From an optimization exercise on the open Yosys and OpenROAD flow, aimed at small area and a short achievable clock period; shortcuts taken in it are not production practice.
At most, simulation tests tie the RTL to the original design; equivalence was not proved.
Some runs may be left out. An edit can pass the tests and still lose a function that they never use.
No functional check of the RTL was part of runs 5 to 9.

==> run_1/port_trees.png <==
Scale: 2 px per um.
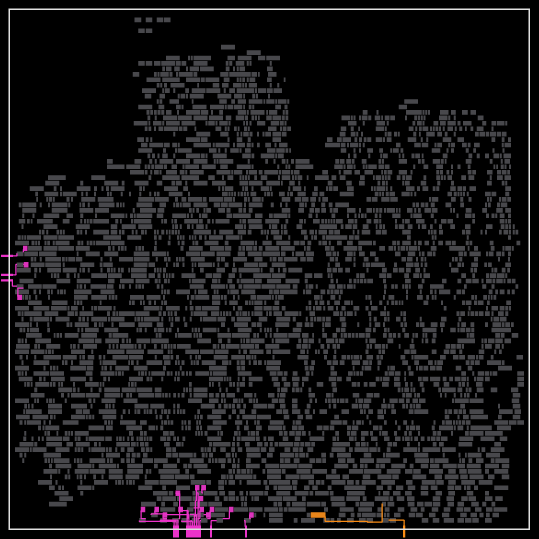
==> run_1/floorplan.png <==
Scale: 2 px per um. Pins as bars on the die edge. Tap cells in grey.
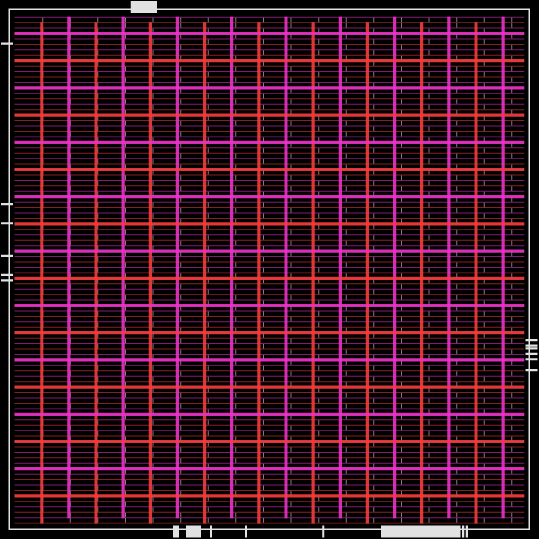
==> run_1/gates.png <==
Scale: 2 px per um.
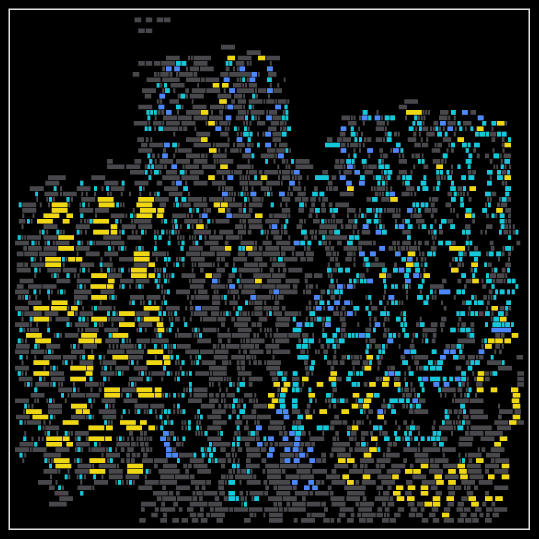
==> run_1/top_view.png <==
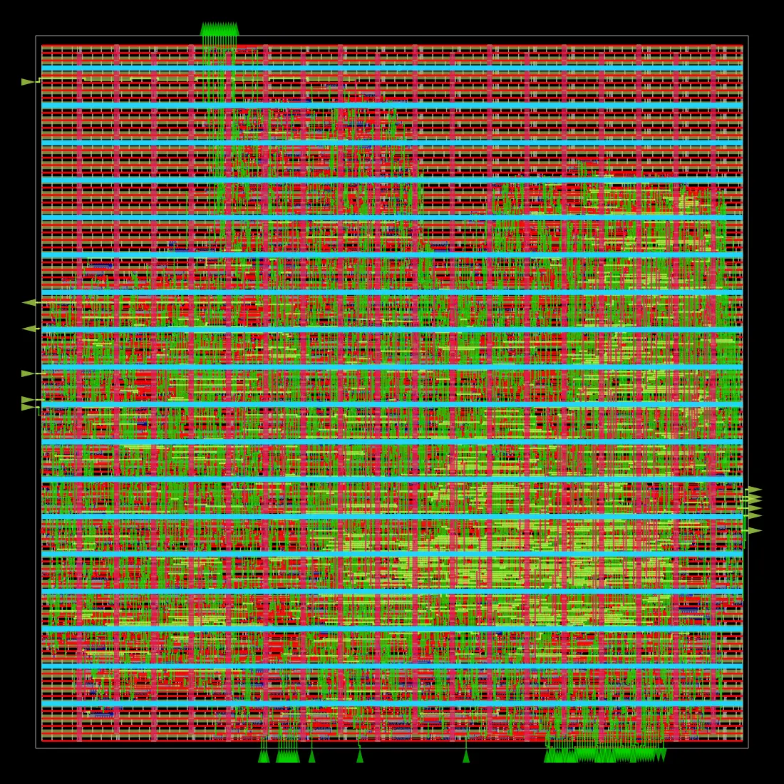
$ cat config.mk
export PLATFORM = sky130hd
export DESIGN_NAME = proc
export DESIGN_NICKNAME = proc
export VERILOG_FILES = /design/flow/design.v
export SDC_FILE = /design/flow/constraint.sdc
export NUM_CORES = 4
export LEC_CHECK = 0
export CAP_MARGIN = 20
export CORE_MARGIN = 2
export CORE_UTILIZATION = 40
export SLEW_MARGIN = 20
$ cat constraint.sdc
create_clock -name core_clock -period 9.0 [get_ports {clk}]
set_input_delay 1.8000 -clock core_clock [delete_from_list [all_inputs] [get_ports {clk}]]
set_output_delay 1.8000 -clock core_clock [all_outputs]
set_load 0.01 [all_outputs]
$ cat design.v
module adder16 (A, B, Cin, sign, Out, Ofl);
  input [15:0] A;
  input [15:0] B;
  input Cin;
  input sign;
  output [15:0] Out;
  output Ofl;
  wire [15:0] cout, G, P;
  wire [3:0] outP, outG;
  wire top_outP, top_outG;
  wire [3:0] top_cout;
  wire signed_overflow;
  adder1b ZERO  (.A(A[0]),  .B(B[0]),  .Cin(Cin),        .Sum(Out[0]),  .P(P[0]),  .G(G[0]));
  adder1b ONE   (.A(A[1]),  .B(B[1]),  .Cin(cout[0]),    .Sum(Out[1]),  .P(P[1]),  .G(G[1]));
  adder1b TWO   (.A(A[2]),  .B(B[2]),  .Cin(cout[1]),    .Sum(Out[2]),  .P(P[2]),  .G(G[2]));
  adder1b THREE (.A(A[3]),  .B(B[3]),  .Cin(cout[2]),    .Sum(Out[3]),  .P(P[3]),  .G(G[3]));
  cla4    CLA1  (.G(G[3:0]), .P(P[3:0]), .Cin(Cin), .Cout(cout[3:0]), .outP(outP[0]), .outG(outG[0]));  
  adder1b FOUR  (.A(A[4]),  .B(B[4]),  .Cin(top_cout[0]),.Sum(Out[4]),  .P(P[4]),  .G(G[4]));
  adder1b FIVE  (.A(A[5]),  .B(B[5]),  .Cin(cout[4]),    .Sum(Out[5]),  .P(P[5]),  .G(G[5]));
  adder1b SIX   (.A(A[6]),  .B(B[6]),  .Cin(cout[5]),    .Sum(Out[6]),  .P(P[6]),  .G(G[6]));
  adder1b SEVEN (.A(A[7]),  .B(B[7]),  .Cin(cout[6]),    .Sum(Out[7]),  .P(P[7]),  .G(G[7]));
  cla4    CLA2  (.G(G[7:4]), .P(P[7:4]), .Cin(cout[3]),.Cout(cout[7:4]), .outP(outP[1]), .outG(outG[1])); 
  adder1b EIGHT (.A(A[8]),  .B(B[8]),  .Cin(top_cout[1]),.Sum(Out[8]),  .P(P[8]),  .G(G[8]));
  adder1b NINE  (.A(A[9]),  .B(B[9]),  .Cin(cout[8]),    .Sum(Out[9]),  .P(P[9]),  .G(G[9]));
  adder1b TEN   (.A(A[10]), .B(B[10]), .Cin(cout[9]),    .Sum(Out[10]), .P(P[10]), .G(G[10]));
  adder1b ELEVE (.A(A[11]), .B(B[11]), .Cin(cout[10]),   .Sum(Out[11]), .P(P[11]), .G(G[11]));
  cla4    CLA3  (.G(G[11:8]), .P(P[11:8]), .Cin(cout[7]), .Cout(cout[11:8]), .outP(outP[2]), .outG(outG[2])); 
  adder1b TWELV (.A(A[12]), .B(B[12]), .Cin(top_cout[2]),.Sum(Out[12]), .P(P[12]), .G(G[12]));
  adder1b THIRT (.A(A[13]), .B(B[13]), .Cin(cout[12]),   .Sum(Out[13]), .P(P[13]), .G(G[13]));
  adder1b FOURT (.A(A[14]), .B(B[14]), .Cin(cout[13]),   .Sum(Out[14]), .P(P[14]), .G(G[14]));
  adder1b FIFTE (.A(A[15]), .B(B[15]), .Cin(cout[14]),   .Sum(Out[15]), .P(P[15]), .G(G[15]));
  cla4    CLA4  (.G(G[15:12]), .P(P[15:12]), .Cin(cout[11]), .Cout(cout[15:12]), .outP(outP[3]), .outG(outG[3])); 
  cla4    CLATOP(.G(outG[3:0]), .P(outP[3:0]), .Cin(Cin), .Cout(top_cout[3:0]), .outP(top_outP), .outG(top_outG));
  assign signed_overflow = (((A[15] & B[15]) & (~Out[15])) | (((~A[15]) & (~B[15])) & Out[15]));
  mux2_1 OFL (.InB(signed_overflow), .InA(cout[15]), .S(sign), .Out(Ofl ));      
endmodule
module adder1b(A, B, Cin, P, G, Sum);
	input A, B, Cin;
	output P, G, Sum;
	assign G = A & B;
	assign P = A | B;
	assign Sum = ((A ^ B) ^ Cin);
endmodule
module alu(A, B, Cin, Op, invA, invB, sign, Out, Ofl, Z, ltz);
  input [15:0] A;
  input [15:0] B;
  input Cin;
  input [2:0] Op;
  input invA;
  input invB;
  input sign;
  output [15:0] Out;
  output Ofl;
  output Z;
  output ltz;
  wire [15:0] a_inv, b_inv, muxed_A, muxed_B;
  wire [15:0] add_out, or_out, xor_out, and_out, logical_out, shift_out;
  wire add_Ofl, Ofl_temp, ltz_temp;
  inverter A_INV(.In(A[15:0]), .sign(sign), .Out(a_inv[15:0]));
  inverter B_INV(.In(B[15:0]), .sign(sign), .Out(b_inv[15:0]));
  mux2_1_16bit A_OR_AINV (.InB(a_inv[15:0]), .InA(A[15:0]), .S(invA), .Out(muxed_A[15:0]));
  mux2_1_16bit B_OR_BINV (.InB(b_inv[15:0]), .InA(B[15:0]), .S(invB), .Out(muxed_B[15:0]));
  adder16 A0(.Out(add_out[15:0]), .Ofl(add_Ofl),
    .A(muxed_A[15:0]), .B(muxed_B[15:0]), .Cin(Cin), .sign(sign));
  or16          OR0   (.A(muxed_A[15:0]), .B(muxed_B[15:0]), .Out(or_out[15:0]));
  xor16         XOR0  (.A(muxed_A[15:0]), .B(muxed_B[15:0]), .Out(xor_out[15:0]));
  and16         AND0  (.A(muxed_A[15:0]), .B(muxed_B[15:0]), .Out(and_out[15:0]));
  shifter SHIFT0(.In(muxed_A[15:0]), .Cnt(muxed_B[3:0]), .Op(Op[1:0]), .Out(shift_out[15:0]));
  mux4_1_16bit LOGICAL_MUX (.InD(and_out[15:0]), .InC(xor_out[15:0]), .InB(or_out[15:0]), .InA(add_out[15:0]), .S(Op[1:0]), .Out(logical_out[15:0]));
  mux2_1_16bit SHIFT_OR_ALU(.InB(logical_out[15:0]), .InA(shift_out[15:0]), .S(Op[2]), .Out(Out[15:0])); 
  mux2_1 OFLMUX1(.InB(add_Ofl), .InA(1'b0), .S(Op[2]), .Out(Ofl_temp));
  mux4_1 OFLMUX2(.InD(1'b0), .InC(1'b0), .InB(1'b0), .InA(Ofl_temp), .S(Op[1:0]), .Out(Ofl));
  zero_detector ZERO(.In(Out[15:0]), .Z(Z), .ltz(ltz_temp));
  assign ltz = ((Ofl & (Out[15] ^ muxed_A[15])) == 1'b1)  ? ~ltz_temp : ltz_temp;
endmodule
module alu_control(ALU_op, ALU_funct, invA, invB, sign, op_to_alu, cin, passA, passB);
  input [4:0] ALU_op;
  input [1:0] ALU_funct;
  output reg invA;
  output reg invB;
  output reg sign;
  output reg [2:0] op_to_alu; 
  output reg cin;
  output reg passA, passB;
  always @(*)
  begin
    invA = 1'b0;
    invB = 1'b0;
    sign = 1'b0;
    op_to_alu = 3'b000;
    cin = 1'b0;
    passA = 1'b0;
    passB = 1'b0;
    casex({ALU_op, ALU_funct})
      7'b00000_xx:  
        begin
        end
      7'b11000_xx:  
        begin
          op_to_alu = 3'b000;
          passB = 1'b1;
        end
      7'b11011_00:  
        begin
          op_to_alu = 3'b100;
        end
      7'b11011_11:  
        begin
          invB = 1'b1;
          op_to_alu = 3'b111;
         end
      7'b11011_01:  
        begin
          invA = 1'b1;
          cin = 1'b1;
          op_to_alu = 3'b100;
         end
      7'b11011_10:  
        begin
          op_to_alu = 3'b110;
         end
      7'b11100_xx:  
        begin
          invA = 1'b1;
          cin = 1'b1;
          op_to_alu = 3'b100;
         end
      7'b11101_xx:  
        begin
          sign = 1'b1;
          invB = 1'b1;
          cin = 1'b1;
          op_to_alu = 3'b100;
         end
      7'b11110_xx:  
        begin
          sign = 1'b1;
          invB = 1'b1;
          cin = 1'b1;
          op_to_alu = 3'b100;
         end
      7'b11111_xx:  
        begin
          op_to_alu = 3'b100;
         end
      7'b10010_xx:  
        begin
          op_to_alu = 3'b101;  
         end
      7'b01000_xx:  
        begin
          sign = 1'b1;
          op_to_alu = 3'b100;
        end
      7'b01001_xx:  
        begin
          invA = 1'b1;
          cin = 1'b1;
          op_to_alu = 3'b100;
         end
      7'b01010_xx:  
        begin
          op_to_alu = 3'b110;
         end
      7'b01011_xx:  
        begin
          invB = 1'b1;
          op_to_alu = 3'b111;
         end
      7'b11010_00:  
        begin
          op_to_alu = 3'b000;
         end
      7'b10100_xx:  
        begin
          op_to_alu = 3'b000;
         end
      7'b11010_01:  
        begin
          op_to_alu = 3'b001;
         end
      7'b10101_xx:  
        begin
          op_to_alu = 3'b001;
         end
      7'b11010_10:  
        begin
          op_to_alu = 3'b010;
         end
      7'b10110_xx:  
        begin
          op_to_alu = 3'b010;
         end
      7'b11010_11:  
        begin
          op_to_alu = 3'b011;
         end
      7'b10111_xx:  
        begin
          op_to_alu = 3'b011;
         end
      7'b10000_xx:  
        begin
          op_to_alu = 3'b100;
         end
      7'b10001_xx:  
        begin
          op_to_alu = 3'b100;
         end
      7'b10011_xx:  
        begin
          op_to_alu = 3'b100;
         end
      7'b11001_xx:  
        begin
          op_to_alu = 3'b100;
        end
      7'b01110_xx:  
        begin
          sign = 1'b1;
          invB = 1'b1;
          cin = 1'b1;
          op_to_alu = 3'b100;
        end
      7'b01111_xx:  
        begin
          sign = 1'b1;
          invB = 1'b1;
          cin = 1'b1;
          op_to_alu = 3'b100;
        end
      default:
        begin
        end
    endcase
  end
endmodule
module and16(A,B,Out);
	input [15:0] A;
	input [15:0] B;
	output [15:0] Out;
	assign Out[15] = A[15] & B[15];
	assign Out[14] = A[14] & B[14];
	assign Out[13] = A[13] & B[13];
	assign Out[12] = A[12] & B[12];
	assign Out[11] = A[11] & B[11];
	assign Out[10] = A[10] & B[10];
	assign Out[9]  = A[9]  & B[9];
	assign Out[8]  = A[8]  & B[8];
	assign Out[7]  = A[7]  & B[7];
	assign Out[6]  = A[6]  & B[6];
	assign Out[5]  = A[5]  & B[5];
	assign Out[4]  = A[4]  & B[4];
	assign Out[3]  = A[3]  & B[3];
	assign Out[2]  = A[2]  & B[2];
	assign Out[1]  = A[1]  & B[1];
	assign Out[0]  = A[0]  & B[0];
endmodule
module cla4(G, P, Cin, Cout, outP, outG);
  input [3:0] G, P;
  input Cin;
  output [3:0] Cout;
  output outP, outG;
  assign Cout[0] = G[0] | (P[0] & Cin);
  assign Cout[1] = G[1] | (P[1] & G[0]) | (P[1] & P[0] & Cin);
  assign Cout[2] = G[2] | (G[1] & P[2]) | (G[0] & P[1] & P[2]) | (Cin & P[0] & P[1] & P[2]);  
  assign Cout[3] = G[3] | (G[2] & P[3]) | (G[1] & P[3] & P[2]) | (G[0] & P[3] & P[2] & P[1] & P[0]) | (P[3] & P[2] & P[1] & P[0] & Cin); 
  assign outP = P[3] & P[2] & P[1] & P[0];
  assign outG = G[3] | (P[3] & G[2]) | (P[3] & P[2] & G[1]) | (P[3] & P[2] & P[1] & G[0]);
endmodule
module control(instruction_op, instr_valid, five_bit_imm,
               RegDst, Jump, Branch, MemRead, MemToReg, ALU_op, MemWrite,
               ALUSrc, RegWrite, err, halt, ZeroExtend);
  input [4:0] instruction_op;     
  input instr_valid;
  output reg halt;
  output reg err;
  output reg RegDst;           
  output reg Jump;             
  output reg Branch;           
  output reg MemRead;          
  output reg MemToReg;         
  output [4:0] ALU_op;     
  output reg MemWrite;         
  output reg ALUSrc;          
  output reg RegWrite;         
  output reg five_bit_imm;
  output reg ZeroExtend;
  wire [4:0] instr;
  mux2_1 INSTR [4:0] (.InB(instruction_op), .InA(5'b00001), .S(instr_valid), .Out(instr));
  assign ALU_op = instr;
  always @(instr, instruction_op, instr_valid)
  begin
    RegDst   = 1'b0;
    Jump     = 1'b0;
    Branch   = 1'b0;
    MemRead  = 1'b0;
    MemToReg = 1'b0;
    MemWrite = 1'b0;
    ALUSrc   = 1'b0;
    RegWrite = 1'b0;
    halt     = 1'b0;
    err      = 1'b0;
    five_bit_imm = 1'b0;
    ZeroExtend = 1'b0;
    casex(instr)
      5'b0_0000:  
        begin
          halt = 1'b1;
        end
      5'b0_0001:  
        begin
        end
      5'b0_1000:  
        begin
          five_bit_imm = 1'b1;
          ALUSrc = 1'b1;
          RegWrite = 1'b1;
        end
      5'b0_1001:  
        begin
          five_bit_imm = 1'b1;
          ALUSrc = 1'b1;
          RegWrite = 1'b1;
        end
      5'b0_1010:  
        begin
          five_bit_imm = 1'b1;
          ALUSrc = 1'b1;
          RegWrite = 1'b1;
          ZeroExtend = 1'b1;
        end
      5'b0_1011:  
        begin
          five_bit_imm = 1'b1;
          ALUSrc = 1'b1;
          RegWrite = 1'b1;
          ZeroExtend = 1'b1;
        end
      5'b1_0100:  
        begin
          ALUSrc = 1'b1;
          five_bit_imm = 1'b1;
          RegWrite = 1'b1;
        end
      5'b1_0101:  
        begin
          five_bit_imm = 1'b1;
          ALUSrc = 1'b1;
          RegWrite = 1'b1;
        end
      5'b1_0110:  
        begin
          five_bit_imm = 1'b1;
          RegWrite = 1'b1;
        end
      5'b1_0111:  
        begin
          five_bit_imm = 1'b1;
          ALUSrc = 1'b1;
          RegWrite = 1'b1;
        end
      5'b1_0000:  
        begin
          ALUSrc = 1'b1;
          five_bit_imm = 1'b1;
          MemWrite = 1'b1;
          MemRead = 1'b1;
          MemToReg = 1'b1;
        end
      5'b1_0001:  
        begin
          MemRead = 1'b1;
          MemToReg = 1'b1;
          five_bit_imm = 1'b1;
          ALUSrc = 1'b1;
          RegWrite = 1'b1;
        end
      5'b1_0011:  
        begin
          RegWrite = 1'b1;
          five_bit_imm = 1'b1;
          MemWrite = 1'b1;
          MemRead = 1'b1;
          ALUSrc = 1'b1;
        end
      5'b1_1001:  
        begin
          RegWrite = 1'b1;
          RegDst = 1'b1;
        end
      5'b1_1011:  
        begin
          RegDst = 1'b1;
          RegWrite = 1'b1;
        end
      5'b1_1010:  
        begin
          RegDst = 1'b1;
          RegWrite = 1'b1;
        end
      5'b1_1100:  
        begin
          RegDst = 1'b1;
          RegWrite = 1'b1;
        end
      5'b1_1101:  
        begin
          RegDst = 1'b1;
          RegWrite = 1'b1;
        end
      5'b1_1110:  
        begin
          RegDst = 1'b1;
          RegWrite = 1'b1;
        end
      5'b1_1111:  
        begin
          RegDst = 1'b1;
          RegWrite = 1'b1;
        end
      5'b0_1100:  
        begin
          ALUSrc = 1'b1;
          Branch = 1'b1;
        end
      5'b0_1101:  
        begin
          ALUSrc = 1'b1;
          Branch = 1'b1;
        end
      5'b0_1110:  
        begin
          ALUSrc = 1'b1;
          Branch = 1'b1;
        end
      5'b0_1111:  
        begin
          ALUSrc = 1'b1;
          Branch = 1'b1;
        end
      5'b1_1000:  
        begin
          RegWrite = 1'b1;
          ALUSrc = 1'b1;
        end
      5'b1_0010:  
        begin
          RegWrite = 1'b1;
          ALUSrc = 1'b1;
          ZeroExtend = 1'b1;
        end
      5'b0_0100:  
        begin
          Jump = 1'b1;
        end
      5'b0_0101:  
        begin
          Jump = 1'b1;
          ALUSrc = 1'b1;
        end
      5'b0_0110:  
        begin
          Jump = 1'b1;
          RegWrite = 1'b1;
        end
      5'b0_0111:  
        begin
          Jump = 1'b1;
          RegWrite = 1'b1;
          ALUSrc = 1'b1;
        end
      5'b0_0010:  
        begin
        end
      5'b0_0011:  
        begin
        end
      default:
        begin
          err = 1'b1;  
        end
    endcase
  end
endmodule
module data_forward_unit(
                        WriteReg_ex_mem,  WriteReg_mem_wb,
                        MemRead_ex_mem,
                        Rs_id_ex, Rs_valid_id_ex, 
                        Rt_id_ex, Rt_valid_id_ex, 
                        Rd_ex_mem, Rd_valid_ex_mem, 
                        Rd_mem_wb, Rd_valid_mem_wb,
                        Rs_ex_mem, Rs_valid_ex_mem,
                        forwardA, forwardB 
                        );
  input [2:0] Rd_ex_mem, Rd_mem_wb, Rs_id_ex, Rt_id_ex, Rs_ex_mem;
  input WriteReg_ex_mem, WriteReg_mem_wb, MemRead_ex_mem;
  input Rs_valid_id_ex, Rt_valid_id_ex, Rd_valid_ex_mem, Rd_valid_mem_wb, Rs_valid_ex_mem; 
  output [1:0] forwardA, forwardB;
  wire Rs_ex_hazard, Rt_ex_hazard;
  assign Rs_ex_hazard = (WriteReg_ex_mem & (Rs_id_ex == Rd_ex_mem) & Rs_valid_id_ex & Rd_valid_ex_mem) ? 1 : 0;
  assign Rt_ex_hazard = (WriteReg_ex_mem & (Rt_id_ex == Rd_ex_mem) & Rt_valid_id_ex & Rd_valid_ex_mem) ? 1 : 0;
  wire Rs_mem_hazard, Rt_mem_hazard;
  assign Rs_mem_hazard = (WriteReg_mem_wb & (Rs_id_ex == Rd_mem_wb) & Rs_valid_id_ex & Rd_valid_mem_wb) ? 1 : 0;
  assign Rt_mem_hazard = (WriteReg_mem_wb & (Rt_id_ex == Rd_mem_wb) & Rt_valid_id_ex & Rd_valid_mem_wb) ? 1 : 0;
  assign load_ex_mem = (MemRead_ex_mem & WriteReg_ex_mem & Rs_valid_ex_mem & (Rs_id_ex == Rs_ex_mem)) ? 1 : 0;
  assign forwardA = (load_ex_mem)? 2'b11 : (Rs_ex_hazard) ? 2'b10 : (Rs_mem_hazard) ? 2'b01 : 2'b00;
  assign forwardB = (Rt_ex_hazard) ? 2'b10 : (Rt_mem_hazard) ? 2'b01 : 2'b00;
endmodule
module data_mem(zero, Branch, branchAddr, MemWrite, MemRead, ALU_result, writedata, clk, rst, halt,
           jumpaddr, branch_or_jump, readData, ltz, branch_op,
           dmem_addr, dmem_wdata, dmem_re, dmem_we, dmem_rdata);
  input zero;              
  input Branch;            
  input [15:0] branchAddr; 
  input MemWrite;          
  input [15:0] ALU_result; 
  input [15:0] writedata;  
  input MemRead;           
  input clk, rst;
  input halt;
  input ltz;
  input [1:0] branch_op;
  input [15:0] jumpaddr;
  output [15:0] branch_or_jump; 
  output [15:0] readData;     
  output [15:0] dmem_addr, dmem_wdata;
  output dmem_re, dmem_we;
  input [15:0] dmem_rdata;
  wire nZero;
  wire enable;
  wire isThereABranch, toBranch;
  wire lessThan_or_greatOrEqual, equalZ_or_notEqualZ;
  wire gez;  
  wire [15:0] addr, in;
  assign nZero = ~zero;
  assign enable = (~halt) & MemRead;
  assign gez = ~ltz; 
  mux2_1 LOW1(.InB(nZero), .InA(zero), .S(branch_op[0]), .Out(equalZ_or_notEqualZ));
  mux2_1 LOW2(.InB(gez), .InA(ltz), .S(branch_op[0]), .Out(lessThan_or_greatOrEqual));
  mux2_1 HIGH(.InB(lessThan_or_greatOrEqual), .InA(equalZ_or_notEqualZ), .S(branch_op[1]), .Out(isThereABranch));
  assign toBranch = Branch & isThereABranch;
  mux2_1_16bit BMUX(.InB(branchAddr), .InA(jumpaddr), .S(toBranch), .Out(branch_or_jump));
  mux2_1_16bit STADDR(.InA(writedata), .InB(ALU_result), .S(MemRead), .Out(addr));
  mux2_1_16bit STIN(.InA(ALU_result), .InB(writedata), .S(MemRead), .Out(in));
  assign dmem_addr = addr;
  assign dmem_wdata = in;
  assign dmem_re = enable & (~MemWrite);
  assign dmem_we = enable & MemWrite & (~rst);
  assign readData = dmem_re ? dmem_rdata : 16'h0000;
endmodule
module decode3_8(in, out);
	input [2:0] in;
	output [7:0] out;
	wire[2:0] not_in;
	assign not_in[0] = ~in[0];
	assign not_in[1] = ~in[1];
	assign not_in[2] = ~in[2];
	assign out[0] = not_in[2] & not_in[1] & not_in[0];
	assign out[1] = not_in[2] & not_in[1] & in[0];
	assign out[2] = not_in[2] & in[1] 		& not_in[0];
	assign out[3] = not_in[2] & in[1] 		& in[0];
	assign out[4] = in[2]			& not_in[1] & not_in[0];
	assign out[5] = in[2] 		& not_in[1] & in[0];
	assign out[6] = in[2]			& in[1] 		& not_in[0];
	assign out[7] = in[2] 		& in[1] 		& in[0];
endmodule
module dff (q, d, clk, rst);
    output         q;
    input          d;
    input          clk;
    input          rst;
    reg            state;
    assign q = state;
    always @(posedge clk) begin
      state <= rst? 0 : d;
    end
endmodule
module eight_registers(clk, rst, write, writedata, read0, read1, read2, read3, read4, read5, read6, read7);
  input clk;
  input rst;
  input [7:0] write;
  input [15:0] writedata;
  output[15:0] read0, read1, read2, read3, read4, read5, read6, read7;
  wire [7:0] write_reg;
  reg16bit ZERO (.clk(clk), .rst(rst), .write(write[0]),  .writedata(writedata[15:0]), .readdata(read0[15:0]));
  reg16bit ONE  (.clk(clk), .rst(rst), .write(write[1]),  .writedata(writedata[15:0]), .readdata(read1[15:0]));
  reg16bit TWO  (.clk(clk), .rst(rst), .write(write[2]),  .writedata(writedata[15:0]), .readdata(read2[15:0]));
  reg16bit THREE(.clk(clk), .rst(rst), .write(write[3]),  .writedata(writedata[15:0]), .readdata(read3[15:0]));
  reg16bit FOUR (.clk(clk), .rst(rst), .write(write[4]),  .writedata(writedata[15:0]), .readdata(read4[15:0]));
  reg16bit FIVE (.clk(clk), .rst(rst), .write(write[5]),  .writedata(writedata[15:0]), .readdata(read5[15:0]));
  reg16bit SIX  (.clk(clk), .rst(rst), .write(write[6]),  .writedata(writedata[15:0]), .readdata(read6[15:0]));
  reg16bit SEVEN(.clk(clk), .rst(rst), .write(write[7]),  .writedata(writedata[15:0]), .readdata(read7[15:0]));
endmodule
module ex_mem_ff (clk, rst, alu_result_in, branch_result_in, zero_in, ltz_in,
                  jumpaddr_in, next_pc_in, read2data_in, alu_op_in, write_reg_in,
                  branch_in, mem_read_in, mem_write_in, halt_in, mem_to_reg_in, 
                  reg_write_in, jump_in, 
                  Rs_in, Rd_in, Rt_in, Rs_valid_in, Rt_valid_in, Rd_valid_in,
                  alu_result_out, branch_result_out, zero_out, ltz_out, 
                  jumpaddr_out, next_pc_out, read2data_out, alu_op_out,
                  write_reg_out, branch_out, mem_read_out, mem_write_out, halt_out,
                  mem_to_reg_out, reg_write_out, jump_out,
                  Rs_out, Rd_out, Rt_out, Rs_valid_out, Rt_valid_out, Rd_valid_out);
  input clk, rst;
  input [15:0] alu_result_in, branch_result_in, jumpaddr_in, next_pc_in, read2data_in;
  input zero_in, ltz_in, branch_in, mem_read_in, mem_write_in, halt_in, mem_to_reg_in, reg_write_in, jump_in;
  input [4:0] alu_op_in;
  input [2:0] write_reg_in;
  input [2:0] Rs_in, Rd_in, Rt_in;
  input Rs_valid_in, Rt_valid_in, Rd_valid_in;
  output [15:0] alu_result_out, branch_result_out, jumpaddr_out, next_pc_out, read2data_out;
  output zero_out, ltz_out, branch_out, mem_read_out, mem_write_out, halt_out, mem_to_reg_out, reg_write_out, jump_out;
  output [4:0] alu_op_out;
  output [2:0] write_reg_out;
  output [2:0] Rs_out, Rd_out, Rt_out;
  output Rs_valid_out, Rt_valid_out, Rd_valid_out;
  dff ALU  [15:0] (.q(alu_result_out),    .d(alu_result_in),    .clk(clk), .rst(rst));
  dff BR   [15:0] (.q(branch_result_out), .d(branch_result_in), .clk(clk), .rst(rst));
  dff JUMPA[15:0] (.q(jumpaddr_out),      .d(jumpaddr_in),      .clk(clk), .rst(rst));
  dff PC   [15:0] (.q(next_pc_out),       .d(next_pc_in),       .clk(clk), .rst(rst));
  dff READ2[15:0] (.q(read2data_out),     .d(read2data_in),     .clk(clk), .rst(rst));
  dff ALU_OP [4:0] (.q(alu_op_out), .d(alu_op_in), .clk(clk), .rst(rst));
  dff WRITE_REG [2:0] (.q(write_reg_out), .d(write_reg_in), .clk(clk), .rst(rst));
  dff ZERO (.q(zero_out),       .d(zero_in),       .clk(clk), .rst(rst));
  dff LTZ  (.q(ltz_out),        .d(ltz_in),        .clk(clk), .rst(rst));
  dff BRO  (.q(branch_out),     .d(branch_in),     .clk(clk), .rst(rst));
  dff MEMR (.q(mem_read_out),   .d(mem_read_in),   .clk(clk), .rst(rst));
  dff MEMW (.q(mem_write_out),  .d(mem_write_in),  .clk(clk), .rst(rst));
  dff HALT (.q(halt_out),       .d(halt_in),       .clk(clk), .rst(rst));
  dff MTR  (.q(mem_to_reg_out), .d(mem_to_reg_in), .clk(clk), .rst(rst));
  dff RWO  (.q(reg_write_out),  .d(reg_write_in),  .clk(clk), .rst(rst));
  dff JUMP (.q(jump_out),       .d(jump_in),       .clk(clk), .rst(rst));
  dff RS [2:0] (.q(Rs_out),       .d(Rs_in),       .clk(clk), .rst(rst));
  dff RT [2:0] (.q(Rt_out),       .d(Rt_in),       .clk(clk), .rst(rst));
  dff RD [2:0] (.q(Rd_out),       .d(Rd_in),       .clk(clk), .rst(rst));
  dff RS_V     (.q(Rs_valid_out), .d(Rs_valid_in), .clk(clk), .rst(rst));
  dff RT_V     (.q(Rt_valid_out), .d(Rt_valid_in), .clk(clk), .rst(rst));
  dff RD_V     (.q(Rd_valid_out), .d(Rd_valid_in), .clk(clk), .rst(rst));
endmodule
module execute(alu_op, ALUSrc, read1data, read2data, immediate, pc, invA, invB, cin, sign,
    passThroughA, passThroughB, instr_op, MemWrite, jump_in, jump_out,
    ALU_result, branch_result, zero, ltz, err,
    forwardA, forwardB, data_mem_from_mem_wb, ALU_result_from_ex_mem,
    read2out);
  input [1:0] forwardA, forwardB;
  input [15:0] data_mem_from_mem_wb, ALU_result_from_ex_mem;
  input [2:0] alu_op;    
  input ALUSrc;          
  input [15:0] read1data;
  input [15:0] read2data;
  input [15:0] immediate;
  input [15:0] pc;        
  input invA, invB;       
  input cin;
  input sign;
  input passThroughA;
  input passThroughB;
  input [4:0] instr_op;
  input MemWrite;
  input [15:0] jump_in;
  output [15:0] jump_out;
  output [15:0] ALU_result;  
  output [15:0] branch_result;  
  output zero;
  output err;
  output ltz;
  output [15:0] read2out;
  wire [15:0] alu_in1, alu_in2;
  wire [1:0] sll;          
  wire toShift;            
  wire cin_for_branch;
  wire sign_branch;
  wire branch_ofl;         
  wire alu_ofl, jump_ofl;
  wire [15:0] result, temp_result;
  wire isSetOP;            
  wire seq, slt, sle, sco;
  wire [15:0] set_condition_result; 
  assign sll = 2'b01;
  assign toShift = 1'b1;
  assign cin_for_branch = 1'b0;  
  assign sign_branch = 1'b0;  
  wire isSLBI;
  wire [15:0] shiftBits_SLBI;
  wire isBTR;
  wire [15:0] btr_result, ALU_result_temp;
  wire [15:0] nRead1data, newRead1data;
  wire isRotateRight;
  wire [2:0] ror_or_alu_op;
  wire [15:0] nRead1, rotateVal;
  wire isRORI;
  wire [15:0] fwd_alu_in1, fwd_alu_in2;
  mux4_1 FWDA [15:0] (.InD(read2data), .InC(ALU_result_from_ex_mem), .InB(data_mem_from_mem_wb), .InA(read1data), .S(forwardB), .Out(fwd_alu_in1));
  mux4_1 FWDB [15:0] (.InD(read1data), .InC(ALU_result_from_ex_mem), .InB(data_mem_from_mem_wb), .InA(read2data), .S(forwardA), .Out(fwd_alu_in2));
  assign isRORI = ((~instr_op[0]) & instr_op[1] & instr_op[2] & (~instr_op[3]) & instr_op[4]);
  mux2_1_16bit RORI(.InB(immediate), .InA(fwd_alu_in1), .S(isRORI), .Out(rotateVal));
  inverter NREAD1(.In(rotateVal), .sign(1'b1), .Out(nRead1data));
  assign nRead1 = nRead1data + 1;
  assign isRotateRight = ((~alu_op[0]) & alu_op[1] & (~alu_op[2]));    
  assign ror_or_alu_op = (isRotateRight) ? 3'b000 : alu_op;  
  mux2_1_16bit ROTATERIGHT(.InB(nRead1), .InA(fwd_alu_in1), .S(isRotateRight), .Out(newRead1data));
  assign isBTR = (instr_op[0] & (~instr_op[1]) & (~instr_op[2]) & instr_op[3] & instr_op[4]);
  assign btr_result = {fwd_alu_in2[0],fwd_alu_in2[1],fwd_alu_in2[2],fwd_alu_in2[3],fwd_alu_in2[4],fwd_alu_in2[5],fwd_alu_in2[6],
  fwd_alu_in2[7], fwd_alu_in2[8],fwd_alu_in2[9],fwd_alu_in2[10],fwd_alu_in2[11],fwd_alu_in2[12],
  fwd_alu_in2[13],fwd_alu_in2[14],fwd_alu_in2[15]}; 
  assign isSLBI = ((~instr_op[0]) & instr_op[1] & (~instr_op[2]) & (~instr_op[3]) & instr_op[4]);
  assign shiftBits_SLBI = fwd_alu_in2 << 8;
  mux4_1_16bit ALU_IN1(.InD(fwd_alu_in2), .InC(shiftBits_SLBI), .InB(fwd_alu_in1), .InA(fwd_alu_in2), .S({isSLBI, MemWrite}), .Out(alu_in1));
  wire [15:0] alu_in2_temp;
  mux4_1_16bit ALU_IN2(.InD(immediate), .InC(immediate), .InB(fwd_alu_in2), .InA(newRead1data), .S({ALUSrc,MemWrite}), .Out(alu_in2_temp));
  wire isBranch;
  assign isBranch = ((~instr_op[4]) & instr_op[3] & instr_op[2]);
  mux2_1_16bit ALU2_BRANCH (.InB(16'h0000), .InA(alu_in2_temp), .S(isBranch), .Out(alu_in2));
  alu ALU( 
    .A(alu_in1), .B(alu_in2), .Cin(cin), .Op(ror_or_alu_op), .invA(invA), .invB(invB), .sign(sign), 
    .Out(result), .Ofl(alu_ofl), .Z(zero), .ltz(ltz));
  mux4_1_16bit RESULT(.InD(result), .InC(alu_in2), .InB(read1data), .InA(result), .S({passThroughB, passThroughA}), .Out(temp_result));
  assign seq = ((~instr_op[1]) & (~instr_op[0])) & zero;
  assign slt = ((~instr_op[1]) & instr_op[0]) & ltz;
  assign sle = (instr_op[1] & (~instr_op[0])) & (zero | ltz);
  assign sco = (instr_op[1] & instr_op[0]) & alu_ofl;
  assign isSetOP = ((instr_op[2] & instr_op[3]) & instr_op[4]);
  assign set_condition_result = (seq | slt | sle | sco) ? 16'h0001 : 16'h0000;
  mux2_1_16bit SETRESULT(.InB(set_condition_result), .InA(temp_result), .S(isSetOP), .Out(ALU_result_temp));
  mux2_1_16bit BTRresult(.InB(btr_result), .InA(ALU_result_temp), .S(isBTR), .Out(ALU_result));
    assign read2out = fwd_alu_in1;
  adder16 ADD( 
      .A(pc), .B(immediate), .Cin(cin_for_branch), .sign(sign_branch), 
              .Out(branch_result), .Ofl(branch_ofl));
  wire [15:0] a_in;
  wire jalr, jr, any_jump;
  assign jalr = (~instr_op[4]) & (~instr_op[3]) & instr_op[2] & instr_op[1] & instr_op[0];
  assign jr = (~instr_op[4]) & (~instr_op[3]) & instr_op[2] & (~instr_op[1]) & (instr_op[0]);
  assign any_jump = jalr | jr;
  mux2_1_16bit AIN(.InB(read2data), .InA(pc), .S(jr|jalr), .Out(a_in));
  adder16 JUMP(.A(a_in), .B(jump_in), .Cin(1'b0), .sign(1'b1), .Out(jump_out), .Ofl(jump_ofl));
  assign err = (branch_ofl | alu_ofl) & (~(passThroughA | passThroughB));  
endmodule
module hazard_detection_unit(
                            MemRead_id_ex, 
                            Rt_id_ex, Rs_if_id, Rt_if_id,
                            Rt_valid_id_ex, Rs_valid_if_id, Rt_valid_if_id,
                            PCWrite, IF_ID_Write, zero_control_signals
                            );
  input MemRead_id_ex;
  input [2:0] Rt_id_ex, Rs_if_id, Rt_if_id;
  input Rt_valid_id_ex, Rs_valid_if_id, Rt_valid_if_id;
  output PCWrite;  
  output IF_ID_Write;  
  output zero_control_signals;  
  assign loadUse = MemRead_id_ex && 
                   (((Rt_id_ex == Rs_if_id) & Rt_valid_id_ex & Rs_valid_if_id) || 
                    ((Rt_id_ex == Rt_if_id) & Rt_valid_id_ex & Rt_valid_if_id));
  assign PCWrite              = (loadUse) ? 1'b0 : 1'b1;
  assign IF_ID_Write          = (loadUse) ? 1'b0 : 1'b1;
  assign zero_control_signals = (loadUse) ? 1'b1 : 1'b0;
endmodule
module id_ex_ff(clk, rst, pc_in, read1_in, read2_in, imm_in, jumpaddr_in,
                instr_in, write_reg_in,
                alu_op_in, alu_src_in, branch_in, mem_read_in, mem_write_in,
                mem_to_reg_in, reg_write_in, jump_in, halt_in,
                Rs_in, Rd_in, Rt_in, Rs_valid_in, Rt_valid_in, Rd_valid_in,
                zero_control_signals,
                read1_out, read2_out, pc_out, imm_out, jumpaddr_out, instr_out,
                write_reg_out,
                alu_op_out, alu_src_out, branch_out, mem_read_out, mem_write_out,
                mem_to_reg_out, reg_write_out, jump_out, halt_out,
                Rs_out, Rd_out, Rt_out, Rs_valid_out, Rt_valid_out, Rd_valid_out);
  input clk, rst;
  input [15:0] pc_in, read1_in, read2_in, imm_in, jumpaddr_in;
  input [4:0] alu_op_in;
  input [2:0] write_reg_in;
  input [1:0] instr_in;
  input alu_src_in, branch_in, mem_read_in, mem_write_in, mem_to_reg_in;
  input reg_write_in, jump_in, halt_in;
  input [2:0] Rs_in, Rd_in, Rt_in;
  input Rs_valid_in, Rt_valid_in, Rd_valid_in;
  input zero_control_signals;
  output [4:0] alu_op_out;
  output [2:0] write_reg_out;
  output [1:0] instr_out;
  output alu_src_out, branch_out, mem_read_out, mem_write_out, mem_to_reg_out;
  output reg_write_out, jump_out, halt_out;
  output [15:0] read1_out, read2_out, pc_out, imm_out, jumpaddr_out;
  output [2:0] Rs_out, Rd_out, Rt_out;
  output Rs_valid_out, Rt_valid_out, Rd_valid_out;
  wire mem_write_in_actual, reg_write_in_actual;
  dff PC_FF    [15:0] (.q(pc_out),        .d(pc_in),        .clk(clk), .rst(rst));
  dff READ1_FF [15:0] (.q(read1_out),     .d(read1_in),     .clk(clk), .rst(rst));
  dff READ2_FF [15:0] (.q(read2_out),     .d(read2_in),     .clk(clk), .rst(rst));
  dff IMM_FF   [15:0] (.q(imm_out),       .d(imm_in),       .clk(clk), .rst(rst));
  dff JUMPA_FF [15:0] (.q(jumpaddr_out),  .d(jumpaddr_in),  .clk(clk), .rst(rst));
  dff OP_FF [4:0] (.q(alu_op_out),     .d(alu_op_in),     .clk(clk), .rst(rst));
  dff WRITE_REG [2:0] (.q(write_reg_out), .d(write_reg_in), .clk(clk), .rst(rst));
  dff INSTR [1:0] (.q(instr_out), .d(instr_in), .clk(clk), .rst(rst));
  dff SRC_FF      (.q(alu_src_out),    .d(alu_src_in),    .clk(clk), .rst(rst));
  dff BR_FF       (.q(branch_out),     .d(branch_in),     .clk(clk), .rst(rst));
  dff MEMR_FF     (.q(mem_read_out),   .d(mem_read_in),   .clk(clk), .rst(rst));
  assign mem_write_in_actual = (zero_control_signals) ? 1'b0 : mem_write_in;
  assign reg_write_in_actual = (zero_control_signals) ? 1'b0 : reg_write_in;
  dff MEMW_FF     (.q(mem_write_out),  .d(mem_write_in_actual),  .clk(clk), .rst(rst));
  dff RW_FF       (.q(reg_write_out),  .d(reg_write_in_actual),  .clk(clk), .rst(rst));
  dff MEMTR_FF    (.q(mem_to_reg_out), .d(mem_to_reg_in), .clk(clk), .rst(rst));
  dff JUMP_FF     (.q(jump_out),       .d(jump_in),       .clk(clk), .rst(rst));
  dff HALT_FF     (.q(halt_out),       .d(halt_in),       .clk(clk), .rst(rst));
  dff RS [2:0] (.q(Rs_out),       .d(Rs_in),       .clk(clk), .rst(rst));
  dff RT [2:0] (.q(Rt_out),       .d(Rt_in),       .clk(clk), .rst(rst));
  dff RD [2:0] (.q(Rd_out),       .d(Rd_in),       .clk(clk), .rst(rst));
  dff RS_V     (.q(Rs_valid_out), .d(Rs_valid_in), .clk(clk), .rst(rst));
  dff RT_V     (.q(Rt_valid_out), .d(Rt_valid_in), .clk(clk), .rst(rst));
  dff RD_V     (.q(Rd_valid_out), .d(Rd_valid_in), .clk(clk), .rst(rst));
endmodule
module if_id_ff(pc_in, instr_in, clk, rst, instr_valid, IF_ID_Write,
                pc_out, instr_out, instr_valid_out);
  input clk, rst;
  input instr_valid;
  input [15:0] pc_in;
  input [15:0] instr_in;
  input IF_ID_Write;
  output instr_valid_out;
  output [15:0] pc_out;
  output [15:0] instr_out;
  wire [15:0] instr;
  dff VALID          (.q(instr_valid_out), .d(instr_valid), .clk(clk), .rst(rst));
  dff PC_FF [15:0]   (.q(pc_out),          .d(pc_in),       .clk(clk), .rst(rst));
  dff INSTR_FF [15:0](.q(instr_out),       .d(instr_in),    .clk(clk), .rst(rst));
endmodule
module instr_decode(instruction, writeData, RegWrite, RegDst, clk, rst, pc,
                    jumpAddr, read1data, read2data, immediate, err, five_bit_imm,
                    ZeroExtend, MemWrite, write_reg, write_reg_in);
  input [15:0] instruction;  
  input RegWrite;            
  input RegDst;              
  input [15:0] writeData;    
  input clk, rst;
  input [15:0] pc;            
  input five_bit_imm;
  input ZeroExtend;
  input MemWrite;
  input [2:0] write_reg_in;
  output err;
  output [15:0] jumpAddr;    
  output [15:0] read1data;
  output [15:0] read2data;
  output [15:0] immediate;
  output [2:0] write_reg;
  wire [15:0] imm1, imm2, temp_immediate, zero_imm1, zero_imm2, temp_zero_imm;
  wire [2:0] write_reg_temp;
  wire [2:0] read1reg, read2reg, write1_reg;
  wire [1:0] sll;            
  wire toShift;              
  wire [15:0] read1data_temp, read2data_temp;
  wire [2:0] stuReg, write_regtemp, write_regtemp2;
  wire isSTU;
  wire jal, jalr, jal_or_jalr;
  wire [15:0]writeData1;
  assign read2reg = instruction[7:5];
  assign read1reg = instruction[10:8];
  assign write1_reg = instruction[4:2];
  assign sll = 2'b01;
  assign toShift = 1'b1;
  assign isSTU = instruction[15] & (~instruction[14]) & (~instruction[13]) & instruction[12] & instruction[11]; 
  assign stuReg = read1reg;
  assign jal = (~instruction[15]) & (~instruction[14]) & instruction[13] & instruction[12] & (~instruction[11]);
  assign jalr = (~instruction[15]) & (~instruction[14]) & instruction[13] & instruction[12] & (instruction[11]);
  assign jal_or_jalr = jal | jalr;
  assign write_reg_temp = (RegDst == 1'b0) ? read1reg : write1_reg;
  assign write_regtemp = (five_bit_imm) ? read2reg : write_reg_temp;
  assign write_regtemp2 = (isSTU) ? stuReg : write_regtemp;
  assign write_reg = (jal_or_jalr) ? 3'b111 : write_regtemp2;  
  assign writeData1 = (jal_or_jalr) ? pc : writeData;
  rf_bypass REGS( 
          .read1data(read1data_temp), .read2data(read2data_temp), .err(err),
          .clk(clk), .rst(rst), .read1regsel(read2reg), .read2regsel(read1reg), 
          .writeregsel(write_reg_in), .writedata(writeData1), .write(RegWrite));
  mux2_1_16bit MEM1(.InB(read2data_temp), .InA(read1data_temp), .S(MemWrite), .Out(read1data));
  mux2_1_16bit MEM2(.InB(read1data_temp), .InA(read2data_temp), .S(MemWrite), .Out(read2data));
  wire jr;
  wire [15:0] jumpAddr1, jumpAddr2;
  sign_extend11bit SJUMP(.in(instruction[10:0]), .out(jumpAddr1));
  sign_extend8bit SJUMP8(.in(instruction[7:0]), .out(jumpAddr2));
  assign jr = (~instruction[15]) & (~instruction[14]) & instruction[13] & (~instruction[12]) & instruction[11];
  mux2_1_16bit JADDR(.InB(jumpAddr2), .InA(jumpAddr1), .S(jr|jalr), .Out(jumpAddr));
  sign_extend8bit EXT8 (.in(instruction[7:0]), .out(imm1));
  sign_extend5bit EXT5   (.in(instruction[4:0]), .out(imm2));
  zero_extend8bit Z8EXT(.in(instruction[7:0]), .out(zero_imm1));
  zero_extend5bit Z5EXT(.in(instruction[4:0]), .out(zero_imm2));
  mux2_1_16bit  IMM(.InB(imm2), .InA(imm1), .S(five_bit_imm), .Out(temp_immediate));
  mux2_1_16bit Z5IM(.InB(zero_imm2), .InA(zero_imm1), .S(five_bit_imm), .Out(temp_zero_imm));
  mux2_1_16bit ZIMM(.InB(temp_zero_imm), .InA(temp_immediate), .S(ZeroExtend), .Out(immediate));
endmodule
module instr_fetch(pc, clk, rst, branch_or_jump, toJump, toBranch, PCWrite,
                   instruction, next_pc, instr_valid, err, imem_addr, imem_data);
  input [15:0] pc, branch_or_jump; 
  input clk, rst;
  input toBranch, toJump;
  input PCWrite;
  output [15:0] next_pc;
  output [15:0] instruction;
  output instr_valid;
  output err;
  output [15:0] imem_addr;
  input [15:0] imem_data;
  wire [15:0] next, next_pc_temp;  
  wire cin;
  wire [15:0] increment_pc;
  wire sign;
  wire dump, wr, enable;
  wire [15:0] data_in;
  wire [15:0] jump_or_pc_or_branch;
  assign increment_pc = 16'b0000_0000_0000_0010;
  assign sign = 1'b0;  
  assign cin = 1'b0;   
  assign data_in = 16'b0000_0000_0000_0000;
  assign dump = 1'b0;
  assign wr = 1'b0;
  assign enable = ~rst;   
  assign instr_valid = 1'b1;
  mux4_1_16bit NEXTPC (.InD(branch_or_jump), .InC(pc), .InB(pc), .InA(pc), .S({PCWrite,(toJump | toBranch)}), .Out(jump_or_pc_or_branch));
  dff PC [15:0] (.q(next),  .d(jump_or_pc_or_branch),  .clk(clk), .rst(rst));
  adder16 ADD(.A(next), .B(increment_pc), .Cin(cin), .sign(sign), .Out(next_pc_temp), .Ofl(err));
  assign next_pc = (PCWrite) ? next_pc_temp : next;
  assign imem_addr = next;
  assign instruction = (enable & (~wr)) ? imem_data : 16'h0000;
endmodule
module inverter(In, sign, Out);
	input [15:0] In;
	input sign;
	output [15:0] Out;
	wire sign, Ofl, Z;
	assign Out[15] = ~In[15];	
	assign Out[14] = ~In[14];	
	assign Out[13] = ~In[13];	
	assign Out[12] = ~In[12];	
	assign Out[11] = ~In[11];	
	assign Out[10] = ~In[10];	
	assign Out[9]  = ~In[9];	
	assign Out[8]  = ~In[8];	
	assign Out[7]  = ~In[7];	
	assign Out[6]  = ~In[6];	
	assign Out[5]  = ~In[5];	
	assign Out[4]  = ~In[4];	
	assign Out[3]  = ~In[3];	
	assign Out[2]  = ~In[2];	
	assign Out[1]  = ~In[1];	
	assign Out[0]  = ~In[0];
endmodule
module mem_wb_ff(clk, rst, data_mem_in,  
                 alu_result_in, write_reg_in, mem_to_reg_in, reg_write_in,
                 Rs_in, Rd_in, Rt_in, Rs_valid_in, Rt_valid_in, Rd_valid_in,
                 data_mem_out, alu_result_out, 
                 write_reg_out, mem_to_reg_out, reg_write_out,
                 Rs_out, Rd_out, Rt_out, Rs_valid_out, Rt_valid_out, Rd_valid_out);
  input clk, rst;
  input [15:0]data_mem_in, alu_result_in;
  input [2:0] write_reg_in;
  input mem_to_reg_in, reg_write_in;
  input [2:0] Rs_in, Rd_in, Rt_in;
  input Rs_valid_in, Rt_valid_in, Rd_valid_in;
  output [15:0] data_mem_out, alu_result_out;
  output [2:0] write_reg_out;
  output mem_to_reg_out, reg_write_out;
  output [2:0] Rs_out, Rd_out, Rt_out;
  output Rs_valid_out, Rt_valid_out, Rd_valid_out;
  dff DMEM [15:0](.q(data_mem_out),     .d(data_mem_in),     .clk(clk), .rst(rst));
  dff ALUR [15:0](.q(alu_result_out),   .d(alu_result_in),   .clk(clk), .rst(rst));
  dff WREG [2:0] (.q(write_reg_out), .d(write_reg_in), .clk(clk), .rst(rst));
  dff MTR  (.q(mem_to_reg_out), .d(mem_to_reg_in), .clk(clk), .rst(rst));
  dff REGW (.q(reg_write_out),  .d(reg_write_in),  .clk(clk), .rst(rst));
  dff RS [2:0] (.q(Rs_out),       .d(Rs_in),       .clk(clk), .rst(rst));
  dff RT [2:0] (.q(Rt_out),       .d(Rt_in),       .clk(clk), .rst(rst));
  dff RD [2:0] (.q(Rd_out),       .d(Rd_in),       .clk(clk), .rst(rst));
  dff RS_V     (.q(Rs_valid_out), .d(Rs_valid_in), .clk(clk), .rst(rst));
  dff RT_V     (.q(Rt_valid_out), .d(Rt_valid_in), .clk(clk), .rst(rst));
  dff RD_V     (.q(Rd_valid_out), .d(Rd_valid_in), .clk(clk), .rst(rst));
endmodule
module mux2_1(InA, InB, S, Out);
	input InA;
	input InB;
	input S;
	output Out;
	wire notS;
	wire nandAS, nandBS;
	not1 N1(.in1(S), .out(notS));
	nand2 NA1(.in1(InB), .in2(S), .out(nandBS));
	nand2 NA2(.in1(InA), .in2(notS), .out(nandAS));
	nand2 NA3(.in1(nandBS), .in2(nandAS), .out(Out));
endmodule
module mux2_1_16bit(InB, InA, S, Out);
	input [15:0] InA, InB;
	input S;
	output [15:0] Out;
	mux2_1_4bit FIRST (.InB(InB[3:0]),   .InA(InA[3:0]),   .S(S), .Out(Out[3:0]));
	mux2_1_4bit SECOND(.InB(InB[7:4]),   .InA(InA[7:4]),   .S(S), .Out(Out[7:4]));
	mux2_1_4bit THIRD (.InB(InB[11:8]),  .InA(InA[11:8]),  .S(S), .Out(Out[11:8]));
	mux2_1_4bit LAST  (.InB(InB[15:12]), .InA(InA[15:12]), .S(S), .Out(Out[15:12]));
endmodule
module mux2_1_4bit(InB, InA, S, Out);
	input [3:0] InA, InB;
	input S;
	output [3:0] Out;
	mux2_1 FIRST (.InB(InB[0]), .InA(InA[0]), .S(S), .Out(Out[0]));
	mux2_1 SECOND(.InB(InB[1]), .InA(InA[1]), .S(S), .Out(Out[1]));
	mux2_1 THIRD (.InB(InB[2]), .InA(InA[2]), .S(S), .Out(Out[2]));
	mux2_1 LAST  (.InB(InB[3]), .InA(InA[3]), .S(S), .Out(Out[3]));
endmodule
module mux4_1(InA, InB, InC, InD, S, Out);
	input InA;
	input InB;
	input InC;
	input InD;
	input [1:0] S;
	output Out;
	wire low, high;
	mux2_1 LOW(.InA(InA), .InB(InB), .S(S[0]), .Out(low));
	mux2_1 HIGH(.InA(InC), .InB(InD), .S(S[0]), .Out(high));
	mux2_1 TOP(.InA(low), .InB(high), .S(S[1]), .Out(Out));
endmodule
module mux4_1_16bit(InD, InC, InB, InA, S, Out);
	input [15:0] InD, InC, InB, InA;
	input [1:0] S;
	output [15:0] Out;
	wire [15:0] low, high;
	mux2_1_16bit LOW (.InB(InB[15:0]), .InA(InA[15:0]), .S(S[0]), .Out(low[15:0]));
	mux2_1_16bit HIGH(.InB(InD[15:0]), .InA(InC[15:0]), .S(S[0]), .Out(high[15:0]));
	mux2_1_16bit TOP (.InB(high[15:0]), .InA(low[15:0]), .S(S[1]), .Out(Out[15:0]));
endmodule
module mux8_1_16bit(InH, InG, InF, InE, InD, InC, InB, InA, S, Out);
	input  [15:0] InH, InG, InF, InE, InD, InC, InB, InA;
	input  [2:0] S;
	output [15:0] Out;
	wire [15:0] low, high;
	mux4_1_16bit LOW (.InD(InD[15:0]), .InC(InC[15:0]), .InB(InB[15:0]), .InA(InA[15:0]), .S(S[1:0]), .Out(low[15:0]));
	mux4_1_16bit HIGH(.InD(InH[15:0]), .InC(InG[15:0]), .InB(InF[15:0]), .InA(InE[15:0]), .S(S[1:0]), .Out(high[15:0]));
	mux2_1_16bit TOP (.InB(high[15:0]), .InA(low[15:0]), .S(S[2]), .Out(Out[15:0]));
endmodule
module nand2 (in1,in2,out);
input in1,in2;
output out;
assign out = ~(in1 & in2);
endmodule
module not1 (in1,out);
input in1;
output out;
assign out = ~in1;
endmodule
module or16(A, B, Out);
	input [15:0] A;
	input [15:0] B;
	output [15:0] Out;
	assign Out[15] = A[15] | B[15];
	assign Out[14] = A[14] | B[14];
	assign Out[13] = A[13] | B[13];
	assign Out[12] = A[12] | B[12];
	assign Out[11] = A[11] | B[11];
	assign Out[10] = A[10] | B[10];
	assign Out[9]  = A[9]  | B[9];
	assign Out[8]  = A[8]  | B[8];
	assign Out[7]  = A[7]  | B[7];
	assign Out[6]  = A[6]  | B[6];
	assign Out[5]  = A[5]  | B[5];
	assign Out[4]  = A[4]  | B[4];
	assign Out[3]  = A[3]  | B[3];
  assign Out[2]  = A[2]  | B[2];
	assign Out[1]  = A[1]  | B[1];
	assign Out[0]  = A[0]  | B[0];
endmodule
module reg16bit(clk, rst, write, writedata, readdata);
  input clk;
  input rst;
  input write;
  input [15:0] writedata;
  output [15:0] readdata;
  wire [15:0] read;
  assign read = write ? writedata : readdata;   
  dff REGS[15:0](.q(readdata),  .d(read),  .clk(clk), .rst(rst));
endmodule
module register_control(instruction, Rs, Rt, Rd, Rs_valid, Rt_valid, Rd_valid);
  input [15:0] instruction;
  output reg [2:0] Rs, Rt, Rd;
  output reg Rs_valid, Rt_valid, Rd_valid;
  always @(instruction)
  begin
    Rs = 3'b000;
    Rs_valid = 1'b0;
    Rt = 3'b000;
    Rt_valid = 1'b0;
    Rd = 3'b000;
    Rd_valid = 1'b0;
    casex(instruction[15:11])
      5'b0_00xx:  
        begin
        end
      5'b0_10xx:  
        begin
          Rs = instruction[10:8];
          Rs_valid = 1'b1;
          Rd = instruction[7:5]; 
          Rd_valid = 1'b1;
        end
      5'b1_01xx:  
        begin
          Rs = instruction[10:8];
          Rs_valid = 1'b1;
          Rd = instruction[7:5];
          Rd_valid = 1'b1;
        end
      5'b1_101x:  
        begin
          Rs = instruction[10:8];
          Rs_valid = 1'b1;
          Rt = instruction[7:5];
          Rt_valid = 1'b1;
          Rd = instruction[4:2];
          Rd_valid = 1'b1;
        end
      5'b1_11xx:  
        begin
          Rs = instruction[10:8];
          Rs_valid = 1'b1;
          Rt = instruction[7:5];
          Rt_valid = 1'b1;
          Rd = instruction[4:2];
          Rd_valid = 1'b1;
        end
      5'b1_1001:  
        begin
          Rs = instruction[10:8];
          Rd = instruction[4:2];
          Rs_valid = 1'b1;
          Rd_valid = 1'b1;
        end
      5'b0_1100:  
        begin
          Rs = instruction[10:8];
          Rs_valid = 1'b1;
        end
      5'b1_1000:  
        begin
          Rd = instruction[10:8];
          Rd_valid = 1'b1;
        end
      5'b1_0010:  
        begin
          Rs = instruction[10:8];
          Rs_valid = 1'b1;
          Rd = instruction[10:8];
          Rd_valid = 1'b1;
        end
      5'b1_0000:  
        begin
          Rs = instruction[10:8];
          Rs_valid = 1'b1;
          Rt = instruction[7:5];
          Rt_valid = 1'b1;
          Rd = instruction[7:5];
          Rd_valid = 1'b1;
        end
      5'b1_0001:  
        begin
          Rs = instruction[10:8];
          Rs_valid = 1'b1;
          Rt = instruction[7:5];
          Rt_valid = 1'b1;
          Rd = instruction[7:5];
          Rd_valid = 1'b1;
        end
      5'b1_0011:  
        begin
          Rs = instruction[10:8];
          Rs_valid = 1'b1;
          Rt = instruction[7:5];
          Rt_valid = 1'b1;
          Rd = instruction[10:8];
          Rd_valid = 1'b1;
        end
      5'b0_0100:  
        begin
        end
      5'b0_0101:  
        begin
          Rs = instruction[10:8];
          Rs_valid = 1'b1;
        end
      5'b0_0110:  
        begin
          Rd = 3'b111;
          Rd_valid = 1'b1;
          Rt = 3'b111;
          Rt_valid = 1'b1;
        end
      5'b0_0111:  
        begin
          Rs = instruction[10:8];
          Rs_valid = 1'b1;
          Rd = 3'b111;
          Rd_valid = 1'b1;
          Rt = 3'b111;
          Rt_valid = 1'b1;
        end
      default:
        begin
        end
    endcase
  end
endmodule
module rf (read1data, read2data, err, clk, rst, read1regsel, read2regsel, writeregsel, writedata, write);
  input 			 clk;
	input 			 rst;
  input [2:0]  read1regsel;
  input [2:0]  read2regsel;
  input [2:0]  writeregsel;
  input [15:0] writedata;
  input        write;
	output [15:0] read1data;
  output [15:0] read2data;
  output        err;
	wire [15:0] read0, read1, read2, read3, read4, read5, read6, read7;
	wire [7:0] write_sel, write_logic;
	decode3_8 WRITE(.in(writeregsel[2:0]), .out(write_sel[7:0]));	
	assign write_logic[0] = write_sel[0] & write;
	assign write_logic[1] = write_sel[1] & write;
	assign write_logic[2] = write_sel[2] & write;
	assign write_logic[3] = write_sel[3] & write;
	assign write_logic[4] = write_sel[4] & write;
	assign write_logic[5] = write_sel[5] & write;
	assign write_logic[6] = write_sel[6] & write;
	assign write_logic[7] = write_sel[7] & write;
	eight_registers REGS(	.clk(clk), .rst(rst), .write(write_logic[7:0]), .writedata(writedata[15:0]),
												.read0(read0), .read1(read1), .read2(read2), .read3(read3), .read4(read4), .read5(read5), .read6(read6), .read7(read7));	
	mux8_1_16bit READ1(.InH(read7), .InG(read6), .InF(read5), .InE(read4), .InD(read3), .InC(read2), .InB(read1), .InA(read0), .S(read1regsel[2:0]), .Out(read1data[15:0]));
	mux8_1_16bit READ2(.InH(read7), .InG(read6), .InF(read5), .InE(read4), .InD(read3), .InC(read2), .InB(read1), .InA(read0), .S(read2regsel[2:0]), .Out(read2data[15:0]));
	assign err = 0;
endmodule
module rf_bypass (
           read1data, read2data, err,
           clk, rst, read1regsel, read2regsel, writeregsel, writedata, write
           );
  input clk, rst;
  input [2:0] read1regsel;
  input [2:0] read2regsel;
  input [2:0] writeregsel;
  input [15:0] writedata;
  input        write;
  output [15:0] read1data;
  output [15:0] read2data;
  output        err;
	wire [15:0] read1datainit, read2datainit;
	assign read1data = write && (read1regsel == writeregsel) ? writedata : read1datainit;
	assign read2data = write && (read2regsel == writeregsel) ? writedata : read2datainit;
	rf REG(.read1data(read1datainit), .read2data(read2datainit), .err(err), .clk(clk), .rst(rst), .read1regsel(read1regsel), .read2regsel(read2regsel), .writeregsel(writeregsel), .writedata(writedata), .write(write));
endmodule
module shifter(In, Cnt, Op, Out);
   input [15:0] In;
   input [3:0]  Cnt;
   input [1:0]  Op;
   output [15:0] Out;
  wire [15:0] eight_to_four;
  wire [15:0] four_to_two;
  wire [15:0] two_to_one;
  shifter_eight_bit s3(.Out(eight_to_four),.In(In),           .Cnt(Cnt[3]), .Op(Op));
  shifter_four_bit s2 (.Out(four_to_two),  .In(eight_to_four),.Cnt(Cnt[2]), .Op(Op));
  shifter_two_bit s1  (.Out(two_to_one),   .In(four_to_two),  .Cnt(Cnt[1]), .Op(Op));
  shifter_one_bit s0  (.Out(Out),          .In(two_to_one),   .Cnt(Cnt[0]), .Op(Op));
endmodule  
module shifter_eight_bit (In, Cnt, Op, Out);
  input [15:0] In;
  input Cnt;
  input [1:0]  Op;
  output [15:0] Out;
	wire [15:0] cmdLogic;
	mux4_1 CMD15(.InD(1'b0), .InC(In[15]), .InB(In[7]), .InA(In[7]), .S(Op), .Out(cmdLogic[15]));
	mux2_1 BIT15(.InB(cmdLogic[15]), .InA(In[15]), .S(Cnt), .Out(Out[15]));
	mux4_1 CMD14(.InD(1'b0), .InC(In[15]), .InB(In[6]), .InA(In[6]), .S(Op), .Out(cmdLogic[14]));
	mux2_1 BIT14(.InB(cmdLogic[14]), .InA(In[14]), .S(Cnt), .Out(Out[14]));
	mux4_1 CMD13(.InD(1'b0), .InC(In[15]), .InB(In[5]), .InA(In[5]), .S(Op), .Out(cmdLogic[13]));
	mux2_1 BIT13(.InB(cmdLogic[13]), .InA(In[13]), .S(Cnt), .Out(Out[13]));
	mux4_1 CMD12(.InD(1'b0), .InC(In[15]), .InB(In[4]), .InA(In[4]), .S(Op), .Out(cmdLogic[12]));
	mux2_1 BIT12(.InB(cmdLogic[12]), .InA(In[12]), .S(Cnt), .Out(Out[12]));
	mux4_1 CMD11(.InD(1'b0), .InC(In[15]), .InB(In[3]), .InA(In[3]), .S(Op), .Out(cmdLogic[11]));
	mux2_1 BIT11(.InB(cmdLogic[11]), .InA(In[11]), .S(Cnt), .Out(Out[11]));
	mux4_1 CMD10(.InD(1'b0), .InC(In[15]), .InB(In[2]), .InA(In[2]), .S(Op), .Out(cmdLogic[10]));
	mux2_1 BIT10(.InB(cmdLogic[10]), .InA(In[10]), .S(Cnt), .Out(Out[10]));
	mux4_1 CMD9 (.InD(1'b0), .InC(In[15]), .InB(In[1]), .InA(In[1]), .S(Op), .Out(cmdLogic[9]));
	mux2_1 BIT9 (.InB(cmdLogic[9]), .InA(In[9]),  .S(Cnt), .Out(Out[9]));
	mux4_1 CMD8 (.InD(1'b0), .InC(In[15]), .InB(In[0]), .InA(In[0]), .S(Op), .Out(cmdLogic[8]));
	mux2_1 BIT8 (.InB(cmdLogic[8]), .InA(In[8]),  .S(Cnt), .Out(Out[8]));
	mux4_1 CMD7 (.InD(In[15]), .InC(In[15]), .InB(1'b0), .InA(In[15]), .S(Op), .Out(cmdLogic[7]));
	mux2_1 BIT7 (.InB(cmdLogic[7]), .InA(In[7]),  .S(Cnt), .Out(Out[7]));
	mux4_1 CMD6 (.InD(In[14]), .InC(In[14]), .InB(1'b0), .InA(In[14]), .S(Op), .Out(cmdLogic[6]));
	mux2_1 BIT6 (.InB(cmdLogic[6]), .InA(In[6]),  .S(Cnt), .Out(Out[6]));
	mux4_1 CMD5 (.InD(In[13]), .InC(In[13]), .InB(1'b0), .InA(In[13]), .S(Op), .Out(cmdLogic[5]));
	mux2_1 BIT5 (.InB(cmdLogic[5]), .InA(In[5]),  .S(Cnt), .Out(Out[5]));
	mux4_1 CMD4 (.InD(In[12]), .InC(In[12]), .InB(1'b0), .InA(In[12]), .S(Op), .Out(cmdLogic[4]));
	mux2_1 BIT4 (.InB(cmdLogic[4]), .InA(In[4]),  .S(Cnt), .Out(Out[4]));
	mux4_1 CMD3 (.InD(In[11]), .InC(In[11]), .InB(1'b0), .InA(In[11]), .S(Op), .Out(cmdLogic[3]));
	mux2_1 BIT3 (.InB(cmdLogic[3]), .InA(In[3]),  .S(Cnt), .Out(Out[3]));
	mux4_1 CMD2 (.InD(In[10]), .InC(In[10]), .InB(1'b0), .InA(In[10]), .S(Op), .Out(cmdLogic[2]));
	mux2_1 BIT2 (.InB(cmdLogic[2]), .InA(In[2]),  .S(Cnt), .Out(Out[2]));
	mux4_1 CMD1 (.InD(In[9]), .InC(In[9]), .InB(1'b0), .InA(In[9]), .S(Op), .Out(cmdLogic[1]));
	mux2_1 BIT1 (.InB(cmdLogic[1]),  .InA(In[1]),  .S(Cnt), .Out(Out[1]));
	mux4_1 CMD0 (.InD(In[8]), .InC(In[8]), .InB(1'b0), .InA(In[8]), .S(Op), .Out(cmdLogic[0]));
	mux2_1 BIT0 (.InB(cmdLogic[0]),  .InA(In[0]),  .S(Cnt), .Out(Out[0]));
endmodule
module shifter_four_bit (In, Cnt, Op, Out);
  input [15:0] In;
  input Cnt;
  input [1:0]  Op;
  output [15:0] Out;
	wire [15:0]  cmdLogic;
	mux4_1 CMD15(.InD(1'b0), .InC(In[15]), .InB(In[11]), .InA(In[11]), .S(Op), .Out(cmdLogic[15]));
	mux2_1 BIT15(.InB(cmdLogic[15]), .InA(In[15]), .S(Cnt), .Out(Out[15]));
	mux4_1 CMD14(.InD(1'b0), .InC(In[15]), .InB(In[10]), .InA(In[10]), .S(Op), .Out(cmdLogic[14]));
	mux2_1 BIT14(.InB(cmdLogic[14]), .InA(In[14]), .S(Cnt), .Out(Out[14]));
	mux4_1 CMD13(.InD(1'b0), .InC(In[15]), .InB(In[9]), .InA(In[9]), .S(Op), .Out(cmdLogic[13]));
	mux2_1 BIT13(.InB(cmdLogic[13]), .InA(In[13]), .S(Cnt), .Out(Out[13]));
	mux4_1 CMD12(.InD(1'b0), .InC(In[15]), .InB(In[8]), .InA(In[8]), .S(Op), .Out(cmdLogic[12]));
	mux2_1 BIT12(.InB(cmdLogic[12]), .InA(In[12]), .S(Cnt), .Out(Out[12]));
	mux2_1 CMD11(.InB(In[15]), .InA(In[7]), .S(Op[1]), .Out(cmdLogic[11]));
	mux2_1 BIT11(.InB(cmdLogic[11]), .InA(In[11]), .S(Cnt), .Out(Out[11]));
	mux2_1 CMD10(.InB(In[14]), .InA(In[6]), .S(Op[1]), .Out(cmdLogic[10]));
	mux2_1 BIT10(.InB(cmdLogic[10]), .InA(In[10]), .S(Cnt), .Out(Out[10]));
	mux2_1 CMD9 (.InB(In[13]), .InA(In[5]), .S(Op[1]), .Out(cmdLogic[9]));
	mux2_1 BIT9 (.InB(cmdLogic[9]), .InA(In[9]),  .S(Cnt), .Out(Out[9]));
	mux2_1 CMD8 (.InB(In[12]), .InA(In[4]), .S(Op[1]), .Out(cmdLogic[8]));
	mux2_1 BIT8 (.InB(cmdLogic[8]), .InA(In[8]),  .S(Cnt), .Out(Out[8]));
	mux2_1 CMD7 (.InB(In[11]), .InA(In[3]), .S(Op[1]), .Out(cmdLogic[7]));
	mux2_1 BIT7 (.InB(cmdLogic[7]), .InA(In[7]),  .S(Cnt), .Out(Out[7]));
	mux2_1 CMD6 (.InB(In[10]), .InA(In[2]), .S(Op[1]), .Out(cmdLogic[6]));
	mux2_1 BIT6 (.InB(cmdLogic[6]), .InA(In[6]),  .S(Cnt), .Out(Out[6]));
	mux2_1 CMD5 (.InB(In[9]), .InA(In[1]), .S(Op[1]), .Out(cmdLogic[5]));
	mux2_1 BIT5 (.InB(cmdLogic[5]), .InA(In[5]),  .S(Cnt), .Out(Out[5]));
	mux2_1 CMD4 (.InB(In[8]), .InA(In[0]), .S(Op[1]), .Out(cmdLogic[4]));
	mux2_1 BIT4 (.InB(cmdLogic[4]), .InA(In[4]),  .S(Cnt), .Out(Out[4]));
	mux4_1 CMD3 (.InD(In[7]), .InC(In[7]), .InB(1'b0), .InA(In[15]), .S(Op), .Out(cmdLogic[3]));
	mux2_1 BIT3 (.InB(cmdLogic[3]), .InA(In[3]),  .S(Cnt), .Out(Out[3]));
	mux4_1 CMD2 (.InD(In[6]), .InC(In[6]), .InB(1'b0), .InA(In[14]), .S(Op), .Out(cmdLogic[2]));
	mux2_1 BIT2 (.InB(cmdLogic[2]), .InA(In[2]),  .S(Cnt), .Out(Out[2]));
	mux4_1 CMD1 (.InD(In[5]), .InC(In[5]), .InB(1'b0), .InA(In[13]), .S(Op), .Out(cmdLogic[1]));
	mux2_1 BIT1 (.InB(cmdLogic[1]), .InA(In[1]),  .S(Cnt), .Out(Out[1]));
	mux4_1 CMD0 (.InD(In[4]), .InC(In[4]), .InB(1'b0), .InA(In[12]), .S(Op), .Out(cmdLogic[0]));
	mux2_1 BIT0 (.InB(cmdLogic[0]), .InA(In[0]), .S(Cnt), .Out(Out[0]));
endmodule
module shifter_one_bit (In, Cnt, Op, Out);
  input [15:0] In;
  input Cnt;
  input [1:0]  Op;
  output [15:0] Out;
	wire [15:0] cmdLogic;
	mux4_1 CMD15(.InD(1'b0), .InC(In[15]), .InB(In[14]), .InA(In[14]), .S(Op), .Out(cmdLogic[15]));
	mux2_1 BIT15(.InB(cmdLogic[15]),  .InA(In[15]), .S(Cnt), .Out(Out[15]));
	mux2_1 CMD14(.InB(In[15]), .InA(In[13]), .S(Op[1]), .Out(cmdLogic[14]));
	mux2_1 BIT14(.InB(cmdLogic[14]), .InA(In[14]), .S(Cnt), .Out(Out[14]));
	mux2_1 CMD13(.InB(In[14]), .InA(In[12]), .S(Op[1]), .Out(cmdLogic[13]));
	mux2_1 BIT13(.InB(cmdLogic[13]), .InA(In[13]), .S(Cnt), .Out(Out[13]));
	mux2_1 CMD12(.InB(In[13]), .InA(In[11]), .S(Op[1]), .Out(cmdLogic[12]));
	mux2_1 BIT12(.InB(cmdLogic[12]), .InA(In[12]), .S(Cnt), .Out(Out[12]));
	mux2_1 CMD11(.InB(In[12]), .InA(In[10]), .S(Op[1]), .Out(cmdLogic[11]));
	mux2_1 BIT11(.InB(cmdLogic[11]), .InA(In[11]), .S(Cnt), .Out(Out[11]));
	mux2_1 CMD10(.InB(In[11]), .InA(In[9]), .S(Op[1]), .Out(cmdLogic[10]));
	mux2_1 BIT10(.InB(cmdLogic[10]), .InA(In[10]), .S(Cnt), .Out(Out[10]));
	mux2_1 CMD9 (.InB(In[10]), .InA(In[8]), .S(Op[1]), .Out(cmdLogic[9]));
	mux2_1 BIT9 (.InB(cmdLogic[9]), .InA(In[9]),  .S(Cnt), .Out(Out[9]));
	mux2_1 CMD8 (.InB(In[9]), .InA(In[7]), .S(Op[1]), .Out(cmdLogic[8]));
	mux2_1 BIT8 (.InB(cmdLogic[8]),  .InA(In[8]),  .S(Cnt), .Out(Out[8]));
	mux2_1 CMD7 (.InB(In[8]), .InA(In[6]), .S(Op[1]), .Out(cmdLogic[7]));
	mux2_1 BIT7 (.InB(cmdLogic[7]),  .InA(In[7]),  .S(Cnt), .Out(Out[7]));
	mux2_1 CMD6 (.InB(In[7]), .InA(In[5]), .S(Op[1]), .Out(cmdLogic[6]));
	mux2_1 BIT6 (.InB(cmdLogic[6]),  .InA(In[6]),  .S(Cnt), .Out(Out[6]));
	mux2_1 CMD5 (.InB(In[6]), .InA(In[4]), .S(Op[1]), .Out(cmdLogic[5]));
	mux2_1 BIT5 (.InB(cmdLogic[5]),  .InA(In[5]),  .S(Cnt), .Out(Out[5]));
	mux2_1 CMD4 (.InB(In[5]), .InA(In[3]), .S(Op[1]), .Out(cmdLogic[4]));
	mux2_1 BIT4 (.InB(cmdLogic[4]),  .InA(In[4]),  .S(Cnt), .Out(Out[4]));
	mux2_1 CMD3 (.InB(In[4]), .InA(In[2]), .S(Op[1]), .Out(cmdLogic[3]));
	mux2_1 BIT3 (.InB(cmdLogic[3]),  .InA(In[3]),  .S(Cnt), .Out(Out[3]));
	mux2_1 CMD2 (.InB(In[3]), .InA(In[1]), .S(Op[1]), .Out(cmdLogic[2]));
	mux2_1 BIT2 (.InB(cmdLogic[2]),  .InA(In[2]),  .S(Cnt), .Out(Out[2]));
	mux2_1 CMD1 (.InB(In[2]), .InA(In[0]), .S(Op[1]), .Out(cmdLogic[1]));
	mux2_1 BIT1 (.InB(cmdLogic[1]),  .InA(In[1]),  .S(Cnt), .Out(Out[1]));
	mux4_1 CMD0 (.InD(In[1]), .InC(In[1]), .InB(1'b0), .InA(In[15]), .S(Op), .Out(cmdLogic[0]));
	mux2_1 BIT0 (.InB(cmdLogic[0]),  .InA(In[0]),  .S(Cnt), .Out(Out[0]));
endmodule
module shifter_two_bit (In, Cnt, Op, Out);
  input [15:0] In;
  input Cnt;
  input [1:0]  Op;
  output [15:0] Out;
	wire [15:0] cmdLogic;
	mux4_1 CMD15(.InD(1'b0), .InC(In[15]), .InB(In[13]), .InA(In[13]), .S(Op), .Out(cmdLogic[15]));
	mux2_1 BIT15(.InB(cmdLogic[15]),      .InA(In[15]), .S(Cnt), .Out(Out[15]));
	mux4_1 CMD14(.InD(1'b0), .InC(In[15]), .InB(In[12]), .InA(In[12]), .S(Op), .Out(cmdLogic[14]));
	mux2_1 BIT14(.InB(cmdLogic[14]),      .InA(In[14]), .S(Cnt), .Out(Out[14]));
	mux2_1 CMD13(.InB(In[15]), .InA(In[11]), .S(Op[1]), .Out(cmdLogic[13]));
	mux2_1 BIT13(.InB(cmdLogic[13]), .InA(In[13]), .S(Cnt), .Out(Out[13]));
	mux2_1 CMD12(.InB(In[14]), .InA(In[10]), .S(Op[1]), .Out(cmdLogic[12]));
	mux2_1 BIT12(.InB(cmdLogic[12]), .InA(In[12]), .S(Cnt), .Out(Out[12]));
	mux2_1 CMD11(.InB(In[13]), .InA(In[9]), .S(Op[1]), .Out(cmdLogic[11]));
	mux2_1 BIT11(.InB(cmdLogic[11]), .InA(In[11]), .S(Cnt), .Out(Out[11]));
	mux2_1 CMD10(.InB(In[12]), .InA(In[8]), .S(Op[1]), .Out(cmdLogic[10]));
	mux2_1 BIT10(.InB(cmdLogic[10]), .InA(In[10]), .S(Cnt), .Out(Out[10]));
	mux2_1 CMD9 (.InB(In[11]), .InA(In[7]), .S(Op[1]), .Out(cmdLogic[9]));
	mux2_1 BIT9 (.InB(cmdLogic[9]), .InA(In[9]),  .S(Cnt), .Out(Out[9]));
	mux2_1 CMD8 (.InB(In[10]), .InA(In[6]), .S(Op[1]), .Out(cmdLogic[8]));
	mux2_1 BIT8 (.InB(cmdLogic[8]), .InA(In[8]),  .S(Cnt), .Out(Out[8]));
	mux2_1 CMD7 (.InB(In[9]), .InA(In[5]), .S(Op[1]), .Out(cmdLogic[7]));
	mux2_1 BIT7 (.InB(cmdLogic[7]),  .InA(In[7]),  .S(Cnt), .Out(Out[7]));
	mux2_1 CMD6 (.InB(In[8]), .InA(In[4]), .S(Op[1]), .Out(cmdLogic[6]));
	mux2_1 BIT6 (.InB(cmdLogic[6]),  .InA(In[6]),  .S(Cnt), .Out(Out[6]));
	mux2_1 CMD5(.InB(In[7]), .InA(In[3]), .S(Op[1]), .Out(cmdLogic[5]));
	mux2_1 BIT5 (.InB(cmdLogic[5]),  .InA(In[5]),  .S(Cnt), .Out(Out[5]));
	mux2_1 CMD4 (.InB(In[6]), .InA(In[2]), .S(Op[1]), .Out(cmdLogic[4]));
	mux2_1 BIT4 (.InB(cmdLogic[4]),  .InA(In[4]),  .S(Cnt), .Out(Out[4]));
	mux2_1 CMD3 (.InB(In[5]), .InA(In[1]), .S(Op[1]), .Out(cmdLogic[3]));
	mux2_1 BIT3 (.InB(cmdLogic[3]),  .InA(In[3]),  .S(Cnt), .Out(Out[3]));
	mux2_1 CMD2 (.InB(In[4]), .InA(In[0]), .S(Op[1]), .Out(cmdLogic[2]));
	mux2_1 BIT2 (.InB(cmdLogic[2]),  .InA(In[2]),  .S(Cnt), .Out(Out[2]));
	mux4_1 CMD1 (.InD(In[3]), .InC(In[3]), .InB(1'b0), .InA(In[15]), .S(Op), .Out(cmdLogic[1]));
	mux2_1 BIT1 (.InB(cmdLogic[1]),  .InA(In[1]),  .S(Cnt), .Out(Out[1]));
	mux4_1 CMD0 (.InD(In[2]), .InC(In[2]), .InB(1'b0), .InA(In[14]), .S(Op), .Out(cmdLogic[0]));
	mux2_1 BIT0 (.InB(cmdLogic[0]),  .InA(In[0]),  .S(Cnt), .Out(Out[0]));
endmodule
module sign_extend11bit(in, out);
  input [10:0] in;
  output [15:0] out;
  assign out = {{5{in[10]}},in};
endmodule
module sign_extend5bit(in, out);
  input [4:0] in;
  output [15:0] out;
  assign out = {{11{in[4]}},in};
endmodule
module sign_extend8bit(in, out);
  input [7:0] in;
  output [15:0] out;
  assign out = {{8{in[7]}},in};
endmodule
module write_back(mem_data, ALU_result, MemToReg, 
                  out_data);
  input [15:0] mem_data;
  input [15:0] ALU_result;
  input MemToReg;             
  output [15:0] out_data;     
  mux2_1_16bit DATA_MUX(.InB(mem_data), .InA(ALU_result), .S(MemToReg), .Out(out_data));
endmodule
module xor16(A,B,Out);
	input [15:0] A;
	input [15:0] B;
	output [15:0] Out;
	assign Out[15] = A[15] ^ B[15];
	assign Out[14] = A[14] ^ B[14];
	assign Out[13] = A[13] ^ B[13];
	assign Out[12] = A[12] ^ B[12];
	assign Out[11] = A[11] ^ B[11];
	assign Out[10] = A[10] ^ B[10];
	assign Out[9]  = A[9]  ^ B[9];
	assign Out[8]  = A[8]  ^ B[8];
	assign Out[7]  = A[7]  ^ B[7];
	assign Out[6]  = A[6]  ^ B[6];
	assign Out[5]  = A[5]  ^ B[5];
	assign Out[4]  = A[4]  ^ B[4];
	assign Out[3]  = A[3]  ^ B[3];
	assign Out[2]  = A[2]  ^ B[2];
	assign Out[1]  = A[1]  ^ B[1];
	assign Out[0]  = A[0]  ^ B[0];
endmodule
module zero_detector(In, Z, ltz);
	input [15:0] In;
  output ltz;  
	output Z;
	assign Z = ~|In; 
  assign ltz = (In[15] == 1) ? 1'b1 : 1'b0;
endmodule
module zero_extend5bit(in, out);
  input [4:0] in;
  output [15:0] out;
  wire zero;
  assign zero = 1'b0;
  assign out = {{11{zero}},in};
endmodule
module zero_extend8bit(in, out);
  input [7:0] in;
  output [15:0] out;
  wire zero;
  assign zero = 1'b0;
  assign out = {{8{zero}},in};
endmodule
module proc ( 
  imem_addr, dmem_addr, dmem_wdata, dmem_re, dmem_we, halt_out,
  clk, rst, imem_data, dmem_rdata
  );
  input clk;
  input rst;
  output [15:0] imem_addr;
  input  [15:0] imem_data;
  output [15:0] dmem_addr;
  output [15:0] dmem_wdata;
  output        dmem_re;
  output        dmem_we;
  input  [15:0] dmem_rdata;
  output        halt_out;
  wire RegDst, Jump, Branch, MemRead, MemToReg, MemWrite, ALU_Src, RegWrite; 
  wire [4:0] ALU_op;
  wire control_err;
  wire halt;
  wire five_bit_imm;
  wire ZeroExtend;
  wire alu_ofl;
  wire [15:0] wb_out; 
  wire [15:0] data_mem_from_mem_wb, ALU_result_from_mem_wb;
  wire [2:0] write_reg_from_mem_wb;
  wire MemToReg_from_mem_wb, RegWrite_from_mem_wb;
  wire [2:0] Rs_mem_wb, Rt_mem_wb, Rd_mem_wb;
  wire Rs_valid_mem_wb, Rt_valid_mem_wb, Rd_valid_mem_wb;
  wire [15:0] branch_or_jump;
  wire [15:0] data_mem_out;
  wire [15:0] ALU_result_from_ex_mem, branch_result_from_ex_mem, jumpaddr_from_ex_mem, read2_from_ex_mem, next_pc_from_ex_mem;
  wire [4:0] ALU_op_from_ex_mem;
  wire [2:0] write_reg_from_ex_mem;
  wire zero_from_ex_mem, ltz_from_ex_mem, Branch_from_ex_mem, MemRead_from_ex_mem, MemWrite_from_ex_mem, halt_from_ex_mem, MemToReg_from_ex_mem, RegWrite_from_ex_mem, Jump_from_ex_mem;
  wire [2:0] Rs_ex_mem, Rt_ex_mem, Rd_ex_mem;
  wire Rs_valid_ex_mem, Rt_valid_ex_mem, Rd_valid_ex_mem;
  wire [15:0] read2out_ex;
  wire [15:0] ALU_result;
  wire zero;
  wire [15:0] branch_result;
  wire alu_err;
  wire ltz;
  wire [15:0] jump_out;
  wire [15:0] read1_from_id_ex, read2_from_id_ex, imm_from_id_ex, jumpAddr_from_id_ex, next_pc_from_id_ex;
  wire [4:0] ALU_op_from_id_ex;
  wire [2:0] write_reg_from_id_ex;
  wire [1:0] instruction_from_id_ex;
  wire ALU_Src_from_id_ex, Branch_from_id_ex, MemRead_from_id_ex, MemWrite_from_id_ex, MemToReg_from_id_ex, RegWrite_from_id_ex, Jump_from_id_ex, halt_from_id_ex;
  wire [2:0] Rs_id_ex, Rt_id_ex, Rd_id_ex;
  wire Rs_valid_id_ex, Rt_valid_id_ex, Rd_valid_id_ex;
  wire [15:0] jumpAddr;
  wire [15:0] read1data;
  wire [15:0] read2data;
  wire [15:0] immediate;
  wire decode_err;
  wire [2:0] write_reg;
  wire [15:0] next_pc_from_if_id;
  wire[15:0] instruction_from_if_id;
  wire instr_valid_out;
  wire [15:0] next_pc;
  wire [15:0] instruction;
  wire fetch_err;
  wire instr_valid;
  wire [2:0] op_to_alu;
  wire invA, invB;
  wire sign;
  wire cin;
  wire passA;
  wire passB;
  wire [2:0] Rs, Rt, Rd;
  wire Rs_valid, Rt_valid, Rd_valid;
  wire [1:0] forwardA,forwardB;
  wire PCWrite, IF_ID_Write, zero_control_signals;
  instr_fetch FETCH( 
                    .pc(next_pc), .branch_or_jump(branch_or_jump), .toJump(Jump_from_ex_mem), .toBranch(Branch_from_ex_mem), .clk(clk), .rst(rst),
                    .PCWrite(PCWrite),
                    .next_pc(next_pc), .instruction(instruction), .err(fetch_err), .instr_valid(instr_valid),
                    .imem_addr(imem_addr), .imem_data(imem_data));
  if_id_ff IF_ID(.clk(clk), .rst(rst), .pc_in(next_pc), .instr_in(instruction), .instr_valid(instr_valid), .IF_ID_Write(IF_ID_Write),
                 .pc_out(next_pc_from_if_id), .instr_out(instruction_from_if_id), .instr_valid_out(instr_valid_out));
  instr_decode DECODE( 
                      .instruction(instruction_from_if_id), .RegWrite(RegWrite_from_mem_wb), .RegDst(RegDst), .writeData(wb_out),
                      .clk(clk), .rst(rst), .pc(next_pc_from_if_id), .five_bit_imm(five_bit_imm), .ZeroExtend(ZeroExtend),
                      .MemWrite(MemWrite), .write_reg_in(write_reg_from_mem_wb),
                      .jumpAddr(jumpAddr), .read1data(read1data), .read2data(read2data), .immediate(immediate),
                      .err(decode_err), .write_reg(write_reg));  
 id_ex_ff ID_EX ( 
                 .clk(clk), .rst(rst), .pc_in(next_pc_from_if_id), .read1_in(read1data), .read2_in(read2data), 
                 .imm_in(immediate), .jumpaddr_in(jumpAddr), .instr_in(instruction_from_if_id[1:0]), 
                 .write_reg_in(write_reg),
                 .alu_op_in(ALU_op), .alu_src_in(ALU_Src),
                 .branch_in(Branch), .mem_read_in(MemRead), .mem_write_in(MemWrite), .halt_in(halt), 
                 .mem_to_reg_in(MemToReg), .reg_write_in(RegWrite), .jump_in(Jump),
                 .Rs_in(Rs), .Rs_valid_in(Rs_valid), .Rt_in(Rt), .Rt_valid_in(Rt_valid), .Rd_in(Rd), .Rd_valid_in(Rd_valid),
                 .zero_control_signals(zero_control_signals),
                 .pc_out(next_pc_from_id_ex), .read1_out(read1_from_id_ex), .read2_out(read2_from_id_ex), 
                 .imm_out(imm_from_id_ex), .jumpaddr_out(jumpAddr_from_id_ex), .instr_out(instruction_from_id_ex[1:0]), 
                 .write_reg_out(write_reg_from_id_ex),
                 .alu_op_out(ALU_op_from_id_ex), .alu_src_out(ALU_Src_from_id_ex), 
                 .branch_out(Branch_from_id_ex), .mem_read_out(MemRead_from_id_ex), .mem_write_out(MemWrite_from_id_ex),
                 .halt_out(halt_from_id_ex),
                 .mem_to_reg_out(MemToReg_from_id_ex), .reg_write_out(RegWrite_from_id_ex), .jump_out(Jump_from_id_ex),
                 .Rs_out(Rs_id_ex), .Rs_valid_out(Rs_valid_id_ex), .Rt_out(Rt_id_ex), .Rt_valid_out(Rt_valid_id_ex), 
                 .Rd_out(Rd_id_ex), .Rd_valid_out(Rd_valid_id_ex)
                 ); 
  execute EXECUTE (  
                    .alu_op(op_to_alu), .ALUSrc(ALU_Src_from_id_ex), .read1data(read1_from_id_ex), .read2data(read2_from_id_ex), 
                    .immediate(imm_from_id_ex), .pc(next_pc_from_id_ex), .invA(invA), .invB(invB), .cin(cin), .sign(sign),  
                    .passThroughA(passA), .passThroughB(passB), .instr_op(ALU_op_from_id_ex), .MemWrite(MemWrite_from_id_ex),
                    .jump_in(jumpAddr_from_id_ex),
                    .ALU_result_from_ex_mem(ALU_result_from_ex_mem), .data_mem_from_mem_wb(wb_out),
                    .forwardA(forwardA), .forwardB(forwardB),
                    .ALU_result(ALU_result), .branch_result(branch_result), .zero(zero), .err(alu_err),
                    .ltz(ltz), .jump_out(jump_out), .read2out(read2out_ex));  
  ex_mem_ff EX_MEM ( 
                    .clk(clk), .rst(rst), .alu_result_in(ALU_result), .branch_result_in(branch_result), 
                    .zero_in(zero), .ltz_in(ltz), .jumpaddr_in(jump_out), .next_pc_in(next_pc_from_id_ex),
                    .read2data_in(read2out_ex), .alu_op_in(ALU_op_from_id_ex), .write_reg_in(write_reg_from_id_ex),
                    .branch_in(Branch_from_id_ex), .mem_read_in(MemRead_from_id_ex), .mem_write_in(MemWrite_from_id_ex),
                    .halt_in(halt_from_id_ex),
                    .mem_to_reg_in(MemToReg_from_id_ex), .reg_write_in(RegWrite_from_id_ex), .jump_in(Jump_from_id_ex),
                    .Rs_in(Rs_id_ex), .Rs_valid_in(Rs_valid_id_ex), .Rt_in(Rt_id_ex), .Rt_valid_in(Rt_valid_id_ex), 
                    .Rd_in(Rd_id_ex), .Rd_valid_in(Rd_valid_id_ex),
                    .alu_result_out(ALU_result_from_ex_mem), .branch_result_out(branch_result_from_ex_mem), .zero_out(zero_from_ex_mem),
                    .ltz_out(ltz_from_ex_mem), .jumpaddr_out(jumpaddr_from_ex_mem), .next_pc_out(next_pc_from_ex_mem),
                    .read2data_out(read2_from_ex_mem), .alu_op_out(ALU_op_from_ex_mem), .write_reg_out(write_reg_from_ex_mem),
                    .branch_out(Branch_from_ex_mem), .mem_read_out(MemRead_from_ex_mem), .mem_write_out(MemWrite_from_ex_mem),
                    .halt_out(halt_from_ex_mem),
                    .mem_to_reg_out(MemToReg_from_ex_mem), .reg_write_out(RegWrite_from_ex_mem), .jump_out(Jump_from_ex_mem),
                    .Rs_out(Rs_ex_mem), .Rs_valid_out(Rs_valid_ex_mem), .Rt_out(Rt_ex_mem), .Rt_valid_out(Rt_valid_ex_mem), 
                    .Rd_out(Rd_ex_mem), .Rd_valid_out(Rd_valid_ex_mem)
                   );
  data_mem MEM    (  
                    .zero(zero_from_ex_mem), .Branch(Branch_from_ex_mem), .branchAddr(branch_result_from_ex_mem),  
                    .MemWrite(MemWrite_from_ex_mem), .MemRead(MemRead_from_ex_mem), .ALU_result(ALU_result_from_ex_mem), 
                    .writedata(read2_from_ex_mem), .clk(clk), .rst(rst), .halt(halt_from_ex_mem), .ltz(ltz_from_ex_mem), 
                    .branch_op(ALU_op_from_ex_mem[1:0]), .jumpaddr(jumpaddr_from_ex_mem), 
                    .branch_or_jump(branch_or_jump), .readData(data_mem_out),
                    .dmem_addr(dmem_addr), .dmem_wdata(dmem_wdata), .dmem_re(dmem_re), .dmem_we(dmem_we),
                    .dmem_rdata(dmem_rdata));
  assign halt_out = halt_from_ex_mem;  
  mem_wb_ff MEM_WB( 
                   .data_mem_in(data_mem_out), .alu_result_in(ALU_result_from_ex_mem), .write_reg_in(write_reg_from_ex_mem),
                   .mem_to_reg_in(MemToReg_from_ex_mem), .reg_write_in(RegWrite_from_ex_mem), 
                   .clk(clk), .rst(rst),
                   .Rs_in(Rs_ex_mem), .Rs_valid_in(Rs_valid_ex_mem), .Rt_in(Rt_ex_mem), .Rt_valid_in(Rt_valid_ex_mem), 
                   .Rd_in(Rd_ex_mem), .Rd_valid_in(Rd_valid_ex_mem),
                   .data_mem_out(data_mem_from_mem_wb), .alu_result_out(ALU_result_from_mem_wb), .write_reg_out(write_reg_from_mem_wb),
                   .mem_to_reg_out(MemToReg_from_mem_wb), .reg_write_out(RegWrite_from_mem_wb),
                   .Rs_out(Rs_mem_wb), .Rs_valid_out(Rs_valid_mem_wb), .Rt_out(Rt_mem_wb), .Rt_valid_out(Rt_valid_mem_wb), 
                   .Rd_out(Rd_mem_wb), .Rd_valid_out(Rd_valid_mem_wb)
                  );
  write_back WB   (  
                    .mem_data(data_mem_from_mem_wb), .ALU_result(ALU_result_from_mem_wb), .MemToReg(MemToReg_from_mem_wb), 
                    .out_data(wb_out)); 
  control CONTROL (  
                    .instruction_op(instruction_from_if_id[15:11]), .instr_valid(instr_valid_out),
                    .RegDst(RegDst), .Jump(Jump), .Branch(Branch), .MemRead(MemRead), .MemToReg(MemToReg), .halt(halt),
                    .ALU_op(ALU_op), .MemWrite(MemWrite), .ALUSrc(ALU_Src), .RegWrite(RegWrite), .err(control_err),
                    .five_bit_imm(five_bit_imm), .ZeroExtend(ZeroExtend));
  alu_control ALU_CTL( 
                      .ALU_op(ALU_op_from_id_ex), .ALU_funct(instruction_from_id_ex[1:0]),
                      .invA(invA), .invB(invB), .op_to_alu(op_to_alu), .cin(cin), .sign(sign), .passA(passA), .passB(passB));
  register_control REG_CTL(.instruction(instruction_from_if_id), 
                           .Rs(Rs), .Rt(Rt), .Rd(Rd), 
                           .Rs_valid(Rs_valid), .Rt_valid(Rt_valid), .Rd_valid(Rd_valid));
  data_forward_unit FWD(
                    .Rs_id_ex(Rs_id_ex), .Rs_valid_id_ex(Rs_valid_id_ex), .Rt_id_ex(Rt_id_ex), .Rt_valid_id_ex(Rt_valid_id_ex), 
                    .Rs_ex_mem(Rs_ex_mem), .Rs_valid_ex_mem(Rs_valid_ex_mem),  
                    .Rd_ex_mem(Rd_ex_mem), .Rd_valid_ex_mem(Rd_valid_ex_mem), .Rd_mem_wb(Rd_mem_wb), .Rd_valid_mem_wb(Rd_valid_mem_wb),
                    .WriteReg_ex_mem(RegWrite_from_ex_mem), .WriteReg_mem_wb(RegWrite_from_mem_wb),
                    .MemRead_ex_mem(MemRead_from_ex_mem),
                    .forwardA(forwardA), .forwardB(forwardB));
  hazard_detection_unit HZD( 
                            .MemRead_id_ex(MemRead_from_id_ex), 
                            .Rt_id_ex(Rt_id_ex), .Rs_if_id(Rs), .Rt_if_id(Rt),
                            .Rt_valid_id_ex(Rt_valid_id_ex), .Rs_valid_if_id(Rs_valid), .Rt_valid_if_id(Rt_valid),
                            .PCWrite(PCWrite), .IF_ID_Write(IF_ID_Write), .zero_control_signals(zero_control_signals)
                           );
endmodule 
$ cat run.sh
#!/bin/bash
# synth_recipe.tcl (not shown) runs the flow's synth.tcl, then flattens the netlist and writes it again
# the make line also repeats each setting of config.mk as NAME=value (left out here)
make -C /OpenROAD-flow-scripts/flow DESIGN_CONFIG=/design/flow/config.mk WORK_HOME=/design/flow/orfs CLKGATE_MAP_FILE= SYNTH_SCRIPT=/design/flow/synth_recipe.tcl finish
==> reports/results.tsv, run 1 <==
stage	metric	value	unit
finish	comb_multi_in	2497	
yosys	main flop type after synthesis	dfxtp_1	
job	maxcap violations	0	
sta	final worst path period share	90.3	%
sta	worst setup margin	0.874	ns
placement	placed cell count	4031	
die	Die Footprint	67200	um2
setup_path	CP max-delay cell	nor3_1	
finish	clock network area share	5.59	%
clocking	CTS tree	yes	
route	First-pass DRT Iterations	7	
clocking	post_cts resized	0	
finish	share of cells above drive strength 1	10.3	%
grt	largest net degree at the start of global routing	98	
die	core area	64500	um2
clocking	Reg clk slew, reported paths	0.07	ns
grt	GR Layer Usage met3	4.90	%
clocking	post-CTS setup buffer count	0	
finish	area of the multi-input gates	16400	um2
route	routed wire length	97900	um
finish	Inverters	123	
setup_path	CP required	9.54	ns
setup_path	nature of the critical path endpoint	flop	
die	TAP cells	855	
yosys	Cell Area, Synth	26100	um2
yosys	Cells after Synth	3293	
yosys	post-synthesis cell type count	98	
placement	I/O Buffers	84	
route	vias	24300	
yosys	yosys warns	6	
finish	final non-filler cell total	4120	
route	post-DR vias/cell	5.90	
placement	GP Congestion	1.03	
setup_path	Crit Path Max Fanout	14	
route	DRT iter0 DRCs	2761	
finish	number of inserted diodes	4	
clocking	clock buffer count from CTS	46	
finish	clock buffers	65	
clocking	clock tree buffer depth	3	
clocking	hold buffer count at cts	0	
die	Starting Density	40.4	%
route	routed len/inst	23.8	um
finish	# fillers	6499	
sta	final hold slack	0.439	ns
sta	final hold violations	0	
hold_path	Worst Hold Class	reg2reg	
finish	buffering overhead	4.73	%
yosys	Syn Area/Cell	7.92	um2
sta	minimum clock period	8.13	ns
finish	fraction of area in multi-input gates	56.6	%
route	Final ANT Viol Nets	0	
setup_path	Worst Setup Start Kind	flop	
grt	Most Used Layer, Global Route	met2	
clocking	H-Tree Depth	2	
placement	hpwl dp	70400	um
route	drt drc	0	
finish	sequential cell area share	27.8	%
grt	GR Util met2	46.4	%
grt	total track usage	28.3	%
yosys	sequential element share of the synthesized area	30.9	%
placement	dpl ws	1.16	ns
sta	Slew @ Worst Pin	1.14	ns
sta	final setup fails	0	
yosys	Async S/R FF share, synth	0	%
sta	count of final max-slew check failures	0	
sta	Setup Skew	0.0439	ns
setup_path	kind of critical path	reg2reg	
clocking	clock latency (worst-skew pair)	0.61	ns
finish	Post-layout nets	3363	
clocking	Root Buffer	clkbuf_16	
finish	Leading cell kind	multi-input combinational cells	
sta	Setup TNS	0	ns
setup_path	Max stage delay on crit path	0.67	ns
run_status	status	no timing/DRC/antenna violations	
grt	initial antenna violation count	2	
yosys	FF+latch count, synth	402	
Back to the opening pictures, port_trees.png:
port	colour	direction	edge	end cells	buffers	wire
halt_out	orange	output	bottom	1	1	52.2 um
imem_data	magenta	input	13 bottom, 3 left	16	16	247 um

Back to the opening pictures, floorplan.png:
net	colour
VSS	red
VDD	magenta
met4 straps	18
met1 rails	94
rows	93
met5 straps	18

Back to the opening pictures, gates.png:
family	colour	cells
xor and xnor cells	blue	127
aoi and oai cells	cyan	704
mux cells	yellow	222

Back to the opening pictures, top_view.png:
Util after Layout: 45.0%
# IOs: 85
row count: 93
Die X: 259 um
Final Cell Area: 29000 um2

[run 1: metal layers]
metal	up-vias	share of wire (%)
met5	-	0
met4	0	4.7
met3	253	8.6
met2	1202	46
met1	11500	41
li1	11300	-
[run 1: final timing paths]
| kind | start | to | slack, ns | cells after the start |
|---|---|---|---|---|
| worst max register to register | MEM_WB.REGW.state | EX_MEM.ALU[0].state | 0.87 | 35 |
| worst min register to register | ID_EX.HALT_FF.state | EX_MEM.HALT.state | 0.44 | 1 |
| worst max-delay path | MEM_WB.REGW.state | EX_MEM.ALU[0].state | 0.87 | 35 |
| worst min-delay path | ID_EX.HALT_FF.state | EX_MEM.HALT.state | 0.44 | 1 |
[run 1: worst max-delay path: cells and delay by family, from the launching register on]
kind            cells  cell delay [ns]
compound gates     18             3.51
xor+xnor            3             0.54
fa+ha+maj           3             0.87
buf+inv             3             0.47
flops               1             0.57
mux                 1             0.31
simple gates        7             1.79
[run 1: placed cells by master, fill, tap and decap left out, types with 25 or more instances in the layout]
cell type	instances
a211oi_1	52
a21oi_1	352
a31oi_1	25
and2_1	40
buf_4	70
clkbuf_16	46
clkdlybuf4s50_1	83
dfxtp_1	397
ha_1	102
inv_1	120
mux2_2	58
mux2i_1	97
mux4_2	66
nand2_1	513
nand3_1	68
nor2_1	340
nor2b_1	108
nor3_1	39
o211ai_1	43
o21ai_0	95
xnor2_1	74
xor2_1	51
[run 1: Yosys cell counts (43+ instances only)]
master | instances | share of area (%)
a211oi_1 | 53 | 1.5
a21oi_1 | 353 | 6.8
buf_4 | 50 | 1.4
clkbuf_1 | 175 | 2.5
dfxtp_1 | 402 | 31
ha_1 | 102 | 4.9
inv_1 | 120 | 1.7
mux2_2 | 58 | 2.5
mux2i_1 | 97 | 3.7
mux4_2 | 66 | 5.7
nand2_1 | 513 | 7.4
nand3_1 | 68 | 1.3
nor2_1 | 348 | 5.0
nor2b_1 | 108 | 2.6
o211ai_1 | 43 | 1.2
o21ai_0 | 96 | 1.8
xnor2_1 | 74 | 2.5
xor2_1 | 51 | 1.7
[run 1: cells by family (layout without fill, tap and decap cells)]
group / after synthesis / after routing / share of synthesized area (%)
compound gates: 802 / 802 / 19.7
xor+xnor: 127 / 127 / 4.37
fa+ha+maj: 106 / 106 / 5.16
buf+inv: 394 / 362 / 6.60
flops: 402 / 402 / 30.9
mux: 222 / 222 / 12.0
other cells: 0 / 4 / 0
simple gates: 1240 / 1240 / 21.3
==> run_1/sizing.png <==
Scale: 1.5 px per um.
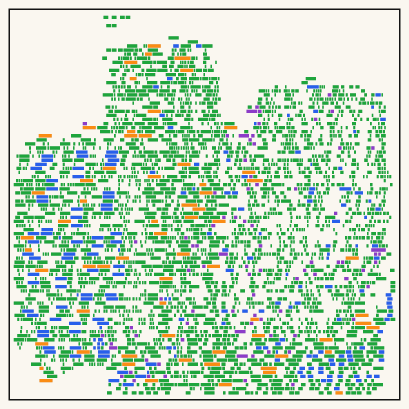

==> run 2: a larger rewrite; changed files in full <==
==> design.v <==
module proc (
  imem_addr, dmem_addr, dmem_wdata, dmem_re, dmem_we, halt_out,
  clk, rst, imem_data, dmem_rdata
  );
  input clk;
  input rst;
  output [15:0] imem_addr;
  input  [15:0] imem_data;
  output [15:0] dmem_addr;
  output [15:0] dmem_wdata;
  output        dmem_re;
  output        dmem_we;
  input  [15:0] dmem_rdata;
  output        halt_out;
  reg [15:0] pc;                   
  reg [15:0] ir_d, pc_d;           
  reg [15:0] pc_e, r1_e, r2_e;     
  reg [10:0] ir_e;
  reg [4:0]  op_e;
  reg        five_e, zx_e;
  reg [2:0]  wreg_e;
  reg        regw_e, memr_e, memw_e, br_e, jmp_e, halt_e;
  reg        fa_ld, fa_ex, fa_mem, fb_ex, fb_mem;
  reg [15:0] alu_m, wdata_m, tgt_m;  
  reg [2:0]  wreg_m;
  reg        regw_m, re_m, we_m, redir_m, halt_m;
  reg [15:0] wb_w;                 
  reg [2:0]  wreg_w;
  reg        regw_w;
  reg [15:0] rf [0:7];
  wire [4:0] op = ir_d[15:11];
  wire [2:0] fs = ir_d[10:8];
  wire [2:0] ft = ir_d[7:5];
  wire d_st    = (op == 5'b10000);
  wire d_ld    = (op == 5'b10001);
  wire d_stu   = (op == 5'b10011);
  wire d_jl    = (op[4:1] == 4'b0011);           
  wire d_memw  = d_st | d_stu;
  wire d_memr  = d_st | d_ld | d_stu;
  wire d_five  = (op[4:2] == 3'b010) | (op[4:2] == 3'b101) | d_memr;
  wire d_zx    = (op == 5'b01010) | (op == 5'b01011) | (op == 5'b10010);
  wire d_regdst = (op[4:2] == 3'b111) | (op[4:1] == 4'b1101) | (op == 5'b11001);
  wire d_regw  = (op[4:2] == 3'b010) | (op[4:2] == 3'b101) | d_ld | d_stu |
                 (op[4:3] == 2'b11) | (op == 5'b10010) | d_jl;
  wire d_rsv = (op[4:2] == 3'b010) | (op[4:2] == 3'b101) | (op[4:3] == 2'b11 && op != 5'b11000) |
               (op == 5'b01100) | (op == 5'b10010) | d_memr | (op == 5'b00101) | (op == 5'b00111);
  wire d_rtv = (op[4:2] == 3'b111) | (op[4:1] == 4'b1101) | d_memr | d_jl;
  wire [2:0] d_rt  = d_jl ? 3'b111 : ft;
  wire [2:0] d_rsf = d_rsv ? fs : 3'b000;
  wire [2:0] d_wreg = d_jl ? 3'b111 : d_stu ? fs : d_five ? ft : d_regdst ? ir_d[4:2] : fs;
  wire stall = memr_e & ((ir_e[7:5] == fs) & d_rsv | (ir_e[7:5] == d_rt) & d_rtv);
  wire [15:0] wd = d_jl ? pc_d : wb_w;
  wire [15:0] rd_t = (regw_w && ft == wreg_w) ? wd : rf[ft];
  wire [15:0] rd_s = (regw_w && fs == wreg_w) ? wd : rf[fs];
  integer i;
  always @(posedge clk) begin
    for (i = 0; i < 8; i = i + 1)
      if (rst | (regw_w & (wreg_w == i)))
        rf[i] <= rst ? 16'h0000 : wd;
  end
  wire [15:0] pc2 = pc + 16'd2;
  assign imem_addr = pc;
  always @(posedge clk) begin
    if (rst) pc <= 16'h0000;
    else if (!stall) pc <= redir_m ? tgt_m : pc2;
    ir_d <= rst ? 16'h0800 : imem_data;
    pc_d <= stall ? pc : pc2;
  end
  always @(posedge clk) begin
    pc_e   <= pc_d;
    r1_e   <= d_memw ? rd_s : rd_t;
    r2_e   <= d_memw ? rd_t : rd_s;
    ir_e   <= ir_d[10:0];
    op_e   <= op;
    five_e <= d_five;
    zx_e   <= d_zx;
    wreg_e <= d_wreg;
    fa_ld  <= memr_e & regw_e & (d_rsf == ir_e[10:8]);
    fa_ex  <= regw_e & d_rsv & (fs == wreg_e);
    fa_mem <= regw_m & d_rsv & (fs == wreg_m);
    fb_ex  <= regw_e & d_rtv & (d_rt == wreg_e);
    fb_mem <= regw_m & d_rtv & (d_rt == wreg_m);
    if (rst) begin
      regw_e <= 1'b0; memr_e <= 1'b0; memw_e <= 1'b0;
      br_e <= 1'b0; jmp_e <= 1'b0; halt_e <= 1'b0;
    end else begin
      regw_e <= d_regw & ~stall;
      memr_e <= d_memr;
      memw_e <= d_memw & ~stall;
      br_e   <= (op[4:2] == 3'b011);
      jmp_e  <= (op[4:2] == 3'b001);
      halt_e <= (op == 5'b00000);
    end
  end
  wire [15:0] x = fb_ex ? alu_m : fb_mem ? wb_w : r1_e;
  wire [15:0] y = fa_ld ? r1_e : fa_ex ? alu_m : fa_mem ? wb_w : r2_e;
  wire [15:0] imm = five_e ? (zx_e ? {11'b0, ir_e[4:0]} : {{11{ir_e[4]}}, ir_e[4:0]})
                           : (zx_e ? {8'b0, ir_e[7:0]}  : {{8{ir_e[7]}}, ir_e[7:0]});
  wire [1:0] fn = ir_e[1:0];
  wire e_rtype = (op_e == 5'b11011);
  wire e_sub   = (e_rtype & fn == 2'b01) | (op_e == 5'b01001);
  wire e_imm   = (op_e[4:2] == 3'b010) | (op_e[4:2] == 3'b100) | (op_e[4:2] == 3'b101) | (op_e == 5'b00111);
  wire [15:0] add_a0 = memw_e ? x : y;
  wire [15:0] add_a  = e_sub ? ~add_a0 : add_a0;
  wire [15:0] add_b  = e_imm ? imm : x;
  wire [16:0] sum    = {1'b0, add_a} + {1'b0, add_b} + {16'b0, e_sub};
  wire [3:0] sh_src = e_imm ? ir_e[3:0] : x[3:0];
  wire [1:0] sh_op  = (op_e[4:2] == 3'b101) ? op_e[1:0] : (op_e == 5'b11010) ? fn : 2'b00;
  wire [3:0] sh_rot = sh_op[1] ? (4'd0 - sh_src) : sh_src;
  wire [31:0] sh_dbl = {y, y} << sh_rot;
  wire [15:0] rot = sh_dbl[31:16];
  wire [15:0] sh_res = (sh_op == 2'b01) ? (y << sh_src) :
                       (sh_op == 2'b11) ? (y >> sh_src) : rot;
  wire eq  = (x == y);
  wire lt  = ({~y[15], y[14:0]} < {~x[15], x[14:0]});
  wire set_bit = (op_e[1:0] == 2'b00) ? eq : (op_e[1:0] == 2'b01) ? lt : (op_e[1:0] == 2'b10) ? (lt | eq) : sum[16];
  wire [15:0] btr;
  genvar g;
  generate for (g = 0; g < 16; g = g + 1) begin : BTRG
    assign btr[g] = y[15 - g];
  end endgenerate
  reg [15:0] res;
  always @(*) begin
    case (op_e)
      5'b01000, 5'b01001, 5'b10000, 5'b10001, 5'b10011: res = sum[15:0];
      5'b01010: res = y ^ imm;
      5'b01011: res = y & ~imm;
      5'b10010: res = {y[7:0], 8'h00} | imm;
      5'b11000: res = imm;
      5'b11001: res = btr;
      5'b11011: case (fn)
                  2'b00, 2'b01: res = sum[15:0];
                  2'b10: res = y ^ x;
                  default: res = y & ~x;
                endcase
      5'b11100, 5'b11101, 5'b11110, 5'b11111: res = {15'b0, set_bit};
      default: res = sh_res;    
    endcase
  end
  wire yz = (y == 16'h0000);
  wire cond = op_e[1] ? (op_e[0] ? ~y[15] : y[15]) : (op_e[0] ? ~yz : yz);
  wire e_jr = (op_e == 5'b00101) | (op_e == 5'b00111);
  wire [15:0] sext8  = {{8{ir_e[7]}}, ir_e[7:0]};
  wire [15:0] sext11 = {{5{ir_e[10]}}, ir_e[10:0]};
  wire [15:0] t_br = pc_e + sext8;
  wire [15:0] t_j  = (e_jr ? r2_e : pc_e) + (e_jr ? sext8 : sext11);
  always @(posedge clk) begin
    alu_m   <= res;
    wdata_m <= x;
    tgt_m   <= (br_e & cond) ? t_br : t_j;
    wreg_m  <= wreg_e;
    if (rst) begin
      regw_m <= 1'b0; re_m <= 1'b0; we_m <= 1'b0; redir_m <= 1'b0; halt_m <= 1'b0;
    end else begin
      regw_m  <= regw_e;
      re_m    <= memr_e & ~memw_e;
      we_m    <= memw_e;
      redir_m <= br_e | jmp_e;
      halt_m  <= halt_e;
    end
  end
  assign dmem_addr  = alu_m;
  assign dmem_wdata = wdata_m;
  assign dmem_re    = re_m;
  assign dmem_we    = we_m & ~rst;
  assign halt_out   = halt_m;
  always @(posedge clk) begin
    wb_w   <= re_m ? dmem_rdata : alu_m;
    wreg_w <= wreg_m;
    regw_w <= rst ? 1'b0 : regw_m;
  end
endmodule
==> config.mk <==
export PLATFORM = sky130hd
export DESIGN_NAME = proc
export DESIGN_NICKNAME = proc
export VERILOG_FILES = /design/flow/design.v
export SDC_FILE = /design/flow/constraint.sdc
export NUM_CORES = 4
export LEC_CHECK = 0
export CAP_MARGIN = 20
export CORE_MARGIN = 2
export CORE_UTILIZATION = 40
export SETUP_SLACK_MARGIN = 5
export SLEW_MARGIN = 20
==> run_2/sizing.png <==
Scale: 1.5 px per um.
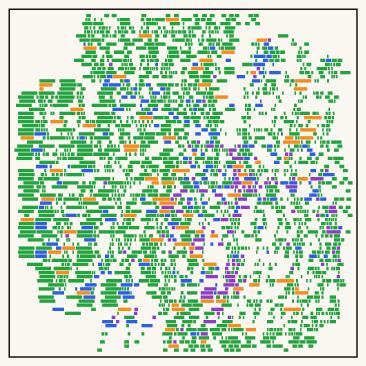
size	colour	cells	share	most used
x1 and smaller	green	2012	85%	nor2_1
x2	blue	167	7.0%	mux2_2
x6 and larger	orange	79	3.3%	clkbuf_16
x3 and x4	purple	120	5.0%	buf_4

==> run_2/floorplan.png <==
Scale: 2 px per um. Pins as bars on the die edge. Tap cells in grey.
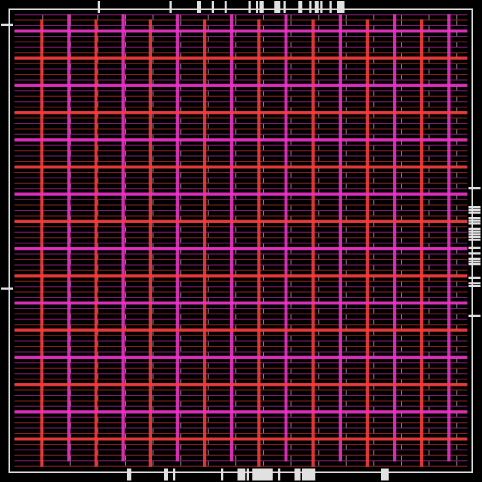
net	colour
VSS	red
VDD	magenta
tap cells	680
met5 straps	16
met1 rails	84
signal pins	85

==> run_2/gates.png <==
Scale: 2 px per um.
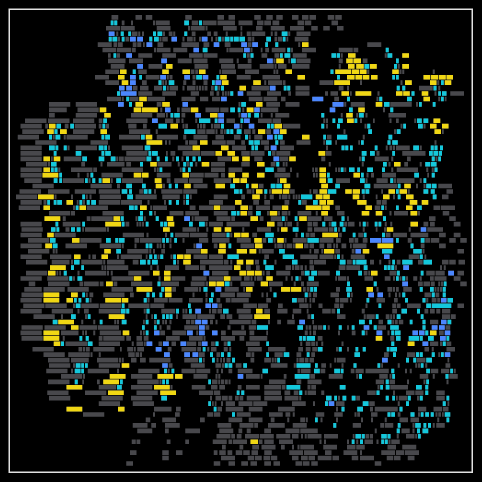
family	colour	cells
xor and xnor cells	blue	95
mux cells	yellow	246
aoi and oai cells	cyan	577

==> reports/results.tsv, run 2 <==
stage	metric	value	unit	change
run_status	status	no timing/DRC/antenna violations		
setup_path	reg-to-reg slack, setup	5.09	ns	+4.22 ns
die	Die X	231	um	-11%
clocking	H-Tree Depth	2		unchanged
hold_path	Worst Hold Class	reg2reg		
die	row count	83		-11%
yosys	sequential element share of the synthesized area	38.5	%	+7.7 points
job	maxcap violations	0		unchanged
placement	I/O Buffers	84		unchanged
yosys	yosys warns	2		-4
yosys	top cells by count, synth	229 x nor2_1, 208 x a21oi_1, 204 x dfxtp_1		
die	Die Footprint	53300	um2	-21%
setup_path	FF-to-FF Start	r2_e[1]		
sta	count of final max-slew check failures	0		unchanged
setup_path	kind of critical path	in2out		
clocking	Reg clk slew, reported paths	0.06	ns	about the same
hold_path	hold endpoint	ir_e[1]		
route	post-DR vias/cell	6.09		+3.1%
sta	Setup TNS	0	ns	unchanged
hold_path	hold path depth	0		-1
clocking	hold buffer count at cts	0		unchanged
grt	initial antenna violation count	1		-1
yosys	area leader, netlist	dfxtp_1		
sta	Setup Skew	0.0331	ns	-0.0108 ns
finish	# fillers	4934		-24%
yosys	most common cell in the netlist	nor2_1		
setup_path	CP startpoint	rst		
yosys	Cell Area, Synth	20600	um2	-21%
route	drt drc	0		unchanged
route	Final ANT Viol Nets	0		unchanged
yosys	post-synth top area share	19.8	%	-11 points
setup_path	Critical Path Sink	dmem_we		
yosys	Synth area leaders	dfxtp_1 20%, edfxtp_1 19%, mux2i_1 7.3%, ha_1 5.2%, a21oi_1 5.1%		
yosys	FF+latch count, synth	332		-17%
clocking	clock tree buffer depth	3		unchanged
die	core area	51100	um2	-21%
route	DRT iter0 DRCs	1836		-34%
clocking	clock buffer count from CTS	39		-15%
yosys	post-synthesis cell type count	90		-8.2%
finish	share of cells above drive strength 1	15.4	%	+5.1 points
grt	total track usage	29.4	%	+1.1 points
route	First-pass DRT Iterations	6		-1
-- run 2: kinds of logic after synthesis --
logic type | after synthesis | share of synthesized area, %
compound gates | 646 | 19.5
simple gates | 629 | 14.0
flops | 332 | 38.5
mux | 245 | 14.0
buf+inv | 223 | 4.37
xor+xnor | 95 | 4.18
fa+ha+maj | 88 | 5.46
-- run 2: critical path: stages --
cell	delay, ns
buf_12	0.10
buf_12	0.11
nor2b_4	0.10
buf_6	0.10
-- run 2: per-layer routing --
layer,global-route usage (%),wire [um]
met2,48.6,37700
met4,16.4,4730
met1,36.1,31800
met3,5.52,5720
met5,0,0
-- run 2: area by class of cell --
cell class	instances	area [um2]	share of cell area, %
multi-input combinational	1705	12200	49.5
antenna	1	2.50	0.0102
sequential	332	7970	32.3
clock inverter	17	195	0.792
timing repair buffer	190	1990	8.07
inverter	82	335	1.36
clock buffer	51	1090	4.44
timing repair inverter	1	8.76	0.0355
tap	680	851	3.45
-- run 2: through the flow --
| stage | worst slack, ns | utilization, % | hold WS (ns) | instances | instance area [um2] |
|---|---|---|---|---|---|
| after floorplan | 4.92 | - | 0.310 | 2258 | 20700 |
| after global routing | 4.88 | 48.2 | 0.329 | 3058 | 24600 |
| after detailed placement | 3.63 | 43.1 | 0.315 | 2919 | 22000 |
| final | 4.99 | 48.2 | 0.325 | 3059 | 24600 |
| after CTS | 4.99 | 47.7 | 0.326 | 3043 | 24400 |
| after global placement | 3.66 | 43.1 | 0.313 | 2919 | 22000 |
-- run 2: what timing repair did --
action | 4_1_cts | 5_1_grt
buffers inserted | 44 | 15
pin swaps | 20 | 12
gates resized for setup | 116 | 39
hold endpoints to repair | 0 | 0
setup endpoints to repair | 24 | 12
cloned | 12 | 0
## Run 3: what changed since run 2
--- a/config.mk
+++ b/config.mk
@@ -7,2 +7,3 @@
 export LEC_CHECK = 0
+export ABC_CLOCK_PERIOD_IN_PS = 3500
 export CAP_MARGIN = 20
==> run_3/ff_map.png <==
Scale: 1.5 px per um. Other sequential cells in the stronger grey, the rest of the logic in the fainter grey.
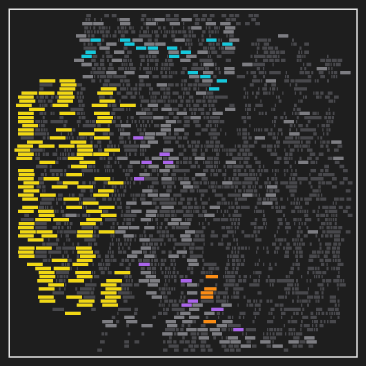
signal	colour	placed flops
rf	yellow	128
op_e	orange	5
tgt_m	cyan	16
ir_e	purple	11
not coloured	172

==> reports/results.tsv, run 3 <==
stage	metric	value	unit	change
setup_path	Cell Chain, Critical Path	buf_12 > buf_12 > nor2b_4 > buf_6		
hold_path	hold path depth	0		unchanged
sta	Setup TNS	0	ns	unchanged
yosys	post-synth top area share	19.8	%	unchanged
die	Die X	231	um	unchanged
placement	GP Congestion	1.01		
grt	Remaining Overflow, GRT	0		
run_status	status	no timing/DRC/antenna violations		
route	routed wire length	79900	um	
route	post-DR vias/cell	6.09		unchanged
clocking	H-Tree Depth	2		unchanged
yosys	Post-synth EDFFs	128		
route	Final ANT Viol Nets	0		unchanged
setup_path	Max stage delay on crit path	0.11	ns	about the same
setup_path	FF-to-FF Start	r2_e[1]		
setup_path	CP required	7.20	ns	
sta	final hold violations	0		
yosys	sequential element share of the synthesized area	38.5	%	unchanged
setup_path	reg-to-reg slack, setup	5.09	ns	about the same
die	# IOs	85		
route	drt drc	0		unchanged
finish	Biggest register	rf		
finish	# fillers	4934		unchanged
hold_path	Worst Hold Class	reg2reg		
die	core area	51100	um2	unchanged
placement	hpwl dp	55200	um	
sta	Setup Skew	0.0331	ns	unchanged
route	First-pass DRT Iterations	6		unchanged
yosys	post-synthesis cell type count	90		unchanged
finish	Storage cell area	7970	um2	unchanged
setup_path	Top cell by count, worst path	buf_12		
yosys	Cells after Synth	2258		
setup_path	Crit Path Max Fanout	2		
placement	placed cell count	2919		unchanged
grt	first-pass GRT wire length	117000	um	
yosys	area leader, netlist	dfxtp_1		
grt	vias in the first global route	18100		
yosys	Synth area leaders	dfxtp_1 20%, edfxtp_1 19%, mux2i_1 7.3%, ha_1 5.2%, a21oi_1 5.1%		
finish	share of cells above drive strength 1	15.4	%	unchanged
clocking	Reg clk slew, reported paths	0.06	ns	about the same
sta	fmax	249	MHz	
clocking	clock buffer count from CTS	39		unchanged
clocking	Root Buffer	clkbuf_16		
clocking	clock tree buffer depth	3		unchanged
sta	final hold slack	0.325	ns	unchanged
route	top sig layer	met4		
finish	commonest non-fill, non-tap cells in the layout	225 x nor2_1, 198 x a21oi_1, 188 x dfxtp_1		
route	Met3 Wirelength	5720	um	unchanged
sta	final setup fails	0		
route	DRT iter0 DRCs	1836		unchanged
hold_path	hold endpoint	ir_e[1]		
yosys	FF+latch count, synth	332		unchanged
placement	I/O Buffers	84		unchanged
clocking	CTS tree	yes		
grt	initial antenna violation count	1		unchanged
job	maxcap violations	0		unchanged
setup_path	CP max-delay cell	buf_12		
setup_path	kind of critical path	in2out		
sta	count of final max-slew check failures	0		unchanged
die	Die Footprint	53300	um2	unchanged
route	WL met2	37700	um	unchanged
yosys	Cell Area, Synth	20600	um2	unchanged
yosys	most common cell in the netlist	nor2_1		
hold_path	Hold Crit Start	ir_d[1]		
grt	total track usage	29.4	%	unchanged
yosys	top cells by count, synth	229 x nor2_1, 208 x a21oi_1, 204 x dfxtp_1		
clocking	clock sinks	332		
yosys	yosys warns	2		unchanged
sta	Slew headroom	27.2	%	
clocking	hold buffer count at cts	0		unchanged
finish	area of the multi-input gates	12200	um2	unchanged
route	Routed met1 length	31800	um	unchanged
==> run_3/top_view.png <==
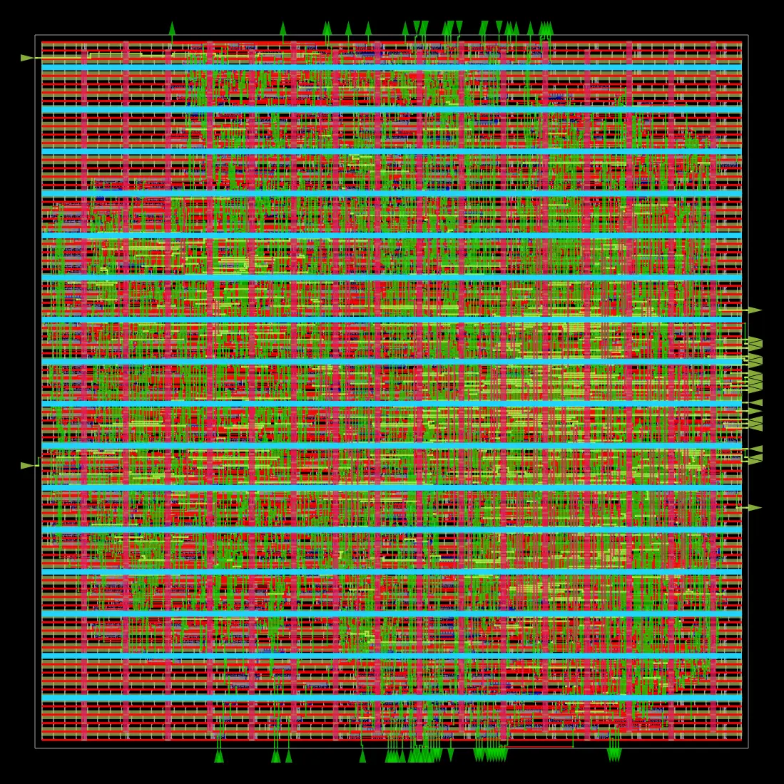
row count: 83
final non-filler cell total: 3059
Die Height: 231 um

[run 3: worst max-delay path: cells and delay by family]
kind                   cells  cell delay [ns]
buffers and inverters      3             0.31
and+or+nand+nor            1             0.10
[run 3: worst max-delay path by stage]
| stage | startpoint | to | cells after the start |
|---|---|---|---|
| CTS | rst | dmem_we | 4 |
| floorplan | op_e[2] | alu_m[14] | 18 |
| finish | rst | dmem_we | 4 |
| global placement | op_e[1] | alu_m[12] | 16 |
| detailed placement | op_e[1] | alu_m[12] | 16 |
| global route | op_e[3] | tgt_m[15] | 17 |
[run 3: cell families after synthesis]
group                      share of synthesized area [%]
AOI/OAI and AO/OA                                   19.5
xor gates and xnor gates                            4.18
adders and majority gates                           5.46
buffers and inverters                               4.37
DFF                                                 38.5
muxes                                               14.0
and+or+nand+nor                                     14.0
[run 3: through the flow]
step           area [um2]  utilization, %  setup WS (ns)
4_1_cts             24400            47.7           4.99
5_1_grt             24600            48.2           4.88
3_3_place_gp        22000            43.1           3.66
2_1_floorplan       20700               -           4.92
6_report            24600            48.2           4.99
3_5_place_dp        22000            43.1           3.63
[run 3: final cells by class]
class / count / area share, %
Multi-Input combinational cell: 1705 / 49.5
Sequential cell: 332 / 32.3
Timing Repair Buffer: 190 / 8.07
Clock buffer: 51 / 4.44
Tap cell: 680 / 3.45
Inverter: 82 / 1.36
Clock inverter: 17 / 0.792
Timing Repair inverter: 1 / 0.0355
Antenna cell: 1 / 0.0102
[run 3: metal layers]
layer / vias to the layer above / global-route usage, %
li1: 8487 / -
met1: 9104 / 36.1
met2: 806 / 48.6
met3: 221 / 5.52
met4: 0 / 16.4
met5: - / 0
[run 3: repair_timing]
action                                  in CTS  in global routing
endpoints found under the setup margin      24                 12
cloned                                      12                  0
resized for setup                          116                 39
setup buffers                               44                 15
pin swaps                                   20                 12
## Run 4: what changed since run 3
--- a/config.mk
+++ b/config.mk
@@ -7,3 +7,2 @@
 export LEC_CHECK = 0
-export ABC_CLOCK_PERIOD_IN_PS = 3500
 export CAP_MARGIN = 20
@@ -11,3 +10,2 @@
 export CORE_UTILIZATION = 40
-export SETUP_SLACK_MARGIN = 5
 export SLEW_MARGIN = 20
==> run_4/gates.png <==
Scale: 2 px per um.
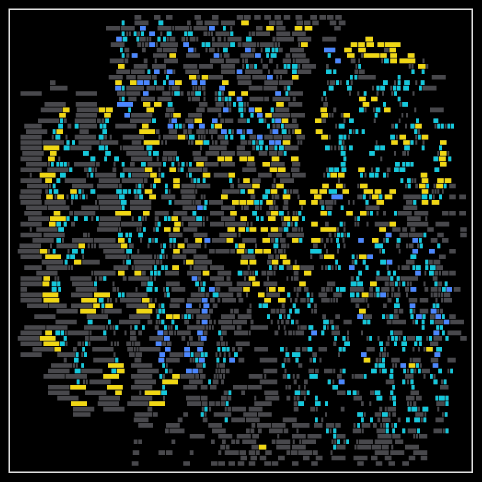
family	colour	cells
mux cells	yellow	245
aoi and oai cells	cyan	576
xor and xnor cells	blue	95

==> run_4/ff_map.png <==
Scale: 1.5 px per um. Other sequential cells in the stronger grey, the rest of the logic in the fainter grey.
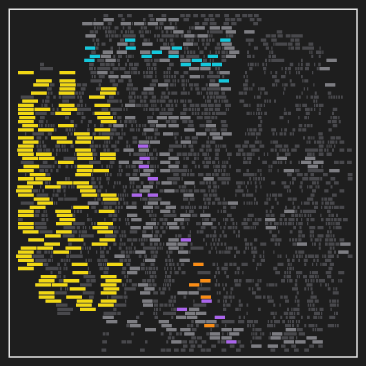
signal	colour	placed flops
rf	yellow	128
tgt_m	cyan	16
op_e	orange	5
ir_e	purple	11
not coloured	172

==> run_4/top_view.png <==
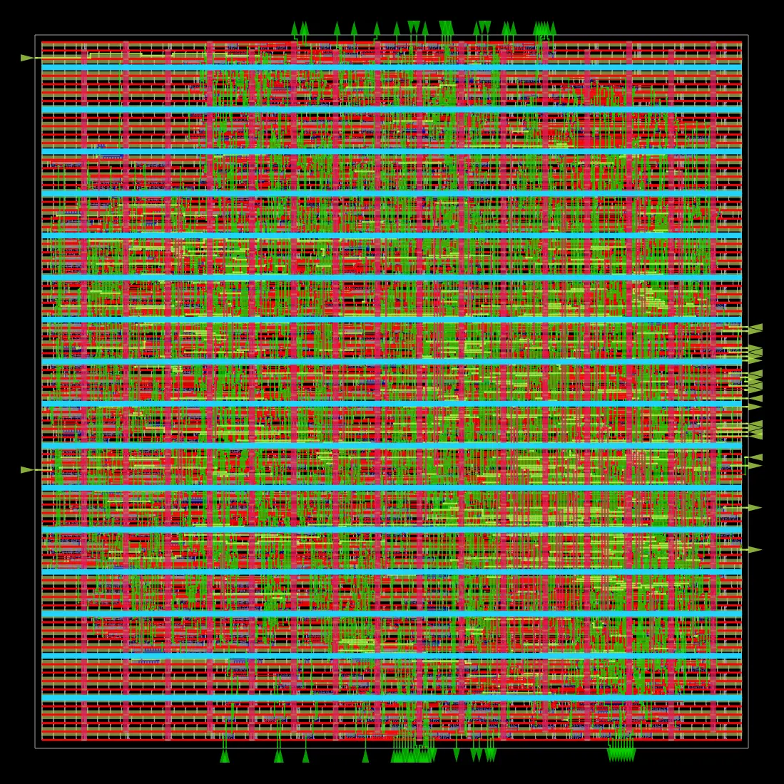
Die Footprint: 53300 um2
routed wire length: 76000 um
Die X: 231 um
Final Cell Area: 23300 um2
final non-filler cell total: 2987

==> reports/results.tsv, run 4 <==
stage	metric	value	unit	change
run_status	status	no timing/DRC/antenna violations		
yosys	Post-synth EDFFs	128		unchanged
sta	Setup Skew	0.0235	ns	-0.00959 ns
clocking	Reg clk slew, reported paths	0.06	ns	about the same
sta	count of final max-slew check failures	0		unchanged
clocking	clock tree buffer depth	3		unchanged
die	# IOs	85		unchanged
clocking	post_cts resized	0		-100%
grt	Remaining Overflow, GRT	0		unchanged
yosys	post-synth top area share	19.8	%	unchanged
setup_path	Max stage delay on crit path	0.66	ns	+0.55 ns
finish	share of cells above drive strength 1	9.62	%	-5.8 points
yosys	yosys warns	2		unchanged
clocking	clock buffer count from CTS	39		unchanged
finish	max FFs per register	128		
route	post-DR vias/cell	6.07		-0.32%
die	row count	83		unchanged
finish	Biggest register	rf		
setup_path	Top cell by count, worst path	a21oi_1		
yosys	most common cell in the netlist	nor2_1		
yosys	Synth area leaders	dfxtp_1 20%, edfxtp_1 19%, mux2i_1 7.3%, ha_1 5.2%, a21oi_1 5.1%		
grt	largest net degree at the start of global routing	70		
grt	total track usage	28.0	%	-1.4 points
yosys	Cell Area, Synth	20600	um2	unchanged
placement	hpwl dp	55700	um	+0.89%
setup_path	CP max-delay cell	dfxtp_1		
finish	Util after Layout	45.5	%	-2.7 points
yosys	post-synthesis cell type count	90		unchanged
clocking	H-Tree Depth	2		unchanged
route	DRT iter0 DRCs	1755		-4.4%
placement	I/O Buffers	84		unchanged
route	Final ANT Viol Nets	0		unchanged
clocking	post-CTS setup buffer count	0		-100%
setup_path	kind of critical path	reg2reg		
yosys	Cells after Synth	2258		unchanged
yosys	FF+latch count, synth	332		unchanged
finish	commonest non-fill, non-tap cells in the layout	229 x nor2_1, 208 x a21oi_1, 199 x dfxtp_1		
clocking	CTS tree	yes		
clocking	Root Buffer	clkbuf_16		
sta	final hold slack	0.324	ns	-0.000971 ns
job	maxcap violations	0		unchanged
placement	GP Congestion	1.03		+2.2%
clocking	clock sinks	332		unchanged
finish	number of inserted diodes	0		-1
hold_path	Worst Hold Class	reg2reg		
setup_path	Cell Chain, Critical Path	nand2b_1 > o22ai_2 > buf_4 > mux2_4 > inv_4 > a21oi_1 > fa_1 > a21o_1 > a211oi_1 > nor2_1 > or4b_1 > nand3_1 > a21oi_1 > or2_2 > mux2i_1 > a2111oi_0 > nor3_1		
grt	vias in the first global route	17400		-4.0%
grt	initial antenna violation count	2		+1
placement	dpl ws	3.90	ns	+0.267 ns
yosys	sequential element share of the synthesized area	38.5	%	unchanged
setup_path	Crit Path Max Fanout	26		+24
sta	Slew headroom	26.7	%	-0.58 points
sta	fmax	192	MHz	-23%
sta	Setup TNS	0	ns	unchanged
route	drt drc	0		unchanged
route	First-pass DRT Iterations	6		unchanged
sta	final hold violations	0		unchanged
sta	worst setup margin	3.78	ns	-1.20 ns
die	core area	51100	um2	unchanged
route	routed len/inst	25.5	um	
grt	first-pass GRT wire length	112000	um	-4.5%
[run 4: cell counts after synthesis]
Identical to the previous run, type by type.
[run 4: final timing paths]
| path | startpoint | endpoint | slack (ns) | depth (start not counted) |
|---|---|---|---|---|
| worst min register to register | ir_d[1] | ir_e[1] | 0.32 | 0 |
| worst max-delay path | op_e[3] | alu_m[14] | 3.78 | 17 |
| worst max register to register | op_e[3] | alu_m[14] | 3.78 | 17 |
| worst min-delay path | ir_d[1] | ir_e[1] | 0.32 | 0 |
[run 4: cell families (layout without fill, tap and decap cells)]
logic type                 count (synthesis)  in the layout  share of synthesized area (%)
AOI/OAI and AO/OA                        646            646                           19.5
xor gates and xnor gates                  95             95                           4.18
adders and majority gates                 88             88                           5.46
buffers and inverters                    223            272                           4.37
DFF                                      332            332                           38.5
muxes                                    245            245                           14.0
and+or+nand+nor                          629            629                           14.0
[run 4: critical path: cells and delay by family, from the launching register on]
kind / cells / cell delay, ns
and+or+nand+nor: 6 / 1.40
AOI/OAI and AO/OA: 6 / 1.31
DFF: 1 / 0.66
muxes: 2 / 0.60
adders and majority gates: 1 / 0.48
buffers and inverters: 2 / 0.61
[run 4: metal layers]
metal | track usage, % | share of wire [%] | vias to the layer above
met2 | 46.7 | 47 | 721
li1 | - | - | 8311
met5 | 0 | 0 | -
met4 | 13.8 | 5.1 | 0
met1 | 35.2 | 41 | 8917
met3 | 4.59 | 6.4 | 172
[run 4: final cells by class]
| class | instances | area (um2) |
|---|---|---|
| fillers | 4970 | 27800 |
| repair buffers | 122 | 1130 |
| flip-flops and latches | 332 | 7930 |
| multi-input cells | 1703 | 11800 |
| well taps | 680 | 851 |
| clock buffers | 56 | 1130 |
| clock inverters | 12 | 148 |
| inverters | 82 | 310 |
[run 4: per-stage QoR]
stage	cells	area (um2)
after floorplan	2258	20600
after global placement	2918	22000
after detailed placement	2919	22000
after CTS	2987	23300
after global routing	2987	23300
final	2987	23300
==> run_4/floorplan.png <==
Scale: 2 px per um. Pins as bars on the die edge. Tap cells in grey.
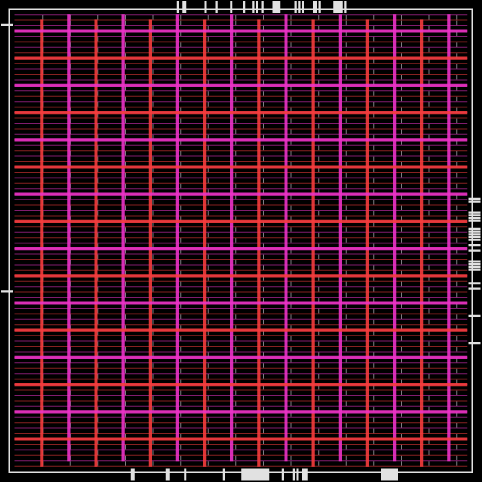

--- run 5 (changed files replaced; the others as in run 4) ---
==> design.v <==
module proc (
  imem_addr, dmem_addr, dmem_wdata, dmem_re, dmem_we, halt_out,
  clk, rst, imem_data, dmem_rdata
  );
  input clk;
  input rst;
  output [15:0] imem_addr;
  input  [15:0] imem_data;
  output [15:0] dmem_addr;
  output [15:0] dmem_wdata;
  output        dmem_re;
  output        dmem_we;
  input  [15:0] dmem_rdata;
  output        halt_out;
  reg [15:0] pc;                   
  reg [15:0] ir_d, pc_d;           
  reg [15:0] pc_e, r1_e, r2_e;     
  reg [15:0] imm_e;
  reg [10:0] ir_e;
  reg [1:0]  opl_e;                
  reg        sub_e, bimm_e, jr_e;
  reg        r_add_e, r_xor_e, r_andn_e, r_slbi_e, r_imm_e, r_btr_e, r_set_e, r_sh_e;
  reg [1:0]  shop_e;               
  reg        shx_e;                
  reg [3:0]  shamt_e, shrot_e;     
  reg [2:0]  wreg_e;
  reg        regw_e, memr_e, memw_e, br_e, jmp_e, halt_e;
  reg        fa_ld, fa_ex, fa_mem, fb_ex, fb_mem;
  reg [15:0] alu_m, wdata_m, tgt_m;  
  reg [2:0]  wreg_m;
  reg        regw_m, re_m, we_m, redir_m, halt_m;
  reg [15:0] wb_w;                 
  reg [15:0] rf [0:7];
  wire [15:0] wd;
  wire [4:0] op = ir_d[15:11];
  wire [2:0] fs = ir_d[10:8];
  wire [2:0] ft = ir_d[7:5];
  wire d_st    = (op == 5'b10000);
  wire d_ld    = (op == 5'b10001);
  wire d_stu   = (op == 5'b10011);
  wire d_jl    = (op[4:1] == 4'b0011);           
  wire d_memw  = d_st | d_stu;
  wire d_memr  = d_st | d_ld | d_stu;
  wire d_five  = (op[4:2] == 3'b010) | (op[4:2] == 3'b101) | d_memr;
  wire d_zx    = (op == 5'b01010) | (op == 5'b01011) | (op == 5'b10010);
  wire d_regdst = (op[4:2] == 3'b111) | (op[4:1] == 4'b1101) | (op == 5'b11001);
  wire d_regw  = (op[4:2] == 3'b010) | (op[4:2] == 3'b101) | d_ld | d_stu |
                 (op[4:3] == 2'b11) | (op == 5'b10010) | d_jl;
  wire d_rsv = (op[4:2] == 3'b010) | (op[4:2] == 3'b101) | (op[4:3] == 2'b11 && op != 5'b11000) |
               (op == 5'b01100) | (op == 5'b10010) | d_memr | (op == 5'b00101) | (op == 5'b00111);
  wire d_rtv = (op[4:2] == 3'b111) | (op[4:1] == 4'b1101) | d_memr | d_jl;
  wire [2:0] d_rt  = d_jl ? 3'b111 : ft;
  wire [2:0] d_rsf = d_rsv ? fs : 3'b000;
  wire [2:0] d_wreg = d_jl ? 3'b111 : d_stu ? fs : d_five ? ft : d_regdst ? ir_d[4:2] : fs;
  wire [1:0] d_fn = ir_d[1:0];
  wire d_rr   = (op == 5'b11011);
  wire d_sub  = (d_rr & d_fn == 2'b01) | (op == 5'b01001);
  wire d_bimm = (op[4:2] == 3'b010) | (op[4:2] == 3'b100) | (op[4:2] == 3'b101) | (op == 5'b00111);
  wire [15:0] d_imm = d_five ? (d_zx ? {11'b0, ir_d[4:0]} : {{11{ir_d[4]}}, ir_d[4:0]})
                             : (d_zx ? {8'b0, ir_d[7:0]}  : {{8{ir_d[7]}}, ir_d[7:0]});
  wire d_r_add  = (op == 5'b01000) | (op == 5'b01001) | d_memr | (d_rr & ~d_fn[1]);
  wire d_r_xor  = (op == 5'b01010) | (d_rr & d_fn == 2'b10);
  wire d_r_andn = (op == 5'b01011) | (d_rr & d_fn == 2'b11);
  wire d_r_slbi = (op == 5'b10010);
  wire d_r_lbi  = (op == 5'b11000);
  wire d_r_btr  = (op == 5'b11001);
  wire d_r_set  = (op[4:2] == 3'b111);
  wire d_r_sh   = ~(d_r_add | d_r_xor | d_r_andn | d_r_slbi | d_r_lbi | d_r_btr | d_r_set);
  wire [1:0] d_shop = (op[4:2] == 3'b101) ? op[1:0] : (op == 5'b11010) ? d_fn : 2'b00;
  wire [3:0] d_shamt = ir_d[3:0];
  wire [3:0] d_shrot = d_shop[1] ? (4'd0 - ir_d[3:0]) : ir_d[3:0];
  wire stall = memr_e & ((ir_e[7:5] == fs) & d_rsv | (ir_e[7:5] == d_rt) & d_rtv);
  wire [2:0] sel1 = d_memw ? fs : ft;
  wire [2:0] sel2 = d_memw ? ft : fs;
  wire [7:0] oh1 = 8'b1 << sel1;
  wire [7:0] oh2 = 8'b1 << sel2;
  reg [15:0] rf_1, rf_2;
  integer j;
  always @(*) begin
    rf_1 = 16'h0; rf_2 = 16'h0;
    for (j = 0; j < 8; j = j + 1) begin
      rf_1 = rf_1 | ({16{oh1[j]}} & rf[j]);
      rf_2 = rf_2 | ({16{oh2[j]}} & rf[j]);
    end
  end
  wire [15:0] rd_1 = rf_1;
  wire [15:0] rd_2 = rf_2;
  integer i;
  always @(posedge clk) begin
    for (i = 0; i < 8; i = i + 1)
      if (rst | (regw_m & (wreg_m == i)))
        rf[i] <= rst ? 16'h0000 : wd;
  end
  wire [15:0] pc2 = pc + 16'd2;
  assign imem_addr = pc;
  wire [15:0] pc_d_nx = stall ? pc : pc2;
  always @(posedge clk) begin
    if (rst) pc <= 16'h0000;
    else if (!stall) pc <= redir_m ? tgt_m : pc2;
    ir_d <= rst ? 16'h0800 : imem_data;
    pc_d <= pc_d_nx;
  end
  always @(posedge clk) begin
    pc_e   <= pc_d;
    r1_e   <= rd_1;
    r2_e   <= rd_2;
    ir_e   <= ir_d[10:0];
    imm_e  <= d_imm;
    opl_e  <= op[1:0];
    sub_e  <= d_sub;
    bimm_e <= d_bimm;
    jr_e   <= (op == 5'b00101) | (op == 5'b00111);
    r_add_e <= d_r_add; r_xor_e <= d_r_xor; r_andn_e <= d_r_andn; r_slbi_e <= d_r_slbi;
    r_imm_e <= d_r_slbi | d_r_lbi; r_btr_e <= d_r_btr; r_set_e <= d_r_set; r_sh_e <= d_r_sh;
    shop_e  <= d_shop;
    shx_e   <= ~d_bimm;
    shamt_e <= d_shamt;
    shrot_e <= d_shrot;
    wreg_e <= d_wreg;
    fa_ld  <= memr_e & regw_e & (d_rsf == ir_e[10:8]);
    fa_ex  <= regw_e & d_rsv & (fs == wreg_e);
    fa_mem <= regw_m & d_rsv & (fs == wreg_m);
    fb_ex  <= regw_e & d_rtv & (d_rt == wreg_e);
    fb_mem <= regw_m & d_rtv & (d_rt == wreg_m);
    if (rst) begin
      regw_e <= 1'b0; memr_e <= 1'b0; memw_e <= 1'b0;
      br_e <= 1'b0; jmp_e <= 1'b0; halt_e <= 1'b0;
    end else begin
      regw_e <= d_regw & ~stall;
      memr_e <= d_memr;
      memw_e <= d_memw & ~stall;
      br_e   <= (op[4:2] == 3'b011);
      jmp_e  <= (op[4:2] == 3'b001);
      halt_e <= (op == 5'b00000);
    end
  end
  wire [15:0] x = fb_ex ? alu_m : fb_mem ? wb_w : r1_e;
  wire [15:0] y = fa_ld ? r1_e : fa_ex ? alu_m : fa_mem ? wb_w : r2_e;
  wire [15:0] imm = imm_e;
  wire [15:0] opb    = bimm_e ? imm : x;
  wire [15:0] add_a0 = memw_e ? x : y;
  wire [15:0] add_a  = sub_e ? ~add_a0 : add_a0;
  wire [16:0] sum    = {1'b0, add_a} + {1'b0, opb} + {16'b0, sub_e};
  wire [3:0] sh_amt = shx_e ? x[3:0] : shamt_e;
  wire [3:0] sh_rot = shx_e ? (shop_e[1] ? (4'd0 - x[3:0]) : x[3:0]) : shrot_e;
  wire [15:0] rt1 = sh_rot[0] ? {y[14:0],   y[15]}      : y;
  wire [15:0] rt2 = sh_rot[1] ? {rt1[13:0], rt1[15:14]} : rt1;
  wire [15:0] rt4 = sh_rot[2] ? {rt2[11:0], rt2[15:12]} : rt2;
  wire [15:0] rot = sh_rot[3] ? {rt4[7:0],  rt4[15:8]}  : rt4;
  reg  [15:0] sh_mask;
  integer k;
  always @(*) begin
    for (k = 0; k < 16; k = k + 1)
      case (shop_e)
        2'b01:   sh_mask[k] = (k >= sh_amt);         
        2'b11:   sh_mask[k] = ((15 - k) >= sh_amt);  
        default: sh_mask[k] = 1'b1;                  
      endcase
  end
  wire [15:0] sh_res = rot & sh_mask;
  wire eq  = (x == y);
  wire lt  = ({~y[15], y[14:0]} < {~x[15], x[14:0]});
  wire set_bit = (opl_e == 2'b00) ? eq : (opl_e == 2'b01) ? lt : (opl_e == 2'b10) ? (lt | eq) : sum[16];
  wire [15:0] btr;
  genvar g;
  generate for (g = 0; g < 16; g = g + 1) begin : BTRG
    assign btr[g] = y[15 - g];
  end endgenerate
  wire [15:0] res = ({16{r_add_e}}  & sum[15:0]) |
                    ({16{r_xor_e}}  & (y ^ opb)) |
                    ({16{r_andn_e}} & (y & ~opb)) |
                    ({16{r_slbi_e}} & {y[7:0], 8'h00}) |
                    ({16{r_imm_e}}  & imm) |
                    ({16{r_btr_e}}  & btr) |
                    ({16{r_set_e}}  & {15'b0, set_bit}) |
                    ({16{r_sh_e}}   & sh_res);
  wire yz = (y == 16'h0000);
  wire cond = opl_e[1] ? (opl_e[0] ? ~y[15] : y[15]) : (opl_e[0] ? ~yz : yz);
  wire [15:0] t_base = jr_e ? r2_e : pc_e;
  wire [8:0]  t_lo   = {1'b0, t_base[7:0]} + {1'b0, ir_e[7:0]};
  wire [7:0]  t_hi8  = t_base[15:8] + {8{ir_e[7]}} + {7'b0, t_lo[8]};
  wire [7:0]  t_hi11 = t_base[15:8] + {{5{ir_e[10]}}, ir_e[10:8]} + {7'b0, t_lo[8]};
  wire [7:0]  t_hi   = (jr_e | (br_e & cond)) ? t_hi8 : t_hi11;
  always @(posedge clk) begin
    alu_m   <= res;
    wdata_m <= x;
    tgt_m   <= {t_hi, t_lo[7:0]};
    wreg_m  <= wreg_e;
    if (rst) begin
      regw_m <= 1'b0; re_m <= 1'b0; we_m <= 1'b0; redir_m <= 1'b0; halt_m <= 1'b0;
    end else begin
      regw_m  <= regw_e;
      re_m    <= memr_e & ~memw_e;
      we_m    <= memw_e;
      redir_m <= br_e | jmp_e;
      halt_m  <= halt_e;
    end
  end
  assign dmem_addr  = alu_m;
  assign dmem_wdata = wdata_m;
  assign dmem_re    = re_m;
  assign dmem_we    = we_m & ~rst;
  assign halt_out   = halt_m;
  wire [15:0] wbv = re_m ? dmem_rdata : alu_m;
  wire jl_next = (imem_data[15:12] == 4'b0011);
  assign wd = jl_next ? pc_d_nx : wbv;
  always @(posedge clk) begin
    wb_w <= wbv;
  end
endmodule
==> config.mk <==
export PLATFORM = sky130hd
export DESIGN_NAME = proc
export DESIGN_NICKNAME = proc
export VERILOG_FILES = /design/flow/design.v
export SDC_FILE = /design/flow/constraint.sdc
export NUM_CORES = 4
export LEC_CHECK = 0
export CAP_MARGIN = 20
export CORE_MARGIN = 2
export CORE_UTILIZATION = 40
export SETUP_SLACK_MARGIN = 5
export SLEW_MARGIN = 20
==> run_5/floorplan.png <==
Scale: 2 px per um. Pins as bars on the die edge. Tap cells in grey.
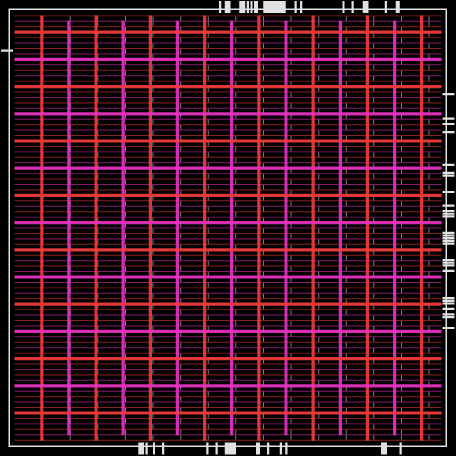
net	colour
VSS	red
VDD	magenta
tap cells	600
met4 straps	15
met5 straps	15
signal pins	85
met1 rails	79

==> run_5/sizing.png <==
Scale: 1.5 px per um.
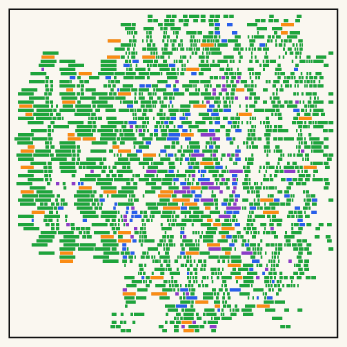
size	colour	cells	share	most used
x3 and x4	purple	64	3.3%	buf_4
x6 and larger	orange	65	3.4%	clkbuf_16
x1 and smaller	green	1666	87%	dfxtp_1
x2	blue	116	6.1%	mux2_2

==> run_5/gates.png <==
Scale: 2 px per um.
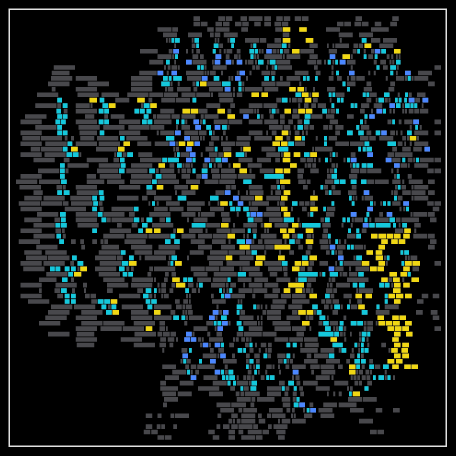
family	colour	cells
aoi and oai cells	cyan	397
xor and xnor cells	blue	78
mux cells	yellow	163

==> reports/results.tsv, run 5 <==
stage	metric	value	unit	change
sta	final hold violations	0		unchanged
hold_path	Worst Hold Class	reg2reg		
finish	Biggest register	rf		
sta	fmax	249	MHz	+30%
job	maxcap violations	0		unchanged
die	Die X	218	um	-5.6%
yosys	post-synth top area share	23.6	%	+3.8 points
setup_path	Crit Path Max Fanout	2		-92%
finish	Util after Layout	47.5	%	+1.9 points
yosys	area leader, netlist	dfxtp_1		
placement	dpl ws	4.08	ns	+0.189 ns
grt	first-pass GRT wire length	90800	um	-19%
placement	I/O Buffers	84		unchanged
grt	Remaining Overflow, GRT	0		unchanged
yosys	FF+latch count, synth	344		+3.6%
yosys	yosys warns	2		unchanged
setup_path	CP Data Arrival Time	2.22	ns	
finish	commonest non-fill, non-tap cells in the layout	210 x dfxtp_1, 128 x edfxtp_1, 116 x nor2_1		
grt	largest net degree at the start of global routing	44		-37%
die	row count	78		-6.0%
sta	Slew headroom	23.7	%	-2.9 points
grt	GR Layer Usage met3	3.77	%	-0.83 points
yosys	Post-synth EDFFs	128		unchanged
yosys	Synth area leaders	dfxtp_1 24%, edfxtp_1 21%, mux2i_1 6.1%, ha_1 5.1%, a22oi_1 3.2%		
finish	Post-layout nets	1999		
sta	worst setup margin	4.98	ns	+1.19 ns
clocking	clock tree buffer depth	3		unchanged
placement	DP Area	19700	um2	-11%
yosys	post-synthesis cell type count	86		-4.4%
sta	final hold slack	0.322	ns	-0.00231 ns
yosys	sequential element share of the synthesized area	44.7	%	+6.1 points
finish	final non-filler cell total	2511		-16%
clocking	clock latency (worst-skew pair)	0.57	ns	
grt	Most Used Layer, Global Route	met2		
setup_path	CP startpoint	rst		
sta	count of final max-slew check failures	0		unchanged
die	Die Footprint	47400	um2	-11%
clocking	Reg clk slew, reported paths	0.06	ns	about the same
route	routed len/inst	24.4	um	-4.1%
finish	max FFs per register	128		unchanged
die	core area	45300	um2	-11%
grt	total track usage	25.5	%	-2.5 points
sta	Setup Skew	0.0138	ns	-0.00969 ns
placement	placed cell count	2424		-17%
yosys	Cell Area, Synth	18300	um2	-11%
run_status	status	no timing/DRC/antenna violations		
route	Final ANT Viol Nets	0		unchanged
route	routed wire length	61300	um	-19%
route	post-DR vias/cell	5.96		-1.8%
grt	initial antenna violation count	0		-2
clocking	clock sinks	344		+3.6%
clocking	H-Tree Depth	2		unchanged
hold_path	Hold Crit Start	pc_d[7]		
yosys	Cells after Synth	1819		-19%
sta	final worst path period share	44.7	%	
clocking	Root Buffer	clkbuf_16		
grt	vias in the first global route	14500		-16%
setup_path	FF-to-FF Start	fa_ld		
sta	Setup TNS	0	ns	unchanged
finish	number of inserted diodes	0		unchanged
route	drt drc	0		unchanged
clocking	hold buffer count at cts	0		
die	# IOs	85		unchanged
finish	Final Cell Area	21500	um2	-7.6%
route	DRT iter0 DRCs	1477		-16%
setup_path	kind of critical path	in2out		
clocking	clock buffer count from CTS	40		+2.6%
yosys	most common cell in the netlist	dfxtp_1		
route	First-pass DRT Iterations	5		-1
placement	hpwl dp	43200	um	-22%
grt	met1 usage	31.9	%	-3.3 points
placement	GP Congestion	0.981		-4.9%
grt	GR Util met2	42.9	%	-3.9 points
clocking	CTS tree	yes		
finish	share of cells above drive strength 1	12.8	%	+3.2 points
run 5: changes by cell type after synthesis, moves of 27 or more:
cell / previous run / this run
a21oi_1: 208 / 99
nor2_1: 229 / 123
o21ai_0: 164 / 66
nand2_1: 179 / 106
a22oi_1: 16 / 79
mux2i_1: 151 / 111
xnor2_1: 62 / 24
mux4_2: 27 / 0
run 5: per-layer routing:
layer	part of all wire, %	vias to the layer above
met4	5.5	0
met3	6.1	159
met2	47	605
met5	0	-
li1	-	6898
met1	41	7303
run 5: critical path: stages:
cell	delay (ns)
buf_12	0.10
buf_12	0.11
nor2b_4	0.10
buf_6	0.10
run 5: final timing paths:
| kind | endpoint | slack [ns] | depth (start not counted) |
|---|---|---|---|
| setup / recovery | dmem_we | 4.98 | 4 |
| setup reg to reg | alu_m[0] | 5.00 | 16 |
| hold reg to reg | pc_e[7] | 0.32 | 0 |
| hold / removal | pc_e[7] | 0.32 | 0 |
run 5: cell type report:
type / instances / area, um2
Fill cell: 4187 / 23800
Sequential cell: 344 / 8180
Clock inverter: 12 / 133
Clock buffer: 57 / 1220
Inverter: 95 / 357
Multi-Input combinational cell: 1266 / 9500
Tap cell: 600 / 751
Timing Repair Buffer: 137 / 1340
run 5: cells by family (layout without fill, tap and decap cells):
group	Yosys count	after routing	share of synthesized area, %
muxes	163	163	9.36
buffers and inverters	209	301	4.76
adders and majority gates	81	81	5.79
and+or+nand+nor	441	441	11.9
AOI/OAI and AO/OA	503	503	19.8
DFF	344	344	44.7
xor gates and xnor gates	78	78	3.74
run 5: what timing repair did:
action,in CTS,in global routing
hold endpoints to repair,0,0
setup endpoints to repair,112,114
cloned,2,0
pin swaps,1,15
resized for setup,33,37
buffers inserted,5,11
==> run_5/ff_map.png <==
Scale: 1.5 px per um. Other sequential cells in the stronger grey, the rest of the logic in the fainter grey.
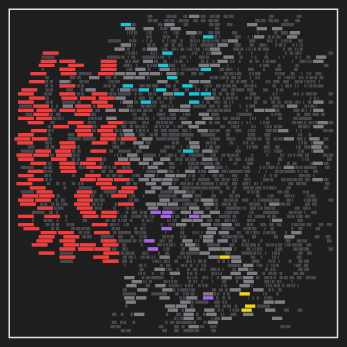

## Run 6: what changed since run 5
--- a/config.mk
+++ b/config.mk
@@ -10,3 +10,2 @@
 export CORE_UTILIZATION = 40
-export SETUP_SLACK_MARGIN = 5
 export SLEW_MARGIN = 20
==> run_6/ff_map.png <==
Scale: 1.5 px per um. Other sequential cells in the stronger grey, the rest of the logic in the fainter grey.
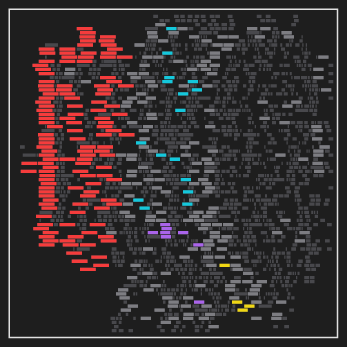
signal	colour	placed flops
tgt_m	cyan	16
shrot_e	yellow	4
ir_e	purple	8
rf	red	128

==> run_6/gates.png <==
Scale: 2 px per um.
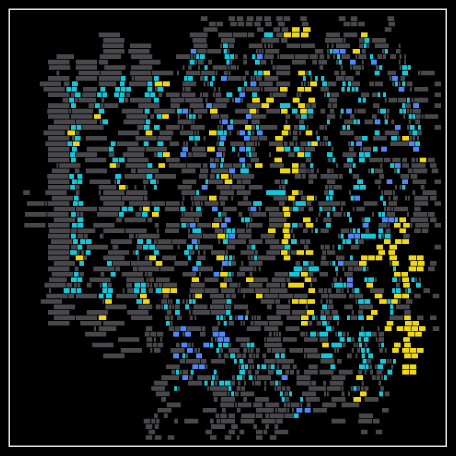
family	colour	cells
mux cells	yellow	163
xor and xnor cells	blue	78
aoi and oai cells	cyan	397

==> run_6/top_view.png <==
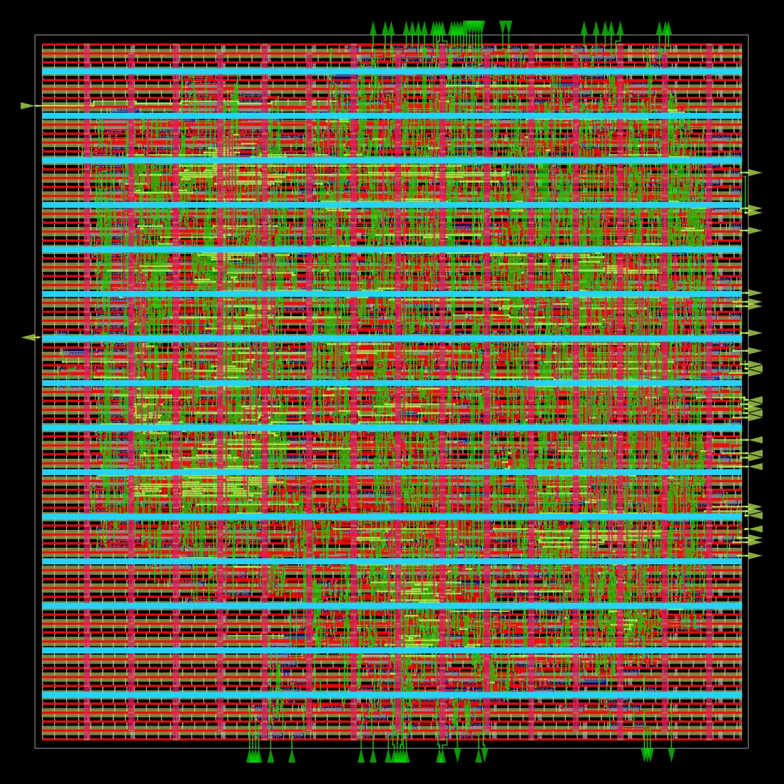
Final Cell Area: 21000 um2
Die Height: 218 um
row count: 78

==> reports/results.tsv, run 6 <==
stage	metric	value	unit	change
sta	count of final max-slew check failures	0		unchanged
yosys	sequential element share of the synthesized area	44.7	%	unchanged
route	DRT iter0 DRCs	1466		-0.74%
grt	Remaining Overflow, GRT	0		unchanged
clocking	post_cts resized	0		-100%
clocking	clock tree buffer depth	3		unchanged
setup_path	worst path buffer plus inverter count	0		-3
sta	fmax	194	MHz	-22%
finish	number of inserted diodes	0		unchanged
route	post-DR vias/cell	5.91		-0.86%
grt	vias in the first global route	14300		-1.5%
clocking	Root Buffer	clkbuf_16		
yosys	Cell Area, Synth	18300	um2	unchanged
placement	dpl ws	3.94	ns	-0.148 ns
placement	I/O Buffers	84		unchanged
yosys	FF+latch count, synth	344		unchanged
sta	final hold violations	0		unchanged
grt	first-pass GRT wire length	89400	um	-1.5%
sta	Slew headroom	17.9	%	-5.9 points
yosys	Synth area leaders	dfxtp_1 24%, edfxtp_1 21%, mux2i_1 6.1%, ha_1 5.1%, a22oi_1 3.2%		
placement	hpwl dp	43300	um	+0.11%
route	drt drc	0		unchanged
clocking	hold buffer count at cts	0		unchanged
die	Die X	218	um	unchanged
yosys	post-synth top area share	23.6	%	unchanged
setup_path	Crit path max-delay family	compound AO/OA/AOI/OAI gates		
grt	initial antenna violation count	1		+1
placement	GP Congestion	0.958		-2.3%
route	routed wire length	59500	um	-3.0%
clocking	Reg clk slew, reported paths	0.06	ns	about the same
grt	total track usage	24.9	%	-0.59 points
grt	largest net degree at the start of global routing	68		+55%
sta	Setup Skew	0.0332	ns	+0.0194 ns
finish	Storage cell area	8170	um2	-0.18%
setup_path	Cell Chain, Critical Path	nor2_2 > a221oi_2 > nor2_1 > a21oi_1 > xor2_1 > fa_1 > a21o_1 > a21oi_1 > o21ai_0 > a31oi_1 > o221ai_1 > a221o_1 > a211oi_1 > o41ai_1		
clocking	clock sinks	344		unchanged
finish	share of cells above drive strength 1	9.80	%	-3.0 points
clocking	clock buffer count from CTS	39		-2.5%
yosys	most common cell in the netlist	dfxtp_1		
route	routed len/inst	23.8	um	-2.5%
placement	DP Area	19700	um2	about the same
setup_path	Crit Path Max Fanout	27		+25
job	maxcap violations	0		unchanged
sta	Setup TNS	0	ns	unchanged
clocking	post-CTS setup buffer count	0		-5
yosys	Cells after Synth	1819		unchanged
clocking	clock latency (worst-skew pair)	0.58	ns	about the same
finish	commonest non-fill, non-tap cells in the layout	216 x dfxtp_1, 128 x edfxtp_1, 119 x nor2_1		
yosys	Post-synth EDFFs	128		unchanged
die	core area	45300	um2	unchanged
yosys	yosys warns	2		unchanged
run_status	status	no timing/DRC/antenna violations		
yosys	post-synthesis cell type count	86		unchanged
finish	Biggest register	rf		
finish	# fillers	4187		unchanged
finish	area of the multi-input gates	9310	um2	-2.0%
setup_path	kind of critical path	reg2reg		
setup_path	Top cell by count, worst path	a21oi_1		
setup_path	Critical Path Stages	14		+10
clocking	H-Tree Depth	2		unchanged
hold_path	hold path depth	0		unchanged
die	# IOs	85		unchanged
die	Die Footprint	47400	um2	unchanged
## run 6: worst reg2reg max path: stages, from the launching register on
cell and delay [ns]:
dfxtp_1 0.84, nor2_2 0.35, a221oi_2 0.80, nor2_1 0.09
a21oi_1 0.17, xor2_1 0.13, fa_1 0.49, a21o_1 0.19
a21oi_1 0.24, o21ai_0 0.22, a31oi_1 0.37, o221ai_1 0.27
a221o_1 0.40, a211oi_1 0.33, o41ai_1 0.13
## run 6: layout make-up
class | instances | share of cell area (%)
clock buffers | 58 | 5.35
clock inverters | 13 | 0.639
inverters | 95 | 1.70
multi-input cells | 1266 | 44.4
flip-flops and latches | 344 | 39.0
well taps | 600 | 3.58
repair buffers | 121 | 5.31
## run 6: worst paths after layout
path                start       end  slack, ns
hold / removal    pc_d[7]   pc_e[7]       0.31
hold reg to reg   pc_d[7]   pc_e[7]       0.31
setup / recovery    fa_ex  alu_m[0]       3.84
setup reg to reg    fa_ex  alu_m[0]       3.84
## run 6: cell families after synthesis
kind of cell	count (synthesis)	share of synthesized area (%)
and+or+nand+nor	441	11.9
muxes	163	9.36
xor gates and xnor gates	78	3.74
AOI/OAI and AO/OA	503	19.8
DFF	344	44.7
buffers and inverters	209	4.76
adders and majority gates	81	5.79
## run 6: metal layers
metal / GRT usage (%) / wire length, um
met5: 0 / 0
met4: 12.6 / 2970
met3: 3.39 / 3800
met2: 41.7 / 28100
met1: 31.5 / 24600
## run 6: metrics by stage
step,std cells,hold WS (ns)
global route,2497,0.320
finish,2497,0.314
CTS,2497,0.311
global placement,2426,0.311
detailed placement,2426,0.312
floorplan,1819,0.310
==> run_6/floorplan.png <==
Scale: 2 px per um. Pins as bars on the die edge. Tap cells in grey.
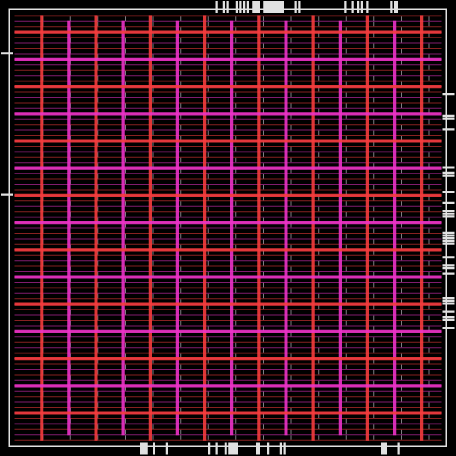

==> run 7: a larger rewrite; changed files in full <==
==> design.v <==
module proc (
  imem_addr, dmem_addr, dmem_wdata, dmem_re, dmem_we, halt_out,
  clk, rst, imem_data, dmem_rdata
  );
  input clk;
  input rst;
  output [15:0] imem_addr;
  input  [15:0] imem_data;
  output [15:0] dmem_addr;
  output [15:0] dmem_wdata;
  output        dmem_re;
  output        dmem_we;
  input  [15:0] dmem_rdata;
  output        halt_out;
  reg [15:0] pc;                   
  reg [15:0] ir_d, pc_d;           
  reg [15:0] x_e, y_e;             
  reg [15:0] imm_e;
  reg [2:0]  rs_e, rt_e;           
  reg [1:0]  opl_e;                
  reg        sub_e, jr_e;
  reg        r_add_e, r_xor_e, r_andn_e, r_slbi_e, r_imm_e, r_btr_e, r_set_e, r_sh_e;
  reg [1:0]  shop_e;               
  reg [3:0]  shamt_e;              
  reg [2:0]  wreg_e;
  reg        regw_e, memr_e, memw_e, br_e, jmp_e, halt_e;
  reg [15:0] alu_m, wdata_m, tgt_m;  
  reg [2:0]  wreg_m;
  reg        regw_m, re_m, we_m, redir_m, halt_m;
  reg [15:0] rf [0:7];
  wire [4:0] op = ir_d[15:11];
  wire [2:0] fs = ir_d[10:8];
  wire [2:0] ft = ir_d[7:5];
  wire [1:0] d_fn = ir_d[1:0];
  wire d_st    = (op == 5'b10000);
  wire d_ld    = (op == 5'b10001);
  wire d_stu   = (op == 5'b10011);
  wire d_jl    = (op[4:1] == 4'b0011);           
  wire d_jr    = (op == 5'b00101) | (op == 5'b00111);
  wire d_br    = (op[4:2] == 3'b011);
  wire d_jmp   = (op[4:2] == 3'b001);
  wire d_memw  = d_st | d_stu;
  wire d_memr  = d_st | d_ld | d_stu;
  wire d_five  = (op[4:2] == 3'b010) | (op[4:2] == 3'b101) | d_memr;
  wire d_zx    = (op == 5'b01010) | (op == 5'b01011) | (op == 5'b10010);
  wire d_regdst = (op[4:2] == 3'b111) | (op[4:1] == 4'b1101) | (op == 5'b11001);
  wire d_regw  = (op[4:2] == 3'b010) | (op[4:2] == 3'b101) | d_ld | d_stu |
                 (op[4:3] == 2'b11) | (op == 5'b10010) | d_jl;
  wire d_rsv = (op[4:2] == 3'b010) | (op[4:2] == 3'b101) | (op[4:3] == 2'b11 && op != 5'b11000) |
               (op == 5'b01100) | (op == 5'b10010) | d_memr | d_jr;
  wire d_rtv = (op[4:2] == 3'b111) | (op[4:1] == 4'b1101) | d_memr | d_jl;
  wire [2:0] d_rt  = d_jl ? 3'b111 : ft;
  wire [2:0] d_rsf = d_rsv ? fs : 3'b000;
  wire [2:0] d_wreg = d_jl ? 3'b111 : d_stu ? fs : d_five ? ft : d_regdst ? ir_d[4:2] : fs;
  wire d_rr   = (op == 5'b11011);
  wire d_sub  = (d_rr & d_fn == 2'b01) | (op == 5'b01001);
  wire d_bimm = (op[4:2] == 3'b010) | (op[4:2] == 3'b100) | (op[4:2] == 3'b101) | (op == 5'b00111);
  wire [15:0] d_imm = d_five ? (d_zx ? {11'b0, ir_d[4:0]} : {{11{ir_d[4]}}, ir_d[4:0]})
                             : (d_zx ? {8'b0, ir_d[7:0]}  : {{8{ir_d[7]}}, ir_d[7:0]});
  wire d_r_add  = (op == 5'b01000) | (op == 5'b01001) | d_memr | (d_rr & ~d_fn[1]);
  wire d_r_xor  = (op == 5'b01010) | (d_rr & d_fn == 2'b10);
  wire d_r_andn = (op == 5'b01011) | (d_rr & d_fn == 2'b11);
  wire d_r_slbi = (op == 5'b10010);
  wire d_r_lbi  = (op == 5'b11000);
  wire d_r_btr  = (op == 5'b11001);
  wire d_r_set  = (op[4:2] == 3'b111);
  wire d_r_sh   = ~(d_r_add | d_r_xor | d_r_andn | d_r_slbi | d_r_lbi | d_r_btr | d_r_set);
  wire [1:0] d_shop = (op[4:2] == 3'b101) ? op[1:0] : (op == 5'b11010) ? d_fn : 2'b00;
  wire stall = memr_e & ((rt_e == fs) & d_rsv | (rt_e == d_rt) & d_rtv);
  wire [15:0] wd;
  integer i;
  always @(posedge clk) begin
    for (i = 0; i < 8; i = i + 1)
      if (rst | (regw_m & (wreg_m == i)))
        rf[i] <= rst ? 16'h0000 : wd;
  end
  wire [2:0] sel1 = d_memw ? fs : ft;
  wire [2:0] sel2 = d_memw ? ft : fs;
  wire [7:0] oh1 = 8'b1 << sel1;
  wire [7:0] oh2 = 8'b1 << sel2;
  reg [15:0] rd_1, rd_2;
  integer j;
  always @(*) begin
    rd_1 = 16'h0; rd_2 = 16'h0;
    for (j = 0; j < 8; j = j + 1) begin
      rd_1 = rd_1 | ({16{oh1[j]}} & rf[j]);
      rd_2 = rd_2 | ({16{oh2[j]}} & rf[j]);
    end
  end
  wire [15:0] res, wbv;
  wire fa_ld  = memr_e & regw_e & (d_rsf == rs_e);
  wire fa_ex  = regw_e & d_rsv & (fs == wreg_e);
  wire fa_mem = regw_m & d_rsv & (fs == wreg_m);
  wire fb_ex  = regw_e & d_rtv & (d_rt == wreg_e);
  wire fb_mem = regw_m & d_rtv & (d_rt == wreg_m);
  wire [15:0] x_n = fb_ex ? res : fb_mem ? wbv : rd_1;
  wire [15:0] y_n = fa_ld ? rd_1 : fa_ex ? res : fa_mem ? wbv : rd_2;
  wire [15:0] pc2 = pc + 16'd2;
  wire [15:0] pc_d_nx = stall ? pc : pc2;
  assign imem_addr = pc;
  always @(posedge clk) begin
    if (rst) pc <= 16'h0000;
    else if (!stall) pc <= redir_m ? tgt_m : pc2;
    ir_d[15:11] <= rst ? 5'b00001 : imem_data[15:11];    
    ir_d[10:0]  <= imem_data[10:0];
    pc_d <= pc_d_nx;
  end
  always @(posedge clk) begin
    x_e    <= d_jr ? rd_2 : (d_br | op == 5'b00100 | op == 5'b00110) ? pc_d :
              (d_bimm | d_r_lbi) ? d_imm : x_n;
    y_e    <= (d_memw & ~stall) ? x_n : y_n;
    imm_e  <= d_imm;
    rs_e   <= fs;
    rt_e   <= ft;
    opl_e  <= op[1:0];
    sub_e  <= d_sub;
    jr_e   <= d_jr;
    r_add_e <= d_r_add; r_xor_e <= d_r_xor; r_andn_e <= d_r_andn; r_slbi_e <= d_r_slbi;
    r_imm_e <= d_r_slbi | d_r_lbi; r_btr_e <= d_r_btr; r_set_e <= d_r_set; r_sh_e <= d_r_sh;
    shop_e  <= d_shop;
    shamt_e <= d_bimm ? ir_d[3:0] : x_n[3:0];
    wreg_e <= d_wreg;
    if (rst) begin
      regw_e <= 1'b0; memr_e <= 1'b0; memw_e <= 1'b0;
      br_e <= 1'b0; jmp_e <= 1'b0; halt_e <= 1'b0;
    end else begin
      regw_e <= d_regw & ~stall;
      memr_e <= d_memr;
      memw_e <= d_memw & ~stall;
      br_e   <= d_br;
      jmp_e  <= d_jmp;
      halt_e <= (op == 5'b00000);
    end
  end
  wire [15:0] x = x_e;
  wire [15:0] y = y_e;
  wire [15:0] imm = imm_e;
  wire [15:0] opb    = x;
  wire [15:0] add_a  = sub_e ? ~y : y;
  wire [16:0] sum    = {1'b0, add_a} + {1'b0, opb} + {16'b0, sub_e};
  wire [3:0] sh_rot = shop_e[1] ? (4'd0 - shamt_e) : shamt_e;
  wire [15:0] rt1 = sh_rot[0] ? {y[14:0],   y[15]}      : y;
  wire [15:0] rt2 = sh_rot[1] ? {rt1[13:0], rt1[15:14]} : rt1;
  wire [15:0] rt4 = sh_rot[2] ? {rt2[11:0], rt2[15:12]} : rt2;
  wire [15:0] rot = sh_rot[3] ? {rt4[7:0],  rt4[15:8]}  : rt4;
  reg  [15:0] sh_mask;
  integer k;
  always @(*) begin
    for (k = 0; k < 16; k = k + 1)
      case (shop_e)
        2'b01:   sh_mask[k] = (k >= shamt_e);         
        2'b11:   sh_mask[k] = ((15 - k) >= shamt_e);  
        default: sh_mask[k] = 1'b1;                   
      endcase
  end
  wire [15:0] sh_res = rot & sh_mask;
  wire eq  = (x == y);
  wire lt  = ({~y[15], y[14:0]} < {~x[15], x[14:0]});
  wire set_bit = (opl_e == 2'b00) ? eq : (opl_e == 2'b01) ? lt : (opl_e == 2'b10) ? (lt | eq) : sum[16];
  wire [15:0] btr;
  genvar g;
  generate for (g = 0; g < 16; g = g + 1) begin : BTRG
    assign btr[g] = y[15 - g];
  end endgenerate
  assign res = ({16{r_add_e}}  & sum[15:0]) |
               ({16{r_xor_e}}  & (y ^ opb)) |
               ({16{r_andn_e}} & (y & ~opb)) |
               ({16{r_slbi_e}} & {y[7:0], 8'h00}) |
               ({16{r_imm_e}}  & x) |
               ({16{r_btr_e}}  & btr) |
               ({16{r_set_e}}  & {15'b0, set_bit}) |
               ({16{r_sh_e}}   & sh_res);
  wire yz = (y == 16'h0000);
  wire cond = opl_e[1] ? (opl_e[0] ? ~y[15] : y[15]) : (opl_e[0] ? ~yz : yz);
  wire [8:0]  t_lo   = {1'b0, x[7:0]} + {1'b0, imm[7:0]};
  wire [7:0]  t_hi8  = x[15:8] + {8{imm[7]}} + {7'b0, t_lo[8]};
  wire [7:0]  t_hi11 = x[15:8] + {{5{rs_e[2]}}, rs_e} + {7'b0, t_lo[8]};
  wire [7:0]  t_hi   = (jr_e | (br_e & cond)) ? t_hi8 : t_hi11;
  always @(posedge clk) begin
    alu_m   <= res;
    wdata_m <= y;
    tgt_m   <= {t_hi, t_lo[7:0]};
    wreg_m  <= wreg_e;
    if (rst) begin
      regw_m <= 1'b0; re_m <= 1'b0; we_m <= 1'b0; redir_m <= 1'b0; halt_m <= 1'b0;
    end else begin
      regw_m  <= regw_e;
      re_m    <= memr_e & ~memw_e;
      we_m    <= memw_e;
      redir_m <= br_e | jmp_e;
      halt_m  <= halt_e;
    end
  end
  assign dmem_addr  = alu_m;
  assign dmem_wdata = wdata_m;
  assign dmem_re    = re_m;
  assign dmem_we    = we_m & ~rst;
  assign halt_out   = halt_m;
  assign wbv = re_m ? dmem_rdata : alu_m;
  wire jl_next = (imem_data[15:12] == 4'b0011);
  assign wd = jl_next ? pc_d_nx : wbv;
endmodule
==> config.mk <==
export PLATFORM = sky130hd
export DESIGN_NAME = proc
export DESIGN_NICKNAME = proc
export VERILOG_FILES = /design/flow/design.v
export SDC_FILE = /design/flow/constraint.sdc
export NUM_CORES = 4
export LEC_CHECK = 0
export CAP_MARGIN = 20
export CORE_MARGIN = 2
export CORE_UTILIZATION = 70
export SETUP_SLACK_MARGIN = 5
export SLEW_MARGIN = 20
==> run_7/floorplan.png <==
Scale: 3 px per um. Pins as bars on the die edge. Tap cells in grey.
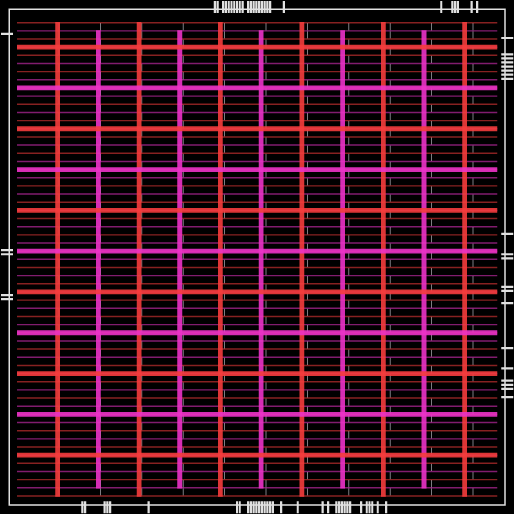
net	colour
VSS	red
VDD	magenta
signal pins	85
met5 straps	11
tap cells	330
met1 rails	59

==> run_7/gates.png <==
Scale: 3 px per um.
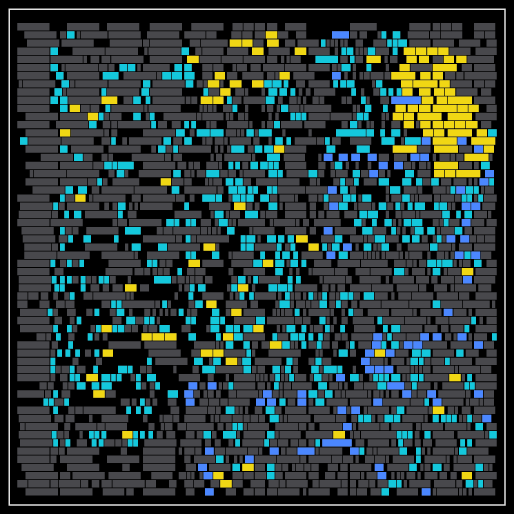
family	colour	cells
mux cells	yellow	109
xor and xnor cells	blue	78
aoi and oai cells	cyan	485

==> reports/results.tsv, run 7 <==
stage	metric	value	unit	change
run_status	status	no timing/DRC/antenna violations		
sta	Slew @ Worst Pin	1.18	ns	
sta	final hold violations	0		unchanged
yosys	yosys warns	2		unchanged
finish	share of cells above drive strength 1	11.8	%	+2.0 points
sta	fmax	249	MHz	+28%
route	drt drc	0		unchanged
yosys	sequential element share of the synthesized area	40.9	%	-3.8 points
route	post-DR vias/cell	7.69		+30%
yosys	Cells after Synth	1900		+4.5%
yosys	Synth area leaders	edfxtp_1 21%, dfxtp_1 20%, ha_1 4.2%, o21ai_0 3.6%, mux2i_1 3.2%		
route	routed wire length	68200	um	+15%
setup_path	kind of critical path	in2out		
yosys	Cell Area, Synth	18100	um2	-1.1%
grt	vias in the first global route	16600		+16%
die	core area	25300	um2	-44%
hold_path	hold path depth	0		unchanged
clocking	clock tree buffer depth	3		unchanged
sta	count of final max-slew check failures	0		unchanged
die	Die X	165	um	-24%
clocking	Root Buffer	clkbuf_16		
sta	Setup Skew	0.0275	ns	-0.00565 ns
die	Die Height	165	um	-24%
clocking	hold buffer count at cts	0		unchanged
placement	GP Congestion	1.06		+10%
route	routed len/inst	29.9	um	+25%
yosys	most common cell in the netlist	dfxtp_1		
clocking	clock latency (worst-skew pair)	0.59	ns	about the same
yosys	Post-synth EDFFs	128		unchanged
route	DRT iter0 DRCs	3296		+120%
sta	Setup TNS	0	ns	unchanged
clocking	clock sinks	305		-11%
yosys	FF+latch count, synth	305		-11%
placement	DP Area	18900	um2	-3.7%
grt	largest net degree at the start of global routing	43		-37%
clocking	H-Tree Depth	1		-1
setup_path	Crit Path Max Fanout	3		-89%
job	maxcap violations	0		unchanged
yosys	post-synthesis cell type count	98		+14%
yosys	post-synth top area share	21.3	%	-2.4 points
clocking	clock buffer count from CTS	30		-23%
die	Die Footprint	27100	um2	-43%
finish	Final Cell Area	20300	um2	-3.0%
grt	first-pass GRT wire length	99300	um	+11%
die	row count	58		-26%
clocking	Reg clk slew, reported paths	0.07	ns	about the same
grt	Remaining Overflow, GRT	0		unchanged
finish	Biggest register	rf		
placement	I/O Buffers	84		unchanged
placement	hpwl dp	46000	um	+6.4%
grt	total track usage	49.2	%	+24 points
die	# IOs	85		unchanged
grt	initial antenna violation count	3		+2
finish	commonest non-fill, non-tap cells in the layout	169 x dfxtp_1, 128 x edfxtp_1, 124 x o21ai_0		
sta	Slew headroom	21.0	%	+3.1 points
==> run_7/sizing.png <==
Scale: 2 px per um.
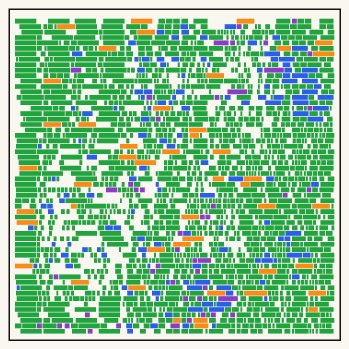
size	colour	cells	share	most used
x1 and smaller	green	1718	88%	dfxtp_1
x6 and larger	orange	46	2.4%	clkbuf_16
x3 and x4	purple	46	2.4%	buf_4
x2	blue	138	7.1%	mux2_2

==> run 7: area by class of cell <==
class                   instances  area (um2)
diodes                          3        7.51
clock buffers                  40         818
clock inverters                16         228
fillers                      1553        4920
inverters                      85         319
multi-input cells            1377        9930
flip-flops and latches        305        7400
well taps                     330         413
repair buffers                125        1220
==> run 7: routing by layer <==
metal / vias to the layer above / wire (um) / global-route usage [%]
met1: 8026 / 22500 / 59.4
li1: 7248 / - / -
met3: 509 / 10200 / 14.9
met5: - / 13 / 0
met2: 1750 / 28900 / 74.5
met4: 2 / 6630 / 36.3
==> run 7: critical path, stage by stage <==
cell     delay [ns]
buf_12         0.10
buf_12         0.12
nor2b_4        0.09
buf_6          0.10
==> run 7: metrics by stage <==
stage                     worst slack, ns  utilization, %  hold slack (ns)  cells
after floorplan                      5.02               -            0.326   1900
after global routing                 4.91            80.5            0.406   2278
after detailed placement             4.20            75.0            0.394   2209
final                                4.98            80.5            0.402   2281
after CTS                            4.70            79.4            0.400   2266
after global placement               4.22            75.0            0.392   2209
==> run 7: cells by family after synthesis <==
group | share of synthesized area, %
xor gates and xnor gates | 4.01
buffers and inverters | 5.11
muxes | 7.36
adders and majority gates | 4.82
AOI/OAI and AO/OA | 23.4
DFF | 40.9
and+or+nand+nor | 14.4
==> run 7: what timing repair did <==
action,CTS,global route
gates cloned,1,1
setup buffers,0,9
pin swaps,0,5
gates resized for setup,11,47
endpoints found under the setup margin,126,144
==> run 7: worst paths after layout <==
check,start,end,slack [ns]
worst max-delay path,rst,dmem_we,4.98
worst min register to register,wreg_e[2],wreg_m[2],0.40
worst min-delay path,wreg_e[2],wreg_m[2],0.40
worst max register to register,ir_d[15],rf[2][1],4.99
==> run_7/ff_map.png <==
Scale: 2 px per um. Other sequential cells in the stronger grey, the rest of the logic in the fainter grey.
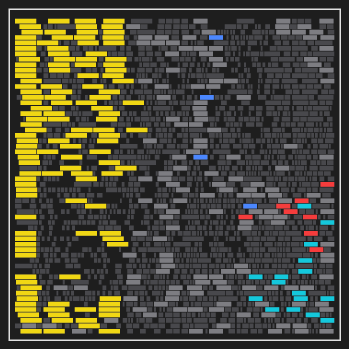

## Run 8: what changed since run 7
--- a/design.v
+++ b/design.v
@@ -17,3 +17,3 @@
   reg [15:0] x_e, y_e;             
-  reg [15:0] imm_e;
+  reg [7:0]  imm_e;                 
   reg [2:0]  rs_e, rt_e;           
@@ -111,3 +111,3 @@
     y_e    <= (d_memw & ~stall) ? x_n : y_n;
-    imm_e  <= d_imm;
+    imm_e  <= ir_d[7:0];
     rs_e   <= fs;
@@ -136,3 +136,3 @@
   wire [15:0] y = y_e;
-  wire [15:0] imm = imm_e;
+  wire [7:0]  imm = imm_e;
   wire [15:0] opb    = x;
==> flow/run.sh (new file) <==
#!/bin/bash
# The standard ORFS layout (standard.sh) with one change to how it
# sizes cells: the port buffers that the standard flow inserts use the
# smallest buffer (buf_1) instead of the resizer's default pick.
set -euo pipefail
export BUFFER_PORTS_ARGS="-buffer_cell sky130_fd_sc_hd__buf_1"
bash standard.sh > standard_flow.log 2>&1
==> standard.sh (new file) <==
#!/bin/bash
# synth_recipe.tcl (not shown) runs the flow's synth.tcl, then flattens the netlist and writes it again
# the make line also repeats each setting of config.mk as NAME=value (left out here)
make -C /OpenROAD-flow-scripts/flow DESIGN_CONFIG=/design/flow/config.mk WORK_HOME=/design/flow/orfs CLKGATE_MAP_FILE= SYNTH_SCRIPT=/design/flow/synth_recipe.tcl "${@:-finish}"
--- a/config.mk
+++ b/config.mk
@@ -9,3 +9,3 @@
 export CORE_MARGIN = 2
-export CORE_UTILIZATION = 70
+export CORE_UTILIZATION = 55
 export SETUP_SLACK_MARGIN = 5
removed: run.sh
==> run_8/ff_map.png <==
Scale: 2 px per um. Other sequential cells in the stronger grey, the rest of the logic in the fainter grey.
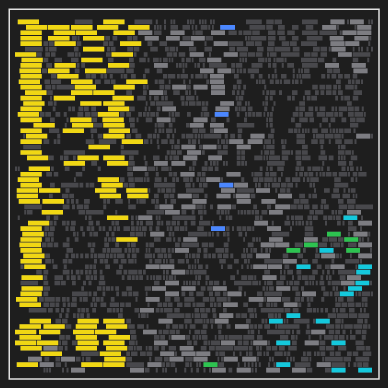
signal	colour	placed flops
imm_e	green	6
shamt_e	blue	4
rf	yellow	128
tgt_m	cyan	16

==> run_8/floorplan.png <==
Scale: 2 px per um. Pins as bars on the die edge. Tap cells in grey.
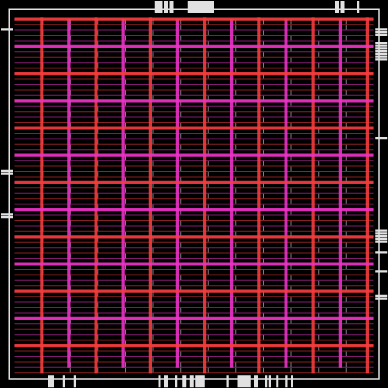
net	colour
VDD	magenta
VSS	red
met5 straps	13
signal pins	85
met4 straps	13

==> reports/results.tsv, run 8 <==
stage	metric	value	unit	change
run_status	status	no timing/DRC/antenna violations		
grt	first-pass GRT wire length	97200	um	-2.2%
sta	final worst path period share	44.8	%	
route	First-pass DRT Iterations	8		
yosys	Post-synth EDFFs	128		unchanged
sta	Setup TNS	0	ns	unchanged
grt	total track usage	38.7	%	-11 points
placement	placed cell count	2260		+2.3%
setup_path	CP max-delay cell	buf_2		
placement	GP Congestion	0.979		-7.4%
sta	final hold violations	0		unchanged
clocking	CTS tree	yes		
die	Die Footprint	33900	um2	+25%
clocking	clock buffer count from CTS	35		+17%
setup_path	Crit Path Max Fanout	2		-1
clocking	clock tree buffer depth	3		unchanged
clocking	Reg clk slew, reported paths	0.06	ns	about the same
setup_path	CP required	7.20	ns	
sta	final setup fails	0		
finish	number of inserted diodes	0		-3
setup_path	kind of critical path	in2out		
route	DRT iter0 DRCs	2339		-29%
clocking	H-Tree Depth	2		+1
setup_path	Crit path max-delay family	buffers and inverters		
route	drt drc	0		unchanged
setup_path	Max stage delay on crit path	0.13	ns	about the same
clocking	hold buffer count at cts	0		unchanged
yosys	post-synth top area share	21.5	%	+0.28 points
finish	final non-filler cell total	2334		+2.3%
sta	count of final max-slew check failures	0		unchanged
yosys	main flop type after synthesis	dfxtp_1		
finish	Biggest register	rf		
setup_path	Top cell by count, worst path	buf_12		
sta	Slew @ Worst Pin	1.14	ns	-0.0479 ns
finish	# fillers	2703		+74%
sta	RSZ-0062 raised after global routing	yes		
clocking	clock sinks	302		-0.98%
yosys	FF+latch count, synth	302		-0.98%
yosys	most common cell in the netlist	dfxtp_1		
yosys	sequential element share of the synthesized area	41.1	%	+0.21 points
grt	Remaining Overflow, GRT	0		unchanged
die	Die X	184	um	+12%
finish	commonest non-fill, non-tap cells in the layout	168 x dfxtp_1, 128 x edfxtp_1, 124 x nand2_1		
placement	I/O Buffers	84		unchanged
yosys	Cells after Synth	1864		-1.9%
setup_path	Critical Path Stages	4		unchanged
setup_path	worst path buffer plus inverter count	3		unchanged
sta	Slew headroom	24.2	%	+3.2 points
finish	share of cells above drive strength 1	12.1	%	+0.25 points
hold_path	Worst Hold Class	reg2reg		
yosys	Post-Syn Nets	1964		
yosys	Cell Area, Synth	17800	um2	-1.3%
clocking	clock latency (worst-skew pair)	0.55	ns	-0.04 ns
route	post-DR vias/cell	6.95		-9.6%
die	Starting Density	56.3	%	
route	routed len/inst	28.4	um	-4.9%
yosys	top cells by count, synth	174 x dfxtp_1, 128 x edfxtp_1, 124 x nand2_1, 124 x nor2_1, 118 x o21ai_0		
hold_path	hold path depth	1		+1
job	maxcap violations	0		unchanged
grt	largest net degree at the start of global routing	39		-9.3%
yosys	area leader, netlist	edfxtp_1		
setup_path	Cell Chain, Critical Path	buf_12 > buf_12 > nor2b_1 > buf_2		
grt	initial antenna violation count	0		-3
yosys	Synth area leaders	edfxtp_1 22%, dfxtp_1 20%, ha_1 4.2%, o21ai_0 3.3%, a21oi_1 3.1%		
setup_path	CP Data Arrival Time	2.24	ns	
yosys	Syn Area/Cell	9.57	um2	
placement	hpwl dp	46600	um	+1.3%
yosys	yosys warns	2		unchanged
yosys	post-synthesis cell type count	98		unchanged
finish	Post-layout nets	2005		
die	core area	31700	um2	+26%
sta	fmax	248	MHz	-0.44%
die	# IOs	85		unchanged
clocking	Root Buffer	clkbuf_16		
yosys	Async S/R FF share, synth	0	%	
grt	vias in the first global route	15300		-8.1%
setup_path	R2R depth	10		
sta	Setup Skew	0.0210	ns	-0.00656 ns
route	Final ANT Viol Nets	0		
==> run_8/top_view.png <==
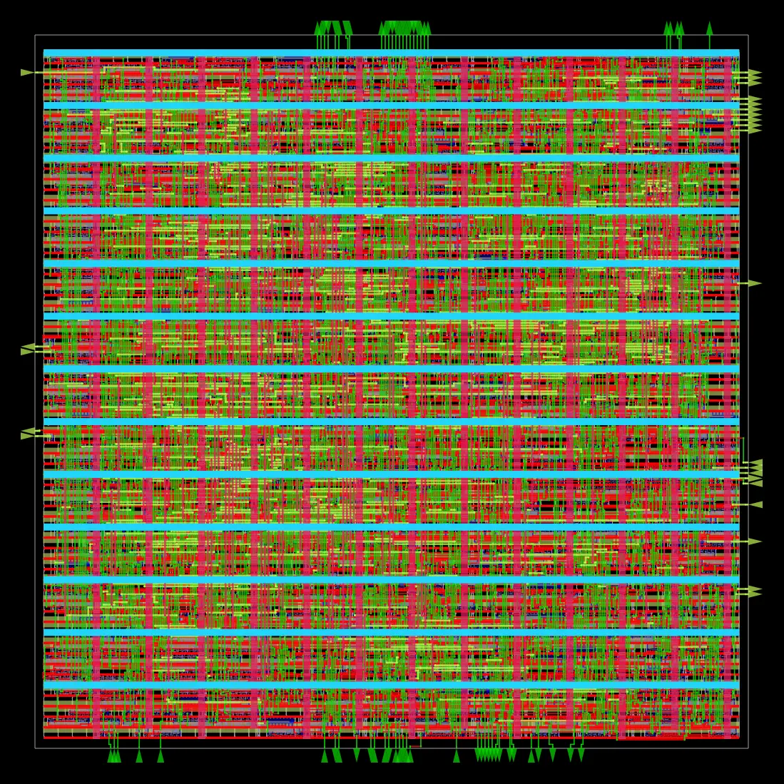
row count: 65
routed wire length: 66300 um
Die Height: 184 um

-- run 8: worst reg2reg max path: cells and delay by family, from the launching register on --
family	cells	cell delay (ns)
AND/OR/NAND/NOR	3	0.71
buffers and inverters	1	0.20
adder cells (fa/ha/maj)	1	0.36
AO/OA/AOI/OAI	2	0.52
multiplexers	3	1.24
flip-flops	1	0.62
-- run 8: metal layers --
metal	vias up	wire (um)	global-route usage [%]
met5	-	0	0
met4	0	4280	20.6
met3	255	6170	6.86
met2	989	29900	62.2
met1	7812	26000	49.9
li1	7169	-	-
-- run 8: worst paths after layout --
kind	start	to	slack [ns]
setup / recovery	rst	dmem_we	4.96
hold / removal	memw_e	re_m	0.41
setup reg to reg	shamt_e[0]	x_e[5]	5.19
hold reg to reg	memw_e	re_m	0.41
-- run 8: area by class of cell --
cell class                 instances  area [um2]  share of cell area, %
clock buffer                      44         951                   4.81
clock inverter                    20         206                   1.04
inverter                          67         251                   1.27
multi-input combinational       1373        9810                   49.6
sequential                       302        7330                   37.1
tap                              402         503                   2.54
timing repair buffer             126         711                   3.60
-- run 8: repair_timing --
action	CTS	global route
endpoints found under the setup margin	57	100
cloned	2	1
pin swaps	1	2
buffers inserted	6	1
gates resized for setup	14	24
-- run 8: cells by family (layout without fill, tap and decap cells) --
| family | Yosys count | count (layout) | synth area share (%) |
|---|---|---|---|
| buf+inv | 190 | 257 | 4.69 |
| simple gates | 514 | 514 | 14.7 |
| xor+xnor | 79 | 80 | 4.07 |
| flops | 302 | 302 | 41.1 |
| mux | 101 | 101 | 6.79 |
| fa+ha+maj | 66 | 66 | 4.88 |
| compound gates | 612 | 612 | 23.8 |
-- run 8: stage by stage --
step / utilization (%) / area, um2 / setup WS [ns] / hold slack [ns]
after detailed placement: 57.8 / 18300 / 4.55 / 0.400
after floorplan: - / 17800 / 5.02 / 0.326
after CTS: 62.0 / 19700 / 4.86 / 0.408
final: 62.3 / 19800 / 4.96 / 0.410
after global routing: 62.3 / 19800 / 4.93 / 0.427
after global placement: 57.8 / 18300 / 4.55 / 0.396
==> run_8/sizing.png <==
Scale: 2 px per um.
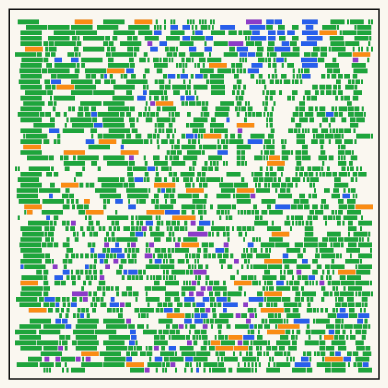

## Run 9: what changed since run 8
==> flow/run.sh (replaced) <==
#!/bin/bash
# The standard ORFS layout (standard.sh), with two changes to how it
# sizes cells: port buffers use the smallest buffer (buf_1) instead of the
# resizer's default pick, and gates off the critical paths are downsized after
# global routing (RECOVER_POWER). Everything else is the standard flow.
set -euo pipefail
export BUFFER_PORTS_ARGS="-buffer_cell sky130_fd_sc_hd__buf_1"
export RECOVER_POWER=100
bash standard.sh > standard_flow.log 2>&1
==> run_9/sizing.png <==
Scale: 2 px per um.
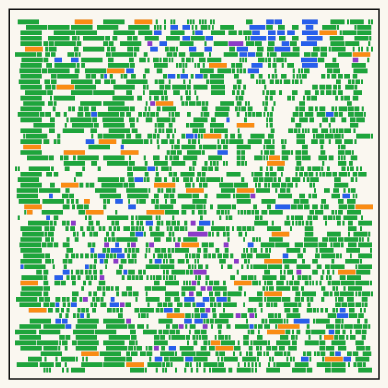
size	colour	cells	share	most used
x6 and larger	orange	44	2.3%	clkbuf_16
x3 and x4	purple	31	1.6%	buf_4
x2	blue	100	5.2%	mux2_2
x1 and smaller	green	1757	91%	dfxtp_1

==> run_9/top_view.png <==
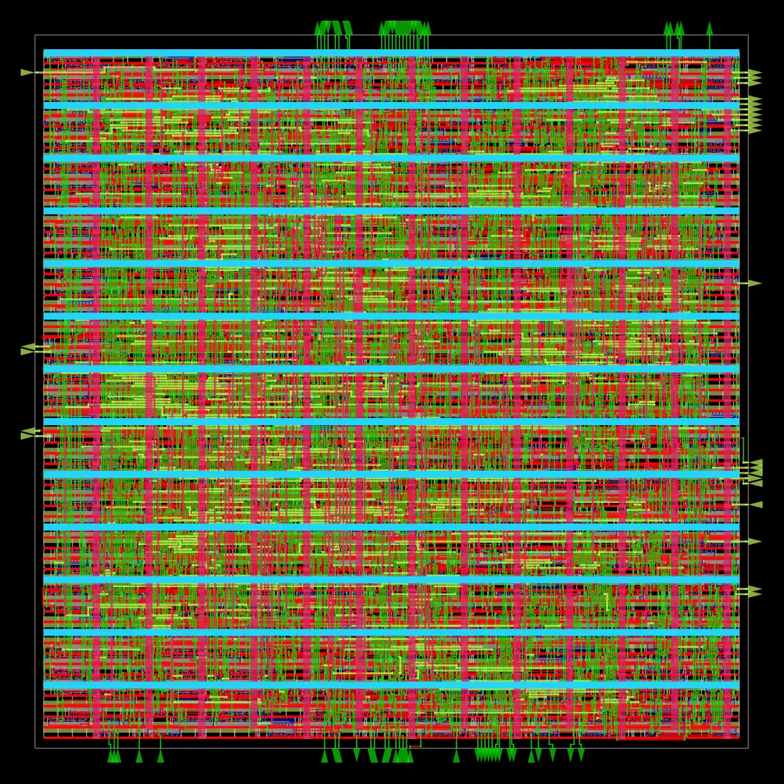
Die X: 184 um
Util after Layout: 61.4%
routed wire length: 66300 um
Final Cell Area: 19500 um2
Die Footprint: 33900 um2

==> reports/results.tsv, run 9 <==
stage	metric	value	unit	change
run_status	status	finished with violations		
run_status	SO Faults	capacitance limit, slew limit		
placement	DP Area	18300	um2	unchanged
placement	GP Congestion	0.979		unchanged
setup_path	CP required	9.40	ns	+2.20 ns
clocking	clock latency (worst-skew pair)	0.55	ns	about the same
sta	worst setup margin	3.11	ns	-1.85 ns
sta	final hold violations	0		unchanged
yosys	top cells by count, synth	174 x dfxtp_1, 128 x edfxtp_1, 124 x nand2_1, 124 x nor2_1, 118 x o21ai_0		
setup_path	Critical Path Stages	11		+7
grt	Remaining Overflow, GRT	0		unchanged
grt	met1 usage	49.9	%	unchanged
setup_path	Crit path max-delay family	compound AO/OA/AOI/OAI gates		
die	row count	65		unchanged
grt	initial antenna violation count	0		unchanged
yosys	Cell Area, Synth	17800	um2	unchanged
sta	Setup Skew	0.0244	ns	+0.00344 ns
sta	RSZ-0062 raised after global routing	yes		
die	Starting Density	56.3	%	unchanged
grt	first-pass GRT wire length	97200	um	unchanged
grt	GR Util met2	62.2	%	unchanged
setup_path	Max stage delay on crit path	1.26	ns	+1.13 ns
grt	largest net degree at the start of global routing	39		unchanged
finish	final non-filler cell total	2334		unchanged
finish	share of cells above drive strength 1	9.06	%	-3.0 points
route	DRT iter0 DRCs	2422		+3.5%
sta	final setup fails	0		unchanged
clocking	Root Buffer	clkbuf_16		
finish	commonest non-fill, non-tap cells in the layout	173 x dfxtp_1, 128 x edfxtp_1, 126 x nor2_1		
setup_path	Cell Chain, Critical Path	clkbuf_1 > or3b_1 > nor2_1 > clkbuf_4 > mux2i_1 > clkbuf_1 > a22o_1 > a2111oi_0 > a211oi_1 > a21oi_1 > o221ai_1		
sta	count of final max-slew check failures	20		+20
yosys	FF+latch count, synth	302		unchanged
setup_path	R2R depth	11		+1
yosys	area leader, netlist	edfxtp_1		
job	maxcap violations	2		+2
sta	fmax	170	MHz	-31%
clocking	Reg clk slew, reported paths	0.06	ns	about the same
finish	Post-layout nets	2005		unchanged
hold_path	Hold Crit Start	memw_e		
placement	I/O Buffers	84		unchanged
setup_path	worst path buffer plus inverter count	3		unchanged
die	# IOs	85		unchanged
yosys	most common cell in the netlist	dfxtp_1		
yosys	post-synth top area share	21.5	%	unchanged
grt	total track usage	38.7	%	unchanged
sta	final worst path period share	65.4	%	+21 points
route	post-DR vias/cell	6.98		+0.36%
clocking	clock sinks	302		unchanged
clocking	CTS tree	yes		
==> run_9/gates.png <==
Scale: 2 px per um.
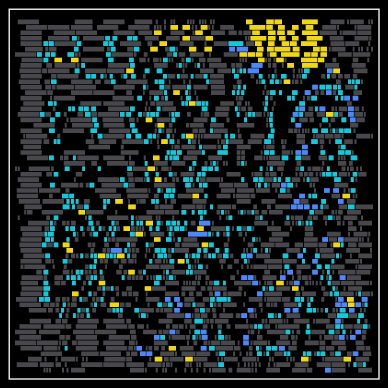
family	colour	cells
mux cells	yellow	101
xor and xnor cells	blue	80
aoi and oai cells	cyan	497

## run 9: metal layers
metal / part of all wire (%) / wire (um)
met1: 39 / 25800
met2: 45 / 29900
met3: 9.5 / 6300
met4: 6.4 / 4270
met5: 0 / 0
## run 9: worst min-delay path by stage
| stage | end | depth (start not counted) |
|---|---|---|
| 2_1_floorplan | rt_e[1] | 0 |
| 3_3_place_gp | re_m | 1 |
| 3_5_place_dp | re_m | 1 |
| 4_1_cts | re_m | 1 |
| 5_1_grt | wreg_m[0] | 0 |
| 6_report | re_m | 1 |
## run 9: area by class of cell
type / instances / area (um2)
flip-flops and latches: 302 / 7330
repair buffers: 126 / 562
clock inverters: 20 / 206
fillers: 2746 / 12200
multi-input cells: 1373 / 9680
well taps: 402 / 503
clock buffers: 44 / 951
inverters: 67 / 251
## run 9: stage by stage
stage / hold WS, ns / util, %
5_1_grt: 0.427 / 61.4
6_report: 0.411 / 61.4
4_1_cts: 0.408 / 62.0
3_3_place_gp: 0.396 / 57.8
2_1_floorplan: 0.326 / -
3_5_place_dp: 0.400 / 57.8
## run 9: cells by family (layout without fill, tap and decap cells)
| family | Yosys count | count (layout) | synth area share, % |
|---|---|---|---|
| AND/OR/NAND/NOR | 514 | 514 | 14.7 |
| AO/OA/AOI/OAI | 612 | 612 | 23.8 |
| adder cells (fa/ha/maj) | 66 | 66 | 4.88 |
| multiplexers | 101 | 101 | 6.79 |
| XOR/XNOR | 79 | 80 | 4.07 |
| buffers and inverters | 190 | 257 | 4.69 |
| flip-flops | 302 | 302 | 41.1 |
## run 9: what timing repair did
item / 4_1_cts / 5_1_grt
setup buffers: 6 / 1
endpoints found under the setup margin: 57 / 100
pin swaps: 1 / 2
cloned: 2 / 1
resized for setup: 14 / 24
==> run_9/ff_map.png <==
Scale: 2 px per um. Other sequential cells in the stronger grey, the rest of the logic in the fainter grey.
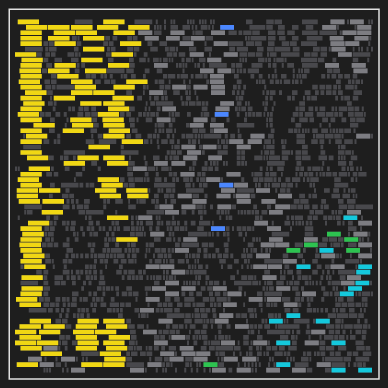

## Run 10: what changed since run 9
--- a/design.v
+++ b/design.v
@@ -21,3 +21,3 @@
   reg        sub_e, jr_e;
-  reg        r_add_e, r_xor_e, r_andn_e, r_slbi_e, r_imm_e, r_btr_e, r_set_e, r_sh_e;
+  reg        r_add_e, r_xor_e, r_andn_e, r_imm_e, r_btr_e, r_set_e, r_sh_e;
   reg [1:0]  shop_e;               
@@ -55,3 +55,3 @@
   wire d_rr   = (op == 5'b11011);
-  wire d_sub  = (d_rr & d_fn == 2'b01) | (op == 5'b01001);
+  wire d_sub  = (d_rr & d_fn == 2'b01) | (op == 5'b01001) | (op[4:2] == 3'b111 && op[1:0] != 2'b11);
   wire d_bimm = (op[4:2] == 3'b010) | (op[4:2] == 3'b100) | (op[4:2] == 3'b101) | (op == 5'b00111);
@@ -66,4 +66,4 @@
   wire d_r_set  = (op[4:2] == 3'b111);
-  wire d_r_sh   = ~(d_r_add | d_r_xor | d_r_andn | d_r_slbi | d_r_lbi | d_r_btr | d_r_set);
-  wire [1:0] d_shop = (op[4:2] == 3'b101) ? op[1:0] : (op == 5'b11010) ? d_fn : 2'b00;
+  wire d_r_sh   = ~(d_r_add | d_r_xor | d_r_andn | d_r_lbi | d_r_btr | d_r_set);    
+  wire [1:0] d_shop = (op[4:2] == 3'b101) ? op[1:0] : (op == 5'b11010) ? d_fn : d_r_slbi ? 2'b01 : 2'b00;
   wire stall = memr_e & ((rt_e == fs) & d_rsv | (rt_e == d_rt) & d_rtv);
@@ -117,6 +117,6 @@
     jr_e   <= d_jr;
-    r_add_e <= d_r_add; r_xor_e <= d_r_xor; r_andn_e <= d_r_andn; r_slbi_e <= d_r_slbi;
+    r_add_e <= d_r_add; r_xor_e <= d_r_xor; r_andn_e <= d_r_andn;
     r_imm_e <= d_r_slbi | d_r_lbi; r_btr_e <= d_r_btr; r_set_e <= d_r_set; r_sh_e <= d_r_sh;
     shop_e  <= d_shop;
-    shamt_e <= d_bimm ? ir_d[3:0] : x_n[3:0];
+    shamt_e <= d_r_slbi ? 4'd8 : d_bimm ? ir_d[3:0] : x_n[3:0];
     wreg_e <= d_wreg;
@@ -156,5 +156,6 @@
   wire [15:0] sh_res = rot & sh_mask;
-  wire eq  = (x == y);
-  wire lt  = ({~y[15], y[14:0]} < {~x[15], x[14:0]});
-  wire set_bit = (opl_e == 2'b00) ? eq : (opl_e == 2'b01) ? lt : (opl_e == 2'b10) ? (lt | eq) : sum[16];
+  wire eq  = (sum[15:0] == 16'h0000);
+  wire c15 = sum[15] ^ ~y[15] ^ x[15];
+  wire le  = (~x[15] & y[15]) | (~x[15] & c15) | (y[15] & c15);    
+  wire set_bit = (opl_e == 2'b00) ? eq : (opl_e == 2'b01) ? (le & ~eq) : (opl_e == 2'b10) ? le : sum[16];
   wire [15:0] btr;
@@ -167,3 +168,2 @@
                ({16{r_andn_e}} & (y & ~opb)) |
-               ({16{r_slbi_e}} & {y[7:0], 8'h00}) |
                ({16{r_imm_e}}  & x) |
==> flow/run.sh (replaced) <==
#!/bin/bash
# The standard ORFS layout (standard.sh) with one change to how it
# sizes cells: the port buffers that the standard flow inserts use the
# smallest buffer (buf_1) instead of the resizer's default pick.
set -euo pipefail
export BUFFER_PORTS_ARGS="-buffer_cell sky130_fd_sc_hd__buf_1"
bash standard.sh > standard_flow.log 2>&1
--- a/config.mk
+++ b/config.mk
@@ -10,2 +10,5 @@
 export CORE_UTILIZATION = 55
+export CTS_BUF_LIST = sky130_fd_sc_hd__clkbuf_8
+export CTS_CLUSTER_DIAMETER = 50
+export CTS_CLUSTER_SIZE = 20
 export SETUP_SLACK_MARGIN = 5
==> run_10/ff_map.png <==
Scale: 2 px per um. Other sequential cells in the stronger grey, the rest of the logic in the fainter grey.
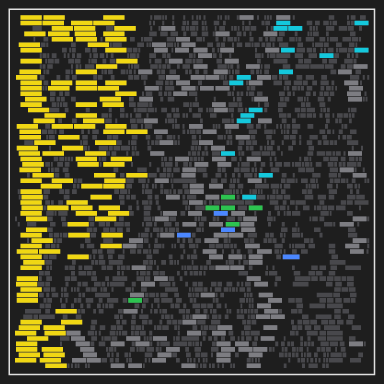
signal	colour	placed flops
tgt_m	cyan	16
imm_e	green	6
rf	yellow	128
shamt_e	blue	4
not coloured	147

==> run_10/gates.png <==
Scale: 2 px per um.
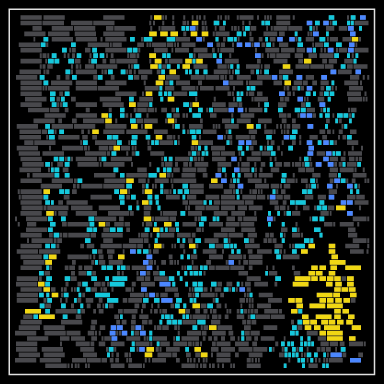
family	colour	cells
mux cells	yellow	123
aoi and oai cells	cyan	450
xor and xnor cells	blue	82

==> run_10/sizing.png <==
Scale: 2 px per um.
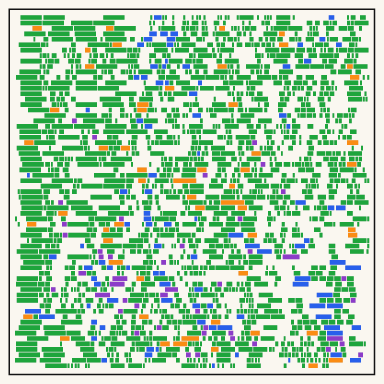
size	colour	cells	share	most used
x1 and smaller	green	1672	89%	dfxtp_1
x3 and x4	purple	45	2.4%	buf_4
x6 and larger	orange	55	2.9%	clkbuf_8
x2	blue	97	5.2%	mux2_2

==> reports/results.tsv, run 10 <==
stage	metric	value	unit	change
sta	Setup TNS	0	ns	
sta	worst setup margin	4.95	ns	+1.84 ns
finish	area grow syn2layout	8.54	%	
sta	RSZ-0062 raised after global routing	yes		
setup_path	Worst Setup Start Kind	primary input		
run_status	status	no timing/DRC/antenna violations		
yosys	yosys warns	2		
setup_path	CP Data Arrival Time	2.25	ns	
clocking	Reg clk slew, reported paths	0.09	ns	+0.03 ns
setup_path	Crit Path Max Fanout	2		
die	row count	65		unchanged
sta	minimum clock period	4.05	ns	
placement	DP Area	17900	um2	-2.6%
route	routed len/inst	26.5	um	
finish	Final Cell Area	18900	um2	-3.0%
yosys	Post-synth EDFFs	128		
clocking	clock buffer count from CTS	35		
job	maxcap violations	0		-2
yosys	Cells after Synth	1815		
setup_path	nature of the critical path endpoint	output pin		
die	Die X	182	um	-1.2%
finish	Storage cell area	7320	um2	-0.17%
finish	commonest non-fill, non-tap cell in the layout	dfxtp_1		
yosys	area leader, netlist	edfxtp_1		
yosys	main flop type after synthesis	dfxtp_1		
yosys	Async S/R FF share, synth	0	%	
setup_path	worst path buffer plus inverter count	3		unchanged
finish	Post-layout nets	1938		-3.3%
sta	Setup Skew	0.0296	ns	+0.00523 ns
grt	Remaining Overflow, GRT	0		unchanged
setup_path	CP max-delay cell	buf_2		
clocking	CTS tree	yes		
sta	final setup fails	0		unchanged
clocking	clock sinks	301		-0.33%
yosys	post-synthesis cell type count	99		
die	Starting Density	55.5	%	-0.78 points
clocking	H-Tree Depth	2		
setup_path	Cell Chain, Critical Path	clkbuf_16 > buf_12 > nor2b_1 > buf_2		
sta	final hold violations	0		unchanged
hold_path	Worst Hold Class	reg2reg		
grt	vias in the first global route	14200		
sta	Slew @ Worst Pin	1.11	ns	
finish	final non-filler cell total	2271		-2.7%
grt	largest net degree at the start of global routing	47		+21%
placement	hpwl dp	42200	um	
sta	final worst path period share	45.0	%	-20 points
sta	count of final max-slew check failures	0		-100%
finish	share of cells above drive strength 1	10.5	%	+1.5 points
die	core area	31400	um2	
sta	final hold slack	0.410	ns	-0.00105 ns
yosys	Cell Area, Synth	17400	um2	-2.4%
setup_path	CP required	7.20	ns	-2.20 ns
placement	GP Congestion	0.959		-2.0%
die	Die Footprint	33100	um2	-2.4%
clocking	hold buffer count at cts	0		
yosys	FF+latch count, synth	301		-0.33%
grt	initial antenna violation count	0		unchanged
clocking	Root Buffer	clkbuf_8		
yosys	Post-Syn Nets	1911		
grt	total track usage	35.5	%	-3.1 points
route	post-DR vias/cell	6.69		-4.1%
setup_path	Crit path max-delay family	buffers and inverters		
setup_path	kind of critical path	in2out		
yosys	Synth area leaders	edfxtp_1 22%, dfxtp_1 20%, mux2i_1 5.0%, ha_1 4.0%, a22oi_1 3.4%		
clocking	clock tree buffer depth	3		
finish	Biggest register	rf		
route	drt drc	0		
placement	dpl ws	4.49	ns	
route	First-pass DRT Iterations	6		
sta	fmax	247	MHz	+45%
yosys	Syn Area/Cell	9.59	um2	
finish	commonest non-fill, non-tap cells in the layout	168 x dfxtp_1, 153 x nand2_1, 128 x edfxtp_1		
placement	I/O Buffers	84		unchanged
die	Die Height	182	um	
finish	number of inserted diodes	0		
yosys	most common cell in the netlist	dfxtp_1		
finish	# fillers	2755		+0.33%
route	vias	15200		
yosys	post-synth top area share	22.1	%	+0.53 points
yosys	sequential element share of the synthesized area	42.0	%	
route	DRT iter0 DRCs	1554		-36%
route	routed wire length	60200	um	-9.3%
grt	first-pass GRT wire length	88600	um	-8.9%
finish	max FFs per register	128		
yosys	top cells by count, synth	173 x dfxtp_1, 153 x nand2_1, 128 x edfxtp_1		
route	Final ANT Viol Nets	0		
setup_path	Max stage delay on crit path	0.13	ns	-1.13 ns
die	# IOs	85		unchanged
placement	placed cell count	2196		
finish	area of the multi-input gates	9460	um2	-2.3%
sta	Slew headroom	25.3	%	
finish	Util after Layout	60.2	%	-1.2 points
clocking	clock latency (worst-skew pair)	0.59	ns	+0.04 ns
==> run 10: changes by cell type in the layout (fill, tap and decap cells not counted), moves of 27 or more <==
cell       previous run  this run
o21ai_0             121        74
mux2i_1              49        86
clkbuf_16            36         1
clkbuf_8              2        35
nand2_1             124       153
clkbuf_1             27         0
==> run 10: final timing paths <==
check | start | to | slack [ns] | cells after the start
worst min register to register | wreg_e[2] | wreg_m[2] | 0.41 | 0
worst max-delay path | rst | dmem_we | 4.95 | 4
worst min-delay path | wreg_e[2] | wreg_m[2] | 0.41 | 0
worst max register to register | sub_e | y_e[0] | 5.19 | 11
==> run 10: kinds of logic (layout without fill, tap and decap cells) <==
kind of cell	Yosys count	count (layout)	share of synthesized area, %
xor gates and xnor gates	82	82	4.25
adders and majority gates	62	62	4.71
DFF	301	301	42.0
buffers and inverters	188	241	4.64
muxes	123	123	8.18
AOI/OAI and AO/OA	542	542	21.7
and+or+nand+nor	517	518	14.5
==> run 10: worst register-to-register path, delay by kind of cell (launching register included) <==
kind	cells	cell delay [ns]
and+or+nand+nor	3	1.27
adders and majority gates	1	0.47
AOI/OAI and AO/OA	5	0.91
DFF	1	0.68
xor gates and xnor gates	2	0.40
==> run 10: routing by layer <==
layer | up-vias | global-route usage, % | part of all wire, %
met3 | 179 | 6.22 | 7.9
met1 | 7353 | 45.5 | 40
met5 | - | 0 | 0
met4 | 0 | 17.3 | 5.3
met2 | 786 | 58.6 | 47
li1 | 6875 | - | -
==> run 10: repair_timing <==
action	in CTS	in global routing
setup endpoints to repair	75	139
setup buffers	7	1
cloned	2	1
resized for setup	16	24
pin swaps	1	1
hold endpoints to repair	0	0
==> run 10: cell type report <==
cell class	count	share of cell area (%)
multi-input combinational	1327	50.1
sequential	301	38.7
timing repair buffer	118	3.54
tap	402	2.66
clock buffer	35	2.55
clock inverter	29	1.28
inverter	59	1.19
==> run_10/top_view.png <==
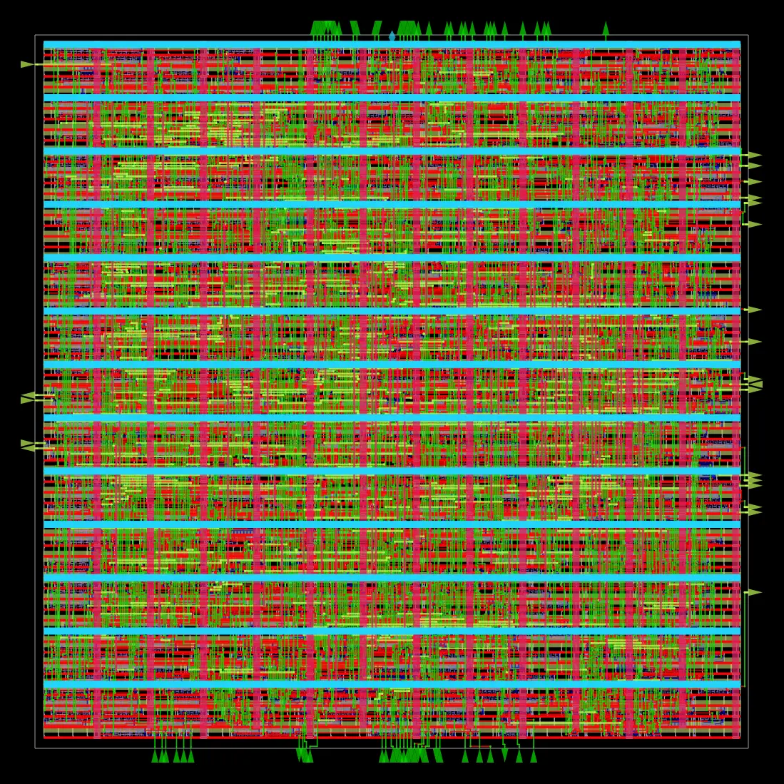

## Run 11: what changed since run 10
--- a/config.mk
+++ b/config.mk
@@ -10,5 +10,2 @@
 export CORE_UTILIZATION = 55
-export CTS_BUF_LIST = sky130_fd_sc_hd__clkbuf_8
-export CTS_CLUSTER_DIAMETER = 50
-export CTS_CLUSTER_SIZE = 20
 export SETUP_SLACK_MARGIN = 5
==> run_11/top_view.png <==
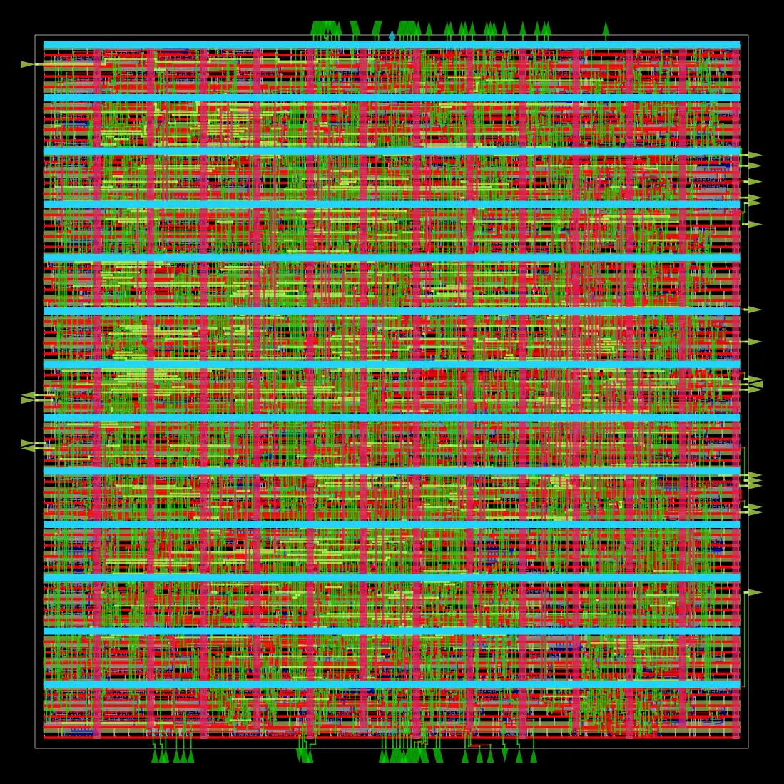
Die Footprint: 33100 um2
Util after Layout: 61.4%
Final Cell Area: 19300 um2
Die X: 182 um
final non-filler cell total: 2266

==> run_11/gates.png <==
Scale: 2 px per um.
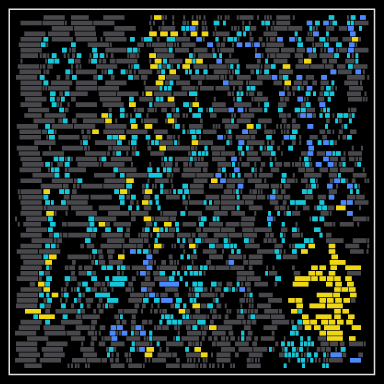
family	colour	cells
aoi and oai cells	cyan	450
xor and xnor cells	blue	82
mux cells	yellow	123

==> reports/results.tsv, run 11 <==
stage	metric	value	unit	change
sta	Setup TNS	0	ns	unchanged
setup_path	CP required	7.20	ns	about the same
setup_path	Cell Chain, Critical Path	clkbuf_16 > buf_12 > nor2b_1 > buf_2		
yosys	Synth area leaders	edfxtp_1 22%, dfxtp_1 20%, mux2i_1 5.0%, ha_1 4.0%, a22oi_1 3.4%		
finish	Storage cell area	7310	um2	about the same
sta	Slew headroom	26.4	%	+1.1 points
route	First-pass DRT Iterations	5		-1
yosys	Cells after Synth	1815		unchanged
setup_path	nature of the critical path endpoint	output pin		
grt	initial antenna violation count	0		unchanged
yosys	Post-Syn Nets	1911		unchanged
finish	Biggest register	rf		
yosys	post-synthesis cell type count	99		unchanged
clocking	clock latency (worst-skew pair)	0.53	ns	-0.06 ns
clocking	clock buffer count from CTS	34		-2.9%
finish	number of inserted diodes	0		unchanged
grt	vias in the first global route	14200		+0.070%
route	routed wire length	60600	um	+0.68%
sta	final worst path period share	45.0	%	about the same
clocking	CTS tree	yes		
setup_path	CP Data Arrival Time	2.25	ns	about the same
route	post-DR vias/cell	6.70		+0.13%
route	drt drc	0		unchanged
clocking	Reg clk slew, reported paths	0.06	ns	-0.03 ns
finish	commonest non-fill, non-tap cells in the layout	169 x dfxtp_1, 153 x nand2_1, 128 x edfxtp_1		
yosys	FF+latch count, synth	301		unchanged
yosys	yosys warns	2		unchanged
placement	hpwl dp	42200	um	unchanged
yosys	top cells by count, synth	173 x dfxtp_1, 153 x nand2_1, 128 x edfxtp_1		
yosys	Cell Area, Synth	17400	um2	unchanged
clocking	clock tree buffer depth	3		unchanged
placement	GP Congestion	0.959		unchanged
sta	Setup Skew	0.0213	ns	-0.00832 ns
sta	final hold violations	0		unchanged
route	Final ANT Viol Nets	0		unchanged
yosys	Post-synth EDFFs	128		unchanged
yosys	most common cell in the netlist	dfxtp_1		
finish	commonest non-fill, non-tap cell in the layout	dfxtp_1		
sta	final hold slack	0.399	ns	-0.0108 ns
yosys	area leader, netlist	edfxtp_1		
placement	dpl ws	4.49	ns	unchanged
finish	max FFs per register	128		unchanged
finish	share of cells above drive strength 1	10.1	%	-0.45 points
finish	Post-layout nets	1936		-0.10%
placement	I/O Buffers	84		unchanged
grt	Remaining Overflow, GRT	0		unchanged
setup_path	CP max-delay cell	buf_2		
finish	area grow syn2layout	10.7	%	
yosys	sequential element share of the synthesized area	42.0	%	unchanged
setup_path	Crit Path Max Fanout	2		unchanged
grt	total track usage	35.8	%	+0.26 points
finish	area of the multi-input gates	9480	um2	+0.20%
sta	fmax	247	MHz	about the same
yosys	Async S/R FF share, synth	0	%	unchanged
finish	# fillers	2705		-1.8%
die	core area	31400	um2	unchanged
clocking	H-Tree Depth	2		unchanged
clocking	clock sinks	301		unchanged
clocking	Root Buffer	clkbuf_16		
setup_path	kind of critical path	in2out		
sta	worst setup margin	4.95	ns	-0.00142 ns
yosys	main flop type after synthesis	dfxtp_1		
setup_path	Max stage delay on crit path	0.13	ns	about the same
die	Starting Density	55.5	%	unchanged
route	routed len/inst	26.7	um	+0.91%
route	DRT iter0 DRCs	1827		+18%
sta	Slew @ Worst Pin	1.10	ns	-0.0109 ns
run_status	status	no timing/DRC/antenna violations		
sta	minimum clock period	4.05	ns	+0.00142 ns
==> run_11/ff_map.png <==
Scale: 2 px per um. Other sequential cells in the stronger grey, the rest of the logic in the fainter grey.
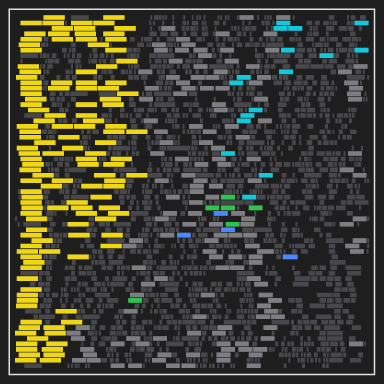
signal	colour	placed flops
shamt_e	blue	4
rf	yellow	128
imm_e	green	6
tgt_m	cyan	16

-- run 11: cell types whose count changed in the layout (fill, tap and decap cells not counted), sizes merged --
cell,change
inv,-13
clkinv,+7
clkbuf,+6
clkinvlp,-5
buf,-1
bufinv,+1
-- run 11: cells by family (layout without fill, tap and decap cells) --
family	after synthesis	after routing	share of synthesized area [%]
buffers and inverters	188	236	4.64
xor gates and xnor gates	82	82	4.25
AOI/OAI and AO/OA	542	542	21.7
muxes	123	123	8.18
and+or+nand+nor	517	518	14.5
DFF	301	301	42.0
adders and majority gates	62	62	4.71
-- run 11: routing by layer --
metal	vias to the layer above	wire length (um)	part of all wire (%)	track usage (%)
li1	6870	-	-	-
met1	7388	24200	40	46.0
met2	743	28300	47	58.9
met3	178	4980	8.2	6.34
met4	0	3140	5.2	16.9
met5	-	0	0	0
-- run 11: path summary, 6_finish.rpt --
check	depth (start not counted)	to	slack [ns]	start
max	4	dmem_we	4.95	rst
min	0	wreg_m[2]	0.40	wreg_e[2]
max reg2reg	11	rf[1][4]	5.17	ir_d[13]
min reg2reg	0	wreg_m[2]	0.40	wreg_e[2]
-- run 11: critical path, delay by kind of cell --
kind	cells	cell delay [ns]
simple gates	1	0.09
buf+inv	3	0.36
-- run 11: area by class of cell --
class                           count  share of cell area (%)
Clock buffer                       41                    4.82
Clock inverter                     19                   0.798
Inverter                           59                    1.17
Multi-Input combinational cell   1327                    49.2
Sequential cell                   301                    37.9
Tap cell                          402                    2.61
Timing Repair Buffer              117                    3.49
-- run 11: through the flow --
step           instance area, um2  cells
2_1_floorplan               17400   1815
4_1_cts                     19100   2263
3_3_place_gp                17900   2196
6_report                    19300   2266
5_1_grt                     19300   2266
3_5_place_dp                17900   2196
-- run 11: timing repair --
action,4_1_cts,5_1_grt
pin swaps,0,3
gates cloned,2,1
resized for setup,15,25
hold buffers,0,0
setup endpoints to repair,66,143
buffers inserted,5,2
==> run_11/sizing.png <==
Scale: 2 px per um.
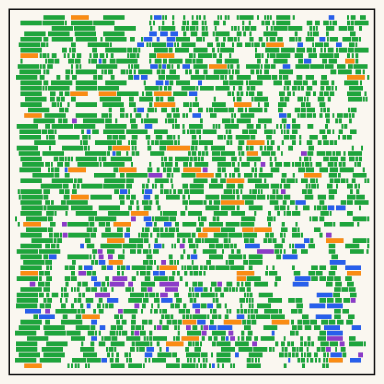

## Run 12: what changed since run 11
--- a/config.mk
+++ b/config.mk
@@ -10,2 +10,5 @@
 export CORE_UTILIZATION = 55
+export CTS_BUF_LIST = sky130_fd_sc_hd__clkbuf_4 sky130_fd_sc_hd__clkbuf_8
+export CTS_CLUSTER_DIAMETER = 40
+export CTS_CLUSTER_SIZE = 16
 export SETUP_SLACK_MARGIN = 5
==> run_12/sizing.png <==
Scale: 2 px per um.
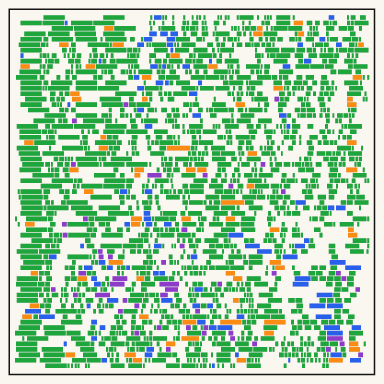
size	colour	cells	share	most used
x3 and x4	purple	49	2.6%	buf_4
x1 and smaller	green	1669	89%	dfxtp_1
x2	blue	97	5.1%	mux2_2
x6 and larger	orange	69	3.7%	clkbuf_8

==> run_12/gates.png <==
Scale: 2 px per um.
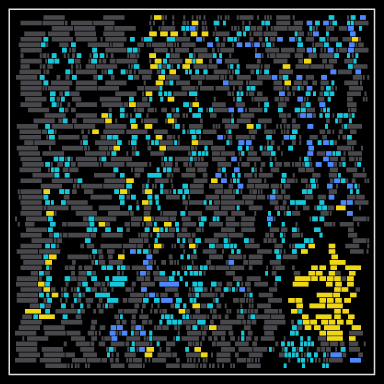
family	colour	cells
aoi and oai cells	cyan	450
mux cells	yellow	123
xor and xnor cells	blue	82

==> run_12/ff_map.png <==
Scale: 2 px per um. Other sequential cells in the stronger grey, the rest of the logic in the fainter grey.
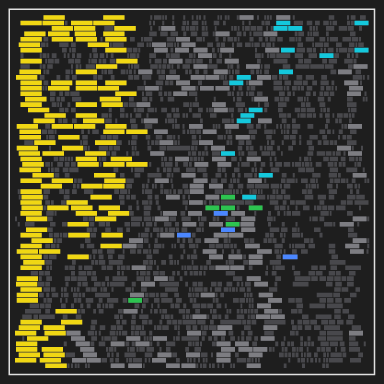
signal	colour	placed flops
tgt_m	cyan	16
shamt_e	blue	4
imm_e	green	6
rf	yellow	128
not coloured	147

==> reports/results.tsv, run 12 <==
stage	metric	value	unit	change
setup_path	CP max-delay cell	buf_2		
die	Die X	182	um	unchanged
route	post-DR vias/cell	6.65		-0.74%
setup_path	R2R Path End	y_e[0]		
yosys	Syn Area/Cell	9.59	um2	
sta	minimum clock period	4.06	ns	+0.00442 ns
setup_path	R2R depth	11		unchanged
yosys	post-synthesis adder-cell area fraction	4.71	%	unchanged
yosys	Cell Area, Synth	17400	um2	unchanged
route	DRT iter0 DRCs	1575		-14%
route	drt drc	0		unchanged
yosys	Synth area leaders	edfxtp_1 22%, dfxtp_1 20%, mux2i_1 5.0%, ha_1 4.0%, a22oi_1 3.4%		
clocking	clock buffer count from CTS	43		+26%
setup_path	kind of critical path	in2out		
clocking	clock latency (worst-skew pair)	0.65	ns	+0.12 ns
yosys	Async S/R FF share, synth	0	%	unchanged
hold_path	hold path depth	1		+1
sta	final hold violations	0		unchanged
sta	Setup Skew	0.0252	ns	+0.00385 ns
route	routed wire length	59900	um	-1.1%
finish	Biggest register	rf		
setup_path	CP startpoint	rst		
grt	total track usage	36.0	%	+0.16 points
setup_path	Critical Path Sink	dmem_we		
setup_path	Worst Setup Start Kind	primary input		
yosys	post-synthesis cell type count	99		unchanged
setup_path	Cell Chain, Critical Path	clkbuf_16 > buf_12 > nor2b_1 > buf_2		
yosys	Post-synth EDFFs	128		unchanged
yosys	post-synth top area share	22.1	%	
die	Die Height	182	um	
yosys	post-synthesis mux area share	8.18	%	unchanged
setup_path	nature of the critical path endpoint	output pin		
clocking	clock sinks	301		unchanged
setup_path	Crit path max-delay family	buffers and inverters		
placement	GP Congestion	0.959		unchanged
yosys	main flop type after synthesis	dfxtp_1		
yosys	Post-Synth XOR/XNOR Area	4.25	%	unchanged
clocking	CTS tree	yes		
setup_path	reg-to-reg slack, setup	5.17	ns	about the same
sta	Slew headroom	27.5	%	+1.1 points
hold_path	Hold Crit Start	memw_e		
finish	share of cells above drive strength 1	11.4	%	+1.3 points
yosys	FF+latch count, synth	301		unchanged
finish	Util after Layout	61.0	%	-0.40 points
clocking	hold buffer count at cts	0		unchanged
grt	vias in the first global route	14300		+0.58%
sta	Slew @ Worst Pin	1.09	ns	-0.0164 ns
yosys	sequential element share of the synthesized area	42.0	%	unchanged
grt	Remaining Overflow, GRT	0		unchanged
finish	commonest non-fill, non-tap cells in the layout	168 x dfxtp_1, 153 x nand2_1, 128 x edfxtp_1		
clocking	H-Tree Depth	2		unchanged
placement	I/O Buffers	84		unchanged
yosys	most common cell in the netlist	dfxtp_1		
route	routed len/inst	26.2	um	-2.0%
die	# IOs	85		
setup_path	worst path buffer plus inverter count	3		unchanged
setup_path	Critical Path Stages	4		unchanged
grt	initial antenna violation count	1		+1
yosys	Post-Synth Simple-Gate Area	14.5	%	unchanged
clocking	Reg clk slew, reported paths	0.09	ns	+0.03 ns
finish	Final Cell Area	19200	um2	-0.65%
yosys	Post-Syn Nets	1911		unchanged
yosys	Cells after Synth	1815		unchanged
placement	hpwl dp	42200	um	unchanged
finish	number of inserted diodes	0		unchanged
grt	largest net degree at the start of global routing	47		
route	vias	15200		
sta	Setup TNS	0	ns	unchanged
yosys	Compound-Gate Fraction of Synth Area	21.7	%	unchanged
finish	area grow syn2layout	10.0	%	
placement	DP Area	17900	um2	unchanged
setup_path	CP required	7.20	ns	about the same
yosys	area leader, netlist	edfxtp_1		
sta	final setup fails	0		
setup_path	CP Data Arrival Time	2.26	ns	about the same
sta	RSZ-0062 raised after global routing	yes		
die	Starting Density	55.5	%	unchanged
sta	final hold slack	0.413	ns	+0.0142 ns
sta	count of final max-slew check failures	0		
finish	commonest non-fill, non-tap cell in the layout	dfxtp_1		
finish	Post-layout nets	1946		+0.52%
setup_path	FF-to-FF Start	sub_e		
route	First-pass DRT Iterations	5		unchanged
finish	max FFs per register	128		unchanged
sta	final worst path period share	45.1	%	+0.049 points
grt	first-pass GRT wire length	89000	um	
yosys	yosys warns	2		unchanged
die	row count	65		
sta	fmax	246	MHz	-0.11%
yosys	largest family of logic cells by synthesized area	compound AO/OA/AOI/OAI gates		
job	maxcap violations	0		
clocking	clock tree buffer depth	3		unchanged
die	Die Footprint	33100	um2	unchanged
setup_path	Max stage delay on crit path	0.13	ns	about the same
setup_path	Crit Path Max Fanout	2		unchanged
yosys	top cells by count, synth	173 x dfxtp_1, 153 x nand2_1, 128 x edfxtp_1		
hold_path	Worst Hold Class	reg2reg		
run_status	status	no timing/DRC/antenna violations		
clocking	Root Buffer	clkbuf_8		
die	core area	31400	um2	unchanged
route	Final ANT Viol Nets	0		unchanged
## run 12: layer usage
metal  vias to the layer above  share of wire [%]  track usage, %
li1                       6899                  -               -
met1                      7354                 40            45.9
met2                       757                 47            59.4
met3                       188                7.9            6.44
met4                         2                5.2            17.2
met5                         -              0.027               0
## run 12: worst min path at each step
| stage | slack [ns] | end |
|---|---|---|
| floorplan | 0.33 | opl_e[1] |
| detailed placement | 0.39 | wreg_m[2] |
| CTS | 0.41 | re_m |
| finish | 0.41 | re_m |
| global route | 0.43 | wreg_m[2] |
| global placement | 0.39 | re_m |
## run 12: kinds of logic (layout without fill, tap and decap cells)
family          Yosys count  count (layout)
mux                     123             123
simple gates            517             517
compound gates          542             542
flops                   301             301
xor+xnor                 82              82
buf+inv                 188             257
fa+ha+maj                62              62
## run 12: cell type report
cell class | count | area (um2)
Clock inverter | 35 | 363
Inverter | 59 | 225
Fill cell | 2748 | 12200
Multi-Input combinational cell | 1326 | 9480
Timing Repair Buffer | 119 | 676
Clock buffer | 44 | 599
Tap cell | 402 | 503
Sequential cell | 301 | 7310
## run 12: timing repair
item,CTS,global route
cloned,2,0
resized for setup,17,24
endpoints found under the setup margin,75,139
pin swaps,1,0
buffers inserted,9,0
## run 12: worst reg2reg max path, cell delays in order (launching register included)
cell and delay [ns]:
dfxtp_2 0.67, xor2_1 0.21, fa_1 0.47, a21oi_1 0.23, o21bai_1 0.10, xor2_1 0.19
or4b_2 0.66, nor4_1 0.28, and4b_1 0.33, a21oi_1 0.13, o21a_1 0.24, o221a_1 0.22
## run 12: metrics by stage
step / cells / setup slack, ns
global placement: 2196 / 4.49
CTS: 2286 / 4.95
floorplan: 1815 / 5.02
detailed placement: 2196 / 4.49
global route: 2286 / 4.93
finish: 2286 / 4.94
==> run_12/top_view.png <==
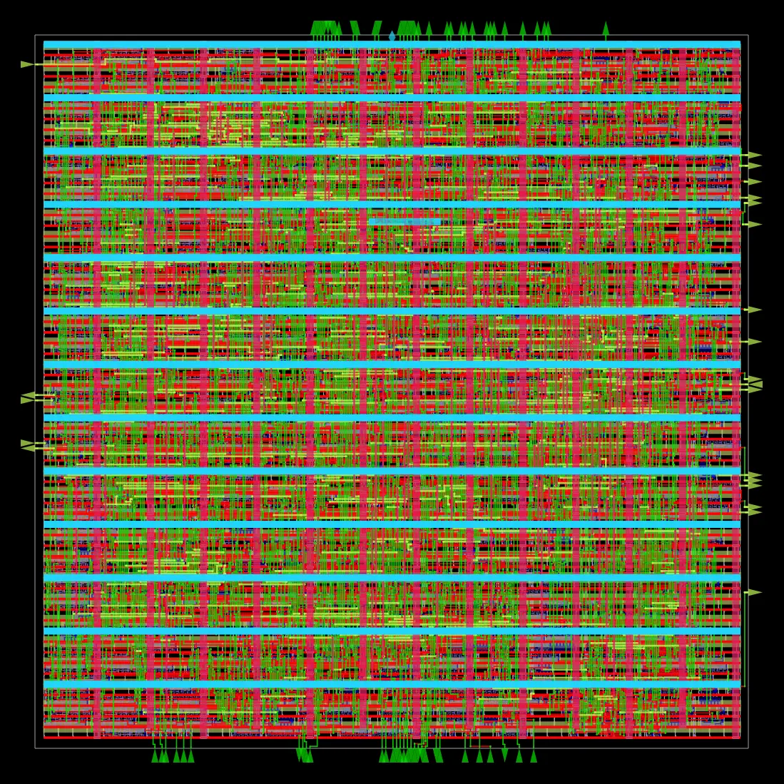

## Run 13: what changed since run 12
==> flow/run.sh (replaced) <==
#!/bin/bash
# The standard ORFS layout (standard.sh) with changes to how it sizes
# cells only: the port buffers that the standard flow inserts use the smallest
# buffer (buf_1), and clock tree synthesis uses clkbuf_8 clusters of at most
# 20 sinks and no dummy loads. Everything else is the standard flow.
set -euo pipefail
export BUFFER_PORTS_ARGS="-buffer_cell sky130_fd_sc_hd__buf_1"
export CTS_ARGS="-sink_clustering_enable -repair_clock_nets -sink_clustering_size 20 -sink_clustering_max_diameter 50 -buf_list sky130_fd_sc_hd__clkbuf_8 -dont_use_dummy_load"
bash standard.sh > standard_flow.log 2>&1
--- a/config.mk
+++ b/config.mk
@@ -10,5 +10,5 @@
 export CORE_UTILIZATION = 55
-export CTS_BUF_LIST = sky130_fd_sc_hd__clkbuf_4 sky130_fd_sc_hd__clkbuf_8
-export CTS_CLUSTER_DIAMETER = 40
-export CTS_CLUSTER_SIZE = 16
+export CTS_BUF_LIST = sky130_fd_sc_hd__clkbuf_8
+export CTS_CLUSTER_DIAMETER = 50
+export CTS_CLUSTER_SIZE = 20
 export SETUP_SLACK_MARGIN = 5
==> run_13/top_view.png <==
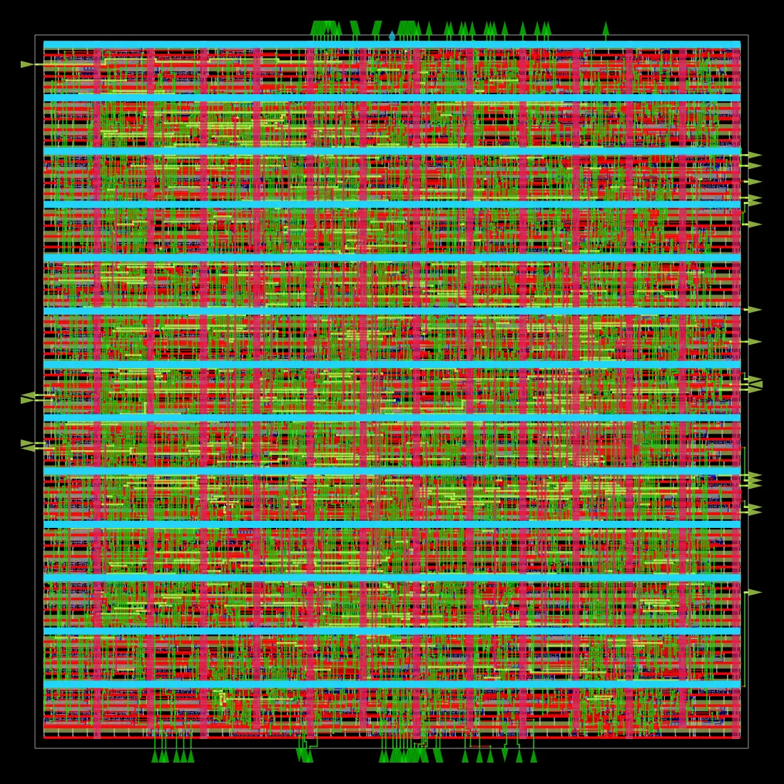
routed wire length: 59800 um
Die Height: 182 um
Final Cell Area: 18700 um2
final non-filler cell total: 2243
Util after Layout: 59.4%

==> run_13/ff_map.png <==
Scale: 2 px per um. Other sequential cells in the stronger grey, the rest of the logic in the fainter grey.
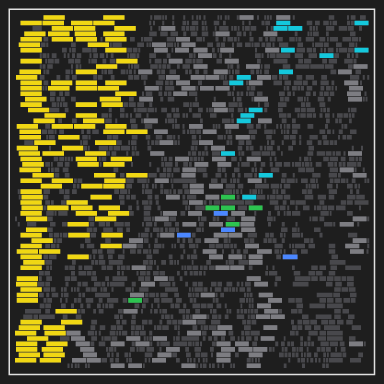
signal	colour	placed flops
imm_e	green	6
tgt_m	cyan	16
shamt_e	blue	4
rf	yellow	128
not coloured	147

==> run_13/gates.png <==
Scale: 2 px per um.
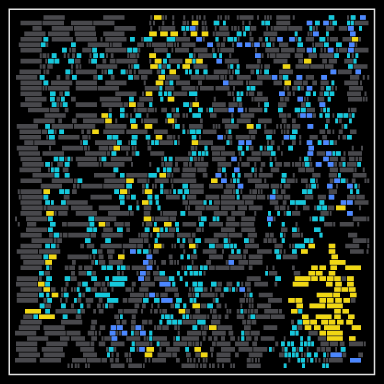
family	colour	cells
mux cells	yellow	123
aoi and oai cells	cyan	450
xor and xnor cells	blue	82

==> reports/results.tsv, run 13 <==
stage	metric	value	unit	change
finish	area grow syn2layout	7.16	%	
setup_path	Cell Chain, Critical Path	clkbuf_16 > buf_12 > nor2b_1 > buf_2		
yosys	Post-Syn Nets	1911		unchanged
sta	Slew @ Worst Pin	1.10	ns	+0.0177 ns
hold_path	Worst Hold Class	reg2reg		
finish	max FFs per register	128		unchanged
setup_path	reg-to-reg slack, setup	5.06	ns	-0.11 ns
grt	total track usage	35.5	%	-0.44 points
finish	number of inserted diodes	0		unchanged
yosys	Cells after Synth	1815		unchanged
grt	vias in the first global route	14100		-1.6%
setup_path	R2R Path End	y_e[0]		
yosys	main flop type after synthesis	dfxtp_1		
die	Die X	182	um	unchanged
clocking	clock sinks	301		unchanged
placement	placed cell count	2196		unchanged
setup_path	R2R depth	12		+1
sta	minimum clock period	4.05	ns	-0.00635 ns
die	# IOs	85		unchanged
clocking	clock buffer count from CTS	35		-19%
route	vias	15000		-1.4%
route	drt drc	0		unchanged
finish	# fillers	2774		+0.95%
setup_path	Worst Setup Start Kind	primary input		
clocking	Root Buffer	clkbuf_8		
yosys	post-synth top area share	22.1	%	unchanged
grt	first-pass GRT wire length	88500	um	-0.67%
finish	Storage cell area	7310	um2	about the same
yosys	Post-synth EDFFs	128		unchanged
yosys	area leader, netlist	edfxtp_1		
sta	final setup fails	0		unchanged
setup_path	CP max-delay cell	buf_2		
die	Starting Density	55.5	%	unchanged
setup_path	Max stage delay on crit path	0.13	ns	about the same
route	routed len/inst	26.7	um	+1.8%
sta	fmax	247	MHz	+0.16%
finish	share of cells above drive strength 1	9.29	%	-2.1 points
sta	final hold violations	0		unchanged
hold_path	Hold Crit Start	wreg_e[2]		
sta	RSZ-0062 raised after global routing	yes		
placement	DP Area	17900	um2	unchanged
yosys	Syn Area/Cell	9.59	um2	unchanged
finish	area of the multi-input gates	9460	um2	-0.13%
die	row count	65		unchanged
run_status	status	no timing/DRC/antenna violations		
hold_path	hold endpoint	wreg_m[2]		
yosys	post-synthesis cell type count	99		unchanged
-- run 13: how the worst max path moves through the flow --
stage / to / start / slack [ns]
6_report: dmem_we / rst / 4.95
5_1_grt: shamt_e[0] / y_e[0] / 4.81
4_1_cts: dmem_we / rst / 4.95
3_5_place_dp: shamt_e[3] / shamt_e[0] / 4.49
3_3_place_gp: dmem_we / rst / 4.49
2_1_floorplan: dmem_we / rst / 5.02
-- run 13: per-stage QoR --
step / setup slack [ns] / util [%]
floorplan: 5.02 / -
global placement: 4.49 / 56.9
detailed placement: 4.49 / 56.9
CTS: 4.95 / 59.1
global route: 4.81 / 59.4
finish: 4.95 / 59.4
-- run 13: cell families (layout without fill, tap and decap cells) --
| family | Yosys count | in the layout | share of synthesized area, % |
|---|---|---|---|
| buffers and inverters | 188 | 213 | 4.64 |
| DFF | 301 | 301 | 42.0 |
| and+or+nand+nor | 517 | 518 | 14.5 |
| muxes | 123 | 123 | 8.18 |
| AOI/OAI and AO/OA | 542 | 542 | 21.7 |
| xor gates and xnor gates | 82 | 82 | 4.25 |
| adders and majority gates | 62 | 62 | 4.71 |
-- run 13: routing by layer --
layer | GRT usage (%) | up-vias | wire length [um]
met2 | 59.4 | 716 | 28300
met1 | 46.0 | 7272 | 24200
met5 | 0 | - | 0
met4 | 15.2 | 0 | 2880
met3 | 5.52 | 154 | 4520
li1 | - | 6848 | -
-- run 13: repair_timing --
item                                   4_1_cts  5_1_grt
gates cloned                                 2        1
pin swaps                                    1        2
buffers inserted                             8        1
resized for setup                           16       21
setup endpoints to repair                   68      139
endpoints found under the hold margin        0        0
-- run 13: final cells by class --
type / instances / area share [%]
clock buffer: 35 / 2.58
sequential: 301 / 39.2
timing repair buffer: 119 / 3.62
tap: 402 / 2.70
multi-input combinational: 1327 / 50.7
inverter: 59 / 1.21
==> run_13/sizing.png <==
Scale: 2 px per um.
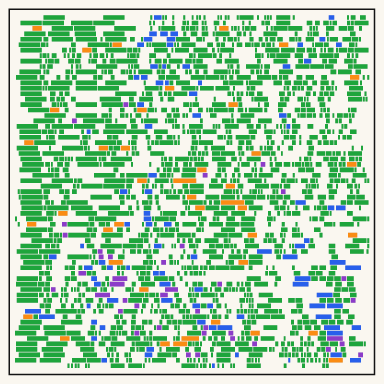

## Run 14: what changed since run 13
--- a/design.v
+++ b/design.v
@@ -26,3 +26,3 @@
   reg        regw_e, memr_e, memw_e, br_e, jmp_e, halt_e;
-  reg [15:0] alu_m, wdata_m, tgt_m;  
+  reg [15:0] alu_m, wdata_m;       
   reg [2:0]  wreg_m;
@@ -74,3 +74,3 @@
       if (rst | (regw_m & (wreg_m == i)))
-        rf[i] <= rst ? 16'h0000 : wd;
+        rf[i] <= wd;
   end
@@ -101,4 +101,5 @@
   always @(posedge clk) begin
-    if (rst) pc <= 16'h0000;
-    else if (!stall) pc <= redir_m ? tgt_m : pc2;
+    pc <= ({16{~rst & ~stall &  redir_m}} & wdata_m) |
+          ({16{~rst & ~stall & ~redir_m}} & pc2) |
+          ({16{~rst &  stall}} & pc);
     ir_d[15:11] <= rst ? 5'b00001 : imem_data[15:11];    
@@ -180,4 +181,3 @@
     alu_m   <= res;
-    wdata_m <= y;
-    tgt_m   <= {t_hi, t_lo[7:0]};
+    wdata_m <= (br_e | jmp_e) ? {t_hi, t_lo[7:0]} : y;
     wreg_m  <= wreg_e;
@@ -200,3 +200,6 @@
   wire jl_next = (imem_data[15:12] == 4'b0011);
-  assign wd = jl_next ? pc_d_nx : wbv;
+  wire w_pc  = ~rst & jl_next;
+  wire w_rd  = ~rst & ~jl_next & re_m;
+  wire w_alu = ~rst & ~jl_next & ~re_m;
+  assign wd = ({16{w_pc}} & pc_d_nx) | ({16{w_rd}} & dmem_rdata) | ({16{w_alu}} & alu_m);
 endmodule
==> run_14/sizing.png <==
Scale: 2 px per um.
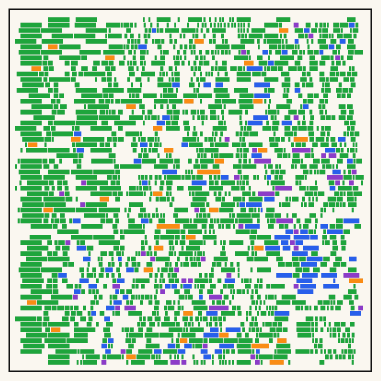
size	colour	cells	share	most used
x1 and smaller	green	1660	89%	nand2_1
x3 and x4	purple	52	2.8%	buf_4
x6 and larger	orange	36	1.9%	clkbuf_8
x2	blue	111	6.0%	mux2_2

==> run_14/ff_map.png <==
Scale: 2 px per um. Other sequential cells in the stronger grey, the rest of the logic in the fainter grey.
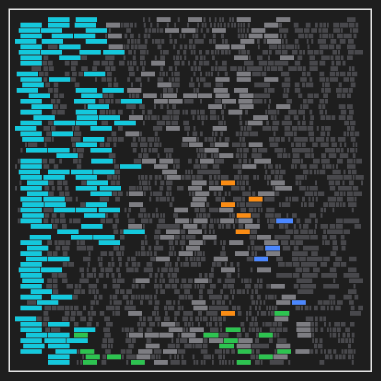
signal	colour	placed flops
ir_d	green	16
rf	cyan	128
imm_e	orange	6
shamt_e	blue	4
not coloured	131

==> run_14/gates.png <==
Scale: 2 px per um.
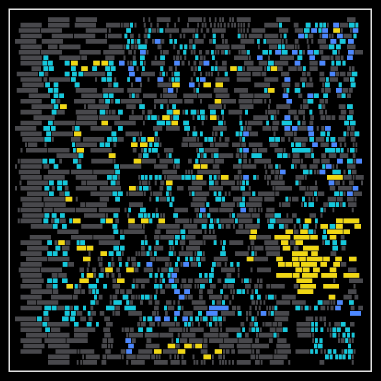
family	colour	cells
mux cells	yellow	106
aoi and oai cells	cyan	512
xor and xnor cells	blue	77

==> reports/results.tsv, run 14 <==
stage	metric	value	unit	change
sta	worst setup margin	4.95	ns	-0.00102 ns
route	routed len/inst	27.1	um	+1.7%
yosys	post-synth top area share	22.5	%	+0.42 points
yosys	Post-Syn Nets	1932		+1.1%
yosys	post-synthesis cell type count	94		-5.1%
grt	met1 usage	47.8	%	+1.8 points
sta	RSZ-0062 raised after global routing	yes		
placement	DP Area	17600	um2	-1.6%
sta	final setup fails	0		unchanged
setup_path	Max stage delay on crit path	0.12	ns	about the same
yosys	main flop type after synthesis	dfxtp_1		
clocking	Root Buffer	clkbuf_8		
finish	share of cells above drive strength 1	10.7	%	+1.4 points
finish	max FFs per register	128		unchanged
placement	placed cell count	2206		+0.46%
die	Die X	180	um	-0.92%
die	Die Height	180	um	-0.92%
finish	area grow syn2layout	7.74	%	
die	# IOs	85		unchanged
hold_path	Worst Hold Class	reg2reg		
route	vias	15500		+3.4%
yosys	Cells after Synth	1836		+1.2%
route	Routed met1 length	24000	um	-0.81%
grt	first-pass GRT wire length	90400	um	+2.2%
grt	GR Layer Usage met3	4.95	%	-0.56 points
clocking	clock sinks	285		-5.3%
sta	fmax	247	MHz	about the same
finish	final non-filler cell total	2255		+0.53%
setup_path	CP max-delay cell	clkbuf_16		
yosys	Post-synth EDFFs	128		unchanged
sta	minimum clock period	4.05	ns	+0.00102 ns
sta	final hold violations	0		unchanged
die	row count	64		-1.5%
route	WL met2	27700	um	-1.8%
grt	total track usage	36.3	%	+0.74 points
route	routed wire length	61200	um	+2.2%
finish	number of inserted diodes	0		unchanged
placement	dpl ws	4.50	ns	+0.0157 ns
die	Starting Density	55.9	%	+0.39 points
grt	GR Util met2	57.2	%	-2.2 points
run_status	status	no timing/DRC/antenna violations		
finish	Final Cell Area	18400	um2	-1.3%
clocking	clock buffer count from CTS	29		-17%
route	Met3 Wirelength	5400	um	+20%
-- run 14: cell types whose count changed after synthesis, moves of 9 or more --
cell,previous run,this run
mux2_2,20,29
a21oi_1,93,134
o22ai_1,23,14
o21ai_1,19,8
o21ai_0,75,112
buf_2,31,16
nand2b_1,12,21
a221oi_1,19,9
clkbuf_1,74,96
nor2_1,127,150
mux2i_1,87,60
dfxtp_1,173,157
a22oi_1,80,104
-- run 14: worst reg2reg max path, stage by stage (launching register included) --
cell       delay (ns)
dfxtp_4          0.38
mux2i_4          0.27
inv_1            0.08
fa_1             0.42
xor2_1           0.19
or3b_2           0.48
or4_4            0.49
a2111oi_2        0.36
nand4b_1         0.16
or3_1            0.37
a221oi_4         0.41
o221ai_2         0.15
-- run 14: cell type report --
cell class,count,area [um2]
multi-input cells,1367,9560
fillers,2709,12200
repair buffers,127,754
inverters,51,191
clock buffers,29,399
flip-flops and latches,285,7010
well taps,396,495
-- run 14: worst paths after layout --
kind / start / endpoint / slack (ns) / cells past startpoint
setup / recovery: rst / dmem_we / 4.95 / 4
hold / removal: memw_e / re_m / 0.42 / 1
setup reg to reg: y_e[0] / y_e[0] / 5.12 / 11
hold reg to reg: memw_e / re_m / 0.42 / 1
-- run 14: cell families after synthesis --
kind of cell / synth area share, %
AOI/OAI and AO/OA: 23.4
and+or+nand+nor: 15.0
DFF: 40.9
buffers and inverters: 4.32
muxes: 7.62
xor gates and xnor gates: 3.99
adders and majority gates: 4.80
-- run 14: timing repair --
| action | in CTS | in global routing |
|---|---|---|
| pin swaps | 1 | 15 |
| hold buffers | 0 | 0 |
| endpoints found under the hold margin | 0 | 0 |
| cloned | 2 | 0 |
| endpoints found under the setup margin | 89 | 108 |
| setup buffers | 2 | 16 |
| gates resized for setup | 27 | 39 |
-- run 14: metrics by stage --
step	hold slack, ns
global placement	0.399
floorplan	0.326
global route	0.421
detailed placement	0.400
CTS	0.418
finish	0.417
==> run_14/floorplan.png <==
Scale: 2 px per um. Pins as bars on the die edge. Tap cells in grey.
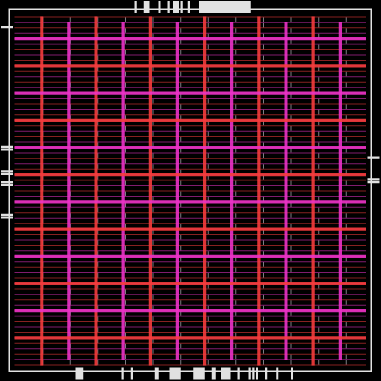

## Run 15: what changed since run 14
--- a/config.mk
+++ b/config.mk
@@ -9,6 +9,3 @@
 export CORE_MARGIN = 2
-export CORE_UTILIZATION = 55
-export CTS_BUF_LIST = sky130_fd_sc_hd__clkbuf_8
-export CTS_CLUSTER_DIAMETER = 50
-export CTS_CLUSTER_SIZE = 20
+export CORE_UTILIZATION = 65
 export SETUP_SLACK_MARGIN = 5
==> run_15/floorplan.png <==
Scale: 3 px per um. Pins as bars on the die edge. Tap cells in grey.
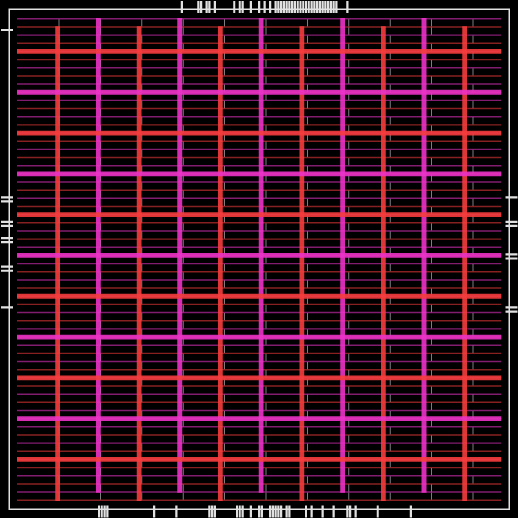
net	colour
VDD	magenta
VSS	red
signal pins	85
met5 straps	11
met1 rails	60

==> run_15/ff_map.png <==
Scale: 2 px per um. Other sequential cells in the stronger grey, the rest of the logic in the fainter grey.
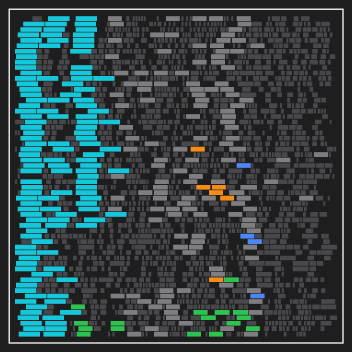
signal	colour	placed flops
shamt_e	blue	4
ir_d	green	16
imm_e	orange	6
rf	cyan	128
not coloured	131

==> reports/results.tsv, run 15 <==
stage	metric	value	unit	change
run_status	status	no timing/DRC/antenna violations		
sta	RSZ-0062 raised after global routing	yes		
hold_path	Worst Hold Class	reg2reg		
finish	share of cells above drive strength 1	9.79	%	-0.91 points
yosys	main flop type after synthesis	dfxtp_1		
yosys	Post-Synth XOR/XNOR Area	3.99	%	unchanged
sta	fmax	247	MHz	about the same
clocking	hold buffer count at cts	0		unchanged
grt	vias in the first global route	14700		
yosys	Post-Synth Simple-Gate Area	15.0	%	unchanged
grt	first-pass GRT wire length	85800	um	-5.1%
grt	Most Used Layer, Global Route	met2		
setup_path	Max stage delay on crit path	0.12	ns	about the same
yosys	Compound-Gate Fraction of Synth Area	23.4	%	unchanged
grt	met1 usage	52.4	%	+4.5 points
sta	Setup TNS	0	ns	
die	Starting Density	65.9	%	+10 points
finish	Storage cell area	7010	um2	about the same
die	Die Footprint	27600	um2	
finish	# fillers	2057		-24%
finish	area grow syn2layout	6.46	%	
grt	total track usage	40.1	%	+3.8 points
finish	max FFs per register	128		unchanged
yosys	post-synthesis cell type count	94		unchanged
clocking	clock sinks	285		unchanged
yosys	area leader, netlist	edfxtp_1		
yosys	Cells after Synth	1836		unchanged
yosys	Post-synth EDFFs	128		unchanged
clocking	clock buffer count from CTS	25		-14%
setup_path	CP max-delay cell	buf_12		
yosys	Post-Syn Nets	1932		unchanged
route	routed len/inst	26.4	um	-2.9%
finish	Post-layout nets	1946		
sta	final setup fails	0		unchanged
yosys	post-synth top area share	22.5	%	unchanged
route	vias	15600		+1.0%
clocking	H-Tree Depth	1		
clocking	Root Buffer	clkbuf_8		
finish	number of inserted diodes	0		unchanged
sta	final hold violations	0		unchanged
yosys	post-synthesis mux area share	7.62	%	unchanged
placement	I/O Buffers	84		
yosys	largest family of logic cells by synthesized area	compound AO/OA/AOI/OAI gates		
finish	area of the multi-input gates	9550	um2	about the same
sta	Setup Skew	0.0582	ns	
setup_path	CP required	7.20	ns	
yosys	post-synthesis adder-cell area fraction	4.80	%	unchanged
route	routed wire length	57500	um	-6.0%
die	row count	59		-7.8%
grt	GR Util met2	63.7	%	+6.4 points
setup_path	Top cell by count, worst path	buf_12		
sta	minimum clock period	4.06	ns	+0.00206 ns
die	# IOs	85		unchanged
==> run_15/top_view.png <==
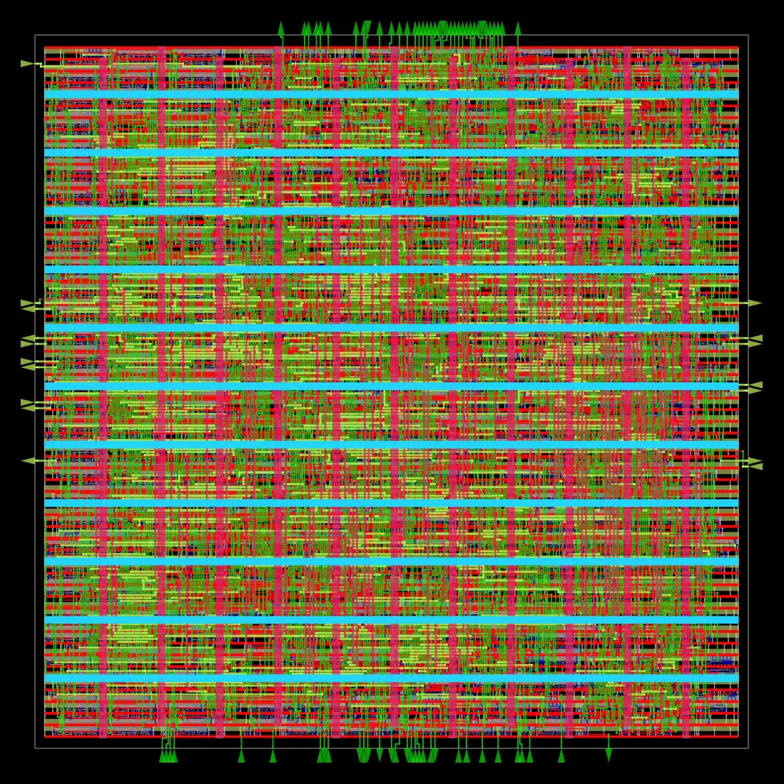
Die X: 166 um
final non-filler cell total: 2183

==> run 15: what timing repair did <==
| item | in CTS | in global routing |
|---|---|---|
| resized for setup | 21 | 40 |
| buffers inserted | 0 | 12 |
| setup endpoints to repair | 36 | 80 |
| pin swaps | 1 | 6 |
| gates cloned | 0 | 2 |
==> run 15: area by class of cell <==
type	count	share of cell area [%]
Multi-Input combinational cell	1367	52.5
Sequential cell	285	38.5
Timing Repair Buffer	120	3.70
Tap cell	335	2.30
Clock buffer	25	1.89
Inverter	51	1.05
==> run 15: routing by layer <==
metal  share of wire (%)  wire [um]
met5                   0          0
met4                 7.3       4180
met3                  11       6490
met2                  45      25700
met1                  37      21200
==> run 15: worst paths after layout <==
check             from        end  slack [ns]  cells past startpoint
min reg2reg  wreg_e[0]  wreg_m[0]        0.43                      0
min          wreg_e[0]  wreg_m[0]        0.43                      0
max                rst    dmem_we        4.94                      4
max reg2reg     y_e[0]     y_e[0]        5.13                     11
==> run 15: kinds of logic after synthesis <==
family,Yosys count
compound gates,591
simple gates,531
xor+xnor,77
flops,285
mux,106
buf+inv,184
fa+ha+maj,62
==> run 15: worst register-to-register path: stages, from the launching register on <==
cell       delay [ns]
dfxtp_4          0.39
mux2i_4          0.27
inv_1            0.08
fa_2             0.38
xor2_1           0.19
or3b_2           0.49
or4_4            0.49
a2111oi_2        0.36
nand4b_1         0.16
or3_1            0.38
a221oi_4         0.42
o221ai_2         0.15
==> run 15: through the flow <==
step                hold WS (ns)  setup WS (ns)  cells  cell area, um2
finish                     0.428           4.94   2183           18200
global route               0.437           4.82   2183           18200
CTS                        0.422           4.80   2168           17900
detailed placement         0.398           4.53   2143           17500
global placement           0.397           4.55   2143           17500
floorplan                  0.326           5.02   1836           17100

what the ideal ports hide:
No port has a modelled driver above. Below, the same layouts with a new extraction and two added sets of constraints. Step 1 (the two cells are an assumption about what drives the block):
set clk [get_ports {clk}]
set_driving_cell -lib_cell sky130_fd_sc_hd__clkbuf_16 $clk
set_driving_cell -lib_cell sky130_fd_sc_hd__buf_2 [delete_from_list [all_inputs] $clk]
Step 2 adds t to the input delays and takes it off the output delays; t is the mean of the earliest and latest rising clock arrival at the registers after step 1. Input paths then give back, and output paths get back, about the clock's delay inside the block. a / b / c = no drivers / after step 1 / after step 2; a / b = the first two.
run | shift t [ns] | setup slack, ns | latest minus earliest clock arrival (ns)
run 1 | 0.649 | 0.874 / 0.874 / 0.874 | 0.045 / 0.045
run 2 | 0.615 | 4.986 / 4.934 / 4.934 | 0.036 / 0.036
run 3 | 0.615 | 4.986 / 4.934 / 4.934 | 0.036 / 0.036
run 4 | 0.619 | 3.785 / 3.785 / 3.785 | 0.026 / 0.026
run 5 | 0.613 | 4.978 / 4.930 / 4.930 | 0.015 / 0.015
run 6 | 0.623 | 3.838 / 3.838 / 3.838 | 0.035 / 0.036
run 7 | 0.622 | 4.982 / 4.934 / 4.719 | 0.028 / 0.028
run 8 | 0.595 | 4.964 / 4.909 / 4.909 | 0.023 / 0.023
run 9 | 0.599 | 3.112 / 3.112 / 3.112 | 0.025 / 0.025
run 10 | 0.623 | 4.947 / 4.898 / 4.898 | 0.036 / 0.036
run 11 | 0.573 | 4.946 / 4.896 / 4.896 | 0.022 / 0.023
run 12 | 0.677 | 4.942 / 4.892 / 4.892 | 0.031 / 0.031
run 13 | 0.595 | 4.948 / 4.898 / 4.898 | 0.067 / 0.067
run 14 | 0.638 | 4.947 / 4.904 / 4.904 | 0.064 / 0.064
run 15 | 0.633 | 4.945 / 4.888 / 4.888 | 0.059 / 0.058
For run 7, which loses most, drivers alone change the setup slack by -0.048 ns; drivers and shift together by -0.263 ns.
